This design comes from an exercise in tuning for small area, a short achievable clock period and few clock cycles per item on the open sky130 flow, not from production work.
The RTL was checked by simulation tests, not by an equivalence proof against the original design.
The series may have gaps, and a smaller design here may also do less where the tests do not look.

`design/flow/run.sh`:
```
#!/bin/bash
# synth_recipe.tcl (not shown) runs the flow's synth.tcl, then flattens the netlist and writes it again
# the make line also repeats each setting of config.mk as NAME=value (left out here)
make -C /OpenROAD-flow-scripts/flow DESIGN_CONFIG=/design/flow/config.mk WORK_HOME=/design/flow/orfs CLKGATE_MAP_FILE= SYNTH_SCRIPT=/design/flow/synth_recipe.tcl finish
```
`design/flow/config.mk`:
```
export PLATFORM = sky130hd
export DESIGN_NAME = conv33
export DESIGN_NICKNAME = conv33
export VERILOG_FILES = /design/flow/design.v
export SDC_FILE = /design/flow/constraint.sdc
export NUM_CORES = 4
export LEC_CHECK = 0
export CAP_MARGIN = 20
export CORE_MARGIN = 2
export CORE_UTILIZATION = 40
export PLACE_DENSITY = 0.6
export SLEW_MARGIN = 20
export SYNTH_HIERARCHICAL = 1
```
`design/flow/constraint.sdc`:
```
create_clock -name core_clock -period 12.0 [get_ports {clk}]
set_input_delay 2.4000 -clock core_clock [delete_from_list [all_inputs] [get_ports {clk}]]
set_output_delay 2.4000 -clock core_clock [all_outputs]
set_load 0.01 [all_outputs]
```
`design/flow/design.v`:
```
module conv33_ctrl (
    input  wire clk,
    input  wire rst,
    input  wire input_valid_in,
    output wire input_ready_out,
    output wire out_valid_out,
    input  wire out_ready_in,
    output wire done,
    output wire advance        
);
    reg win_valid;             
    reg res_valid;             
    reg res_valid_o;           
    assign advance         = !res_valid || out_ready_in;
    assign input_ready_out = !res_valid_o || out_ready_in;
    assign out_valid_out   = res_valid_o;
    assign done            = res_valid_o && out_ready_in;
    always @(posedge clk or posedge rst) begin
        if (rst) begin
            win_valid   <= 1'b0;
            res_valid   <= 1'b0;
            res_valid_o <= 1'b0;
        end else begin
            if (advance) begin
                win_valid <= input_valid_in;
                res_valid <= win_valid;
            end
            res_valid_o <= win_valid || (res_valid_o && !out_ready_in);
        end
    end
endmodule
module conv33_weight_buffer #(
    parameter DATA_WIDTH = 8
)(
    input  wire                     clk,
    input  wire                     rst,
    input  wire                     start,
    input  wire                     advance,
    input  wire                     valid_in,
    output wire                     ready_out,
    input  wire [DATA_WIDTH-1:0]    data_in,
    output reg  [9*DATA_WIDTH-1:0]  staged,    
    output wire                     commit
);
    localparam [DATA_WIDTH-1:0] INV = {1'b0, {(DATA_WIDTH-1){1'b1}}};
    reg [3:0] cnt;
    reg       pending;         
    assign commit    = (start || pending) && advance;
    assign ready_out = (cnt != 4'd9) && !pending;
    always @(posedge clk or posedge rst) begin
        if (rst) begin
            cnt     <= 4'd0;
            pending <= 1'b0;
        end else begin
            pending <= (start || pending) && !advance;
            if (start)
                cnt <= 4'd0;
            else if (valid_in && ready_out)
                cnt <= cnt + 4'd1;
        end
    end
    always @(posedge clk) begin
        if (valid_in && ready_out)
            staged <= {data_in ^ INV, staged[9*DATA_WIDTH-1:DATA_WIDTH]};
    end
endmodule
module conv33_input_buffer #(
    parameter DATA_WIDTH = 8
)(
    input  wire [DATA_WIDTH-1:0] in_0_0,
    input  wire [DATA_WIDTH-1:0] in_0_1,
    input  wire [DATA_WIDTH-1:0] in_0_2,
    input  wire [DATA_WIDTH-1:0] in_1_0,
    input  wire [DATA_WIDTH-1:0] in_1_1,
    input  wire [DATA_WIDTH-1:0] in_1_2,
    input  wire [DATA_WIDTH-1:0] in_2_0,
    input  wire [DATA_WIDTH-1:0] in_2_1,
    input  wire [DATA_WIDTH-1:0] in_2_2,
    output wire [9*DATA_WIDTH-1:0] win     
);
    localparam [DATA_WIDTH-1:0] INV = {1'b0, {(DATA_WIDTH-1){1'b1}}};
    assign win = {in_2_2, in_2_1, in_2_0, in_1_2, in_1_1, in_1_0, in_0_2, in_0_1, in_0_0}
               ^ {9{INV}};
endmodule
module conv33_calc (
    input  wire        clk,
    input  wire        win_load,     
    input  wire        commit,       
    input  wire        res_load,     
    input  wire [71:0] win,          
    input  wire [71:0] wstage,       
    output wire [31:0] result
);
    reg [7:0] x0, x1, x2, x3, x4, x5, x6, x7, x8;
    reg [7:0] w0, w1, w2, w3, w4, w5, w6, w7, w8;
    always @(posedge clk) begin
        if (win_load) begin
            x0 <= win[7:0];
            x1 <= win[15:8];
            x2 <= win[23:16];
            x3 <= win[31:24];
            x4 <= win[39:32];
            x5 <= win[47:40];
            x6 <= win[55:48];
            x7 <= win[63:56];
            x8 <= win[71:64];
        end
        if (commit) begin
            w0 <= wstage[7:0];
            w1 <= wstage[15:8];
            w2 <= wstage[23:16];
            w3 <= wstage[31:24];
            w4 <= wstage[39:32];
            w5 <= wstage[47:40];
            w6 <= wstage[55:48];
            w7 <= wstage[63:56];
            w8 <= wstage[71:64];
        end
    end
    wire pp0_0_0 = ~(x0[0] | w0[0]);
    wire pp0_0_1 = ~(x0[0] | w0[1]);
    wire pp0_0_2 = ~(x0[0] | w0[2]);
    wire pp0_0_3 = ~(x0[0] | w0[3]);
    wire pp0_0_4 = ~(x0[0] | w0[4]);
    wire pp0_0_5 = ~(x0[0] | w0[5]);
    wire pp0_0_6 = ~(x0[0] | w0[6]);
    wire pp0_0_7 = ~(~x0[0] & w0[7]);
    wire pp0_1_0 = ~(x0[1] | w0[0]);
    wire pp0_1_1 = ~(x0[1] | w0[1]);
    wire pp0_1_2 = ~(x0[1] | w0[2]);
    wire pp0_1_3 = ~(x0[1] | w0[3]);
    wire pp0_1_4 = ~(x0[1] | w0[4]);
    wire pp0_1_5 = ~(x0[1] | w0[5]);
    wire pp0_1_6 = ~(x0[1] | w0[6]);
    wire pp0_1_7 = ~(~x0[1] & w0[7]);
    wire pp0_2_0 = ~(x0[2] | w0[0]);
    wire pp0_2_1 = ~(x0[2] | w0[1]);
    wire pp0_2_2 = ~(x0[2] | w0[2]);
    wire pp0_2_3 = ~(x0[2] | w0[3]);
    wire pp0_2_4 = ~(x0[2] | w0[4]);
    wire pp0_2_5 = ~(x0[2] | w0[5]);
    wire pp0_2_6 = ~(x0[2] | w0[6]);
    wire pp0_2_7 = ~(~x0[2] & w0[7]);
    wire pp0_3_0 = ~(x0[3] | w0[0]);
    wire pp0_3_1 = ~(x0[3] | w0[1]);
    wire pp0_3_2 = ~(x0[3] | w0[2]);
    wire pp0_3_3 = ~(x0[3] | w0[3]);
    wire pp0_3_4 = ~(x0[3] | w0[4]);
    wire pp0_3_5 = ~(x0[3] | w0[5]);
    wire pp0_3_6 = ~(x0[3] | w0[6]);
    wire pp0_3_7 = ~(~x0[3] & w0[7]);
    wire pp0_4_0 = ~(x0[4] | w0[0]);
    wire pp0_4_1 = ~(x0[4] | w0[1]);
    wire pp0_4_2 = ~(x0[4] | w0[2]);
    wire pp0_4_3 = ~(x0[4] | w0[3]);
    wire pp0_4_4 = ~(x0[4] | w0[4]);
    wire pp0_4_5 = ~(x0[4] | w0[5]);
    wire pp0_4_6 = ~(x0[4] | w0[6]);
    wire pp0_4_7 = ~(~x0[4] & w0[7]);
    wire pp0_5_0 = ~(x0[5] | w0[0]);
    wire pp0_5_1 = ~(x0[5] | w0[1]);
    wire pp0_5_2 = ~(x0[5] | w0[2]);
    wire pp0_5_3 = ~(x0[5] | w0[3]);
    wire pp0_5_4 = ~(x0[5] | w0[4]);
    wire pp0_5_5 = ~(x0[5] | w0[5]);
    wire pp0_5_6 = ~(x0[5] | w0[6]);
    wire pp0_5_7 = ~(~x0[5] & w0[7]);
    wire pp0_6_0 = ~(x0[6] | w0[0]);
    wire pp0_6_1 = ~(x0[6] | w0[1]);
    wire pp0_6_2 = ~(x0[6] | w0[2]);
    wire pp0_6_3 = ~(x0[6] | w0[3]);
    wire pp0_6_4 = ~(x0[6] | w0[4]);
    wire pp0_6_5 = ~(x0[6] | w0[5]);
    wire pp0_6_6 = ~(x0[6] | w0[6]);
    wire pp0_6_7 = ~(~x0[6] & w0[7]);
    wire pp0_7_0 = ~(x0[7] & ~w0[0]);
    wire pp0_7_1 = ~(x0[7] & ~w0[1]);
    wire pp0_7_2 = ~(x0[7] & ~w0[2]);
    wire pp0_7_3 = ~(x0[7] & ~w0[3]);
    wire pp0_7_4 = ~(x0[7] & ~w0[4]);
    wire pp0_7_5 = ~(x0[7] & ~w0[5]);
    wire pp0_7_6 = ~(x0[7] & ~w0[6]);
    wire pp0_7_7 = (x0[7] & w0[7]);
    wire pp1_0_0 = ~(x1[0] | w1[0]);
    wire pp1_0_1 = ~(x1[0] | w1[1]);
    wire pp1_0_2 = ~(x1[0] | w1[2]);
    wire pp1_0_3 = ~(x1[0] | w1[3]);
    wire pp1_0_4 = ~(x1[0] | w1[4]);
    wire pp1_0_5 = ~(x1[0] | w1[5]);
    wire pp1_0_6 = ~(x1[0] | w1[6]);
    wire pp1_0_7 = ~(~x1[0] & w1[7]);
    wire pp1_1_0 = ~(x1[1] | w1[0]);
    wire pp1_1_1 = ~(x1[1] | w1[1]);
    wire pp1_1_2 = ~(x1[1] | w1[2]);
    wire pp1_1_3 = ~(x1[1] | w1[3]);
    wire pp1_1_4 = ~(x1[1] | w1[4]);
    wire pp1_1_5 = ~(x1[1] | w1[5]);
    wire pp1_1_6 = ~(x1[1] | w1[6]);
    wire pp1_1_7 = ~(~x1[1] & w1[7]);
    wire pp1_2_0 = ~(x1[2] | w1[0]);
    wire pp1_2_1 = ~(x1[2] | w1[1]);
    wire pp1_2_2 = ~(x1[2] | w1[2]);
    wire pp1_2_3 = ~(x1[2] | w1[3]);
    wire pp1_2_4 = ~(x1[2] | w1[4]);
    wire pp1_2_5 = ~(x1[2] | w1[5]);
    wire pp1_2_6 = ~(x1[2] | w1[6]);
    wire pp1_2_7 = ~(~x1[2] & w1[7]);
    wire pp1_3_0 = ~(x1[3] | w1[0]);
    wire pp1_3_1 = ~(x1[3] | w1[1]);
    wire pp1_3_2 = ~(x1[3] | w1[2]);
    wire pp1_3_3 = ~(x1[3] | w1[3]);
    wire pp1_3_4 = ~(x1[3] | w1[4]);
    wire pp1_3_5 = ~(x1[3] | w1[5]);
    wire pp1_3_6 = ~(x1[3] | w1[6]);
    wire pp1_3_7 = ~(~x1[3] & w1[7]);
    wire pp1_4_0 = ~(x1[4] | w1[0]);
    wire pp1_4_1 = ~(x1[4] | w1[1]);
    wire pp1_4_2 = ~(x1[4] | w1[2]);
    wire pp1_4_3 = ~(x1[4] | w1[3]);
    wire pp1_4_4 = ~(x1[4] | w1[4]);
    wire pp1_4_5 = ~(x1[4] | w1[5]);
    wire pp1_4_6 = ~(x1[4] | w1[6]);
    wire pp1_4_7 = ~(~x1[4] & w1[7]);
    wire pp1_5_0 = ~(x1[5] | w1[0]);
    wire pp1_5_1 = ~(x1[5] | w1[1]);
    wire pp1_5_2 = ~(x1[5] | w1[2]);
    wire pp1_5_3 = ~(x1[5] | w1[3]);
    wire pp1_5_4 = ~(x1[5] | w1[4]);
    wire pp1_5_5 = ~(x1[5] | w1[5]);
    wire pp1_5_6 = ~(x1[5] | w1[6]);
    wire pp1_5_7 = ~(~x1[5] & w1[7]);
    wire pp1_6_0 = ~(x1[6] | w1[0]);
    wire pp1_6_1 = ~(x1[6] | w1[1]);
    wire pp1_6_2 = ~(x1[6] | w1[2]);
    wire pp1_6_3 = ~(x1[6] | w1[3]);
    wire pp1_6_4 = ~(x1[6] | w1[4]);
    wire pp1_6_5 = ~(x1[6] | w1[5]);
    wire pp1_6_6 = ~(x1[6] | w1[6]);
    wire pp1_6_7 = ~(~x1[6] & w1[7]);
    wire pp1_7_0 = ~(x1[7] & ~w1[0]);
    wire pp1_7_1 = ~(x1[7] & ~w1[1]);
    wire pp1_7_2 = ~(x1[7] & ~w1[2]);
    wire pp1_7_3 = ~(x1[7] & ~w1[3]);
    wire pp1_7_4 = ~(x1[7] & ~w1[4]);
    wire pp1_7_5 = ~(x1[7] & ~w1[5]);
    wire pp1_7_6 = ~(x1[7] & ~w1[6]);
    wire pp1_7_7 = (x1[7] & w1[7]);
    wire pp2_0_0 = ~(x2[0] | w2[0]);
    wire pp2_0_1 = ~(x2[0] | w2[1]);
    wire pp2_0_2 = ~(x2[0] | w2[2]);
    wire pp2_0_3 = ~(x2[0] | w2[3]);
    wire pp2_0_4 = ~(x2[0] | w2[4]);
    wire pp2_0_5 = ~(x2[0] | w2[5]);
    wire pp2_0_6 = ~(x2[0] | w2[6]);
    wire pp2_0_7 = ~(~x2[0] & w2[7]);
    wire pp2_1_0 = ~(x2[1] | w2[0]);
    wire pp2_1_1 = ~(x2[1] | w2[1]);
    wire pp2_1_2 = ~(x2[1] | w2[2]);
    wire pp2_1_3 = ~(x2[1] | w2[3]);
    wire pp2_1_4 = ~(x2[1] | w2[4]);
    wire pp2_1_5 = ~(x2[1] | w2[5]);
    wire pp2_1_6 = ~(x2[1] | w2[6]);
    wire pp2_1_7 = ~(~x2[1] & w2[7]);
    wire pp2_2_0 = ~(x2[2] | w2[0]);
    wire pp2_2_1 = ~(x2[2] | w2[1]);
    wire pp2_2_2 = ~(x2[2] | w2[2]);
    wire pp2_2_3 = ~(x2[2] | w2[3]);
    wire pp2_2_4 = ~(x2[2] | w2[4]);
    wire pp2_2_5 = ~(x2[2] | w2[5]);
    wire pp2_2_6 = ~(x2[2] | w2[6]);
    wire pp2_2_7 = ~(~x2[2] & w2[7]);
    wire pp2_3_0 = ~(x2[3] | w2[0]);
    wire pp2_3_1 = ~(x2[3] | w2[1]);
    wire pp2_3_2 = ~(x2[3] | w2[2]);
    wire pp2_3_3 = ~(x2[3] | w2[3]);
    wire pp2_3_4 = ~(x2[3] | w2[4]);
    wire pp2_3_5 = ~(x2[3] | w2[5]);
    wire pp2_3_6 = ~(x2[3] | w2[6]);
    wire pp2_3_7 = ~(~x2[3] & w2[7]);
    wire pp2_4_0 = ~(x2[4] | w2[0]);
    wire pp2_4_1 = ~(x2[4] | w2[1]);
    wire pp2_4_2 = ~(x2[4] | w2[2]);
    wire pp2_4_3 = ~(x2[4] | w2[3]);
    wire pp2_4_4 = ~(x2[4] | w2[4]);
    wire pp2_4_5 = ~(x2[4] | w2[5]);
    wire pp2_4_6 = ~(x2[4] | w2[6]);
    wire pp2_4_7 = ~(~x2[4] & w2[7]);
    wire pp2_5_0 = ~(x2[5] | w2[0]);
    wire pp2_5_1 = ~(x2[5] | w2[1]);
    wire pp2_5_2 = ~(x2[5] | w2[2]);
    wire pp2_5_3 = ~(x2[5] | w2[3]);
    wire pp2_5_4 = ~(x2[5] | w2[4]);
    wire pp2_5_5 = ~(x2[5] | w2[5]);
    wire pp2_5_6 = ~(x2[5] | w2[6]);
    wire pp2_5_7 = ~(~x2[5] & w2[7]);
    wire pp2_6_0 = ~(x2[6] | w2[0]);
    wire pp2_6_1 = ~(x2[6] | w2[1]);
    wire pp2_6_2 = ~(x2[6] | w2[2]);
    wire pp2_6_3 = ~(x2[6] | w2[3]);
    wire pp2_6_4 = ~(x2[6] | w2[4]);
    wire pp2_6_5 = ~(x2[6] | w2[5]);
    wire pp2_6_6 = ~(x2[6] | w2[6]);
    wire pp2_6_7 = ~(~x2[6] & w2[7]);
    wire pp2_7_0 = ~(x2[7] & ~w2[0]);
    wire pp2_7_1 = ~(x2[7] & ~w2[1]);
    wire pp2_7_2 = ~(x2[7] & ~w2[2]);
    wire pp2_7_3 = ~(x2[7] & ~w2[3]);
    wire pp2_7_4 = ~(x2[7] & ~w2[4]);
    wire pp2_7_5 = ~(x2[7] & ~w2[5]);
    wire pp2_7_6 = ~(x2[7] & ~w2[6]);
    wire pp2_7_7 = (x2[7] & w2[7]);
    wire pp3_0_0 = ~(x3[0] | w3[0]);
    wire pp3_0_1 = ~(x3[0] | w3[1]);
    wire pp3_0_2 = ~(x3[0] | w3[2]);
    wire pp3_0_3 = ~(x3[0] | w3[3]);
    wire pp3_0_4 = ~(x3[0] | w3[4]);
    wire pp3_0_5 = ~(x3[0] | w3[5]);
    wire pp3_0_6 = ~(x3[0] | w3[6]);
    wire pp3_0_7 = ~(~x3[0] & w3[7]);
    wire pp3_1_0 = ~(x3[1] | w3[0]);
    wire pp3_1_1 = ~(x3[1] | w3[1]);
    wire pp3_1_2 = ~(x3[1] | w3[2]);
    wire pp3_1_3 = ~(x3[1] | w3[3]);
    wire pp3_1_4 = ~(x3[1] | w3[4]);
    wire pp3_1_5 = ~(x3[1] | w3[5]);
    wire pp3_1_6 = ~(x3[1] | w3[6]);
    wire pp3_1_7 = ~(~x3[1] & w3[7]);
    wire pp3_2_0 = ~(x3[2] | w3[0]);
    wire pp3_2_1 = ~(x3[2] | w3[1]);
    wire pp3_2_2 = ~(x3[2] | w3[2]);
    wire pp3_2_3 = ~(x3[2] | w3[3]);
    wire pp3_2_4 = ~(x3[2] | w3[4]);
    wire pp3_2_5 = ~(x3[2] | w3[5]);
    wire pp3_2_6 = ~(x3[2] | w3[6]);
    wire pp3_2_7 = ~(~x3[2] & w3[7]);
    wire pp3_3_0 = ~(x3[3] | w3[0]);
    wire pp3_3_1 = ~(x3[3] | w3[1]);
    wire pp3_3_2 = ~(x3[3] | w3[2]);
    wire pp3_3_3 = ~(x3[3] | w3[3]);
    wire pp3_3_4 = ~(x3[3] | w3[4]);
    wire pp3_3_5 = ~(x3[3] | w3[5]);
    wire pp3_3_6 = ~(x3[3] | w3[6]);
    wire pp3_3_7 = ~(~x3[3] & w3[7]);
    wire pp3_4_0 = ~(x3[4] | w3[0]);
    wire pp3_4_1 = ~(x3[4] | w3[1]);
    wire pp3_4_2 = ~(x3[4] | w3[2]);
    wire pp3_4_3 = ~(x3[4] | w3[3]);
    wire pp3_4_4 = ~(x3[4] | w3[4]);
    wire pp3_4_5 = ~(x3[4] | w3[5]);
    wire pp3_4_6 = ~(x3[4] | w3[6]);
    wire pp3_4_7 = ~(~x3[4] & w3[7]);
    wire pp3_5_0 = ~(x3[5] | w3[0]);
    wire pp3_5_1 = ~(x3[5] | w3[1]);
    wire pp3_5_2 = ~(x3[5] | w3[2]);
    wire pp3_5_3 = ~(x3[5] | w3[3]);
    wire pp3_5_4 = ~(x3[5] | w3[4]);
    wire pp3_5_5 = ~(x3[5] | w3[5]);
    wire pp3_5_6 = ~(x3[5] | w3[6]);
    wire pp3_5_7 = ~(~x3[5] & w3[7]);
    wire pp3_6_0 = ~(x3[6] | w3[0]);
    wire pp3_6_1 = ~(x3[6] | w3[1]);
    wire pp3_6_2 = ~(x3[6] | w3[2]);
    wire pp3_6_3 = ~(x3[6] | w3[3]);
    wire pp3_6_4 = ~(x3[6] | w3[4]);
    wire pp3_6_5 = ~(x3[6] | w3[5]);
    wire pp3_6_6 = ~(x3[6] | w3[6]);
    wire pp3_6_7 = ~(~x3[6] & w3[7]);
    wire pp3_7_0 = ~(x3[7] & ~w3[0]);
    wire pp3_7_1 = ~(x3[7] & ~w3[1]);
    wire pp3_7_2 = ~(x3[7] & ~w3[2]);
    wire pp3_7_3 = ~(x3[7] & ~w3[3]);
    wire pp3_7_4 = ~(x3[7] & ~w3[4]);
    wire pp3_7_5 = ~(x3[7] & ~w3[5]);
    wire pp3_7_6 = ~(x3[7] & ~w3[6]);
    wire pp3_7_7 = (x3[7] & w3[7]);
    wire pp4_0_0 = ~(x4[0] | w4[0]);
    wire pp4_0_1 = ~(x4[0] | w4[1]);
    wire pp4_0_2 = ~(x4[0] | w4[2]);
    wire pp4_0_3 = ~(x4[0] | w4[3]);
    wire pp4_0_4 = ~(x4[0] | w4[4]);
    wire pp4_0_5 = ~(x4[0] | w4[5]);
    wire pp4_0_6 = ~(x4[0] | w4[6]);
    wire pp4_0_7 = ~(~x4[0] & w4[7]);
    wire pp4_1_0 = ~(x4[1] | w4[0]);
    wire pp4_1_1 = ~(x4[1] | w4[1]);
    wire pp4_1_2 = ~(x4[1] | w4[2]);
    wire pp4_1_3 = ~(x4[1] | w4[3]);
    wire pp4_1_4 = ~(x4[1] | w4[4]);
    wire pp4_1_5 = ~(x4[1] | w4[5]);
    wire pp4_1_6 = ~(x4[1] | w4[6]);
    wire pp4_1_7 = ~(~x4[1] & w4[7]);
    wire pp4_2_0 = ~(x4[2] | w4[0]);
    wire pp4_2_1 = ~(x4[2] | w4[1]);
    wire pp4_2_2 = ~(x4[2] | w4[2]);
    wire pp4_2_3 = ~(x4[2] | w4[3]);
    wire pp4_2_4 = ~(x4[2] | w4[4]);
    wire pp4_2_5 = ~(x4[2] | w4[5]);
    wire pp4_2_6 = ~(x4[2] | w4[6]);
    wire pp4_2_7 = ~(~x4[2] & w4[7]);
    wire pp4_3_0 = ~(x4[3] | w4[0]);
    wire pp4_3_1 = ~(x4[3] | w4[1]);
    wire pp4_3_2 = ~(x4[3] | w4[2]);
    wire pp4_3_3 = ~(x4[3] | w4[3]);
    wire pp4_3_4 = ~(x4[3] | w4[4]);
    wire pp4_3_5 = ~(x4[3] | w4[5]);
    wire pp4_3_6 = ~(x4[3] | w4[6]);
    wire pp4_3_7 = ~(~x4[3] & w4[7]);
    wire pp4_4_0 = ~(x4[4] | w4[0]);
    wire pp4_4_1 = ~(x4[4] | w4[1]);
    wire pp4_4_2 = ~(x4[4] | w4[2]);
    wire pp4_4_3 = ~(x4[4] | w4[3]);
    wire pp4_4_4 = ~(x4[4] | w4[4]);
    wire pp4_4_5 = ~(x4[4] | w4[5]);
    wire pp4_4_6 = ~(x4[4] | w4[6]);
    wire pp4_4_7 = ~(~x4[4] & w4[7]);
    wire pp4_5_0 = ~(x4[5] | w4[0]);
    wire pp4_5_1 = ~(x4[5] | w4[1]);
    wire pp4_5_2 = ~(x4[5] | w4[2]);
    wire pp4_5_3 = ~(x4[5] | w4[3]);
    wire pp4_5_4 = ~(x4[5] | w4[4]);
    wire pp4_5_5 = ~(x4[5] | w4[5]);
    wire pp4_5_6 = ~(x4[5] | w4[6]);
    wire pp4_5_7 = ~(~x4[5] & w4[7]);
    wire pp4_6_0 = ~(x4[6] | w4[0]);
    wire pp4_6_1 = ~(x4[6] | w4[1]);
    wire pp4_6_2 = ~(x4[6] | w4[2]);
    wire pp4_6_3 = ~(x4[6] | w4[3]);
    wire pp4_6_4 = ~(x4[6] | w4[4]);
    wire pp4_6_5 = ~(x4[6] | w4[5]);
    wire pp4_6_6 = ~(x4[6] | w4[6]);
    wire pp4_6_7 = ~(~x4[6] & w4[7]);
    wire pp4_7_0 = ~(x4[7] & ~w4[0]);
    wire pp4_7_1 = ~(x4[7] & ~w4[1]);
    wire pp4_7_2 = ~(x4[7] & ~w4[2]);
    wire pp4_7_3 = ~(x4[7] & ~w4[3]);
    wire pp4_7_4 = ~(x4[7] & ~w4[4]);
    wire pp4_7_5 = ~(x4[7] & ~w4[5]);
    wire pp4_7_6 = ~(x4[7] & ~w4[6]);
    wire pp4_7_7 = (x4[7] & w4[7]);
    wire pp5_0_0 = ~(x5[0] | w5[0]);
    wire pp5_0_1 = ~(x5[0] | w5[1]);
    wire pp5_0_2 = ~(x5[0] | w5[2]);
    wire pp5_0_3 = ~(x5[0] | w5[3]);
    wire pp5_0_4 = ~(x5[0] | w5[4]);
    wire pp5_0_5 = ~(x5[0] | w5[5]);
    wire pp5_0_6 = ~(x5[0] | w5[6]);
    wire pp5_0_7 = ~(~x5[0] & w5[7]);
    wire pp5_1_0 = ~(x5[1] | w5[0]);
    wire pp5_1_1 = ~(x5[1] | w5[1]);
    wire pp5_1_2 = ~(x5[1] | w5[2]);
    wire pp5_1_3 = ~(x5[1] | w5[3]);
    wire pp5_1_4 = ~(x5[1] | w5[4]);
    wire pp5_1_5 = ~(x5[1] | w5[5]);
    wire pp5_1_6 = ~(x5[1] | w5[6]);
    wire pp5_1_7 = ~(~x5[1] & w5[7]);
    wire pp5_2_0 = ~(x5[2] | w5[0]);
    wire pp5_2_1 = ~(x5[2] | w5[1]);
    wire pp5_2_2 = ~(x5[2] | w5[2]);
    wire pp5_2_3 = ~(x5[2] | w5[3]);
    wire pp5_2_4 = ~(x5[2] | w5[4]);
    wire pp5_2_5 = ~(x5[2] | w5[5]);
    wire pp5_2_6 = ~(x5[2] | w5[6]);
    wire pp5_2_7 = ~(~x5[2] & w5[7]);
    wire pp5_3_0 = ~(x5[3] | w5[0]);
    wire pp5_3_1 = ~(x5[3] | w5[1]);
    wire pp5_3_2 = ~(x5[3] | w5[2]);
    wire pp5_3_3 = ~(x5[3] | w5[3]);
    wire pp5_3_4 = ~(x5[3] | w5[4]);
    wire pp5_3_5 = ~(x5[3] | w5[5]);
    wire pp5_3_6 = ~(x5[3] | w5[6]);
    wire pp5_3_7 = ~(~x5[3] & w5[7]);
    wire pp5_4_0 = ~(x5[4] | w5[0]);
    wire pp5_4_1 = ~(x5[4] | w5[1]);
    wire pp5_4_2 = ~(x5[4] | w5[2]);
    wire pp5_4_3 = ~(x5[4] | w5[3]);
    wire pp5_4_4 = ~(x5[4] | w5[4]);
    wire pp5_4_5 = ~(x5[4] | w5[5]);
    wire pp5_4_6 = ~(x5[4] | w5[6]);
    wire pp5_4_7 = ~(~x5[4] & w5[7]);
    wire pp5_5_0 = ~(x5[5] | w5[0]);
    wire pp5_5_1 = ~(x5[5] | w5[1]);
    wire pp5_5_2 = ~(x5[5] | w5[2]);
    wire pp5_5_3 = ~(x5[5] | w5[3]);
    wire pp5_5_4 = ~(x5[5] | w5[4]);
    wire pp5_5_5 = ~(x5[5] | w5[5]);
    wire pp5_5_6 = ~(x5[5] | w5[6]);
    wire pp5_5_7 = ~(~x5[5] & w5[7]);
    wire pp5_6_0 = ~(x5[6] | w5[0]);
    wire pp5_6_1 = ~(x5[6] | w5[1]);
    wire pp5_6_2 = ~(x5[6] | w5[2]);
    wire pp5_6_3 = ~(x5[6] | w5[3]);
    wire pp5_6_4 = ~(x5[6] | w5[4]);
    wire pp5_6_5 = ~(x5[6] | w5[5]);
    wire pp5_6_6 = ~(x5[6] | w5[6]);
    wire pp5_6_7 = ~(~x5[6] & w5[7]);
    wire pp5_7_0 = ~(x5[7] & ~w5[0]);
    wire pp5_7_1 = ~(x5[7] & ~w5[1]);
    wire pp5_7_2 = ~(x5[7] & ~w5[2]);
    wire pp5_7_3 = ~(x5[7] & ~w5[3]);
    wire pp5_7_4 = ~(x5[7] & ~w5[4]);
    wire pp5_7_5 = ~(x5[7] & ~w5[5]);
    wire pp5_7_6 = ~(x5[7] & ~w5[6]);
    wire pp5_7_7 = (x5[7] & w5[7]);
    wire pp6_0_0 = ~(x6[0] | w6[0]);
    wire pp6_0_1 = ~(x6[0] | w6[1]);
    wire pp6_0_2 = ~(x6[0] | w6[2]);
    wire pp6_0_3 = ~(x6[0] | w6[3]);
    wire pp6_0_4 = ~(x6[0] | w6[4]);
    wire pp6_0_5 = ~(x6[0] | w6[5]);
    wire pp6_0_6 = ~(x6[0] | w6[6]);
    wire pp6_0_7 = ~(~x6[0] & w6[7]);
    wire pp6_1_0 = ~(x6[1] | w6[0]);
    wire pp6_1_1 = ~(x6[1] | w6[1]);
    wire pp6_1_2 = ~(x6[1] | w6[2]);
    wire pp6_1_3 = ~(x6[1] | w6[3]);
    wire pp6_1_4 = ~(x6[1] | w6[4]);
    wire pp6_1_5 = ~(x6[1] | w6[5]);
    wire pp6_1_6 = ~(x6[1] | w6[6]);
    wire pp6_1_7 = ~(~x6[1] & w6[7]);
    wire pp6_2_0 = ~(x6[2] | w6[0]);
    wire pp6_2_1 = ~(x6[2] | w6[1]);
    wire pp6_2_2 = ~(x6[2] | w6[2]);
    wire pp6_2_3 = ~(x6[2] | w6[3]);
    wire pp6_2_4 = ~(x6[2] | w6[4]);
    wire pp6_2_5 = ~(x6[2] | w6[5]);
    wire pp6_2_6 = ~(x6[2] | w6[6]);
    wire pp6_2_7 = ~(~x6[2] & w6[7]);
    wire pp6_3_0 = ~(x6[3] | w6[0]);
    wire pp6_3_1 = ~(x6[3] | w6[1]);
    wire pp6_3_2 = ~(x6[3] | w6[2]);
    wire pp6_3_3 = ~(x6[3] | w6[3]);
    wire pp6_3_4 = ~(x6[3] | w6[4]);
    wire pp6_3_5 = ~(x6[3] | w6[5]);
    wire pp6_3_6 = ~(x6[3] | w6[6]);
    wire pp6_3_7 = ~(~x6[3] & w6[7]);
    wire pp6_4_0 = ~(x6[4] | w6[0]);
    wire pp6_4_1 = ~(x6[4] | w6[1]);
    wire pp6_4_2 = ~(x6[4] | w6[2]);
    wire pp6_4_3 = ~(x6[4] | w6[3]);
    wire pp6_4_4 = ~(x6[4] | w6[4]);
    wire pp6_4_5 = ~(x6[4] | w6[5]);
    wire pp6_4_6 = ~(x6[4] | w6[6]);
    wire pp6_4_7 = ~(~x6[4] & w6[7]);
    wire pp6_5_0 = ~(x6[5] | w6[0]);
    wire pp6_5_1 = ~(x6[5] | w6[1]);
    wire pp6_5_2 = ~(x6[5] | w6[2]);
    wire pp6_5_3 = ~(x6[5] | w6[3]);
    wire pp6_5_4 = ~(x6[5] | w6[4]);
    wire pp6_5_5 = ~(x6[5] | w6[5]);
    wire pp6_5_6 = ~(x6[5] | w6[6]);
    wire pp6_5_7 = ~(~x6[5] & w6[7]);
    wire pp6_6_0 = ~(x6[6] | w6[0]);
    wire pp6_6_1 = ~(x6[6] | w6[1]);
    wire pp6_6_2 = ~(x6[6] | w6[2]);
    wire pp6_6_3 = ~(x6[6] | w6[3]);
    wire pp6_6_4 = ~(x6[6] | w6[4]);
    wire pp6_6_5 = ~(x6[6] | w6[5]);
    wire pp6_6_6 = ~(x6[6] | w6[6]);
    wire pp6_6_7 = ~(~x6[6] & w6[7]);
    wire pp6_7_0 = ~(x6[7] & ~w6[0]);
    wire pp6_7_1 = ~(x6[7] & ~w6[1]);
    wire pp6_7_2 = ~(x6[7] & ~w6[2]);
    wire pp6_7_3 = ~(x6[7] & ~w6[3]);
    wire pp6_7_4 = ~(x6[7] & ~w6[4]);
    wire pp6_7_5 = ~(x6[7] & ~w6[5]);
    wire pp6_7_6 = ~(x6[7] & ~w6[6]);
    wire pp6_7_7 = (x6[7] & w6[7]);
    wire pp7_0_0 = ~(x7[0] | w7[0]);
    wire pp7_0_1 = ~(x7[0] | w7[1]);
    wire pp7_0_2 = ~(x7[0] | w7[2]);
    wire pp7_0_3 = ~(x7[0] | w7[3]);
    wire pp7_0_4 = ~(x7[0] | w7[4]);
    wire pp7_0_5 = ~(x7[0] | w7[5]);
    wire pp7_0_6 = ~(x7[0] | w7[6]);
    wire pp7_0_7 = ~(~x7[0] & w7[7]);
    wire pp7_1_0 = ~(x7[1] | w7[0]);
    wire pp7_1_1 = ~(x7[1] | w7[1]);
    wire pp7_1_2 = ~(x7[1] | w7[2]);
    wire pp7_1_3 = ~(x7[1] | w7[3]);
    wire pp7_1_4 = ~(x7[1] | w7[4]);
    wire pp7_1_5 = ~(x7[1] | w7[5]);
    wire pp7_1_6 = ~(x7[1] | w7[6]);
    wire pp7_1_7 = ~(~x7[1] & w7[7]);
    wire pp7_2_0 = ~(x7[2] | w7[0]);
    wire pp7_2_1 = ~(x7[2] | w7[1]);
    wire pp7_2_2 = ~(x7[2] | w7[2]);
    wire pp7_2_3 = ~(x7[2] | w7[3]);
    wire pp7_2_4 = ~(x7[2] | w7[4]);
    wire pp7_2_5 = ~(x7[2] | w7[5]);
    wire pp7_2_6 = ~(x7[2] | w7[6]);
    wire pp7_2_7 = ~(~x7[2] & w7[7]);
    wire pp7_3_0 = ~(x7[3] | w7[0]);
    wire pp7_3_1 = ~(x7[3] | w7[1]);
    wire pp7_3_2 = ~(x7[3] | w7[2]);
    wire pp7_3_3 = ~(x7[3] | w7[3]);
    wire pp7_3_4 = ~(x7[3] | w7[4]);
    wire pp7_3_5 = ~(x7[3] | w7[5]);
    wire pp7_3_6 = ~(x7[3] | w7[6]);
    wire pp7_3_7 = ~(~x7[3] & w7[7]);
    wire pp7_4_0 = ~(x7[4] | w7[0]);
    wire pp7_4_1 = ~(x7[4] | w7[1]);
    wire pp7_4_2 = ~(x7[4] | w7[2]);
    wire pp7_4_3 = ~(x7[4] | w7[3]);
    wire pp7_4_4 = ~(x7[4] | w7[4]);
    wire pp7_4_5 = ~(x7[4] | w7[5]);
    wire pp7_4_6 = ~(x7[4] | w7[6]);
    wire pp7_4_7 = ~(~x7[4] & w7[7]);
    wire pp7_5_0 = ~(x7[5] | w7[0]);
    wire pp7_5_1 = ~(x7[5] | w7[1]);
    wire pp7_5_2 = ~(x7[5] | w7[2]);
    wire pp7_5_3 = ~(x7[5] | w7[3]);
    wire pp7_5_4 = ~(x7[5] | w7[4]);
    wire pp7_5_5 = ~(x7[5] | w7[5]);
    wire pp7_5_6 = ~(x7[5] | w7[6]);
    wire pp7_5_7 = ~(~x7[5] & w7[7]);
    wire pp7_6_0 = ~(x7[6] | w7[0]);
    wire pp7_6_1 = ~(x7[6] | w7[1]);
    wire pp7_6_2 = ~(x7[6] | w7[2]);
    wire pp7_6_3 = ~(x7[6] | w7[3]);
    wire pp7_6_4 = ~(x7[6] | w7[4]);
    wire pp7_6_5 = ~(x7[6] | w7[5]);
    wire pp7_6_6 = ~(x7[6] | w7[6]);
    wire pp7_6_7 = ~(~x7[6] & w7[7]);
    wire pp7_7_0 = ~(x7[7] & ~w7[0]);
    wire pp7_7_1 = ~(x7[7] & ~w7[1]);
    wire pp7_7_2 = ~(x7[7] & ~w7[2]);
    wire pp7_7_3 = ~(x7[7] & ~w7[3]);
    wire pp7_7_4 = ~(x7[7] & ~w7[4]);
    wire pp7_7_5 = ~(x7[7] & ~w7[5]);
    wire pp7_7_6 = ~(x7[7] & ~w7[6]);
    wire pp7_7_7 = (x7[7] & w7[7]);
    wire pp8_0_0 = ~(x8[0] | w8[0]);
    wire pp8_0_1 = ~(x8[0] | w8[1]);
    wire pp8_0_2 = ~(x8[0] | w8[2]);
    wire pp8_0_3 = ~(x8[0] | w8[3]);
    wire pp8_0_4 = ~(x8[0] | w8[4]);
    wire pp8_0_5 = ~(x8[0] | w8[5]);
    wire pp8_0_6 = ~(x8[0] | w8[6]);
    wire pp8_0_7 = ~(~x8[0] & w8[7]);
    wire pp8_1_0 = ~(x8[1] | w8[0]);
    wire pp8_1_1 = ~(x8[1] | w8[1]);
    wire pp8_1_2 = ~(x8[1] | w8[2]);
    wire pp8_1_3 = ~(x8[1] | w8[3]);
    wire pp8_1_4 = ~(x8[1] | w8[4]);
    wire pp8_1_5 = ~(x8[1] | w8[5]);
    wire pp8_1_6 = ~(x8[1] | w8[6]);
    wire pp8_1_7 = ~(~x8[1] & w8[7]);
    wire pp8_2_0 = ~(x8[2] | w8[0]);
    wire pp8_2_1 = ~(x8[2] | w8[1]);
    wire pp8_2_2 = ~(x8[2] | w8[2]);
    wire pp8_2_3 = ~(x8[2] | w8[3]);
    wire pp8_2_4 = ~(x8[2] | w8[4]);
    wire pp8_2_5 = ~(x8[2] | w8[5]);
    wire pp8_2_6 = ~(x8[2] | w8[6]);
    wire pp8_2_7 = ~(~x8[2] & w8[7]);
    wire pp8_3_0 = ~(x8[3] | w8[0]);
    wire pp8_3_1 = ~(x8[3] | w8[1]);
    wire pp8_3_2 = ~(x8[3] | w8[2]);
    wire pp8_3_3 = ~(x8[3] | w8[3]);
    wire pp8_3_4 = ~(x8[3] | w8[4]);
    wire pp8_3_5 = ~(x8[3] | w8[5]);
    wire pp8_3_6 = ~(x8[3] | w8[6]);
    wire pp8_3_7 = ~(~x8[3] & w8[7]);
    wire pp8_4_0 = ~(x8[4] | w8[0]);
    wire pp8_4_1 = ~(x8[4] | w8[1]);
    wire pp8_4_2 = ~(x8[4] | w8[2]);
    wire pp8_4_3 = ~(x8[4] | w8[3]);
    wire pp8_4_4 = ~(x8[4] | w8[4]);
    wire pp8_4_5 = ~(x8[4] | w8[5]);
    wire pp8_4_6 = ~(x8[4] | w8[6]);
    wire pp8_4_7 = ~(~x8[4] & w8[7]);
    wire pp8_5_0 = ~(x8[5] | w8[0]);
    wire pp8_5_1 = ~(x8[5] | w8[1]);
    wire pp8_5_2 = ~(x8[5] | w8[2]);
    wire pp8_5_3 = ~(x8[5] | w8[3]);
    wire pp8_5_4 = ~(x8[5] | w8[4]);
    wire pp8_5_5 = ~(x8[5] | w8[5]);
    wire pp8_5_6 = ~(x8[5] | w8[6]);
    wire pp8_5_7 = ~(~x8[5] & w8[7]);
    wire pp8_6_0 = ~(x8[6] | w8[0]);
    wire pp8_6_1 = ~(x8[6] | w8[1]);
    wire pp8_6_2 = ~(x8[6] | w8[2]);
    wire pp8_6_3 = ~(x8[6] | w8[3]);
    wire pp8_6_4 = ~(x8[6] | w8[4]);
    wire pp8_6_5 = ~(x8[6] | w8[5]);
    wire pp8_6_6 = ~(x8[6] | w8[6]);
    wire pp8_6_7 = ~(~x8[6] & w8[7]);
    wire pp8_7_0 = ~(x8[7] & ~w8[0]);
    wire pp8_7_1 = ~(x8[7] & ~w8[1]);
    wire pp8_7_2 = ~(x8[7] & ~w8[2]);
    wire pp8_7_3 = ~(x8[7] & ~w8[3]);
    wire pp8_7_4 = ~(x8[7] & ~w8[4]);
    wire pp8_7_5 = ~(x8[7] & ~w8[5]);
    wire pp8_7_6 = ~(x8[7] & ~w8[6]);
    wire pp8_7_7 = (x8[7] & w8[7]);
    wire fs0, fc0;
    conv33_fa u_fs0 (.a(pp0_0_0), .b(pp1_0_0), .c(pp2_0_0), .s(fs0), .co(fc0));
    wire fs1, fc1;
    conv33_fa u_fs1 (.a(pp3_0_0), .b(pp4_0_0), .c(pp5_0_0), .s(fs1), .co(fc1));
    wire fs2, fc2;
    conv33_fa u_fs2 (.a(pp6_0_0), .b(pp7_0_0), .c(pp8_0_0), .s(fs2), .co(fc2));
    wire fs3, fc3;
    conv33_ha u_fs3 (.a(fs0), .b(fs1), .s(fs3), .co(fc3));
    wire fs4, fc4;
    conv33_fa u_fs4 (.a(pp0_0_1), .b(pp0_1_0), .c(pp1_0_1), .s(fs4), .co(fc4));
    wire fs5, fc5;
    conv33_fa u_fs5 (.a(pp1_1_0), .b(pp2_0_1), .c(pp2_1_0), .s(fs5), .co(fc5));
    wire fs6, fc6;
    conv33_fa u_fs6 (.a(pp3_0_1), .b(pp3_1_0), .c(pp4_0_1), .s(fs6), .co(fc6));
    wire fs7, fc7;
    conv33_fa u_fs7 (.a(pp4_1_0), .b(pp5_0_1), .c(pp5_1_0), .s(fs7), .co(fc7));
    wire fs8, fc8;
    conv33_fa u_fs8 (.a(pp6_0_1), .b(pp6_1_0), .c(pp7_0_1), .s(fs8), .co(fc8));
    wire fs9, fc9;
    conv33_fa u_fs9 (.a(pp7_1_0), .b(pp8_0_1), .c(pp8_1_0), .s(fs9), .co(fc9));
    wire fs10, fc10;
    conv33_fa u_fs10 (.a(fc0), .b(fc1), .c(fc2), .s(fs10), .co(fc10));
    wire fs11, fc11;
    conv33_fa u_fs11 (.a(fs4), .b(fs5), .c(fs6), .s(fs11), .co(fc11));
    wire fs12, fc12;
    conv33_fa u_fs12 (.a(fs7), .b(fs8), .c(fs9), .s(fs12), .co(fc12));
    wire fs13, fc13;
    conv33_fa u_fs13 (.a(fc3), .b(fs10), .c(fs11), .s(fs13), .co(fc13));
    wire fs14, fc14;
    conv33_fa u_fs14 (.a(pp0_0_2), .b(pp0_1_1), .c(pp0_2_0), .s(fs14), .co(fc14));
    wire fs15, fc15;
    conv33_fa u_fs15 (.a(pp1_0_2), .b(pp1_1_1), .c(pp1_2_0), .s(fs15), .co(fc15));
    wire fs16, fc16;
    conv33_fa u_fs16 (.a(pp2_0_2), .b(pp2_1_1), .c(pp2_2_0), .s(fs16), .co(fc16));
    wire fs17, fc17;
    conv33_fa u_fs17 (.a(pp3_0_2), .b(pp3_1_1), .c(pp3_2_0), .s(fs17), .co(fc17));
    wire fs18, fc18;
    conv33_fa u_fs18 (.a(pp4_0_2), .b(pp4_1_1), .c(pp4_2_0), .s(fs18), .co(fc18));
    wire fs19, fc19;
    conv33_fa u_fs19 (.a(pp5_0_2), .b(pp5_1_1), .c(pp5_2_0), .s(fs19), .co(fc19));
    wire fs20, fc20;
    conv33_fa u_fs20 (.a(pp6_0_2), .b(pp6_1_1), .c(pp6_2_0), .s(fs20), .co(fc20));
    wire fs21, fc21;
    conv33_fa u_fs21 (.a(pp7_0_2), .b(pp7_1_1), .c(pp7_2_0), .s(fs21), .co(fc21));
    wire fs22, fc22;
    conv33_fa u_fs22 (.a(pp8_0_2), .b(pp8_1_1), .c(pp8_2_0), .s(fs22), .co(fc22));
    wire fs23, fc23;
    conv33_fa u_fs23 (.a(fc4), .b(fc5), .c(fc6), .s(fs23), .co(fc23));
    wire fs24, fc24;
    conv33_fa u_fs24 (.a(fc7), .b(fc8), .c(fc9), .s(fs24), .co(fc24));
    wire fs25, fc25;
    conv33_fa u_fs25 (.a(fs14), .b(fs15), .c(fs16), .s(fs25), .co(fc25));
    wire fs26, fc26;
    conv33_fa u_fs26 (.a(fs17), .b(fs18), .c(fs19), .s(fs26), .co(fc26));
    wire fs27, fc27;
    conv33_fa u_fs27 (.a(fs20), .b(fs21), .c(fs22), .s(fs27), .co(fc27));
    wire fs28, fc28;
    conv33_fa u_fs28 (.a(fc10), .b(fc11), .c(fc12), .s(fs28), .co(fc28));
    wire fs29, fc29;
    conv33_fa u_fs29 (.a(fs23), .b(fs24), .c(fs25), .s(fs29), .co(fc29));
    wire fs30, fc30;
    conv33_fa u_fs30 (.a(fs26), .b(fs27), .c(fc13), .s(fs30), .co(fc30));
    wire fs31, fc31;
    conv33_ha u_fs31 (.a(fs28), .b(fs29), .s(fs31), .co(fc31));
    wire fs32, fc32;
    conv33_fa u_fs32 (.a(pp0_0_3), .b(pp0_1_2), .c(pp0_2_1), .s(fs32), .co(fc32));
    wire fs33, fc33;
    conv33_fa u_fs33 (.a(pp0_3_0), .b(pp1_0_3), .c(pp1_1_2), .s(fs33), .co(fc33));
    wire fs34, fc34;
    conv33_fa u_fs34 (.a(pp1_2_1), .b(pp1_3_0), .c(pp2_0_3), .s(fs34), .co(fc34));
    wire fs35, fc35;
    conv33_fa u_fs35 (.a(pp2_1_2), .b(pp2_2_1), .c(pp2_3_0), .s(fs35), .co(fc35));
    wire fs36, fc36;
    conv33_fa u_fs36 (.a(pp3_0_3), .b(pp3_1_2), .c(pp3_2_1), .s(fs36), .co(fc36));
    wire fs37, fc37;
    conv33_fa u_fs37 (.a(pp3_3_0), .b(pp4_0_3), .c(pp4_1_2), .s(fs37), .co(fc37));
    wire fs38, fc38;
    conv33_fa u_fs38 (.a(pp4_2_1), .b(pp4_3_0), .c(pp5_0_3), .s(fs38), .co(fc38));
    wire fs39, fc39;
    conv33_fa u_fs39 (.a(pp5_1_2), .b(pp5_2_1), .c(pp5_3_0), .s(fs39), .co(fc39));
    wire fs40, fc40;
    conv33_fa u_fs40 (.a(pp6_0_3), .b(pp6_1_2), .c(pp6_2_1), .s(fs40), .co(fc40));
    wire fs41, fc41;
    conv33_fa u_fs41 (.a(pp6_3_0), .b(pp7_0_3), .c(pp7_1_2), .s(fs41), .co(fc41));
    wire fs42, fc42;
    conv33_fa u_fs42 (.a(pp7_2_1), .b(pp7_3_0), .c(pp8_0_3), .s(fs42), .co(fc42));
    wire fs43, fc43;
    conv33_fa u_fs43 (.a(pp8_1_2), .b(pp8_2_1), .c(pp8_3_0), .s(fs43), .co(fc43));
    wire fs44, fc44;
    conv33_fa u_fs44 (.a(fc14), .b(fc15), .c(fc16), .s(fs44), .co(fc44));
    wire fs45, fc45;
    conv33_fa u_fs45 (.a(fc17), .b(fc18), .c(fc19), .s(fs45), .co(fc45));
    wire fs46, fc46;
    conv33_fa u_fs46 (.a(fc20), .b(fc21), .c(fc22), .s(fs46), .co(fc46));
    wire fs47, fc47;
    conv33_fa u_fs47 (.a(fs32), .b(fs33), .c(fs34), .s(fs47), .co(fc47));
    wire fs48, fc48;
    conv33_fa u_fs48 (.a(fs35), .b(fs36), .c(fs37), .s(fs48), .co(fc48));
    wire fs49, fc49;
    conv33_fa u_fs49 (.a(fs38), .b(fs39), .c(fs40), .s(fs49), .co(fc49));
    wire fs50, fc50;
    conv33_fa u_fs50 (.a(fs41), .b(fs42), .c(fs43), .s(fs50), .co(fc50));
    wire fs51, fc51;
    conv33_fa u_fs51 (.a(fc23), .b(fc24), .c(fc25), .s(fs51), .co(fc51));
    wire fs52, fc52;
    conv33_fa u_fs52 (.a(fc26), .b(fc27), .c(fs44), .s(fs52), .co(fc52));
    wire fs53, fc53;
    conv33_fa u_fs53 (.a(fs45), .b(fs46), .c(fs47), .s(fs53), .co(fc53));
    wire fs54, fc54;
    conv33_fa u_fs54 (.a(fs48), .b(fs49), .c(fs50), .s(fs54), .co(fc54));
    wire fs55, fc55;
    conv33_fa u_fs55 (.a(fc28), .b(fc29), .c(fs51), .s(fs55), .co(fc55));
    wire fs56, fc56;
    conv33_fa u_fs56 (.a(fs52), .b(fs53), .c(fs54), .s(fs56), .co(fc56));
    wire fs57, fc57;
    conv33_fa u_fs57 (.a(fc31), .b(fc30), .c(fs55), .s(fs57), .co(fc57));
    wire fs58, fc58;
    conv33_fa u_fs58 (.a(pp0_0_4), .b(pp0_1_3), .c(pp0_2_2), .s(fs58), .co(fc58));
    wire fs59, fc59;
    conv33_fa u_fs59 (.a(pp0_3_1), .b(pp0_4_0), .c(pp1_0_4), .s(fs59), .co(fc59));
    wire fs60, fc60;
    conv33_fa u_fs60 (.a(pp1_1_3), .b(pp1_2_2), .c(pp1_3_1), .s(fs60), .co(fc60));
    wire fs61, fc61;
    conv33_fa u_fs61 (.a(pp1_4_0), .b(pp2_0_4), .c(pp2_1_3), .s(fs61), .co(fc61));
    wire fs62, fc62;
    conv33_fa u_fs62 (.a(pp2_2_2), .b(pp2_3_1), .c(pp2_4_0), .s(fs62), .co(fc62));
    wire fs63, fc63;
    conv33_fa u_fs63 (.a(pp3_0_4), .b(pp3_1_3), .c(pp3_2_2), .s(fs63), .co(fc63));
    wire fs64, fc64;
    conv33_fa u_fs64 (.a(pp3_3_1), .b(pp3_4_0), .c(pp4_0_4), .s(fs64), .co(fc64));
    wire fs65, fc65;
    conv33_fa u_fs65 (.a(pp4_1_3), .b(pp4_2_2), .c(pp4_3_1), .s(fs65), .co(fc65));
    wire fs66, fc66;
    conv33_fa u_fs66 (.a(pp4_4_0), .b(pp5_0_4), .c(pp5_1_3), .s(fs66), .co(fc66));
    wire fs67, fc67;
    conv33_fa u_fs67 (.a(pp5_2_2), .b(pp5_3_1), .c(pp5_4_0), .s(fs67), .co(fc67));
    wire fs68, fc68;
    conv33_fa u_fs68 (.a(pp6_0_4), .b(pp6_1_3), .c(pp6_2_2), .s(fs68), .co(fc68));
    wire fs69, fc69;
    conv33_fa u_fs69 (.a(pp6_3_1), .b(pp6_4_0), .c(pp7_0_4), .s(fs69), .co(fc69));
    wire fs70, fc70;
    conv33_fa u_fs70 (.a(pp7_1_3), .b(pp7_2_2), .c(pp7_3_1), .s(fs70), .co(fc70));
    wire fs71, fc71;
    conv33_fa u_fs71 (.a(pp7_4_0), .b(pp8_0_4), .c(pp8_1_3), .s(fs71), .co(fc71));
    wire fs72, fc72;
    conv33_fa u_fs72 (.a(pp8_2_2), .b(pp8_3_1), .c(pp8_4_0), .s(fs72), .co(fc72));
    wire fs73, fc73;
    conv33_fa u_fs73 (.a(fc32), .b(fc33), .c(fc34), .s(fs73), .co(fc73));
    wire fs74, fc74;
    conv33_fa u_fs74 (.a(fc35), .b(fc36), .c(fc37), .s(fs74), .co(fc74));
    wire fs75, fc75;
    conv33_fa u_fs75 (.a(fc38), .b(fc39), .c(fc40), .s(fs75), .co(fc75));
    wire fs76, fc76;
    conv33_fa u_fs76 (.a(fc41), .b(fc42), .c(fc43), .s(fs76), .co(fc76));
    wire fs77, fc77;
    conv33_fa u_fs77 (.a(fs58), .b(fs59), .c(fs60), .s(fs77), .co(fc77));
    wire fs78, fc78;
    conv33_fa u_fs78 (.a(fs61), .b(fs62), .c(fs63), .s(fs78), .co(fc78));
    wire fs79, fc79;
    conv33_fa u_fs79 (.a(fs64), .b(fs65), .c(fs66), .s(fs79), .co(fc79));
    wire fs80, fc80;
    conv33_fa u_fs80 (.a(fs67), .b(fs68), .c(fs69), .s(fs80), .co(fc80));
    wire fs81, fc81;
    conv33_fa u_fs81 (.a(fs70), .b(fs71), .c(fs72), .s(fs81), .co(fc81));
    wire fs82, fc82;
    conv33_fa u_fs82 (.a(fc44), .b(fc45), .c(fc46), .s(fs82), .co(fc82));
    wire fs83, fc83;
    conv33_fa u_fs83 (.a(fc47), .b(fc48), .c(fc49), .s(fs83), .co(fc83));
    wire fs84, fc84;
    conv33_fa u_fs84 (.a(fc50), .b(fs73), .c(fs74), .s(fs84), .co(fc84));
    wire fs85, fc85;
    conv33_fa u_fs85 (.a(fs75), .b(fs76), .c(fs77), .s(fs85), .co(fc85));
    wire fs86, fc86;
    conv33_fa u_fs86 (.a(fs78), .b(fs79), .c(fs80), .s(fs86), .co(fc86));
    wire fs87, fc87;
    conv33_fa u_fs87 (.a(fs81), .b(fc51), .c(fc52), .s(fs87), .co(fc87));
    wire fs88, fc88;
    conv33_fa u_fs88 (.a(fs82), .b(fc53), .c(fc54), .s(fs88), .co(fc88));
    wire fs89, fc89;
    conv33_fa u_fs89 (.a(fs83), .b(fs84), .c(fs85), .s(fs89), .co(fc89));
    wire fs90, fc90;
    conv33_fa u_fs90 (.a(fs86), .b(fc55), .c(fs87), .s(fs90), .co(fc90));
    wire fs91, fc91;
    conv33_fa u_fs91 (.a(fc56), .b(fs88), .c(fs89), .s(fs91), .co(fc91));
    wire fs92, fc92;
    conv33_ha u_fs92 (.a(fc57), .b(fs90), .s(fs92), .co(fc92));
    wire fs93, fc93;
    conv33_fa u_fs93 (.a(pp0_0_5), .b(pp0_1_4), .c(pp0_2_3), .s(fs93), .co(fc93));
    wire fs94, fc94;
    conv33_fa u_fs94 (.a(pp0_3_2), .b(pp0_4_1), .c(pp0_5_0), .s(fs94), .co(fc94));
    wire fs95, fc95;
    conv33_fa u_fs95 (.a(pp1_0_5), .b(pp1_1_4), .c(pp1_2_3), .s(fs95), .co(fc95));
    wire fs96, fc96;
    conv33_fa u_fs96 (.a(pp1_3_2), .b(pp1_4_1), .c(pp1_5_0), .s(fs96), .co(fc96));
    wire fs97, fc97;
    conv33_fa u_fs97 (.a(pp2_0_5), .b(pp2_1_4), .c(pp2_2_3), .s(fs97), .co(fc97));
    wire fs98, fc98;
    conv33_fa u_fs98 (.a(pp2_3_2), .b(pp2_4_1), .c(pp2_5_0), .s(fs98), .co(fc98));
    wire fs99, fc99;
    conv33_fa u_fs99 (.a(pp3_0_5), .b(pp3_1_4), .c(pp3_2_3), .s(fs99), .co(fc99));
    wire fs100, fc100;
    conv33_fa u_fs100 (.a(pp3_3_2), .b(pp3_4_1), .c(pp3_5_0), .s(fs100), .co(fc100));
    wire fs101, fc101;
    conv33_fa u_fs101 (.a(pp4_0_5), .b(pp4_1_4), .c(pp4_2_3), .s(fs101), .co(fc101));
    wire fs102, fc102;
    conv33_fa u_fs102 (.a(pp4_3_2), .b(pp4_4_1), .c(pp4_5_0), .s(fs102), .co(fc102));
    wire fs103, fc103;
    conv33_fa u_fs103 (.a(pp5_0_5), .b(pp5_1_4), .c(pp5_2_3), .s(fs103), .co(fc103));
    wire fs104, fc104;
    conv33_fa u_fs104 (.a(pp5_3_2), .b(pp5_4_1), .c(pp5_5_0), .s(fs104), .co(fc104));
    wire fs105, fc105;
    conv33_fa u_fs105 (.a(pp6_0_5), .b(pp6_1_4), .c(pp6_2_3), .s(fs105), .co(fc105));
    wire fs106, fc106;
    conv33_fa u_fs106 (.a(pp6_3_2), .b(pp6_4_1), .c(pp6_5_0), .s(fs106), .co(fc106));
    wire fs107, fc107;
    conv33_fa u_fs107 (.a(pp7_0_5), .b(pp7_1_4), .c(pp7_2_3), .s(fs107), .co(fc107));
    wire fs108, fc108;
    conv33_fa u_fs108 (.a(pp7_3_2), .b(pp7_4_1), .c(pp7_5_0), .s(fs108), .co(fc108));
    wire fs109, fc109;
    conv33_fa u_fs109 (.a(pp8_0_5), .b(pp8_1_4), .c(pp8_2_3), .s(fs109), .co(fc109));
    wire fs110, fc110;
    conv33_fa u_fs110 (.a(pp8_3_2), .b(pp8_4_1), .c(pp8_5_0), .s(fs110), .co(fc110));
    wire fs111, fc111;
    conv33_fa u_fs111 (.a(fc58), .b(fc59), .c(fc60), .s(fs111), .co(fc111));
    wire fs112, fc112;
    conv33_fa u_fs112 (.a(fc61), .b(fc62), .c(fc63), .s(fs112), .co(fc112));
    wire fs113, fc113;
    conv33_fa u_fs113 (.a(fc64), .b(fc65), .c(fc66), .s(fs113), .co(fc113));
    wire fs114, fc114;
    conv33_fa u_fs114 (.a(fc67), .b(fc68), .c(fc69), .s(fs114), .co(fc114));
    wire fs115, fc115;
    conv33_fa u_fs115 (.a(fc70), .b(fc71), .c(fc72), .s(fs115), .co(fc115));
    wire fs116, fc116;
    conv33_fa u_fs116 (.a(fs93), .b(fs94), .c(fs95), .s(fs116), .co(fc116));
    wire fs117, fc117;
    conv33_fa u_fs117 (.a(fs96), .b(fs97), .c(fs98), .s(fs117), .co(fc117));
    wire fs118, fc118;
    conv33_fa u_fs118 (.a(fs99), .b(fs100), .c(fs101), .s(fs118), .co(fc118));
    wire fs119, fc119;
    conv33_fa u_fs119 (.a(fs102), .b(fs103), .c(fs104), .s(fs119), .co(fc119));
    wire fs120, fc120;
    conv33_fa u_fs120 (.a(fs105), .b(fs106), .c(fs107), .s(fs120), .co(fc120));
    wire fs121, fc121;
    conv33_fa u_fs121 (.a(fs108), .b(fs109), .c(fs110), .s(fs121), .co(fc121));
    wire fs122, fc122;
    conv33_fa u_fs122 (.a(fc73), .b(fc74), .c(fc75), .s(fs122), .co(fc122));
    wire fs123, fc123;
    conv33_fa u_fs123 (.a(fc76), .b(fc77), .c(fc78), .s(fs123), .co(fc123));
    wire fs124, fc124;
    conv33_fa u_fs124 (.a(fc79), .b(fc80), .c(fc81), .s(fs124), .co(fc124));
    wire fs125, fc125;
    conv33_fa u_fs125 (.a(fs111), .b(fs112), .c(fs113), .s(fs125), .co(fc125));
    wire fs126, fc126;
    conv33_fa u_fs126 (.a(fs114), .b(fs115), .c(fs116), .s(fs126), .co(fc126));
    wire fs127, fc127;
    conv33_fa u_fs127 (.a(fs117), .b(fs118), .c(fs119), .s(fs127), .co(fc127));
    wire fs128, fc128;
    conv33_fa u_fs128 (.a(fs120), .b(fs121), .c(fc82), .s(fs128), .co(fc128));
    wire fs129, fc129;
    conv33_fa u_fs129 (.a(fc83), .b(fc84), .c(fs122), .s(fs129), .co(fc129));
    wire fs130, fc130;
    conv33_fa u_fs130 (.a(fc85), .b(fc86), .c(fs123), .s(fs130), .co(fc130));
    wire fs131, fc131;
    conv33_fa u_fs131 (.a(fs124), .b(fs125), .c(fs126), .s(fs131), .co(fc131));
    wire fs132, fc132;
    conv33_fa u_fs132 (.a(fs127), .b(fc87), .c(fs128), .s(fs132), .co(fc132));
    wire fs133, fc133;
    conv33_fa u_fs133 (.a(fc88), .b(fs129), .c(fc89), .s(fs133), .co(fc133));
    wire fs134, fc134;
    conv33_fa u_fs134 (.a(fs130), .b(fs131), .c(fc90), .s(fs134), .co(fc134));
    wire fs135, fc135;
    conv33_fa u_fs135 (.a(fs132), .b(fc91), .c(fs133), .s(fs135), .co(fc135));
    wire fs136, fc136;
    conv33_ha u_fs136 (.a(fc92), .b(fs134), .s(fs136), .co(fc136));
    wire fs137, fc137;
    conv33_fa u_fs137 (.a(pp0_0_6), .b(pp0_1_5), .c(pp0_2_4), .s(fs137), .co(fc137));
    wire fs138, fc138;
    conv33_fa u_fs138 (.a(pp0_3_3), .b(pp0_4_2), .c(pp0_5_1), .s(fs138), .co(fc138));
    wire fs139, fc139;
    conv33_fa u_fs139 (.a(pp0_6_0), .b(pp1_0_6), .c(pp1_1_5), .s(fs139), .co(fc139));
    wire fs140, fc140;
    conv33_fa u_fs140 (.a(pp1_2_4), .b(pp1_3_3), .c(pp1_4_2), .s(fs140), .co(fc140));
    wire fs141, fc141;
    conv33_fa u_fs141 (.a(pp1_5_1), .b(pp1_6_0), .c(pp2_0_6), .s(fs141), .co(fc141));
    wire fs142, fc142;
    conv33_fa u_fs142 (.a(pp2_1_5), .b(pp2_2_4), .c(pp2_3_3), .s(fs142), .co(fc142));
    wire fs143, fc143;
    conv33_fa u_fs143 (.a(pp2_4_2), .b(pp2_5_1), .c(pp2_6_0), .s(fs143), .co(fc143));
    wire fs144, fc144;
    conv33_fa u_fs144 (.a(pp3_0_6), .b(pp3_1_5), .c(pp3_2_4), .s(fs144), .co(fc144));
    wire fs145, fc145;
    conv33_fa u_fs145 (.a(pp3_3_3), .b(pp3_4_2), .c(pp3_5_1), .s(fs145), .co(fc145));
    wire fs146, fc146;
    conv33_fa u_fs146 (.a(pp3_6_0), .b(pp4_0_6), .c(pp4_1_5), .s(fs146), .co(fc146));
    wire fs147, fc147;
    conv33_fa u_fs147 (.a(pp4_2_4), .b(pp4_3_3), .c(pp4_4_2), .s(fs147), .co(fc147));
    wire fs148, fc148;
    conv33_fa u_fs148 (.a(pp4_5_1), .b(pp4_6_0), .c(pp5_0_6), .s(fs148), .co(fc148));
    wire fs149, fc149;
    conv33_fa u_fs149 (.a(pp5_1_5), .b(pp5_2_4), .c(pp5_3_3), .s(fs149), .co(fc149));
    wire fs150, fc150;
    conv33_fa u_fs150 (.a(pp5_4_2), .b(pp5_5_1), .c(pp5_6_0), .s(fs150), .co(fc150));
    wire fs151, fc151;
    conv33_fa u_fs151 (.a(pp6_0_6), .b(pp6_1_5), .c(pp6_2_4), .s(fs151), .co(fc151));
    wire fs152, fc152;
    conv33_fa u_fs152 (.a(pp6_3_3), .b(pp6_4_2), .c(pp6_5_1), .s(fs152), .co(fc152));
    wire fs153, fc153;
    conv33_fa u_fs153 (.a(pp6_6_0), .b(pp7_0_6), .c(pp7_1_5), .s(fs153), .co(fc153));
    wire fs154, fc154;
    conv33_fa u_fs154 (.a(pp7_2_4), .b(pp7_3_3), .c(pp7_4_2), .s(fs154), .co(fc154));
    wire fs155, fc155;
    conv33_fa u_fs155 (.a(pp7_5_1), .b(pp7_6_0), .c(pp8_0_6), .s(fs155), .co(fc155));
    wire fs156, fc156;
    conv33_fa u_fs156 (.a(pp8_1_5), .b(pp8_2_4), .c(pp8_3_3), .s(fs156), .co(fc156));
    wire fs157, fc157;
    conv33_fa u_fs157 (.a(pp8_4_2), .b(pp8_5_1), .c(pp8_6_0), .s(fs157), .co(fc157));
    wire fs158, fc158;
    conv33_fa u_fs158 (.a(fc93), .b(fc94), .c(fc95), .s(fs158), .co(fc158));
    wire fs159, fc159;
    conv33_fa u_fs159 (.a(fc96), .b(fc97), .c(fc98), .s(fs159), .co(fc159));
    wire fs160, fc160;
    conv33_fa u_fs160 (.a(fc99), .b(fc100), .c(fc101), .s(fs160), .co(fc160));
    wire fs161, fc161;
    conv33_fa u_fs161 (.a(fc102), .b(fc103), .c(fc104), .s(fs161), .co(fc161));
    wire fs162, fc162;
    conv33_fa u_fs162 (.a(fc105), .b(fc106), .c(fc107), .s(fs162), .co(fc162));
    wire fs163, fc163;
    conv33_fa u_fs163 (.a(fc108), .b(fc109), .c(fc110), .s(fs163), .co(fc163));
    wire fs164, fc164;
    conv33_fa u_fs164 (.a(fs137), .b(fs138), .c(fs139), .s(fs164), .co(fc164));
    wire fs165, fc165;
    conv33_fa u_fs165 (.a(fs140), .b(fs141), .c(fs142), .s(fs165), .co(fc165));
    wire fs166, fc166;
    conv33_fa u_fs166 (.a(fs143), .b(fs144), .c(fs145), .s(fs166), .co(fc166));
    wire fs167, fc167;
    conv33_fa u_fs167 (.a(fs146), .b(fs147), .c(fs148), .s(fs167), .co(fc167));
    wire fs168, fc168;
    conv33_fa u_fs168 (.a(fs149), .b(fs150), .c(fs151), .s(fs168), .co(fc168));
    wire fs169, fc169;
    conv33_fa u_fs169 (.a(fs152), .b(fs153), .c(fs154), .s(fs169), .co(fc169));
    wire fs170, fc170;
    conv33_fa u_fs170 (.a(fs155), .b(fs156), .c(fs157), .s(fs170), .co(fc170));
    wire fs171, fc171;
    conv33_fa u_fs171 (.a(fc111), .b(fc112), .c(fc113), .s(fs171), .co(fc171));
    wire fs172, fc172;
    conv33_fa u_fs172 (.a(fc114), .b(fc115), .c(fc116), .s(fs172), .co(fc172));
    wire fs173, fc173;
    conv33_fa u_fs173 (.a(fc117), .b(fc118), .c(fc119), .s(fs173), .co(fc173));
    wire fs174, fc174;
    conv33_fa u_fs174 (.a(fc120), .b(fc121), .c(fs158), .s(fs174), .co(fc174));
    wire fs175, fc175;
    conv33_fa u_fs175 (.a(fs159), .b(fs160), .c(fs161), .s(fs175), .co(fc175));
    wire fs176, fc176;
    conv33_fa u_fs176 (.a(fs162), .b(fs163), .c(fs164), .s(fs176), .co(fc176));
    wire fs177, fc177;
    conv33_fa u_fs177 (.a(fs165), .b(fs166), .c(fs167), .s(fs177), .co(fc177));
    wire fs178, fc178;
    conv33_fa u_fs178 (.a(fs168), .b(fs169), .c(fs170), .s(fs178), .co(fc178));
    wire fs179, fc179;
    conv33_fa u_fs179 (.a(fc122), .b(fc123), .c(fc124), .s(fs179), .co(fc179));
    wire fs180, fc180;
    conv33_fa u_fs180 (.a(fc125), .b(fs171), .c(fc126), .s(fs180), .co(fc180));
    wire fs181, fc181;
    conv33_fa u_fs181 (.a(fc127), .b(fs172), .c(fs173), .s(fs181), .co(fc181));
    wire fs182, fc182;
    conv33_fa u_fs182 (.a(fs174), .b(fs175), .c(fs176), .s(fs182), .co(fc182));
    wire fs183, fc183;
    conv33_fa u_fs183 (.a(fs177), .b(fs178), .c(fc128), .s(fs183), .co(fc183));
    wire fs184, fc184;
    conv33_fa u_fs184 (.a(fc129), .b(fc130), .c(fs179), .s(fs184), .co(fc184));
    wire fs185, fc185;
    conv33_fa u_fs185 (.a(fc131), .b(fs180), .c(fs181), .s(fs185), .co(fc185));
    wire fs186, fc186;
    conv33_fa u_fs186 (.a(fs182), .b(fs183), .c(fc132), .s(fs186), .co(fc186));
    wire fs187, fc187;
    conv33_fa u_fs187 (.a(fc133), .b(fs184), .c(fs185), .s(fs187), .co(fc187));
    wire fs188, fc188;
    conv33_fa u_fs188 (.a(fc134), .b(fs186), .c(fc135), .s(fs188), .co(fc188));
    wire fs189, fc189;
    conv33_ha u_fs189 (.a(fs187), .b(fc136), .s(fs189), .co(fc189));
    wire fs190, fc190;
    conv33_fa u_fs190 (.a(pp0_0_7), .b(pp0_1_6), .c(pp0_2_5), .s(fs190), .co(fc190));
    wire fs191, fc191;
    conv33_fa u_fs191 (.a(pp0_3_4), .b(pp0_4_3), .c(pp0_5_2), .s(fs191), .co(fc191));
    wire fs192, fc192;
    conv33_fa u_fs192 (.a(pp0_6_1), .b(pp0_7_0), .c(pp1_0_7), .s(fs192), .co(fc192));
    wire fs193, fc193;
    conv33_fa u_fs193 (.a(pp1_1_6), .b(pp1_2_5), .c(pp1_3_4), .s(fs193), .co(fc193));
    wire fs194, fc194;
    conv33_fa u_fs194 (.a(pp1_4_3), .b(pp1_5_2), .c(pp1_6_1), .s(fs194), .co(fc194));
    wire fs195, fc195;
    conv33_fa u_fs195 (.a(pp1_7_0), .b(pp2_0_7), .c(pp2_1_6), .s(fs195), .co(fc195));
    wire fs196, fc196;
    conv33_fa u_fs196 (.a(pp2_2_5), .b(pp2_3_4), .c(pp2_4_3), .s(fs196), .co(fc196));
    wire fs197, fc197;
    conv33_fa u_fs197 (.a(pp2_5_2), .b(pp2_6_1), .c(pp2_7_0), .s(fs197), .co(fc197));
    wire fs198, fc198;
    conv33_fa u_fs198 (.a(pp3_0_7), .b(pp3_1_6), .c(pp3_2_5), .s(fs198), .co(fc198));
    wire fs199, fc199;
    conv33_fa u_fs199 (.a(pp3_3_4), .b(pp3_4_3), .c(pp3_5_2), .s(fs199), .co(fc199));
    wire fs200, fc200;
    conv33_fa u_fs200 (.a(pp3_6_1), .b(pp3_7_0), .c(pp4_0_7), .s(fs200), .co(fc200));
    wire fs201, fc201;
    conv33_fa u_fs201 (.a(pp4_1_6), .b(pp4_2_5), .c(pp4_3_4), .s(fs201), .co(fc201));
    wire fs202, fc202;
    conv33_fa u_fs202 (.a(pp4_4_3), .b(pp4_5_2), .c(pp4_6_1), .s(fs202), .co(fc202));
    wire fs203, fc203;
    conv33_fa u_fs203 (.a(pp4_7_0), .b(pp5_0_7), .c(pp5_1_6), .s(fs203), .co(fc203));
    wire fs204, fc204;
    conv33_fa u_fs204 (.a(pp5_2_5), .b(pp5_3_4), .c(pp5_4_3), .s(fs204), .co(fc204));
    wire fs205, fc205;
    conv33_fa u_fs205 (.a(pp5_5_2), .b(pp5_6_1), .c(pp5_7_0), .s(fs205), .co(fc205));
    wire fs206, fc206;
    conv33_fa u_fs206 (.a(pp6_0_7), .b(pp6_1_6), .c(pp6_2_5), .s(fs206), .co(fc206));
    wire fs207, fc207;
    conv33_fa u_fs207 (.a(pp6_3_4), .b(pp6_4_3), .c(pp6_5_2), .s(fs207), .co(fc207));
    wire fs208, fc208;
    conv33_fa u_fs208 (.a(pp6_6_1), .b(pp6_7_0), .c(pp7_0_7), .s(fs208), .co(fc208));
    wire fs209, fc209;
    conv33_fa u_fs209 (.a(pp7_1_6), .b(pp7_2_5), .c(pp7_3_4), .s(fs209), .co(fc209));
    wire fs210, fc210;
    conv33_fa u_fs210 (.a(pp7_4_3), .b(pp7_5_2), .c(pp7_6_1), .s(fs210), .co(fc210));
    wire fs211, fc211;
    conv33_fa u_fs211 (.a(pp7_7_0), .b(pp8_0_7), .c(pp8_1_6), .s(fs211), .co(fc211));
    wire fs212, fc212;
    conv33_fa u_fs212 (.a(pp8_2_5), .b(pp8_3_4), .c(pp8_4_3), .s(fs212), .co(fc212));
    wire fs213, fc213;
    conv33_fa u_fs213 (.a(pp8_5_2), .b(pp8_6_1), .c(pp8_7_0), .s(fs213), .co(fc213));
    wire fs214, fc214;
    conv33_fa u_fs214 (.a(fc137), .b(fc138), .c(fc139), .s(fs214), .co(fc214));
    wire fs215, fc215;
    conv33_fa u_fs215 (.a(fc140), .b(fc141), .c(fc142), .s(fs215), .co(fc215));
    wire fs216, fc216;
    conv33_fa u_fs216 (.a(fc143), .b(fc144), .c(fc145), .s(fs216), .co(fc216));
    wire fs217, fc217;
    conv33_fa u_fs217 (.a(fc146), .b(fc147), .c(fc148), .s(fs217), .co(fc217));
    wire fs218, fc218;
    conv33_fa u_fs218 (.a(fc149), .b(fc150), .c(fc151), .s(fs218), .co(fc218));
    wire fs219, fc219;
    conv33_fa u_fs219 (.a(fc152), .b(fc153), .c(fc154), .s(fs219), .co(fc219));
    wire fs220, fc220;
    conv33_fa u_fs220 (.a(fc155), .b(fc156), .c(fc157), .s(fs220), .co(fc220));
    wire fs221, fc221;
    conv33_fa u_fs221 (.a(fs190), .b(fs191), .c(fs192), .s(fs221), .co(fc221));
    wire fs222, fc222;
    conv33_fa u_fs222 (.a(fs193), .b(fs194), .c(fs195), .s(fs222), .co(fc222));
    wire fs223, fc223;
    conv33_fa u_fs223 (.a(fs196), .b(fs197), .c(fs198), .s(fs223), .co(fc223));
    wire fs224, fc224;
    conv33_fa u_fs224 (.a(fs199), .b(fs200), .c(fs201), .s(fs224), .co(fc224));
    wire fs225, fc225;
    conv33_fa u_fs225 (.a(fs202), .b(fs203), .c(fs204), .s(fs225), .co(fc225));
    wire fs226, fc226;
    conv33_fa u_fs226 (.a(fs205), .b(fs206), .c(fs207), .s(fs226), .co(fc226));
    wire fs227, fc227;
    conv33_fa u_fs227 (.a(fs208), .b(fs209), .c(fs210), .s(fs227), .co(fc227));
    wire fs228, fc228;
    conv33_fa u_fs228 (.a(fs211), .b(fs212), .c(fs213), .s(fs228), .co(fc228));
    wire fs229, fc229;
    conv33_fa u_fs229 (.a(fc158), .b(fc159), .c(fc160), .s(fs229), .co(fc229));
    wire fs230, fc230;
    conv33_fa u_fs230 (.a(fc161), .b(fc162), .c(fc163), .s(fs230), .co(fc230));
    wire fs231, fc231;
    conv33_fa u_fs231 (.a(fc164), .b(fc165), .c(fc166), .s(fs231), .co(fc231));
    wire fs232, fc232;
    conv33_fa u_fs232 (.a(fc167), .b(fc168), .c(fc169), .s(fs232), .co(fc232));
    wire fs233, fc233;
    conv33_fa u_fs233 (.a(fc170), .b(fs214), .c(fs215), .s(fs233), .co(fc233));
    wire fs234, fc234;
    conv33_fa u_fs234 (.a(fs216), .b(fs217), .c(fs218), .s(fs234), .co(fc234));
    wire fs235, fc235;
    conv33_fa u_fs235 (.a(fs219), .b(fs220), .c(fs221), .s(fs235), .co(fc235));
    wire fs236, fc236;
    conv33_fa u_fs236 (.a(fs222), .b(fs223), .c(fs224), .s(fs236), .co(fc236));
    wire fs237, fc237;
    conv33_fa u_fs237 (.a(fs225), .b(fs226), .c(fs227), .s(fs237), .co(fc237));
    wire fs238, fc238;
    conv33_fa u_fs238 (.a(fs228), .b(fc171), .c(fc172), .s(fs238), .co(fc238));
    wire fs239, fc239;
    conv33_fa u_fs239 (.a(fc173), .b(fc174), .c(fc175), .s(fs239), .co(fc239));
    wire fs240, fc240;
    conv33_fa u_fs240 (.a(fs229), .b(fs230), .c(fc176), .s(fs240), .co(fc240));
    wire fs241, fc241;
    conv33_fa u_fs241 (.a(fc177), .b(fc178), .c(fs231), .s(fs241), .co(fc241));
    wire fs242, fc242;
    conv33_fa u_fs242 (.a(fs232), .b(fs233), .c(fs234), .s(fs242), .co(fc242));
    wire fs243, fc243;
    conv33_fa u_fs243 (.a(fs235), .b(fs236), .c(fs237), .s(fs243), .co(fc243));
    wire fs244, fc244;
    conv33_fa u_fs244 (.a(fc179), .b(fc180), .c(fc181), .s(fs244), .co(fc244));
    wire fs245, fc245;
    conv33_fa u_fs245 (.a(fs238), .b(fs239), .c(fc182), .s(fs245), .co(fc245));
    wire fs246, fc246;
    conv33_fa u_fs246 (.a(fs240), .b(fs241), .c(fs242), .s(fs246), .co(fc246));
    wire fs247, fc247;
    conv33_fa u_fs247 (.a(fs243), .b(fc183), .c(fc184), .s(fs247), .co(fc247));
    wire fs248, fc248;
    conv33_fa u_fs248 (.a(fc185), .b(fs244), .c(fs245), .s(fs248), .co(fc248));
    wire fs249, fc249;
    conv33_fa u_fs249 (.a(fs246), .b(fc186), .c(fs247), .s(fs249), .co(fc249));
    wire fs250, fc250;
    conv33_fa u_fs250 (.a(fc187), .b(fs248), .c(fc189), .s(fs250), .co(fc250));
    wire fs251, fc251;
    conv33_ha u_fs251 (.a(fs249), .b(fc188), .s(fs251), .co(fc251));
    wire fs252 = ~(pp0_1_7 ^ pp0_2_6);
    wire fc252 = pp0_1_7 | pp0_2_6;
    wire fs253, fc253;
    conv33_fa u_fs253 (.a(pp0_3_5), .b(pp0_4_4), .c(pp0_5_3), .s(fs253), .co(fc253));
    wire fs254, fc254;
    conv33_fa u_fs254 (.a(pp0_6_2), .b(pp0_7_1), .c(pp1_1_7), .s(fs254), .co(fc254));
    wire fs255, fc255;
    conv33_fa u_fs255 (.a(pp1_2_6), .b(pp1_3_5), .c(pp1_4_4), .s(fs255), .co(fc255));
    wire fs256, fc256;
    conv33_fa u_fs256 (.a(pp1_5_3), .b(pp1_6_2), .c(pp1_7_1), .s(fs256), .co(fc256));
    wire fs257, fc257;
    conv33_fa u_fs257 (.a(pp2_1_7), .b(pp2_2_6), .c(pp2_3_5), .s(fs257), .co(fc257));
    wire fs258, fc258;
    conv33_fa u_fs258 (.a(pp2_4_4), .b(pp2_5_3), .c(pp2_6_2), .s(fs258), .co(fc258));
    wire fs259, fc259;
    conv33_fa u_fs259 (.a(pp2_7_1), .b(pp3_1_7), .c(pp3_2_6), .s(fs259), .co(fc259));
    wire fs260, fc260;
    conv33_fa u_fs260 (.a(pp3_3_5), .b(pp3_4_4), .c(pp3_5_3), .s(fs260), .co(fc260));
    wire fs261, fc261;
    conv33_fa u_fs261 (.a(pp3_6_2), .b(pp3_7_1), .c(pp4_1_7), .s(fs261), .co(fc261));
    wire fs262, fc262;
    conv33_fa u_fs262 (.a(pp4_2_6), .b(pp4_3_5), .c(pp4_4_4), .s(fs262), .co(fc262));
    wire fs263, fc263;
    conv33_fa u_fs263 (.a(pp4_5_3), .b(pp4_6_2), .c(pp4_7_1), .s(fs263), .co(fc263));
    wire fs264, fc264;
    conv33_fa u_fs264 (.a(pp5_1_7), .b(pp5_2_6), .c(pp5_3_5), .s(fs264), .co(fc264));
    wire fs265, fc265;
    conv33_fa u_fs265 (.a(pp5_4_4), .b(pp5_5_3), .c(pp5_6_2), .s(fs265), .co(fc265));
    wire fs266, fc266;
    conv33_fa u_fs266 (.a(pp5_7_1), .b(pp6_1_7), .c(pp6_2_6), .s(fs266), .co(fc266));
    wire fs267, fc267;
    conv33_fa u_fs267 (.a(pp6_3_5), .b(pp6_4_4), .c(pp6_5_3), .s(fs267), .co(fc267));
    wire fs268, fc268;
    conv33_fa u_fs268 (.a(pp6_6_2), .b(pp6_7_1), .c(pp7_1_7), .s(fs268), .co(fc268));
    wire fs269, fc269;
    conv33_fa u_fs269 (.a(pp7_2_6), .b(pp7_3_5), .c(pp7_4_4), .s(fs269), .co(fc269));
    wire fs270, fc270;
    conv33_fa u_fs270 (.a(pp7_5_3), .b(pp7_6_2), .c(pp7_7_1), .s(fs270), .co(fc270));
    wire fs271, fc271;
    conv33_fa u_fs271 (.a(pp8_1_7), .b(pp8_2_6), .c(pp8_3_5), .s(fs271), .co(fc271));
    wire fs272, fc272;
    conv33_fa u_fs272 (.a(pp8_4_4), .b(pp8_5_3), .c(pp8_6_2), .s(fs272), .co(fc272));
    wire fs273, fc273;
    conv33_fa u_fs273 (.a(pp8_7_1), .b(fs252), .c(fc190), .s(fs273), .co(fc273));
    wire fs274, fc274;
    conv33_fa u_fs274 (.a(fc191), .b(fc192), .c(fc193), .s(fs274), .co(fc274));
    wire fs275, fc275;
    conv33_fa u_fs275 (.a(fc194), .b(fc195), .c(fc196), .s(fs275), .co(fc275));
    wire fs276, fc276;
    conv33_fa u_fs276 (.a(fc197), .b(fc198), .c(fc199), .s(fs276), .co(fc276));
    wire fs277, fc277;
    conv33_fa u_fs277 (.a(fc200), .b(fc201), .c(fc202), .s(fs277), .co(fc277));
    wire fs278, fc278;
    conv33_fa u_fs278 (.a(fc203), .b(fc204), .c(fc205), .s(fs278), .co(fc278));
    wire fs279, fc279;
    conv33_fa u_fs279 (.a(fc206), .b(fc207), .c(fc208), .s(fs279), .co(fc279));
    wire fs280, fc280;
    conv33_fa u_fs280 (.a(fc209), .b(fc210), .c(fc211), .s(fs280), .co(fc280));
    wire fs281, fc281;
    conv33_fa u_fs281 (.a(fc212), .b(fc213), .c(fs253), .s(fs281), .co(fc281));
    wire fs282, fc282;
    conv33_fa u_fs282 (.a(fs254), .b(fs255), .c(fs256), .s(fs282), .co(fc282));
    wire fs283, fc283;
    conv33_fa u_fs283 (.a(fs257), .b(fs258), .c(fs259), .s(fs283), .co(fc283));
    wire fs284, fc284;
    conv33_fa u_fs284 (.a(fs260), .b(fs261), .c(fs262), .s(fs284), .co(fc284));
    wire fs285, fc285;
    conv33_fa u_fs285 (.a(fs263), .b(fs264), .c(fs265), .s(fs285), .co(fc285));
    wire fs286, fc286;
    conv33_fa u_fs286 (.a(fs266), .b(fs267), .c(fs268), .s(fs286), .co(fc286));
    wire fs287, fc287;
    conv33_fa u_fs287 (.a(fs269), .b(fs270), .c(fs271), .s(fs287), .co(fc287));
    wire fs288, fc288;
    conv33_fa u_fs288 (.a(fs272), .b(fc214), .c(fc215), .s(fs288), .co(fc288));
    wire fs289, fc289;
    conv33_fa u_fs289 (.a(fc216), .b(fc217), .c(fc218), .s(fs289), .co(fc289));
    wire fs290, fc290;
    conv33_fa u_fs290 (.a(fc219), .b(fc220), .c(fc221), .s(fs290), .co(fc290));
    wire fs291, fc291;
    conv33_fa u_fs291 (.a(fc222), .b(fc223), .c(fc224), .s(fs291), .co(fc291));
    wire fs292, fc292;
    conv33_fa u_fs292 (.a(fc225), .b(fc226), .c(fc227), .s(fs292), .co(fc292));
    wire fs293, fc293;
    conv33_fa u_fs293 (.a(fc228), .b(fs273), .c(fs274), .s(fs293), .co(fc293));
    wire fs294, fc294;
    conv33_fa u_fs294 (.a(fs275), .b(fs276), .c(fs277), .s(fs294), .co(fc294));
    wire fs295, fc295;
    conv33_fa u_fs295 (.a(fs278), .b(fs279), .c(fs280), .s(fs295), .co(fc295));
    wire fs296, fc296;
    conv33_fa u_fs296 (.a(fs281), .b(fs282), .c(fs283), .s(fs296), .co(fc296));
    wire fs297, fc297;
    conv33_fa u_fs297 (.a(fs284), .b(fs285), .c(fs286), .s(fs297), .co(fc297));
    wire fs298, fc298;
    conv33_fa u_fs298 (.a(fs287), .b(fc229), .c(fc230), .s(fs298), .co(fc298));
    wire fs299, fc299;
    conv33_fa u_fs299 (.a(fc231), .b(fc232), .c(fc233), .s(fs299), .co(fc299));
    wire fs300, fc300;
    conv33_fa u_fs300 (.a(fc234), .b(fs288), .c(fs289), .s(fs300), .co(fc300));
    wire fs301, fc301;
    conv33_fa u_fs301 (.a(fc235), .b(fc236), .c(fc237), .s(fs301), .co(fc301));
    wire fs302, fc302;
    conv33_fa u_fs302 (.a(fs290), .b(fs291), .c(fs292), .s(fs302), .co(fc302));
    wire fs303, fc303;
    conv33_fa u_fs303 (.a(fs293), .b(fs294), .c(fs295), .s(fs303), .co(fc303));
    wire fs304, fc304;
    conv33_fa u_fs304 (.a(fs296), .b(fs297), .c(fc238), .s(fs304), .co(fc304));
    wire fs305, fc305;
    conv33_fa u_fs305 (.a(fc239), .b(fs298), .c(fc240), .s(fs305), .co(fc305));
    wire fs306, fc306;
    conv33_fa u_fs306 (.a(fc241), .b(fc242), .c(fs299), .s(fs306), .co(fc306));
    wire fs307, fc307;
    conv33_fa u_fs307 (.a(fs300), .b(fc243), .c(fs301), .s(fs307), .co(fc307));
    wire fs308, fc308;
    conv33_fa u_fs308 (.a(fs302), .b(fs303), .c(fs304), .s(fs308), .co(fc308));
    wire fs309, fc309;
    conv33_fa u_fs309 (.a(fc244), .b(fc245), .c(fc246), .s(fs309), .co(fc309));
    wire fs310, fc310;
    conv33_fa u_fs310 (.a(fs305), .b(fs306), .c(fs307), .s(fs310), .co(fc310));
    wire fs311, fc311;
    conv33_fa u_fs311 (.a(fc247), .b(fs308), .c(fs309), .s(fs311), .co(fc311));
    wire fs312, fc312;
    conv33_fa u_fs312 (.a(fc248), .b(fs310), .c(fc249), .s(fs312), .co(fc312));
    wire fs313, fc313;
    conv33_fa u_fs313 (.a(fs311), .b(fc251), .c(fc250), .s(fs313), .co(fc313));
    wire fs314, fc314;
    conv33_fa u_fs314 (.a(pp0_2_7), .b(pp0_3_6), .c(pp0_4_5), .s(fs314), .co(fc314));
    wire fs315, fc315;
    conv33_fa u_fs315 (.a(pp0_5_4), .b(pp0_6_3), .c(pp0_7_2), .s(fs315), .co(fc315));
    wire fs316, fc316;
    conv33_fa u_fs316 (.a(pp1_2_7), .b(pp1_3_6), .c(pp1_4_5), .s(fs316), .co(fc316));
    wire fs317, fc317;
    conv33_fa u_fs317 (.a(pp1_5_4), .b(pp1_6_3), .c(pp1_7_2), .s(fs317), .co(fc317));
    wire fs318, fc318;
    conv33_fa u_fs318 (.a(pp2_2_7), .b(pp2_3_6), .c(pp2_4_5), .s(fs318), .co(fc318));
    wire fs319, fc319;
    conv33_fa u_fs319 (.a(pp2_5_4), .b(pp2_6_3), .c(pp2_7_2), .s(fs319), .co(fc319));
    wire fs320, fc320;
    conv33_fa u_fs320 (.a(pp3_2_7), .b(pp3_3_6), .c(pp3_4_5), .s(fs320), .co(fc320));
    wire fs321, fc321;
    conv33_fa u_fs321 (.a(pp3_5_4), .b(pp3_6_3), .c(pp3_7_2), .s(fs321), .co(fc321));
    wire fs322, fc322;
    conv33_fa u_fs322 (.a(pp4_2_7), .b(pp4_3_6), .c(pp4_4_5), .s(fs322), .co(fc322));
    wire fs323, fc323;
    conv33_fa u_fs323 (.a(pp4_5_4), .b(pp4_6_3), .c(pp4_7_2), .s(fs323), .co(fc323));
    wire fs324, fc324;
    conv33_fa u_fs324 (.a(pp5_2_7), .b(pp5_3_6), .c(pp5_4_5), .s(fs324), .co(fc324));
    wire fs325, fc325;
    conv33_fa u_fs325 (.a(pp5_5_4), .b(pp5_6_3), .c(pp5_7_2), .s(fs325), .co(fc325));
    wire fs326, fc326;
    conv33_fa u_fs326 (.a(pp6_2_7), .b(pp6_3_6), .c(pp6_4_5), .s(fs326), .co(fc326));
    wire fs327, fc327;
    conv33_fa u_fs327 (.a(pp6_5_4), .b(pp6_6_3), .c(pp6_7_2), .s(fs327), .co(fc327));
    wire fs328, fc328;
    conv33_fa u_fs328 (.a(pp7_2_7), .b(pp7_3_6), .c(pp7_4_5), .s(fs328), .co(fc328));
    wire fs329, fc329;
    conv33_fa u_fs329 (.a(pp7_5_4), .b(pp7_6_3), .c(pp7_7_2), .s(fs329), .co(fc329));
    wire fs330, fc330;
    conv33_fa u_fs330 (.a(pp8_2_7), .b(pp8_3_6), .c(pp8_4_5), .s(fs330), .co(fc330));
    wire fs331, fc331;
    conv33_fa u_fs331 (.a(pp8_5_4), .b(pp8_6_3), .c(pp8_7_2), .s(fs331), .co(fc331));
    wire fs332, fc332;
    conv33_fa u_fs332 (.a(fc252), .b(fc253), .c(fc254), .s(fs332), .co(fc332));
    wire fs333, fc333;
    conv33_fa u_fs333 (.a(fc255), .b(fc256), .c(fc257), .s(fs333), .co(fc333));
    wire fs334, fc334;
    conv33_fa u_fs334 (.a(fc258), .b(fc259), .c(fc260), .s(fs334), .co(fc334));
    wire fs335, fc335;
    conv33_fa u_fs335 (.a(fc261), .b(fc262), .c(fc263), .s(fs335), .co(fc335));
    wire fs336, fc336;
    conv33_fa u_fs336 (.a(fc264), .b(fc265), .c(fc266), .s(fs336), .co(fc336));
    wire fs337, fc337;
    conv33_fa u_fs337 (.a(fc267), .b(fc268), .c(fc269), .s(fs337), .co(fc337));
    wire fs338, fc338;
    conv33_fa u_fs338 (.a(fc270), .b(fc271), .c(fc272), .s(fs338), .co(fc338));
    wire fs339, fc339;
    conv33_fa u_fs339 (.a(fs314), .b(fs315), .c(fs316), .s(fs339), .co(fc339));
    wire fs340, fc340;
    conv33_fa u_fs340 (.a(fs317), .b(fs318), .c(fs319), .s(fs340), .co(fc340));
    wire fs341, fc341;
    conv33_fa u_fs341 (.a(fs320), .b(fs321), .c(fs322), .s(fs341), .co(fc341));
    wire fs342, fc342;
    conv33_fa u_fs342 (.a(fs323), .b(fs324), .c(fs325), .s(fs342), .co(fc342));
    wire fs343, fc343;
    conv33_fa u_fs343 (.a(fs326), .b(fs327), .c(fs328), .s(fs343), .co(fc343));
    wire fs344, fc344;
    conv33_fa u_fs344 (.a(fs329), .b(fs330), .c(fs331), .s(fs344), .co(fc344));
    wire fs345, fc345;
    conv33_fa u_fs345 (.a(fc273), .b(fc274), .c(fc275), .s(fs345), .co(fc345));
    wire fs346, fc346;
    conv33_fa u_fs346 (.a(fc276), .b(fc277), .c(fc278), .s(fs346), .co(fc346));
    wire fs347, fc347;
    conv33_fa u_fs347 (.a(fc279), .b(fc280), .c(fc281), .s(fs347), .co(fc347));
    wire fs348, fc348;
    conv33_fa u_fs348 (.a(fc282), .b(fc283), .c(fc284), .s(fs348), .co(fc348));
    wire fs349, fc349;
    conv33_fa u_fs349 (.a(fc285), .b(fc286), .c(fc287), .s(fs349), .co(fc349));
    wire fs350, fc350;
    conv33_fa u_fs350 (.a(fs332), .b(fs333), .c(fs334), .s(fs350), .co(fc350));
    wire fs351, fc351;
    conv33_fa u_fs351 (.a(fs335), .b(fs336), .c(fs337), .s(fs351), .co(fc351));
    wire fs352, fc352;
    conv33_fa u_fs352 (.a(fs338), .b(fs339), .c(fs340), .s(fs352), .co(fc352));
    wire fs353, fc353;
    conv33_fa u_fs353 (.a(fs341), .b(fs342), .c(fs343), .s(fs353), .co(fc353));
    wire fs354, fc354;
    conv33_fa u_fs354 (.a(fs344), .b(fc288), .c(fc289), .s(fs354), .co(fc354));
    wire fs355, fc355;
    conv33_fa u_fs355 (.a(fc290), .b(fc291), .c(fc292), .s(fs355), .co(fc355));
    wire fs356, fc356;
    conv33_fa u_fs356 (.a(fc293), .b(fc294), .c(fc295), .s(fs356), .co(fc356));
    wire fs357, fc357;
    conv33_fa u_fs357 (.a(fs345), .b(fs346), .c(fc296), .s(fs357), .co(fc357));
    wire fs358, fc358;
    conv33_fa u_fs358 (.a(fc297), .b(fs347), .c(fs348), .s(fs358), .co(fc358));
    wire fs359, fc359;
    conv33_fa u_fs359 (.a(fs349), .b(fs350), .c(fs351), .s(fs359), .co(fc359));
    wire fs360, fc360;
    conv33_fa u_fs360 (.a(fs352), .b(fs353), .c(fc298), .s(fs360), .co(fc360));
    wire fs361, fc361;
    conv33_fa u_fs361 (.a(fc299), .b(fc300), .c(fs354), .s(fs361), .co(fc361));
    wire fs362, fc362;
    conv33_fa u_fs362 (.a(fc301), .b(fc302), .c(fc303), .s(fs362), .co(fc362));
    wire fs363, fc363;
    conv33_fa u_fs363 (.a(fs355), .b(fs356), .c(fs357), .s(fs363), .co(fc363));
    wire fs364, fc364;
    conv33_fa u_fs364 (.a(fs358), .b(fs359), .c(fc304), .s(fs364), .co(fc364));
    wire fs365, fc365;
    conv33_fa u_fs365 (.a(fs360), .b(fc305), .c(fc306), .s(fs365), .co(fc365));
    wire fs366, fc366;
    conv33_fa u_fs366 (.a(fs361), .b(fc307), .c(fs362), .s(fs366), .co(fc366));
    wire fs367, fc367;
    conv33_fa u_fs367 (.a(fs363), .b(fc308), .c(fs364), .s(fs367), .co(fc367));
    wire fs368, fc368;
    conv33_fa u_fs368 (.a(fc309), .b(fs365), .c(fs366), .s(fs368), .co(fc368));
    wire fs369, fc369;
    conv33_fa u_fs369 (.a(fc310), .b(fs367), .c(fc311), .s(fs369), .co(fc369));
    wire fs370, fc370;
    conv33_fa u_fs370 (.a(fs368), .b(fc312), .c(fs369), .s(fs370), .co(fc370));
    wire fs371, fc371;
    conv33_fa u_fs371 (.a(pp0_3_7), .b(pp0_4_6), .c(pp0_5_5), .s(fs371), .co(fc371));
    wire fs372, fc372;
    conv33_fa u_fs372 (.a(pp0_6_4), .b(pp0_7_3), .c(pp1_3_7), .s(fs372), .co(fc372));
    wire fs373, fc373;
    conv33_fa u_fs373 (.a(pp1_4_6), .b(pp1_5_5), .c(pp1_6_4), .s(fs373), .co(fc373));
    wire fs374, fc374;
    conv33_fa u_fs374 (.a(pp1_7_3), .b(pp2_3_7), .c(pp2_4_6), .s(fs374), .co(fc374));
    wire fs375, fc375;
    conv33_fa u_fs375 (.a(pp2_5_5), .b(pp2_6_4), .c(pp2_7_3), .s(fs375), .co(fc375));
    wire fs376, fc376;
    conv33_fa u_fs376 (.a(pp3_3_7), .b(pp3_4_6), .c(pp3_5_5), .s(fs376), .co(fc376));
    wire fs377, fc377;
    conv33_fa u_fs377 (.a(pp3_6_4), .b(pp3_7_3), .c(pp4_3_7), .s(fs377), .co(fc377));
    wire fs378, fc378;
    conv33_fa u_fs378 (.a(pp4_4_6), .b(pp4_5_5), .c(pp4_6_4), .s(fs378), .co(fc378));
    wire fs379, fc379;
    conv33_fa u_fs379 (.a(pp4_7_3), .b(pp5_3_7), .c(pp5_4_6), .s(fs379), .co(fc379));
    wire fs380, fc380;
    conv33_fa u_fs380 (.a(pp5_5_5), .b(pp5_6_4), .c(pp5_7_3), .s(fs380), .co(fc380));
    wire fs381, fc381;
    conv33_fa u_fs381 (.a(pp6_3_7), .b(pp6_4_6), .c(pp6_5_5), .s(fs381), .co(fc381));
    wire fs382, fc382;
    conv33_fa u_fs382 (.a(pp6_6_4), .b(pp6_7_3), .c(pp7_3_7), .s(fs382), .co(fc382));
    wire fs383, fc383;
    conv33_fa u_fs383 (.a(pp7_4_6), .b(pp7_5_5), .c(pp7_6_4), .s(fs383), .co(fc383));
    wire fs384, fc384;
    conv33_fa u_fs384 (.a(pp7_7_3), .b(pp8_3_7), .c(pp8_4_6), .s(fs384), .co(fc384));
    wire fs385, fc385;
    conv33_fa u_fs385 (.a(pp8_5_5), .b(pp8_6_4), .c(pp8_7_3), .s(fs385), .co(fc385));
    wire fs386, fc386;
    conv33_fa u_fs386 (.a(fc314), .b(fc315), .c(fc316), .s(fs386), .co(fc386));
    wire fs387, fc387;
    conv33_fa u_fs387 (.a(fc317), .b(fc318), .c(fc319), .s(fs387), .co(fc387));
    wire fs388, fc388;
    conv33_fa u_fs388 (.a(fc320), .b(fc321), .c(fc322), .s(fs388), .co(fc388));
    wire fs389, fc389;
    conv33_fa u_fs389 (.a(fc323), .b(fc324), .c(fc325), .s(fs389), .co(fc389));
    wire fs390, fc390;
    conv33_fa u_fs390 (.a(fc326), .b(fc327), .c(fc328), .s(fs390), .co(fc390));
    wire fs391, fc391;
    conv33_fa u_fs391 (.a(fc329), .b(fc330), .c(fc331), .s(fs391), .co(fc391));
    wire fs392, fc392;
    conv33_fa u_fs392 (.a(fs371), .b(fs372), .c(fs373), .s(fs392), .co(fc392));
    wire fs393, fc393;
    conv33_fa u_fs393 (.a(fs374), .b(fs375), .c(fs376), .s(fs393), .co(fc393));
    wire fs394, fc394;
    conv33_fa u_fs394 (.a(fs377), .b(fs378), .c(fs379), .s(fs394), .co(fc394));
    wire fs395, fc395;
    conv33_fa u_fs395 (.a(fs380), .b(fs381), .c(fs382), .s(fs395), .co(fc395));
    wire fs396, fc396;
    conv33_fa u_fs396 (.a(fs383), .b(fs384), .c(fs385), .s(fs396), .co(fc396));
    wire fs397, fc397;
    conv33_fa u_fs397 (.a(fc332), .b(fc333), .c(fc334), .s(fs397), .co(fc397));
    wire fs398, fc398;
    conv33_fa u_fs398 (.a(fc335), .b(fc336), .c(fc337), .s(fs398), .co(fc398));
    wire fs399, fc399;
    conv33_fa u_fs399 (.a(fc338), .b(fc339), .c(fc340), .s(fs399), .co(fc399));
    wire fs400, fc400;
    conv33_fa u_fs400 (.a(fc341), .b(fc342), .c(fc343), .s(fs400), .co(fc400));
    wire fs401, fc401;
    conv33_fa u_fs401 (.a(fc344), .b(fs386), .c(fs387), .s(fs401), .co(fc401));
    wire fs402, fc402;
    conv33_fa u_fs402 (.a(fs388), .b(fs389), .c(fs390), .s(fs402), .co(fc402));
    wire fs403, fc403;
    conv33_fa u_fs403 (.a(fs391), .b(fs392), .c(fs393), .s(fs403), .co(fc403));
    wire fs404, fc404;
    conv33_fa u_fs404 (.a(fs394), .b(fs395), .c(fs396), .s(fs404), .co(fc404));
    wire fs405, fc405;
    conv33_fa u_fs405 (.a(fc345), .b(fc346), .c(fc347), .s(fs405), .co(fc405));
    wire fs406, fc406;
    conv33_fa u_fs406 (.a(fc348), .b(fc349), .c(fc350), .s(fs406), .co(fc406));
    wire fs407, fc407;
    conv33_fa u_fs407 (.a(fc351), .b(fs397), .c(fs398), .s(fs407), .co(fc407));
    wire fs408, fc408;
    conv33_fa u_fs408 (.a(fc352), .b(fc353), .c(fs399), .s(fs408), .co(fc408));
    wire fs409, fc409;
    conv33_fa u_fs409 (.a(fs400), .b(fs401), .c(fs402), .s(fs409), .co(fc409));
    wire fs410, fc410;
    conv33_fa u_fs410 (.a(fs403), .b(fs404), .c(fc354), .s(fs410), .co(fc410));
    wire fs411, fc411;
    conv33_fa u_fs411 (.a(fc355), .b(fc356), .c(fc357), .s(fs411), .co(fc411));
    wire fs412, fc412;
    conv33_fa u_fs412 (.a(fc358), .b(fc359), .c(fs405), .s(fs412), .co(fc412));
    wire fs413, fc413;
    conv33_fa u_fs413 (.a(fs406), .b(fs407), .c(fs408), .s(fs413), .co(fc413));
    wire fs414, fc414;
    conv33_fa u_fs414 (.a(fs409), .b(fc360), .c(fs410), .s(fs414), .co(fc414));
    wire fs415, fc415;
    conv33_fa u_fs415 (.a(fc361), .b(fc362), .c(fc363), .s(fs415), .co(fc415));
    wire fs416, fc416;
    conv33_fa u_fs416 (.a(fs411), .b(fs412), .c(fs413), .s(fs416), .co(fc416));
    wire fs417, fc417;
    conv33_fa u_fs417 (.a(fc364), .b(fs414), .c(fc365), .s(fs417), .co(fc417));
    wire fs418, fc418;
    conv33_fa u_fs418 (.a(fc366), .b(fs415), .c(fs416), .s(fs418), .co(fc418));
    wire fs419, fc419;
    conv33_fa u_fs419 (.a(fc367), .b(fs417), .c(fc368), .s(fs419), .co(fc419));
    wire fs420, fc420;
    conv33_fa u_fs420 (.a(fs418), .b(fc369), .c(fs419), .s(fs420), .co(fc420));
    wire fs421 = ~(pp0_4_7 ^ pp0_5_6);
    wire fc421 = pp0_4_7 | pp0_5_6;
    wire fs422, fc422;
    conv33_fa u_fs422 (.a(pp0_6_5), .b(pp0_7_4), .c(pp1_4_7), .s(fs422), .co(fc422));
    wire fs423, fc423;
    conv33_fa u_fs423 (.a(pp1_5_6), .b(pp1_6_5), .c(pp1_7_4), .s(fs423), .co(fc423));
    wire fs424, fc424;
    conv33_fa u_fs424 (.a(pp2_4_7), .b(pp2_5_6), .c(pp2_6_5), .s(fs424), .co(fc424));
    wire fs425, fc425;
    conv33_fa u_fs425 (.a(pp2_7_4), .b(pp3_4_7), .c(pp3_5_6), .s(fs425), .co(fc425));
    wire fs426, fc426;
    conv33_fa u_fs426 (.a(pp3_6_5), .b(pp3_7_4), .c(pp4_4_7), .s(fs426), .co(fc426));
    wire fs427, fc427;
    conv33_fa u_fs427 (.a(pp4_5_6), .b(pp4_6_5), .c(pp4_7_4), .s(fs427), .co(fc427));
    wire fs428, fc428;
    conv33_fa u_fs428 (.a(pp5_4_7), .b(pp5_5_6), .c(pp5_6_5), .s(fs428), .co(fc428));
    wire fs429, fc429;
    conv33_fa u_fs429 (.a(pp5_7_4), .b(pp6_4_7), .c(pp6_5_6), .s(fs429), .co(fc429));
    wire fs430, fc430;
    conv33_fa u_fs430 (.a(pp6_6_5), .b(pp6_7_4), .c(pp7_4_7), .s(fs430), .co(fc430));
    wire fs431, fc431;
    conv33_fa u_fs431 (.a(pp7_5_6), .b(pp7_6_5), .c(pp7_7_4), .s(fs431), .co(fc431));
    wire fs432, fc432;
    conv33_fa u_fs432 (.a(pp8_4_7), .b(pp8_5_6), .c(pp8_6_5), .s(fs432), .co(fc432));
    wire fs433, fc433;
    conv33_fa u_fs433 (.a(pp8_7_4), .b(fs421), .c(fc371), .s(fs433), .co(fc433));
    wire fs434, fc434;
    conv33_fa u_fs434 (.a(fc372), .b(fc373), .c(fc374), .s(fs434), .co(fc434));
    wire fs435, fc435;
    conv33_fa u_fs435 (.a(fc375), .b(fc376), .c(fc377), .s(fs435), .co(fc435));
    wire fs436, fc436;
    conv33_fa u_fs436 (.a(fc378), .b(fc379), .c(fc380), .s(fs436), .co(fc436));
    wire fs437, fc437;
    conv33_fa u_fs437 (.a(fc381), .b(fc382), .c(fc383), .s(fs437), .co(fc437));
    wire fs438, fc438;
    conv33_fa u_fs438 (.a(fc384), .b(fc385), .c(fs422), .s(fs438), .co(fc438));
    wire fs439, fc439;
    conv33_fa u_fs439 (.a(fs423), .b(fs424), .c(fs425), .s(fs439), .co(fc439));
    wire fs440, fc440;
    conv33_fa u_fs440 (.a(fs426), .b(fs427), .c(fs428), .s(fs440), .co(fc440));
    wire fs441, fc441;
    conv33_fa u_fs441 (.a(fs429), .b(fs430), .c(fs431), .s(fs441), .co(fc441));
    wire fs442, fc442;
    conv33_fa u_fs442 (.a(fs432), .b(fc386), .c(fc387), .s(fs442), .co(fc442));
    wire fs443, fc443;
    conv33_fa u_fs443 (.a(fc388), .b(fc389), .c(fc390), .s(fs443), .co(fc443));
    wire fs444, fc444;
    conv33_fa u_fs444 (.a(fc391), .b(fc392), .c(fc393), .s(fs444), .co(fc444));
    wire fs445, fc445;
    conv33_fa u_fs445 (.a(fc394), .b(fc395), .c(fc396), .s(fs445), .co(fc445));
    wire fs446, fc446;
    conv33_fa u_fs446 (.a(fs433), .b(fs434), .c(fs435), .s(fs446), .co(fc446));
    wire fs447, fc447;
    conv33_fa u_fs447 (.a(fs436), .b(fs437), .c(fs438), .s(fs447), .co(fc447));
    wire fs448, fc448;
    conv33_fa u_fs448 (.a(fs439), .b(fs440), .c(fs441), .s(fs448), .co(fc448));
    wire fs449, fc449;
    conv33_fa u_fs449 (.a(fc397), .b(fc398), .c(fc399), .s(fs449), .co(fc449));
    wire fs450, fc450;
    conv33_fa u_fs450 (.a(fc400), .b(fc401), .c(fc402), .s(fs450), .co(fc450));
    wire fs451, fc451;
    conv33_fa u_fs451 (.a(fs442), .b(fs443), .c(fc403), .s(fs451), .co(fc451));
    wire fs452, fc452;
    conv33_fa u_fs452 (.a(fc404), .b(fs444), .c(fs445), .s(fs452), .co(fc452));
    wire fs453, fc453;
    conv33_fa u_fs453 (.a(fs446), .b(fs447), .c(fs448), .s(fs453), .co(fc453));
    wire fs454, fc454;
    conv33_fa u_fs454 (.a(fc405), .b(fc406), .c(fc407), .s(fs454), .co(fc454));
    wire fs455, fc455;
    conv33_fa u_fs455 (.a(fc408), .b(fc409), .c(fs449), .s(fs455), .co(fc455));
    wire fs456, fc456;
    conv33_fa u_fs456 (.a(fs450), .b(fs451), .c(fs452), .s(fs456), .co(fc456));
    wire fs457, fc457;
    conv33_fa u_fs457 (.a(fs453), .b(fc410), .c(fs454), .s(fs457), .co(fc457));
    wire fs458, fc458;
    conv33_fa u_fs458 (.a(fc411), .b(fc412), .c(fc413), .s(fs458), .co(fc458));
    wire fs459, fc459;
    conv33_fa u_fs459 (.a(fs455), .b(fs456), .c(fc414), .s(fs459), .co(fc459));
    wire fs460, fc460;
    conv33_fa u_fs460 (.a(fs457), .b(fc415), .c(fs458), .s(fs460), .co(fc460));
    wire fs461, fc461;
    conv33_fa u_fs461 (.a(fc416), .b(fs459), .c(fc417), .s(fs461), .co(fc461));
    wire fs462, fc462;
    conv33_fa u_fs462 (.a(fs460), .b(fc418), .c(fs461), .s(fs462), .co(fc462));
    wire fs463, fc463;
    conv33_ha u_fs463 (.a(fc419), .b(fs462), .s(fs463), .co(fc463));
    wire fs464, fc464;
    conv33_fa u_fs464 (.a(pp0_5_7), .b(pp0_6_6), .c(pp0_7_5), .s(fs464), .co(fc464));
    wire fs465, fc465;
    conv33_fa u_fs465 (.a(pp1_5_7), .b(pp1_6_6), .c(pp1_7_5), .s(fs465), .co(fc465));
    wire fs466, fc466;
    conv33_fa u_fs466 (.a(pp2_5_7), .b(pp2_6_6), .c(pp2_7_5), .s(fs466), .co(fc466));
    wire fs467, fc467;
    conv33_fa u_fs467 (.a(pp3_5_7), .b(pp3_6_6), .c(pp3_7_5), .s(fs467), .co(fc467));
    wire fs468, fc468;
    conv33_fa u_fs468 (.a(pp4_5_7), .b(pp4_6_6), .c(pp4_7_5), .s(fs468), .co(fc468));
    wire fs469, fc469;
    conv33_fa u_fs469 (.a(pp5_5_7), .b(pp5_6_6), .c(pp5_7_5), .s(fs469), .co(fc469));
    wire fs470, fc470;
    conv33_fa u_fs470 (.a(pp6_5_7), .b(pp6_6_6), .c(pp6_7_5), .s(fs470), .co(fc470));
    wire fs471, fc471;
    conv33_fa u_fs471 (.a(pp7_5_7), .b(pp7_6_6), .c(pp7_7_5), .s(fs471), .co(fc471));
    wire fs472, fc472;
    conv33_fa u_fs472 (.a(pp8_5_7), .b(pp8_6_6), .c(pp8_7_5), .s(fs472), .co(fc472));
    wire fs473, fc473;
    conv33_fa u_fs473 (.a(fc421), .b(fc422), .c(fc423), .s(fs473), .co(fc473));
    wire fs474, fc474;
    conv33_fa u_fs474 (.a(fc424), .b(fc425), .c(fc426), .s(fs474), .co(fc474));
    wire fs475, fc475;
    conv33_fa u_fs475 (.a(fc427), .b(fc428), .c(fc429), .s(fs475), .co(fc475));
    wire fs476, fc476;
    conv33_fa u_fs476 (.a(fc430), .b(fc431), .c(fc432), .s(fs476), .co(fc476));
    wire fs477, fc477;
    conv33_fa u_fs477 (.a(fs464), .b(fs465), .c(fs466), .s(fs477), .co(fc477));
    wire fs478, fc478;
    conv33_fa u_fs478 (.a(fs467), .b(fs468), .c(fs469), .s(fs478), .co(fc478));
    wire fs479, fc479;
    conv33_fa u_fs479 (.a(fs470), .b(fs471), .c(fs472), .s(fs479), .co(fc479));
    wire fs480, fc480;
    conv33_fa u_fs480 (.a(fc433), .b(fc434), .c(fc435), .s(fs480), .co(fc480));
    wire fs481, fc481;
    conv33_fa u_fs481 (.a(fc436), .b(fc437), .c(fc438), .s(fs481), .co(fc481));
    wire fs482, fc482;
    conv33_fa u_fs482 (.a(fc439), .b(fc440), .c(fc441), .s(fs482), .co(fc482));
    wire fs483, fc483;
    conv33_fa u_fs483 (.a(fs473), .b(fs474), .c(fs475), .s(fs483), .co(fc483));
    wire fs484, fc484;
    conv33_fa u_fs484 (.a(fs476), .b(fs477), .c(fs478), .s(fs484), .co(fc484));
    wire fs485, fc485;
    conv33_fa u_fs485 (.a(fs479), .b(fc442), .c(fc443), .s(fs485), .co(fc485));
    wire fs486, fc486;
    conv33_fa u_fs486 (.a(fc444), .b(fc445), .c(fc446), .s(fs486), .co(fc486));
    wire fs487, fc487;
    conv33_fa u_fs487 (.a(fs480), .b(fc447), .c(fc448), .s(fs487), .co(fc487));
    wire fs488, fc488;
    conv33_fa u_fs488 (.a(fs481), .b(fs482), .c(fs483), .s(fs488), .co(fc488));
    wire fs489, fc489;
    conv33_fa u_fs489 (.a(fs484), .b(fc449), .c(fc450), .s(fs489), .co(fc489));
    wire fs490, fc490;
    conv33_fa u_fs490 (.a(fs485), .b(fc451), .c(fc452), .s(fs490), .co(fc490));
    wire fs491, fc491;
    conv33_fa u_fs491 (.a(fs486), .b(fc453), .c(fs487), .s(fs491), .co(fc491));
    wire fs492, fc492;
    conv33_fa u_fs492 (.a(fs488), .b(fc454), .c(fs489), .s(fs492), .co(fc492));
    wire fs493, fc493;
    conv33_fa u_fs493 (.a(fc455), .b(fc456), .c(fs490), .s(fs493), .co(fc493));
    wire fs494, fc494;
    conv33_fa u_fs494 (.a(fs491), .b(fc457), .c(fs492), .s(fs494), .co(fc494));
    wire fs495, fc495;
    conv33_fa u_fs495 (.a(fc458), .b(fs493), .c(fc459), .s(fs495), .co(fc495));
    wire fs496, fc496;
    conv33_fa u_fs496 (.a(fs494), .b(fc460), .c(fs495), .s(fs496), .co(fc496));
    wire fs497, fc497;
    conv33_fa u_fs497 (.a(fc461), .b(fc462), .c(fs496), .s(fs497), .co(fc497));
    wire fs498, fc498;
    conv33_fa u_fs498 (.a(pp0_6_7), .b(pp0_7_6), .c(pp1_6_7), .s(fs498), .co(fc498));
    wire fs499, fc499;
    conv33_fa u_fs499 (.a(pp1_7_6), .b(pp2_6_7), .c(pp2_7_6), .s(fs499), .co(fc499));
    wire fs500, fc500;
    conv33_fa u_fs500 (.a(pp3_6_7), .b(pp3_7_6), .c(pp4_6_7), .s(fs500), .co(fc500));
    wire fs501, fc501;
    conv33_fa u_fs501 (.a(pp4_7_6), .b(pp5_6_7), .c(pp5_7_6), .s(fs501), .co(fc501));
    wire fs502, fc502;
    conv33_fa u_fs502 (.a(pp6_6_7), .b(pp6_7_6), .c(pp7_6_7), .s(fs502), .co(fc502));
    wire fs503, fc503;
    conv33_fa u_fs503 (.a(pp7_7_6), .b(pp8_6_7), .c(pp8_7_6), .s(fs503), .co(fc503));
    wire fs504, fc504;
    conv33_fa u_fs504 (.a(fc464), .b(fc465), .c(fc466), .s(fs504), .co(fc504));
    wire fs505, fc505;
    conv33_fa u_fs505 (.a(fc467), .b(fc468), .c(fc469), .s(fs505), .co(fc505));
    wire fs506, fc506;
    conv33_fa u_fs506 (.a(fc470), .b(fc471), .c(fc472), .s(fs506), .co(fc506));
    wire fs507, fc507;
    conv33_fa u_fs507 (.a(fs498), .b(fs499), .c(fs500), .s(fs507), .co(fc507));
    wire fs508, fc508;
    conv33_fa u_fs508 (.a(fs501), .b(fs502), .c(fs503), .s(fs508), .co(fc508));
    wire fs509, fc509;
    conv33_fa u_fs509 (.a(fc473), .b(fc474), .c(fc475), .s(fs509), .co(fc509));
    wire fs510, fc510;
    conv33_fa u_fs510 (.a(fc476), .b(fc477), .c(fc478), .s(fs510), .co(fc510));
    wire fs511, fc511;
    conv33_fa u_fs511 (.a(fc479), .b(fs504), .c(fs505), .s(fs511), .co(fc511));
    wire fs512, fc512;
    conv33_fa u_fs512 (.a(fs506), .b(fs507), .c(fs508), .s(fs512), .co(fc512));
    wire fs513, fc513;
    conv33_fa u_fs513 (.a(fc480), .b(fc481), .c(fc482), .s(fs513), .co(fc513));
    wire fs514, fc514;
    conv33_fa u_fs514 (.a(fc483), .b(fs509), .c(fc484), .s(fs514), .co(fc514));
    wire fs515, fc515;
    conv33_fa u_fs515 (.a(fs510), .b(fs511), .c(fs512), .s(fs515), .co(fc515));
    wire fs516, fc516;
    conv33_fa u_fs516 (.a(fc485), .b(fc486), .c(fc487), .s(fs516), .co(fc516));
    wire fs517, fc517;
    conv33_fa u_fs517 (.a(fc488), .b(fs513), .c(fs514), .s(fs517), .co(fc517));
    wire fs518, fc518;
    conv33_fa u_fs518 (.a(fs515), .b(fc489), .c(fc490), .s(fs518), .co(fc518));
    wire fs519, fc519;
    conv33_fa u_fs519 (.a(fc491), .b(fs516), .c(fs517), .s(fs519), .co(fc519));
    wire fs520, fc520;
    conv33_fa u_fs520 (.a(fc492), .b(fc493), .c(fs518), .s(fs520), .co(fc520));
    wire fs521, fc521;
    conv33_fa u_fs521 (.a(fs519), .b(fc494), .c(fs520), .s(fs521), .co(fc521));
    wire fs522, fc522;
    conv33_fa u_fs522 (.a(fc495), .b(fs521), .c(fc496), .s(fs522), .co(fc522));
    wire fs523, fc523;
    conv33_fa u_fs523 (.a(pp0_7_7), .b(pp1_7_7), .c(pp2_7_7), .s(fs523), .co(fc523));
    wire fs524, fc524;
    conv33_fa u_fs524 (.a(pp3_7_7), .b(pp4_7_7), .c(pp5_7_7), .s(fs524), .co(fc524));
    wire fs525, fc525;
    conv33_fa u_fs525 (.a(pp6_7_7), .b(pp7_7_7), .c(pp8_7_7), .s(fs525), .co(fc525));
    wire fs526, fc526;
    conv33_fa u_fs526 (.a(fc498), .b(fc499), .c(fc500), .s(fs526), .co(fc526));
    wire fs527, fc527;
    conv33_fa u_fs527 (.a(fc501), .b(fc502), .c(fc503), .s(fs527), .co(fc527));
    wire fs528, fc528;
    conv33_fa u_fs528 (.a(fs523), .b(fs524), .c(fs525), .s(fs528), .co(fc528));
    wire fs529, fc529;
    conv33_fa u_fs529 (.a(fc504), .b(fc505), .c(fc506), .s(fs529), .co(fc529));
    wire fs530, fc530;
    conv33_fa u_fs530 (.a(fc507), .b(fc508), .c(fs526), .s(fs530), .co(fc530));
    wire fs531, fc531;
    conv33_fa u_fs531 (.a(fs527), .b(fs528), .c(fc509), .s(fs531), .co(fc531));
    wire fs532, fc532;
    conv33_fa u_fs532 (.a(fc510), .b(fc511), .c(fs529), .s(fs532), .co(fc532));
    wire fs533, fc533;
    conv33_fa u_fs533 (.a(fc512), .b(fs530), .c(fc513), .s(fs533), .co(fc533));
    wire fs534, fc534;
    conv33_fa u_fs534 (.a(fs531), .b(fc514), .c(fs532), .s(fs534), .co(fc534));
    wire fs535, fc535;
    conv33_fa u_fs535 (.a(fc515), .b(fs533), .c(fc516), .s(fs535), .co(fc535));
    wire fs536, fc536;
    conv33_fa u_fs536 (.a(fc517), .b(fs534), .c(fc518), .s(fs536), .co(fc536));
    wire fs537, fc537;
    conv33_fa u_fs537 (.a(fs535), .b(fc519), .c(fc520), .s(fs537), .co(fc537));
    wire fs538, fc538;
    conv33_fa u_fs538 (.a(fs536), .b(fc521), .c(fs537), .s(fs538), .co(fc538));
    wire fs539 = ~(fc523 ^ fc524);
    wire fc539 = fc523 | fc524;
    wire fs540, fc540;
    conv33_fa u_fs540 (.a(fc525), .b(fs539), .c(fc526), .s(fs540), .co(fc540));
    wire fs541, fc541;
    conv33_fa u_fs541 (.a(fc527), .b(fc528), .c(fc529), .s(fs541), .co(fc541));
    wire fs542, fc542;
    conv33_fa u_fs542 (.a(fc530), .b(fs540), .c(fc531), .s(fs542), .co(fc542));
    wire fs543, fc543;
    conv33_fa u_fs543 (.a(fc532), .b(fs541), .c(fc533), .s(fs543), .co(fc543));
    wire fs544, fc544;
    conv33_fa u_fs544 (.a(fs542), .b(fc534), .c(fs543), .s(fs544), .co(fc544));
    wire fs545, fc545;
    conv33_fa u_fs545 (.a(fc535), .b(fc536), .c(fs544), .s(fs545), .co(fc545));
    wire fs546, fc546;
    conv33_ha u_fs546 (.a(fc537), .b(fs545), .s(fs546), .co(fc546));
    wire fs547 = ~(fc539 ^ fc540);
    wire fc547 = fc539 | fc540;
    wire fs548, fc548;
    conv33_fa u_fs548 (.a(fs547), .b(fc541), .c(fc542), .s(fs548), .co(fc548));
    wire fs549, fc549;
    conv33_fa u_fs549 (.a(fc543), .b(fs548), .c(fc544), .s(fs549), .co(fc549));
    wire fs550, fc550;
    conv33_ha u_fs550 (.a(fc545), .b(fs549), .s(fs550), .co(fc550));
    wire fs551 = ~(fc547 ^ fc548);
    wire fc551 = fc547 | fc548;
    wire fs552, fc552;
    conv33_ha u_fs552 (.a(fs551), .b(fc549), .s(fs552), .co(fc552));
    wire [18:0] row_s = {fc551, fc550, fc546, fc538, fc522, fc497, fc463, fc420, fc370, fc313, fs312, fs250, fs188, fs135, fs91, fs56, fs30, fs12, fs2};
    wire [18:0] row_c = {fc552, fs552, fs550, fs546, fs538, fs522, fs497, fs463, fs420, fs370, fs313, fs251, fs189, fs136, fs92, fs57, fs31, fs13, fs3};
    reg [18:0] sum_s, sum_c;
    always @(posedge clk) begin
        if (res_load) begin
            sum_s <= row_s;
            sum_c <= row_c;
        end
    end
    wire [18:0] total = sum_s + sum_c;
    assign result = {{13{total[18]}}, total};
endmodule
module conv33_fa (input wire a, input wire b, input wire c, output wire s, output wire co);
    assign s  = a ^ b ^ c;
    assign co = (a & b) | (a & c) | (b & c);
endmodule
module conv33_ha (input wire a, input wire b, output wire s, output wire co);
    assign s  = a ^ b;
    assign co = a & b;
endmodule
module conv33 #(
    parameter                       DATA_WIDTH = 8,
    parameter                       MUL_WIDTH  = 16,
    parameter                       OUT_WIDTH  = 32
)(
    input  wire                     clk,
    input  wire                     rst,
    input  wire                     start,
    output wire                     done,
    input  wire                     input_valid_in,
    output wire                     input_ready_out,
    input  wire                     weight_valid_in,
    output wire                     weight_ready_out,
    output wire                     out_valid_out,
    input  wire                     out_ready_in,
    input  wire [DATA_WIDTH-1:0]    weight_data,
    input  wire [DATA_WIDTH-1:0]    data_in_0_0,
    input  wire [DATA_WIDTH-1:0]    data_in_0_1,
    input  wire [DATA_WIDTH-1:0]    data_in_0_2,
    input  wire [DATA_WIDTH-1:0]    data_in_1_0,
    input  wire [DATA_WIDTH-1:0]    data_in_1_1,
    input  wire [DATA_WIDTH-1:0]    data_in_1_2,
    input  wire [DATA_WIDTH-1:0]    data_in_2_0,
    input  wire [DATA_WIDTH-1:0]    data_in_2_1,
    input  wire [DATA_WIDTH-1:0]    data_in_2_2,
    output wire [OUT_WIDTH-1:0]     out_data
);
    wire advance;
    wire [9*DATA_WIDTH-1:0] win, staged;
    wire commit;
    conv33_ctrl u_ctrl(
        .clk                (clk),
        .rst                (rst),
        .input_valid_in     (input_valid_in),
        .input_ready_out    (input_ready_out),
        .out_valid_out      (out_valid_out),
        .out_ready_in       (out_ready_in),
        .done               (done),
        .advance            (advance)
    );
    conv33_weight_buffer #(.DATA_WIDTH(DATA_WIDTH)) u_weight(
        .clk                (clk),
        .rst                (rst),
        .start              (start),
        .advance            (advance),
        .valid_in           (weight_valid_in),
        .ready_out          (weight_ready_out),
        .data_in            (weight_data),
        .staged             (staged),
        .commit             (commit)
    );
    conv33_input_buffer #(.DATA_WIDTH(DATA_WIDTH)) u_input(
        .in_0_0             (data_in_0_0),
        .in_0_1             (data_in_0_1),
        .in_0_2             (data_in_0_2),
        .in_1_0             (data_in_1_0),
        .in_1_1             (data_in_1_1),
        .in_1_2             (data_in_1_2),
        .in_2_0             (data_in_2_0),
        .in_2_1             (data_in_2_1),
        .in_2_2             (data_in_2_2),
        .win                (win)
    );
    conv33_calc u_calc(
        .clk                (clk),
        .win_load           (advance),
        .commit             (commit),
        .res_load           (advance),
        .win                (win),
        .wstage             (staged),
        .result             (out_data)
    );
endmodule
```
### Final layout, run 1

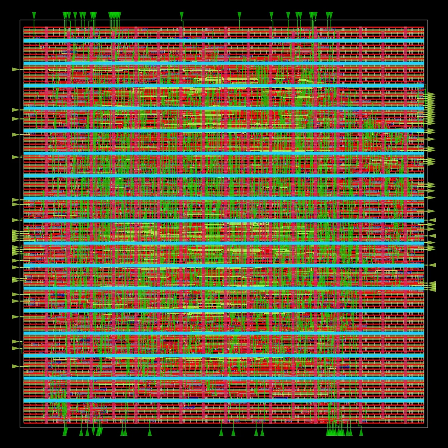
fin cells: 2595
DIE HEIGHT: 246 um
final WL: 64200 um
final instance area: 26100 sq um
row count: 88

### The worst timing path, run 1

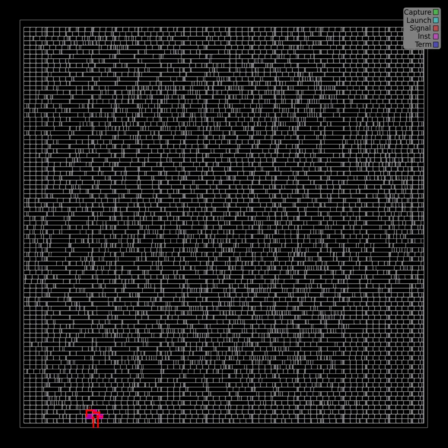
final worst setup slack: 6.05 ns
final setup TNS: 0 ns
Final Util: 45.1%
min Tclk post-route: 5.95 ns

### Routed clock nets over the placement, run 1

(1.5 px per um)
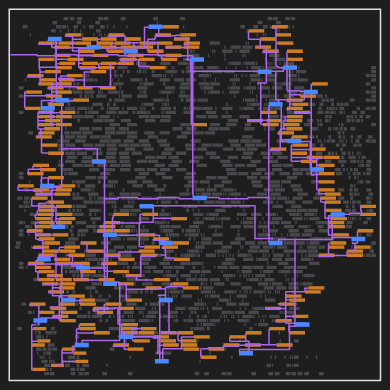
[orange] flip-flops | count: 262
[blue] cells driving clock nets | count: 34
[purple] clock wires | length: 4200 um
flops lie	spread over the die
routed clock nets	35
clock latency on the worst-skew pair: 0.57 ns
Final Skew: 0.0290 ns

==> impl_metrics.py, run 1 <==
metrics = {
    "die": {
        "core_area_sq_um": 57900,
        "tap_cells": 765,
        "start_util_pct": 40.6,
        "die_w_um": 246,
        "ios": 122,
    },
    "logic_synthesis": {
        "synth_compound_area_share_pct": 1.90,
        "ys_types": 55,
        "yosys.area.top_type": "fa_1",
        "syn_inst": 1795,
        "async_reset_ff_share_pct": 3.05,
        "synth_fa_ha_area_share_pct": 47.8,
        "synth_area_leaders": "fa_1, edfxtp_1, nor2_1, nand2b_1, clkbuf_1",
        "synth_commonest_cells": "fa_1, nor2_1, edfxtp_1",
        "synth_seq_cells": 262,
        "synthFlopType": "edfxtp_1",
        "ys.warnings.count": 9,
        "syn_avg_cell_area_sq_um": 13.1,
        "yosys.area.top_type_share_pct": 45.9,
        "synthSimpleGateAreaFrac_pct": 12.3,
        "synth_seq_area_share_pct": 33.3,
        "muxShareOfSynthArea_pct": 0.202,
        "synth_edf_count": 254,
        "synth_nets": 2455,
    },
    "clocking": {
        "cts_tree": "built",
        "cts_resized": 0,
        "clkSinkCount": 262,
        "hold_buffers": 0,
        "clkTransAtPathRegs_ns": 0.06,
        "cts_buffers": 34,
        "postCtsSetupBuffers": 0,
        "clockBufferDepth": 3,
        "root_buffer": "clkbuf_16",
    },
    "routing": {
        "drc": 0,
        "first_pass_iters": 5,
        "routedWlPerCell_um": 24.7,
        "highest_layer": "met4",
        "drt_iter0_drc": 1222,
        "viasPerCell": 5.25,
    },
    "global_routing": {
        "grt_use_met3_pct": 2.70,
        "globalRouteOverflowTotal": 0,
        "grt_most_used_layer": "met2",
        "met1_usage_pct": 29.6,
        "track_usage_pct": 22.5,
    },
    "critical_path": {
        "path_depth": 3,
        "timing.rr.start": "u_calc.x0[2]$_DFFE_PP_",
        "reg2reg_depth": 10,
        "cp_top_family": "buffers and inverters",
        "critical_path_class": "in -> out",
        "reg2reg_slack_ns": 6.37,
        "crit_start": "out_ready_in",
        "cp_common_cell": "clkdlybuf4s50_1",
        "critPathBufInv": 2,
        "crit_path_max_incr_delay_ns": 0.54,
        "r2r-end": "u_calc.sum_c[13]$_DFFE_PP_",
        "crit_chain": "clkdlybuf4s50_1 > nand2b_1 > clkdlybuf4s50_1",
        "endpoint": "input_ready_out",
        "slowest_stage": "clkdlybuf4s50_1",
    },
    "final_layout": {
        "multi_input_area_sq_um": 14700,
        "largestClassByArea": "multi-input combinational cells",
        "comb.multi_input.count": 1294,
        "bufAreaShareNonClock_pct": 4.72,
        "area_growth_pct": 11.2,
        "num_antenna_cells": 0,
        "largest_reg_flops": 72,
        "seq_area_sq_um": 7830,
        "num-clock-buffers": 39,
        "nNonClkInverters": 91,
        "top_register": "u_weight.staged",
        "final_cell_mix": "fa_1, nor2_1, edfxtp_1",
        "multi_input_area_share_pct": 56.3,
        "largestRegisters": "u_weight.staged: 72 flops, u_calc.sum_c: 19 flops, u_calc.sum_s: 19 flops",
        "seq_area_share_pct": 29.9,
    },
    "sta": {
        "rsz0062_at_grt": "false",
        "drv_slew": 0,
        "final_hold_viol_count": 0,
        "whs_ns": 0.419,
        "fin_crit_sh_pct": 49.6,
        "worst_pin_slew_ns": 1.05,
        "fmax_ghz": 0.168,
        "slew_headroom_pct": 30.1,
    },
    "flow_run": {
        "cap_violations": 0,
    },
    "min_path": {
        "worstHoldEndpoint": "u_calc.w0[1]$_DFFE_PP_",
        "hp-class": "reg -> reg",
    },
    "place": {
        "placement.io_buffers": 121,
        "place_area_sq_um": 25100,
        "dp.cells": 2536,
        "routabilityCongestion": 0.901,
    },
    "status": {
        "outcome": "timing/DRC/antenna clean",
    },
}
Testbench counts for the RTL of run 1, summed over its fixed seeds: cycles 4,184, items 4,096.
### I/O nets highlighted, run 1

(2 px per um)
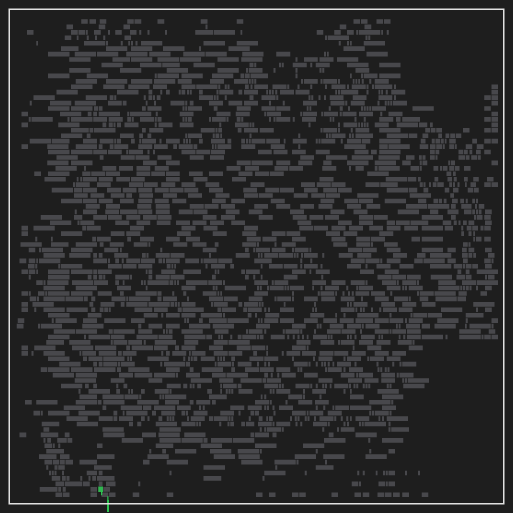

## Run 2: what changed since run 1
==> design/flow/flow/run.sh (new file) <==
#!/bin/bash
# The standard layout (standard.sh, unchanged synthesis), except that the
# port buffers are sky130_fd_sc_hd__buf_2 instead of the delay-cell buffer
# that buffer_ports picks by default. Every port still gets its own buffer.
set -euo pipefail
bash standard.sh "BUFFER_PORTS_ARGS=-buffer_cell sky130_fd_sc_hd__buf_2" finish > standard.log 2>&1
==> design/flow/standard.sh (new file) <==
#!/bin/bash
# synth_recipe.tcl (not shown) runs the flow's synth.tcl, then flattens the netlist and writes it again
# the make line also repeats each setting of config.mk as NAME=value (left out here)
make -C /OpenROAD-flow-scripts/flow DESIGN_CONFIG=/design/flow/config.mk WORK_HOME=/design/flow/orfs CLKGATE_MAP_FILE= SYNTH_SCRIPT=/design/flow/synth_recipe.tcl "${@:-finish}"
removed: design/flow/run.sh
### I/O nets highlighted, run 2

(2 px per um)
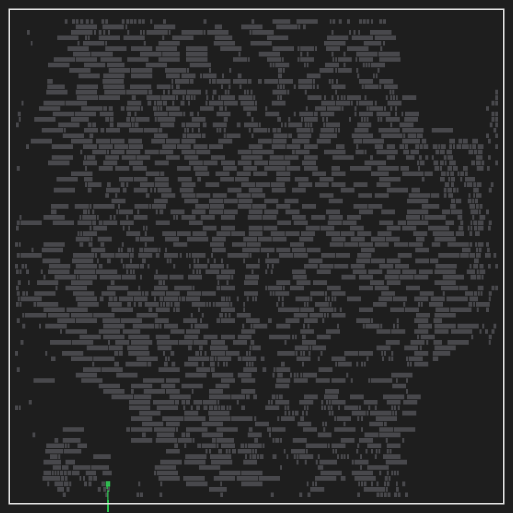
color	port	direction	edge	end cells	buffers	wire
green	done	output	south	1	1	9.20 um
I/O pin total: 122
IO Port Bufs: 121

### Final layout, run 2

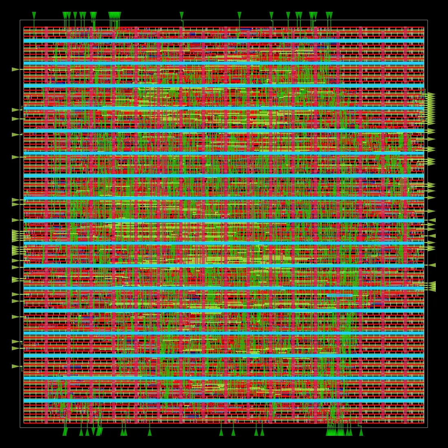
Final Util: 44.2%
final instance area: 25600 sq um

### The worst timing path, run 2

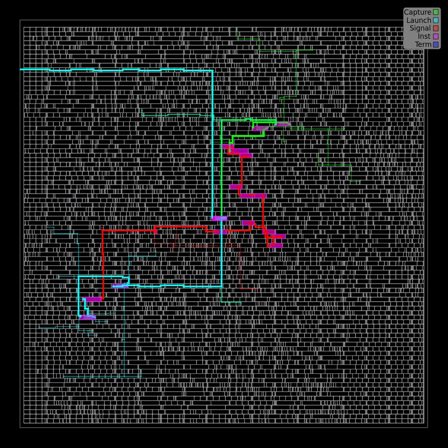
final worst setup slack: 6.32 ns
min Tclk post-route: 5.68 ns
fin cells: 2599

==> run 2 against run 1 <==
Effect of this change:
- clock skew hardly changed
- still clean
- critical path type is now reg -> reg
- synthesized cell count stayed put
- highest routed layer is now met5
- critical endpoint is now u_calc.sum_c[12]$_DFFE_PP_
- utilization is 0.95 points lower
- die area stayed put
==> impl_metrics.py, run 2 <==
metrics = {
    "die": {
        "die_w_um": 246,
        "core.rowCount": 88,
        "core_area_sq_um": 57900,
        "die_y_um": 246,
        "dieArea_sq_um": 60700,
        "start_util_pct": 40.6,
        "tap_cells": 765,
    },
    "routing": {
        "routedWlPerCell_um": 27.2,
        "drc": 0,
        "highest_layer": "met5",
        "wl_met1_um": 28400,
        "viasPerCell": 5.28,
        "met3_length_um": 5310,
        "num_vias": 13715,
        "routed_wl_um": 70600,
        "wl_met2_um": 33600,
        "ant_nets": 0,
        "first_pass_iters": 5,
        "drt_iter0_drc": 1349,
    },
    "final_layout": {
        "largest_reg_flops": 72,
        "seq_area_sq_um": 7830,
        "final_common_cell": "fa_1",
        "multi_input_area_sq_um": 14700,
        "fillers": 5350,
        "multi_input_area_share_pct": 57.5,
        "seq_area_share_pct": 30.6,
        "num-clock-buffers": 37,
        "nets": 2467,
        "bufAreaShareNonClock_pct": 2.45,
        "top_register": "u_weight.staged",
        "drive_gt1_share_pct": 10.6,
        "largestRegisters": "u_weight.staged: 72 flops, u_calc.sum_c: 19 flops, u_calc.sum_s: 19 flops",
        "num-nonclk-buffers": 124,
        "num_antenna_cells": 2,
        "area_growth_pct": 8.85,
        "comb.multi_input.count": 1294,
        "seq_cell_count": 262,
        "final_cell_mix": "fa_1, nor2_1, edfxtp_1",
        "clk_share_pct": 4.39,
        "nNonClkInverters": 91,
        "largestClassByArea": "multi-input combinational cells",
    },
    "logic_synthesis": {
        "async_reset_ff_share_pct": 3.05,
        "synth_commonest_cells": "fa_1, nor2_1, edfxtp_1",
        "ys.warnings.count": 9,
        "synth_seq_area_share_pct": 33.3,
        "synth_xor_area_share_pct": 0.410,
        "netlist_area_sq_um": 23500,
        "synth_nets": 2455,
        "syn_avg_cell_area_sq_um": 13.1,
        "yosysMostFrequentCell": "fa_1",
        "ys_types": 55,
        "syn_inst": 1795,
        "yosys.area.top_type_share_pct": 45.9,
        "synth_seq_cells": 262,
        "synth_compound_area_share_pct": 1.90,
        "synthSimpleGateAreaFrac_pct": 12.3,
        "synth_area_leaders": "fa_1, edfxtp_1, nor2_1, nand2b_1, clkbuf_1",
        "synth_edf_count": 254,
        "synth_top_family_by_area": "adder cells",
        "yosys.area.top_type": "fa_1",
        "synthFlopType": "edfxtp_1",
        "synth_fa_ha_area_share_pct": 47.8,
        "muxShareOfSynthArea_pct": 0.202,
    },
    "place": {
        "dp.cells": 2536,
        "dpl_worst_slack_ns": 6.32,
        "routabilityCongestion": 0.959,
        "hpwl_um": 59900,
        "place_area_sq_um": 24500,
    },
    "sta": {
        "fin_crit_sh_pct": 47.3,
        "final_hold_viol_count": 0,
        "whs_ns": 0.405,
        "drv_slew": 0,
        "setup_violations": 0,
        "fin_setup_tns_ns": 0,
        "rsz0062_at_grt": "false",
        "worst_pin_slew_ns": 0.958,
        "fin_skew_ns": 0.0289,
        "slew_headroom_pct": 36.1,
        "fmax_ghz": 0.176,
    },
    "global_routing": {
        "antenna_found_initial": 2,
        "globalRouteOverflowTotal": 0,
        "grt_most_used_layer": "met2",
        "track_usage_pct": 24.3,
        "grt_pass1_vias": 15294,
        "met2_usage_pct": 39.8,
        "met1_usage_pct": 32.8,
        "grt_use_met3_pct": 3.53,
        "grt_start_max_net_pins": 66,
        "grt_pass1_wl_um": 103000,
    },
    "critical_path": {
        "path_max_fanout": 8,
        "slowest_stage": "edfxtp_1",
        "crit_chain": "nor2_1 > fa_1 > fa_1 > fa_1 > fa_1 > fa_1 > fa_1 > fa_1 > fa_1 > fa_1 > fa_1",
        "cp.arrival_ns": 5.96,
        "worstSetupEndpointType": "flip-flop",
        "critPathBufInv": 0,
        "path_depth": 11,
        "crit_path_max_incr_delay_ns": 0.61,
        "reg2reg_depth": 11,
        "reg2reg_slack_ns": 6.32,
        "timing.rr.start": "u_calc.w4[0]$_DFFE_PP_",
        "crit_start": "u_calc.w4[0]$_DFFE_PP_",
        "critical_path_class": "reg -> reg",
        "required_ns": 12.28,
        "start_kind": "flip-flop",
        "cp_top_family": "adder cells",
        "endpoint": "u_calc.sum_c[12]$_DFFE_PP_",
        "r2r-end": "u_calc.sum_c[12]$_DFFE_PP_",
        "cp_common_cell": "fa_1",
    },
    "min_path": {
        "hp-class": "reg -> reg",
        "hp-start": "u_weight.staged[7]$_DFFE_PP_",
        "worstHoldEndpoint": "u_calc.w0[7]$_DFFE_PP_",
        "hold_depth": 0,
    },
    "clocking": {
        "htree_num_levels": 2,
        "root_buffer": "clkbuf_16",
        "clkSinkCount": 262,
        "cts_resized": 0,
        "insertion_delay_ns": 0.56,
        "cts_tree": "built",
        "hold_buffers": 0,
        "clockBufferDepth": 3,
        "postCtsSetupBuffers": 0,
        "clkTransAtPathRegs_ns": 0.06,
        "cts_buffers": 34,
    },
    "flow_run": {
        "cap_violations": 0,
    },
    "status": {
        "outcome": "timing/DRC/antenna clean",
    },
}
### Routed clock nets over the placement, run 2

(1.5 px per um)
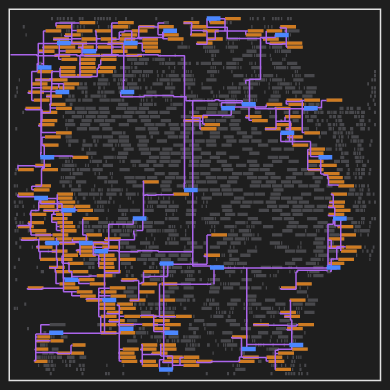

--- run 3: outline of the changes from run 2 ---
design/flow/design.v: 1894 -> 1908 lines; modules unchanged: 2
  conv33_ctrl: edited, 31 -> 34 lines
  conv33_weight_buffer: edited, 35 -> 34 lines
  conv33_input_buffer: edited, 18 -> 16 lines
  conv33_calc: edited, 1729 -> 1744 lines
  conv33: edited, 73 -> 72 lines
==> module conv33_ctrl as of run 3 <==
module conv33_ctrl (
    input  wire clk,
    input  wire rst,
    input  wire input_valid_in,
    output wire input_ready_out,
    output wire out_valid_out,
    input  wire out_ready_in,
    output wire done,
    output wire advance        
);
    reg win_valid;             
    reg mid_valid;             
    reg res_valid;             
    reg res_valid_o;           
    assign advance         = !res_valid || out_ready_in;
    assign input_ready_out = !res_valid_o || out_ready_in;
    assign out_valid_out   = res_valid_o;
    assign done            = res_valid_o && out_ready_in;
    always @(posedge clk or posedge rst) begin
        if (rst) begin
            win_valid   <= 1'b0;
            mid_valid   <= 1'b0;
            res_valid   <= 1'b0;
            res_valid_o <= 1'b0;
        end else begin
            if (advance) begin
                win_valid <= input_valid_in;
                mid_valid <= win_valid;
                res_valid <= mid_valid;
            end
            res_valid_o <= mid_valid || (res_valid_o && !out_ready_in);
        end
    end
endmodule
==> module conv33_input_buffer as of run 3 <==
module conv33_input_buffer #(
    parameter DATA_WIDTH = 8
)(
    input  wire [DATA_WIDTH-1:0] in_0_0,
    input  wire [DATA_WIDTH-1:0] in_0_1,
    input  wire [DATA_WIDTH-1:0] in_0_2,
    input  wire [DATA_WIDTH-1:0] in_1_0,
    input  wire [DATA_WIDTH-1:0] in_1_1,
    input  wire [DATA_WIDTH-1:0] in_1_2,
    input  wire [DATA_WIDTH-1:0] in_2_0,
    input  wire [DATA_WIDTH-1:0] in_2_1,
    input  wire [DATA_WIDTH-1:0] in_2_2,
    output wire [9*DATA_WIDTH-1:0] win     
);
    assign win = {in_2_2, in_2_1, in_2_0, in_1_2, in_1_1, in_1_0, in_0_2, in_0_1, in_0_0};
endmodule
==> module conv33 as of run 3 <==
module conv33 #(
    parameter                       DATA_WIDTH = 8,
    parameter                       MUL_WIDTH  = 16,
    parameter                       OUT_WIDTH  = 32
)(
    input  wire                     clk,
    input  wire                     rst,
    input  wire                     start,
    output wire                     done,
    input  wire                     input_valid_in,
    output wire                     input_ready_out,
    input  wire                     weight_valid_in,
    output wire                     weight_ready_out,
    output wire                     out_valid_out,
    input  wire                     out_ready_in,
    input  wire [DATA_WIDTH-1:0]    weight_data,
    input  wire [DATA_WIDTH-1:0]    data_in_0_0,
    input  wire [DATA_WIDTH-1:0]    data_in_0_1,
    input  wire [DATA_WIDTH-1:0]    data_in_0_2,
    input  wire [DATA_WIDTH-1:0]    data_in_1_0,
    input  wire [DATA_WIDTH-1:0]    data_in_1_1,
    input  wire [DATA_WIDTH-1:0]    data_in_1_2,
    input  wire [DATA_WIDTH-1:0]    data_in_2_0,
    input  wire [DATA_WIDTH-1:0]    data_in_2_1,
    input  wire [DATA_WIDTH-1:0]    data_in_2_2,
    output wire [OUT_WIDTH-1:0]     out_data
);
    wire advance;
    wire [9*DATA_WIDTH-1:0] win, staged;
    wire commit;
    conv33_ctrl u_ctrl(
        .clk                (clk),
        .rst                (rst),
        .input_valid_in     (input_valid_in),
        .input_ready_out    (input_ready_out),
        .out_valid_out      (out_valid_out),
        .out_ready_in       (out_ready_in),
        .done               (done),
        .advance            (advance)
    );
    conv33_weight_buffer #(.DATA_WIDTH(DATA_WIDTH)) u_weight(
        .clk                (clk),
        .rst                (rst),
        .start              (start),
        .advance            (advance),
        .valid_in           (weight_valid_in),
        .ready_out          (weight_ready_out),
        .data_in            (weight_data),
        .staged             (staged),
        .commit             (commit)
    );
    conv33_input_buffer #(.DATA_WIDTH(DATA_WIDTH)) u_input(
        .in_0_0             (data_in_0_0),
        .in_0_1             (data_in_0_1),
        .in_0_2             (data_in_0_2),
        .in_1_0             (data_in_1_0),
        .in_1_1             (data_in_1_1),
        .in_1_2             (data_in_1_2),
        .in_2_0             (data_in_2_0),
        .in_2_1             (data_in_2_1),
        .in_2_2             (data_in_2_2),
        .win                (win)
    );
    conv33_calc u_calc(
        .clk                (clk),
        .advance            (advance),
        .commit             (commit),
        .win                (win),
        .wstage             (staged),
        .result             (out_data)
    );
endmodule
==> module conv33_weight_buffer as of run 3 <==
module conv33_weight_buffer #(
    parameter DATA_WIDTH = 8
)(
    input  wire                     clk,
    input  wire                     rst,
    input  wire                     start,
    input  wire                     advance,
    input  wire                     valid_in,
    output wire                     ready_out,
    input  wire [DATA_WIDTH-1:0]    data_in,
    output reg  [9*DATA_WIDTH-1:0]  staged,    
    output wire                     commit
);
    reg [3:0] cnt;
    reg       pending;         
    assign commit    = (start || pending) && advance;
    assign ready_out = (cnt != 4'd9) && !pending;
    always @(posedge clk or posedge rst) begin
        if (rst) begin
            cnt     <= 4'd0;
            pending <= 1'b0;
        end else begin
            pending <= (start || pending) && !advance;
            if (start)
                cnt <= 4'd0;
            else if (valid_in && ready_out)
                cnt <= cnt + 4'd1;
        end
    end
    always @(posedge clk) begin
        if (valid_in && ready_out)
            staged <= {data_in, staged[9*DATA_WIDTH-1:DATA_WIDTH]};
    end
endmodule
--- a/design/flow/config.mk
+++ b/design/flow/config.mk
@@ -8,6 +8,6 @@
 export CAP_MARGIN = 20
 export CORE_MARGIN = 2
-export CORE_UTILIZATION = 40
-export PLACE_DENSITY = 0.6
+export CORE_UTILIZATION = 65
+export PLACE_DENSITY = 0.8
 export SLEW_MARGIN = 20
 export SYNTH_HIERARCHICAL = 1
### Routed clock nets over the placement, run 3

(2 px per um)
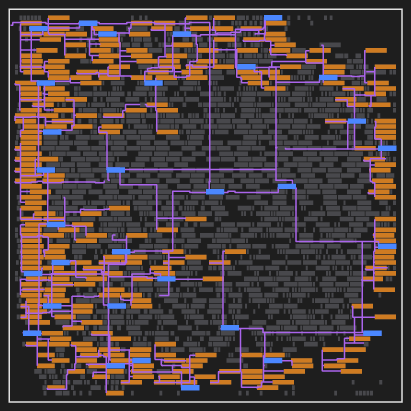
[blue] cells driving clock nets | count: 31
[orange] flip-flops | count: 283
[purple] clock wires | length: 3730 um
flops lie	spread over the die

### Final layout, run 3

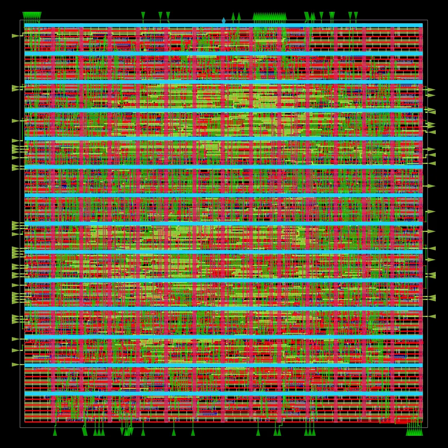
final WL: 57500 um
fin cells: 2210

### Selected gate families, run 3

(2 px per um)
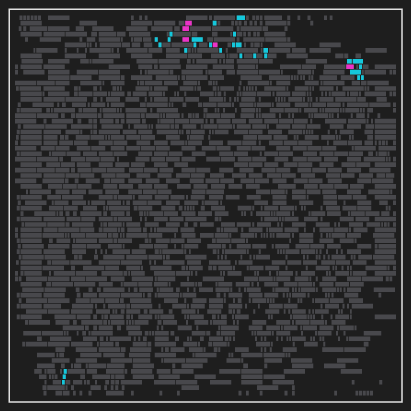
color	family	cells
cyan	inverting AOI/OAI gates	27
magenta	AND-OR and OR-AND gates	5
multi-input combinational area share: 56.9%
most common cell after layout, fill and taps aside: fa_1

==> run 3 against run 2 <==
Effect of this change:
- non-clock buffer count up 1
- still clean
- routed wire length down 19%
- utilization up 26 points
- worst setup slack better by 0.49 ns
- hold slack worse by 0.018 ns
- critical path depth down 8
- flip-flop and latch count up 21
- via count down 1.4%
- critical path type is now in -> out
- largest cell class unchanged
- global-route usage up 8.3 points
- first-iteration DRC count down 0.44%
==> impl_metrics.py, run 3 <==
metrics = {
    "final_layout": {
        "nNonClkInverters": 35,
        "drive_gt1_share_pct": 11.0,
        "multi_input_area_sq_um": 14400,
        "num-nonclk-buffers": 125,
        "area_growth_pct": 6.14,
        "bufAreaShareNonClock_pct": 2.51,
        "seq_area_share_pct": 33.4,
        "utilization_pct": 69.7,
        "nets": 2378,
        "comb.multi_input.count": 1241,
        "top_register": "u_weight.staged",
    },
    "logic_synthesis": {
        "synth_seq_area_share_pct": 35.4,
        "yosysMostFrequentCell": "fa_1",
        "muxShareOfSynthArea_pct": 0.262,
        "synth_top_family_by_area": "adder cells",
        "ys.warnings.count": 9,
        "synth_area_leaders": "fa_1, edfxtp_1, nand2_1, and2_1, buf_4",
        "syn_avg_cell_area_sq_um": 14.0,
        "synth_nets": 2369,
        "netlist_area_sq_um": 23900,
        "synth_commonest_cells": "fa_1, nand2_1, edfxtp_1",
        "synth_fa_ha_area_share_pct": 47.3,
        "async_reset_ff_share_pct": 3.18,
        "synth_xor_area_share_pct": 0.550,
        "synth_seq_cells": 283,
    },
    "routing": {
        "wl_met1_um": 19800,
        "ant_nets": 0,
        "met3_length_um": 6470,
        "highest_layer": "met4",
        "viasPerCell": 6.12,
        "num_vias": 13521,
        "drt_iter0_drc": 1343,
        "drc": 0,
        "wl_met2_um": 27200,
    },
    "place": {
        "routabilityCongestion": 0.941,
        "hpwl_um": 47600,
    },
    "critical_path": {
        "cp_common_cell": "buf_2",
        "cp_top_family": "buffers and inverters",
        "reg2reg_depth": 9,
        "crit_path_max_incr_delay_ns": 0.14,
        "cp.arrival_ns": 2.79,
        "timing.rr.start": "u_calc.x7[5]$_DFFE_PP_",
        "path_depth": 3,
    },
    "global_routing": {
        "track_usage_pct": 32.7,
        "grt_pass1_wl_um": 89900,
        "met1_usage_pct": 43.3,
        "met2_usage_pct": 51.2,
        "grt_use_met3_pct": 7.12,
        "antenna_found_initial": 0,
        "globalRouteOverflowTotal": 0,
    },
    "sta": {
        "slew_headroom_pct": 28.8,
        "fin_crit_ns": 5.19,
        "setup_violations": 0,
        "final_hold_viol_count": 0,
        "fin_crit_sh_pct": 43.3,
        "whs_ns": 0.387,
        "rsz0062_at_grt": "false",
        "worst_pin_slew_ns": 1.07,
    },
    "clocking": {
        "cts_resized": 0,
        "cts_tree": "built",
        "cts_buffers": 31,
        "clkSinkCount": 283,
        "htree_num_levels": 1,
        "root_buffer": "clkbuf_16",
    },
    "die": {
        "ios": 122,
        "tap_cells": 468,
        "start_util_pct": 65.7,
        "die_w_um": 196,
        "core.rowCount": 70,
    },
    "status": {
        "outcome": "timing/DRC/antenna clean",
    },
    "min_path": {
        "worstHoldEndpoint": "u_calc.w0[1]$_DFFE_PP_",
        "hp-class": "reg -> reg",
        "hold_depth": 0,
        "hp-start": "u_weight.staged[1]$_DFFE_PP_",
    },
    "flow_run": {
        "cap_violations": 0,
    },
}
Testbench counts for the RTL of run 3, summed over its fixed seeds: cycles 4,192, items 4,096.
### I/O nets highlighted, run 3

(2 px per um)
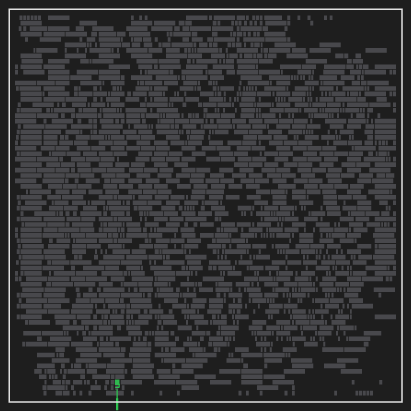

## Run 4: what changed since run 3
==> design/flow/flow/run.sh (replaced) <==
#!/bin/bash
# The standard layout (standard.sh, unchanged synthesis) with two changes:
# - the port buffers are sky130_fd_sc_hd__buf_2 instead of the delay-cell
#   buffer that buffer_ports picks by default (every port still gets its own
#   buffer);
# - clock tree synthesis uses clkbuf_4 buffers and no dummy loads (the same
#   CTS command and options as the standard flow otherwise).
set -euo pipefail
bash standard.sh \
  "BUFFER_PORTS_ARGS=-buffer_cell sky130_fd_sc_hd__buf_2" \
  "CTS_ARGS=-sink_clustering_enable -repair_clock_nets -buf_list sky130_fd_sc_hd__clkbuf_4 -dont_use_dummy_load" \
  finish > standard.log 2>&1
### I/O nets highlighted, run 4

(2 px per um)
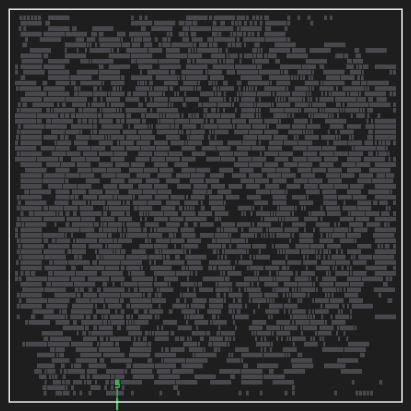
color	port	direction	edge	end cells	buffers	wire
green	done	output	south	1	1	9.20 um

### Final layout, run 4

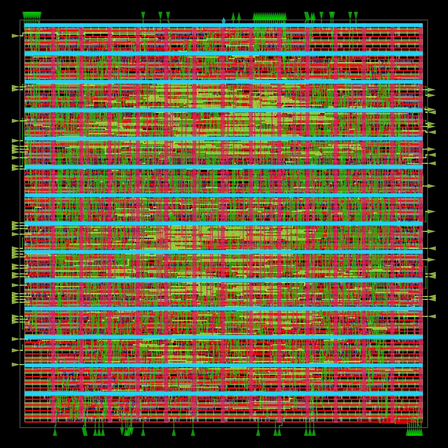
row count: 70
final instance area: 24800 sq um
DIE HEIGHT: 196 um

### Pin placement, run 4

(2 px per um) Pins as bars across the die edge, other pins in gray.
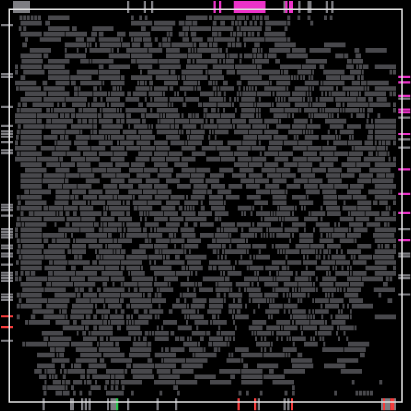
color	port	pins	direction	edge
green	done	1	output	south
magenta	out_data	32	output	22 north, 10 east
red	data_in_0_1	8	input	6 south, 2 west
all pins by edge	40 north, 34 west, 28 south, 20 east
Die W: 196 um

==> run 4 against run 3 <==
Effect of this change:
- worst setup slack better by 0.00077 ns
- clock skew up 0.052 ns
- non-clock buffer count unchanged
- area after synthesis did not move
- hold slack worse by 0.037 ns
- largest cell class unchanged
- register-to-register slack got worse by 0.07 ns
- sequential share of layout area is 0.74 points higher
==> impl_metrics.py, run 4 <==
metrics = {
    "final_layout": {
        "multi_input_area_share_pct": 58.2,
        "seq_area_share_pct": 34.1,
        "bufAreaShareNonClock_pct": 2.56,
        "final_common_cell": "fa_1",
        "num-nonclk-buffers": 125,
        "largest_reg_flops": 72,
        "num-clock-buffers": 75,
        "seq_cell_count": 283,
        "nets": 2422,
        "fillers": 2513,
        "comb.multi_input.count": 1241,
        "largestClassByArea": "multi-input combinational cells",
        "top_register": "u_weight.staged",
        "multi_input_area_sq_um": 14400,
    },
    "logic_synthesis": {
        "synth_seq_area_share_pct": 35.4,
        "synth_commonest_cells": "fa_1, nand2_1, edfxtp_1",
        "yosys.area.top_type": "fa_1",
        "synth_xor_area_share_pct": 0.550,
        "synthSimpleGateAreaFrac_pct": 11.3,
        "synth_nets": 2369,
        "ys.warnings.count": 9,
        "synth_top_family_by_area": "adder cells",
        "syn_inst": 1708,
    },
    "clocking": {
        "cts_resized": 0,
        "postCtsSetupBuffers": 0,
        "clkTransAtPathRegs_ns": 0.07,
        "root_buffer": "clkbuf_4",
        "clkSinkCount": 283,
        "cts_tree": "built",
        "hold_buffers": 0,
    },
    "global_routing": {
        "met1_usage_pct": 42.9,
        "grt_most_used_layer": "met2",
        "antenna_found_initial": 1,
        "grt_use_met3_pct": 7.86,
        "grt_pass1_wl_um": 89500,
    },
    "critical_path": {
        "timing.rr.start": "u_calc.w0[5]$_DFFE_PP_",
        "reg2reg_depth": 9,
        "slowest_stage": "nand2b_1",
        "cp_top_family": "buffers and inverters",
        "reg2reg_slack_ns": 6.91,
        "crit_path_max_incr_delay_ns": 0.14,
        "required_ns": 9.60,
        "cp.arrival_ns": 2.79,
        "r2r-end": "u_calc.m[13]$_DFFE_PP_",
        "path_depth": 3,
    },
    "routing": {
        "wl_met2_um": 26900,
        "met3_length_um": 6080,
        "drt_iter0_drc": 1387,
        "routedWlPerCell_um": 25.6,
        "ant_nets": 0,
        "highest_layer": "met4",
        "drc": 0,
        "routed_wl_um": 57100,
    },
    "sta": {
        "fin_setup_tns_ns": 0,
        "final_hold_viol_count": 0,
        "whs_ns": 0.350,
        "worst_pin_slew_ns": 1.07,
        "fin_crit_ns": 5.19,
        "fin_skew_ns": 0.101,
        "layout_setup_ws_ns": 6.81,
    },
    "status": {
        "outcome": "timing/DRC/antenna clean",
    },
    "die": {
        "start_util_pct": 65.7,
        "tap_cells": 468,
    },
    "min_path": {
        "hp-class": "reg -> reg",
    },
    "place": {
        "placement.io_buffers": 121,
        "place_area_sq_um": 24200,
    },
}
### Selected gate families, run 4

(2 px per um)
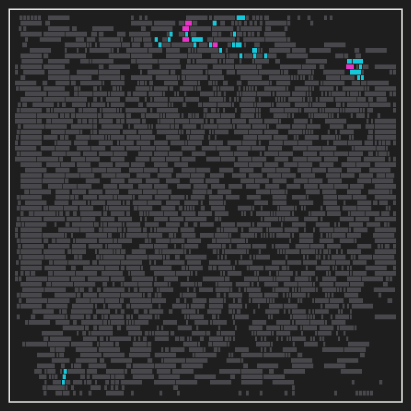

--- run 5: outline of the changes from run 4 ---
design/flow/design.v: 1908 -> 1932 lines; modules unchanged: 6
  conv33_calc: edited, 1744 -> 1768 lines
==> design/flow/flow/run.sh (replaced) <==
#!/bin/bash
# The standard layout (standard.sh, unchanged synthesis) with these changes:
# - every port still gets its own buffer, but a sky130_fd_sc_hd__buf_1
#   instead of the delay-cell buffer that buffer_ports picks by default;
#   flow/io_fix.tcl (run after global placement) makes the buffers on the
#   combinational handshake ports (out_ready_in, done, input_ready_out)
#   sky130_fd_sc_hd__buf_2;
# - clock tree synthesis uses clkbuf_4 buffers and no dummy loads (the same
#   CTS command and options as the standard flow otherwise).
set -euo pipefail
bash standard.sh \
  "BUFFER_PORTS_ARGS=-buffer_cell sky130_fd_sc_hd__buf_1" \
  "POST_GLOBAL_PLACE_TCL=$(pwd)/flow/io_fix.tcl" \
  "CTS_ARGS=-sink_clustering_enable -repair_clock_nets -buf_list sky130_fd_sc_hd__clkbuf_4 -dont_use_dummy_load" \
  finish > standard.log 2>&1
==> design/flow/flow/io_fix.tcl (new file) <==
# Run after global placement (POST_GLOBAL_PLACE_TCL). The ports were
# buffered with sky130_fd_sc_hd__buf_1; the buffers on the ports of the
# combinational handshake paths (out_ready_in to done and input_ready_out)
# are made sky130_fd_sc_hd__buf_2.
foreach port {out_ready_in done input_ready_out} {
  foreach pin [get_pins -of_objects [get_nets $port]] {
    set inst [get_cells -of_objects $pin]
    if {[get_property [get_lib_cells -of_objects $inst] name] eq "sky130_fd_sc_hd__buf_1"} {
      puts "io_fix: [get_full_name $inst] on $port -> sky130_fd_sc_hd__buf_2"
      replace_cell $inst sky130_fd_sc_hd__buf_2
    }
  }
}
### Selected gate families, run 5

(2 px per um)
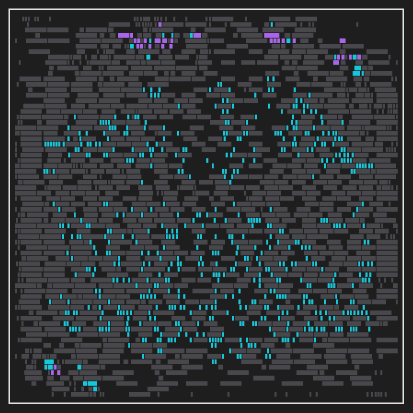
color	family	cells
cyan	NAND gates	596
purple	inverting AOI/OAI gates	30

### Pin placement, run 5

(2 px per um) Pins as bars across the die edge, other pins in gray.
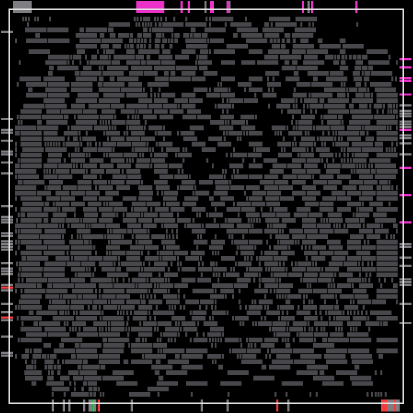
color	port	pins	direction	edge
red	data_in_0_1	8	input	6 south, 2 west
green	done	1	output	south
magenta	out_data	32	output	23 north, 9 east
DIE HEIGHT: 196 um
Die W: 196 um

### Final layout, run 5

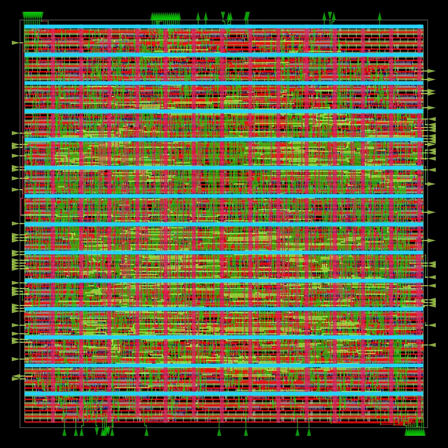
fin cells: 2264
final WL: 61100 um
die area: 38500 sq um
Final Util: 67.2%

==> run 5 against run 4 <==
Effect of this change:
- area after synthesis increased by 0.68%
- fmax fell by 0.24%
- sequential share of layout area rose by 0.48 points
- critical endpoint unchanged
- largest cell class unchanged
- routed wire length is 7.1% higher
- design area shrank 1.0%
- register-to-register slack worse by 0.06 ns
- non-clock buffer count rose by 1
- still clean
==> impl_metrics.py, run 5 <==
metrics = {
    "global_routing": {
        "grt_start_max_net_pins": 73,
        "grt_pass1_vias": 15840,
        "met1_usage_pct": 45.8,
        "met2_usage_pct": 54.5,
        "antenna_found_initial": 1,
        "grt_pass1_wl_um": 94700,
        "grt_use_met3_pct": 6.79,
        "grt_most_used_layer": "met2",
        "globalRouteOverflowTotal": 0,
        "track_usage_pct": 34.9,
    },
    "final_layout": {
        "bufAreaShareNonClock_pct": 2.07,
        "nNonClkInverters": 60,
        "comb.multi_input.count": 1249,
        "multi_input_area_sq_um": 14200,
        "fillers": 2527,
        "seq_cell_count": 284,
        "seq_area_sq_um": 8480,
        "multi_input_area_share_pct": 57.7,
        "nets": 2458,
        "largestClassByArea": "multi-input combinational cells",
        "drive_gt1_share_pct": 5.91,
        "seq_area_share_pct": 34.6,
        "clk_share_pct": 2.33,
        "num-clock-buffers": 76,
        "top_register": "u_weight.staged",
        "num-nonclk-buffers": 126,
        "fin_area_sq_um": 24500,
        "largestRegisters": "u_weight.staged: 72 flops, u_calc.m: 40 flops, u_calc.total: 19 flops",
        "final_common_cell": "nand2_1",
        "num_antenna_cells": 1,
        "area_growth_pct": 2.06,
        "largest_reg_flops": 72,
        "final_cell_mix": "nand2_1, fa_1, edfxtp_1",
    },
    "place": {
        "hpwl_um": 50300,
        "dp.cells": 2186,
        "dpl_worst_slack_ns": 6.79,
        "placement.io_buffers": 121,
        "place_area_sq_um": 23900,
    },
    "critical_path": {
        "reg2reg_depth": 9,
        "crit_chain": "buf_2 > nand2b_1 > buf_2",
        "path_depth": 3,
        "path_max_fanout": 3,
        "start_kind": "input port",
        "critical_path_class": "in -> out",
        "timing.rr.start": "u_calc.x5[1]$_DFFE_PP_",
        "endpoint": "input_ready_out",
        "cp.arrival_ns": 2.80,
        "worstSetupEndpointType": "primary output",
        "cp_common_cell": "buf_2",
        "crit_path_max_incr_delay_ns": 0.15,
        "required_ns": 9.60,
        "crit_start": "out_ready_in",
        "slowest_stage": "nand2b_1",
        "r2r-end": "u_calc.m[13]$_DFFE_PP_",
        "reg2reg_slack_ns": 6.85,
        "critPathBufInv": 2,
    },
    "clocking": {
        "clkSinkCount": 284,
        "cts_buffers": 76,
        "postCtsSetupBuffers": 0,
        "clkTransAtPathRegs_ns": 0.06,
        "htree_num_levels": 3,
        "root_buffer": "clkbuf_4",
        "cts_tree": "built",
        "insertion_delay_ns": 0.79,
        "clockBufferDepth": 3,
        "cts_resized": 0,
        "hold_buffers": 0,
    },
    "sta": {
        "setup_violations": 0,
        "final_hold_viol_count": 0,
        "fin_setup_tns_ns": 0,
        "drv_slew": 0,
        "worst_pin_slew_ns": 1.08,
        "fin_crit_sh_pct": 43.4,
        "fin_skew_ns": 0.0926,
        "fmax_ghz": 0.192,
        "whs_ns": 0.416,
        "rsz0062_at_grt": "false",
        "fin_crit_ns": 5.20,
        "slew_headroom_pct": 27.7,
        "layout_setup_ws_ns": 6.80,
    },
    "logic_synthesis": {
        "ys_types": 45,
        "syn_inst": 1822,
        "synth_seq_area_share_pct": 35.3,
        "ys.warnings.count": 9,
        "synth_xor_area_share_pct": 0.510,
        "synthFlopType": "edfxtp_1",
        "synth_seq_cells": 284,
        "synth_area_leaders": "fa_1, edfxtp_1, nand2_1, buf_4, clkbuf_1",
        "yosys.area.top_type_share_pct": 45.3,
        "yosys.area.top_type": "fa_1",
        "synth_compound_area_share_pct": 0.890,
        "syn_avg_cell_area_sq_um": 13.2,
        "yosysMostFrequentCell": "nand2_1",
        "synth_nets": 2483,
        "synth_top_family_by_area": "adder cells",
        "synth_fa_ha_area_share_pct": 46.9,
        "muxShareOfSynthArea_pct": 0.260,
        "synth_edf_count": 275,
        "async_reset_ff_share_pct": 3.17,
        "netlist_area_sq_um": 24000,
        "synthSimpleGateAreaFrac_pct": 10.3,
        "synth_commonest_cells": "nand2_1, fa_1, edfxtp_1",
    },
    "min_path": {
        "hold_depth": 0,
        "hp-class": "reg -> reg",
        "hp-start": "u_weight.staged[7]$_DFFE_PP_",
        "worstHoldEndpoint": "u_calc.w0[7]$_DFFE_PP_",
    },
    "routing": {
        "viasPerCell": 6.28,
        "met3_length_um": 6460,
        "wl_met1_um": 20900,
        "drc": 0,
        "first_pass_iters": 5,
        "wl_met2_um": 29500,
        "num_vias": 14209,
        "ant_nets": 0,
        "routedWlPerCell_um": 27.0,
        "drt_iter0_drc": 1522,
        "highest_layer": "met4",
    },
    "flow_run": {
        "cap_violations": 0,
    },
    "die": {
        "start_util_pct": 65.8,
        "ios": 122,
        "tap_cells": 468,
        "core.rowCount": 70,
        "core_area_sq_um": 36500,
    },
    "status": {
        "outcome": "timing/DRC/antenna clean",
    },
}
Testbench counts for the RTL of run 5, summed over its fixed seeds: cycles 4,192, items 4,096.
### Routed clock nets over the placement, run 5

(2 px per um)
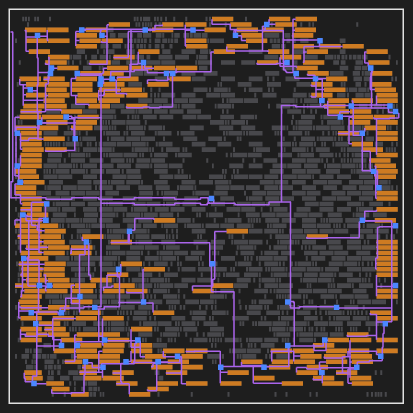

## Run 6: what changed since run 5
--- a/design/flow/design.v
+++ b/design/flow/design.v
@@ -1843,10 +1843,55 @@
     conv33_ha u_s559 (.a(c556), .b(s558), .s(s559), .co(c559));
     wire [18:0] row_s = {c558, c557, c555, c553, c552, c550, c548, c546, c545, c544, c543, c541, s541, s540, s539, c537, s537, s536, m[0]};
     wire [18:0] row_c = {c559, s559, s557, s555, s553, s552, s550, s548, s546, s545, s544, s543, 1'b0, 1'b0, 1'b0, s538, 1'b0, 1'b0, 1'b0};
+    wire [18:0] g = row_s & row_c;
+    wire [18:0] p = row_s ^ row_c;
+    wire bg0 = g[1] | (p[1] & g[0]);
+    wire bg1 = g[3] | (p[3] & g[2]);
+    wire bp1 = p[3] & p[2];
+    wire bg2 = g[5] | (p[5] & g[4]);
+    wire bp2 = p[5] & p[4];
+    wire bg3 = g[7] | (p[7] & g[6]);
+    wire bp3 = p[7] & p[6];
+    wire bg4 = g[9] | (p[9] & g[8]);
+    wire bp4 = p[9] & p[8];
+    wire bg5 = g[11] | (p[11] & g[10]);
+    wire bp5 = p[11] & p[10];
+    wire bg6 = g[13] | (p[13] & g[12]);
+    wire bp6 = p[13] & p[12];
+    wire bg7 = g[15] | (p[15] & g[14]);
+    wire bp7 = p[15] & p[14];
+    wire bg8 = g[17] | (p[17] & g[16]);
+    wire bp8 = p[17] & p[16];
+    wire bg9 = bg1 | (bp1 & bg0);
+    wire bg10 = bg3 | (bp3 & bg2);
+    wire bp10 = bp3 & bp2;
+    wire bg11 = bg5 | (bp5 & bg4);
+    wire bp11 = bp5 & bp4;
+    wire bg12 = bg7 | (bp7 & bg6);
+    wire bp12 = bp7 & bp6;
+    wire bg13 = bg10 | (bp10 & bg9);
+    wire bg14 = bg12 | (bp12 & bg11);
+    wire bp14 = bp12 & bp11;
+    wire bg15 = bg14 | (bp14 & bg13);
+    wire bg16 = bg11 | (bp11 & bg13);
+    wire bg17 = bg2 | (bp2 & bg9);
+    wire bg18 = bg4 | (bp4 & bg13);
+    wire bg19 = bg6 | (bp6 & bg16);
+    wire bg20 = bg8 | (bp8 & bg15);
+    wire bg21 = g[2] | (p[2] & bg0);
+    wire bg22 = g[4] | (p[4] & bg9);
+    wire bg23 = g[6] | (p[6] & bg17);
+    wire bg24 = g[8] | (p[8] & bg13);
+    wire bg25 = g[10] | (p[10] & bg18);
+    wire bg26 = g[12] | (p[12] & bg16);
+    wire bg27 = g[14] | (p[14] & bg19);
+    wire bg28 = g[16] | (p[16] & bg15);
+    wire bg29 = g[18] | (p[18] & bg20);
+    wire [18:0] carry = {bg20, bg28, bg15, bg27, bg19, bg26, bg16, bg25, bg18, bg24, bg13, bg23, bg17, bg22, bg9, bg21, bg0, g[0], 1'b0};
     reg [18:0] total;
     always @(posedge clk) begin
         if (advance)
-            total <= ~(row_s + row_c);
+            total <= ~(p ^ carry);
     end
     assign result = {{13{total[18]}}, total};
 endmodule
### Routed clock nets over the placement, run 6

(2 px per um)
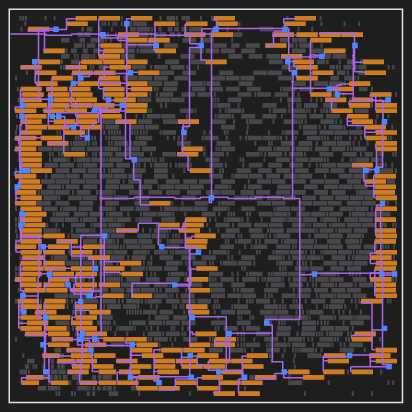
[purple] clock wires | length: 3810 um
[orange] flip-flops | count: 284
[blue] cells driving clock nets | count: 76
routed clock nets	77
Final Skew: 0.0859 ns
clock latency on the worst-skew pair: 0.78 ns

### The worst timing path, run 6

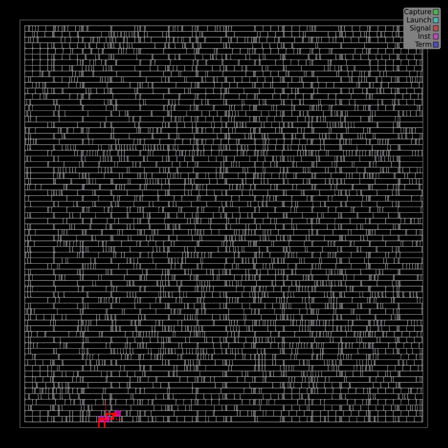
final worst setup slack: 6.80 ns
min Tclk post-route: 5.20 ns

### Pin placement, run 6

(2 px per um) Pins as bars across the die edge, other pins in gray.
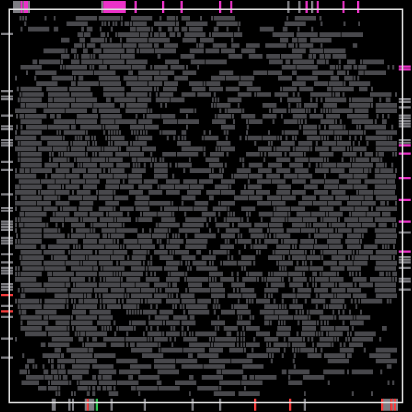
color	port	pins	direction	edge
magenta	out_data	32	output	24 north, 8 east
green	done	1	output	south
red	data_in_0_1	8	input	6 south, 2 west
all pins by edge	36 west, 34 north, 26 south, 26 east
Die W: 196 um
DIE HEIGHT: 196 um

==> run 6 against run 5 <==
Effect of this change:
- routed wire length is 2.4% lower
- design area is 0.45% lower
- die area is 0.37% lower
- worst setup slack better by 0.0018 ns
- flip-flop and latch count stayed put
- first-iteration DRC count is 3.2% higher
- largest cell class unchanged
- utilization is 0.14 points lower
- via count is 3.0% lower
==> impl_metrics.py, run 6 <==
metrics = {
    "status": {
        "outcome": "timing/DRC/antenna clean",
    },
    "routing": {
        "met3_length_um": 6130,
        "highest_layer": "met4",
        "drc": 0,
        "num_vias": 13777,
        "wl_met1_um": 20100,
        "drt_iter0_drc": 1570,
        "wl_met2_um": 28500,
        "ant_nets": 0,
        "first_pass_iters": 6,
        "viasPerCell": 6.15,
        "routedWlPerCell_um": 26.6,
    },
    "critical_path": {
        "crit_path_max_incr_delay_ns": 0.15,
        "worstSetupEndpointType": "primary output",
        "slowest_stage": "nand2b_1",
        "reg2reg_depth": 9,
        "cp_common_cell": "buf_2",
        "crit_start": "out_ready_in",
        "r2r-end": "u_calc.m[13]$_DFFE_PP_",
        "start_kind": "input port",
        "critical_path_class": "in -> out",
        "reg2reg_slack_ns": 6.86,
        "critPathBufInv": 2,
        "endpoint": "input_ready_out",
        "path_max_fanout": 3,
        "crit_chain": "buf_2 > nand2b_1 > buf_2",
        "cp.arrival_ns": 2.80,
    },
    "logic_synthesis": {
        "synth_edf_count": 275,
        "synth_compound_area_share_pct": 0.460,
        "synth_xor_area_share_pct": 0.366,
        "muxShareOfSynthArea_pct": 0.303,
        "ys_types": 39,
        "ys.warnings.count": 9,
        "yosys.area.top_type": "fa_1",
        "async_reset_ff_share_pct": 3.17,
        "yosysMostFrequentCell": "nand2_1",
        "netlist_area_sq_um": 23900,
        "synth_fa_ha_area_share_pct": 47.6,
        "syn_avg_cell_area_sq_um": 13.3,
        "synth_nets": 2467,
        "synthSimpleGateAreaFrac_pct": 9.86,
        "synth_commonest_cells": "nand2_1, fa_1, edfxtp_1",
    },
    "min_path": {
        "hold_depth": 0,
        "worstHoldEndpoint": "u_calc.w0[6]$_DFFE_PP_",
        "hp-start": "u_weight.staged[6]$_DFFE_PP_",
    },
    "place": {
        "place_area_sq_um": 23800,
        "placement.io_buffers": 121,
        "dpl_worst_slack_ns": 6.80,
        "hpwl_um": 49300,
        "dp.cells": 2164,
    },
    "clocking": {
        "clkSinkCount": 284,
        "cts_tree": "built",
        "clkTransAtPathRegs_ns": 0.06,
        "cts_buffers": 76,
        "cts_resized": 0,
        "postCtsSetupBuffers": 0,
        "root_buffer": "clkbuf_4",
        "hold_buffers": 0,
        "htree_num_levels": 3,
    },
    "final_layout": {
        "nets": 2441,
        "num-nonclk-buffers": 125,
        "final_common_cell": "nand2_1",
        "area_growth_pct": 1.99,
        "nNonClkInverters": 68,
        "num_antenna_cells": 1,
        "largestClassByArea": "multi-input combinational cells",
        "final_cells": 2241,
        "seq_cell_count": 284,
        "multi_input_area_share_pct": 57.5,
        "largest_reg_flops": 72,
        "bufAreaShareNonClock_pct": 2.00,
        "top_register": "u_weight.staged",
        "num-clock-buffers": 76,
        "final_cell_mix": "nand2_1, fa_1, edfxtp_1",
        "fillers": 2585,
        "utilization_pct": 67.0,
        "clk_share_pct": 2.34,
        "largestRegisters": "u_weight.staged: 72 flops, u_calc.m: 40 flops, u_calc.total: 19 flops",
        "seq_area_share_pct": 34.7,
    },
    "sta": {
        "final_hold_viol_count": 0,
        "setup_violations": 0,
        "rsz0062_at_grt": "false",
        "whs_ns": 0.412,
        "slew_headroom_pct": 31.5,
        "fin_crit_sh_pct": 43.3,
        "fmax_ghz": 0.192,
    },
    "die": {
        "ios": 122,
        "core.rowCount": 70,
        "core_area_sq_um": 36400,
        "start_util_pct": 65.7,
        "tap_cells": 468,
        "dieArea_sq_um": 38400,
    },
    "global_routing": {
        "met1_usage_pct": 44.1,
        "grt_most_used_layer": "met2",
        "grt_use_met3_pct": 6.22,
        "grt_start_max_net_pins": 75,
        "met2_usage_pct": 53.3,
        "grt_pass1_wl_um": 92400,
        "globalRouteOverflowTotal": 0,
        "track_usage_pct": 34.1,
    },
}
Testbench counts for the RTL of run 6, summed over its fixed seeds: cycles 4,192, items 4,096.

==> notes/layouts.md <==
Pictures saved along the way, in no particular order.

Pin placement.
(2 px per um) Pins as bars across the die edge, other pins in gray.
Plate I
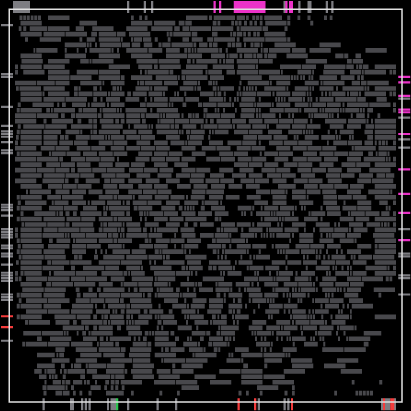
Plate II
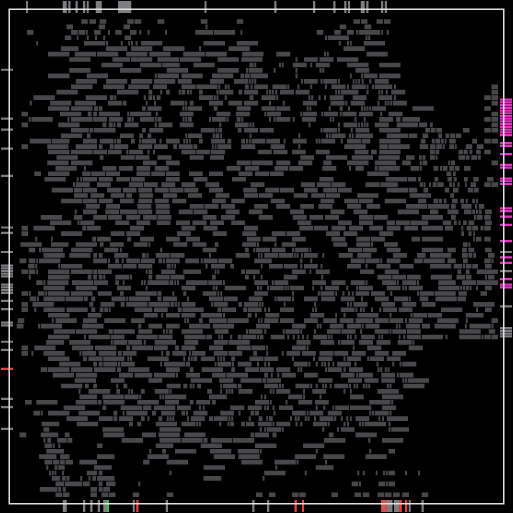
- Plate I = run 3
- Plate II = run 1
The one with the largest die is Plate II.

Key to Plate I:
color	port	pins	direction	edge
green	done	1	output	south
magenta	out_data	32	output	22 north, 10 east
red	data_in_0_1	8	input	6 south, 2 west
all pins by edge	40 north, 34 west, 28 south, 20 east


==> screenshots <==
Selected gate families.
(2 px per um)
(a)
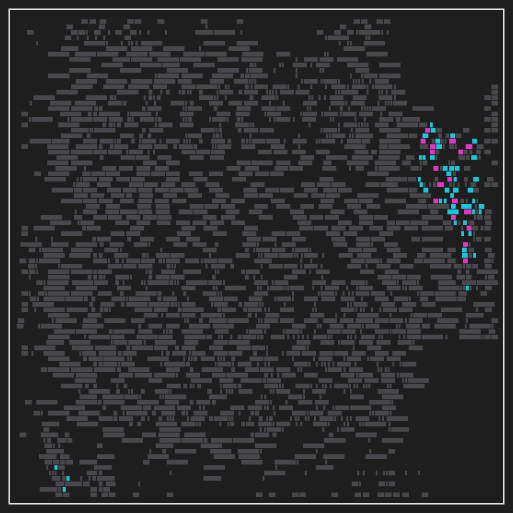
(b)
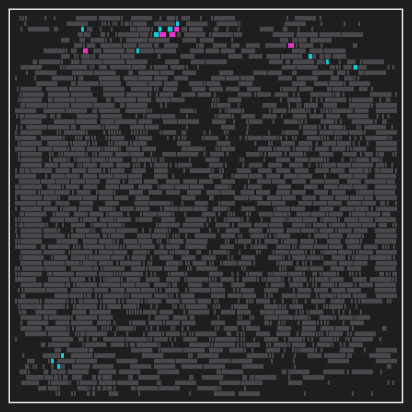
| picture | from |
|---|---|
| (a) | run 1 |
| (b) | run 6 |

Key to (b):
color	family	cells
cyan	inverting AOI/OAI gates	12
magenta	AND-OR and OR-AND gates	5

[static timing again, ports no longer ideal]
The results above use ideal ports. As a check the final layouts listed here were re-extracted and re-timed, cells and wires unchanged. Step 1: set_driving_cell puts a clkbuf_16 on clk and a buf_2 on each other input, an assumption about the parent block. Step 2 moves the port delays by t, midway between the first and last clock arrival at a register: inputs arrive t later, outputs are due t later. That takes back most of the time a late clock gives input paths. Three values: ideal, step 1, step 2; two values: the first two.
run | t (ns) | setup WS [ns] | worst setup path after step 2
run 1 | 0.611 | 6.049 / 6.018 / 6.025 | input to output
run 2 | 0.602 | 6.319 / 6.319 / 6.319 | register to register
run 3 | 0.649 | 6.809 / 6.788 / 6.788 | input to output
run 4 | 0.783 | 6.810 / 6.789 / 6.789 | input to output
run 5 | 0.792 | 6.797 / 6.779 / 6.779 | input to output
run 6 | 0.790 | 6.799 / 6.780 / 6.780 | input to output
After both steps every run listed still meets setup and hold. The setup slack of run 1, which loses most, moves by -0.031 ns with the drivers and by -0.024 ns with both steps.
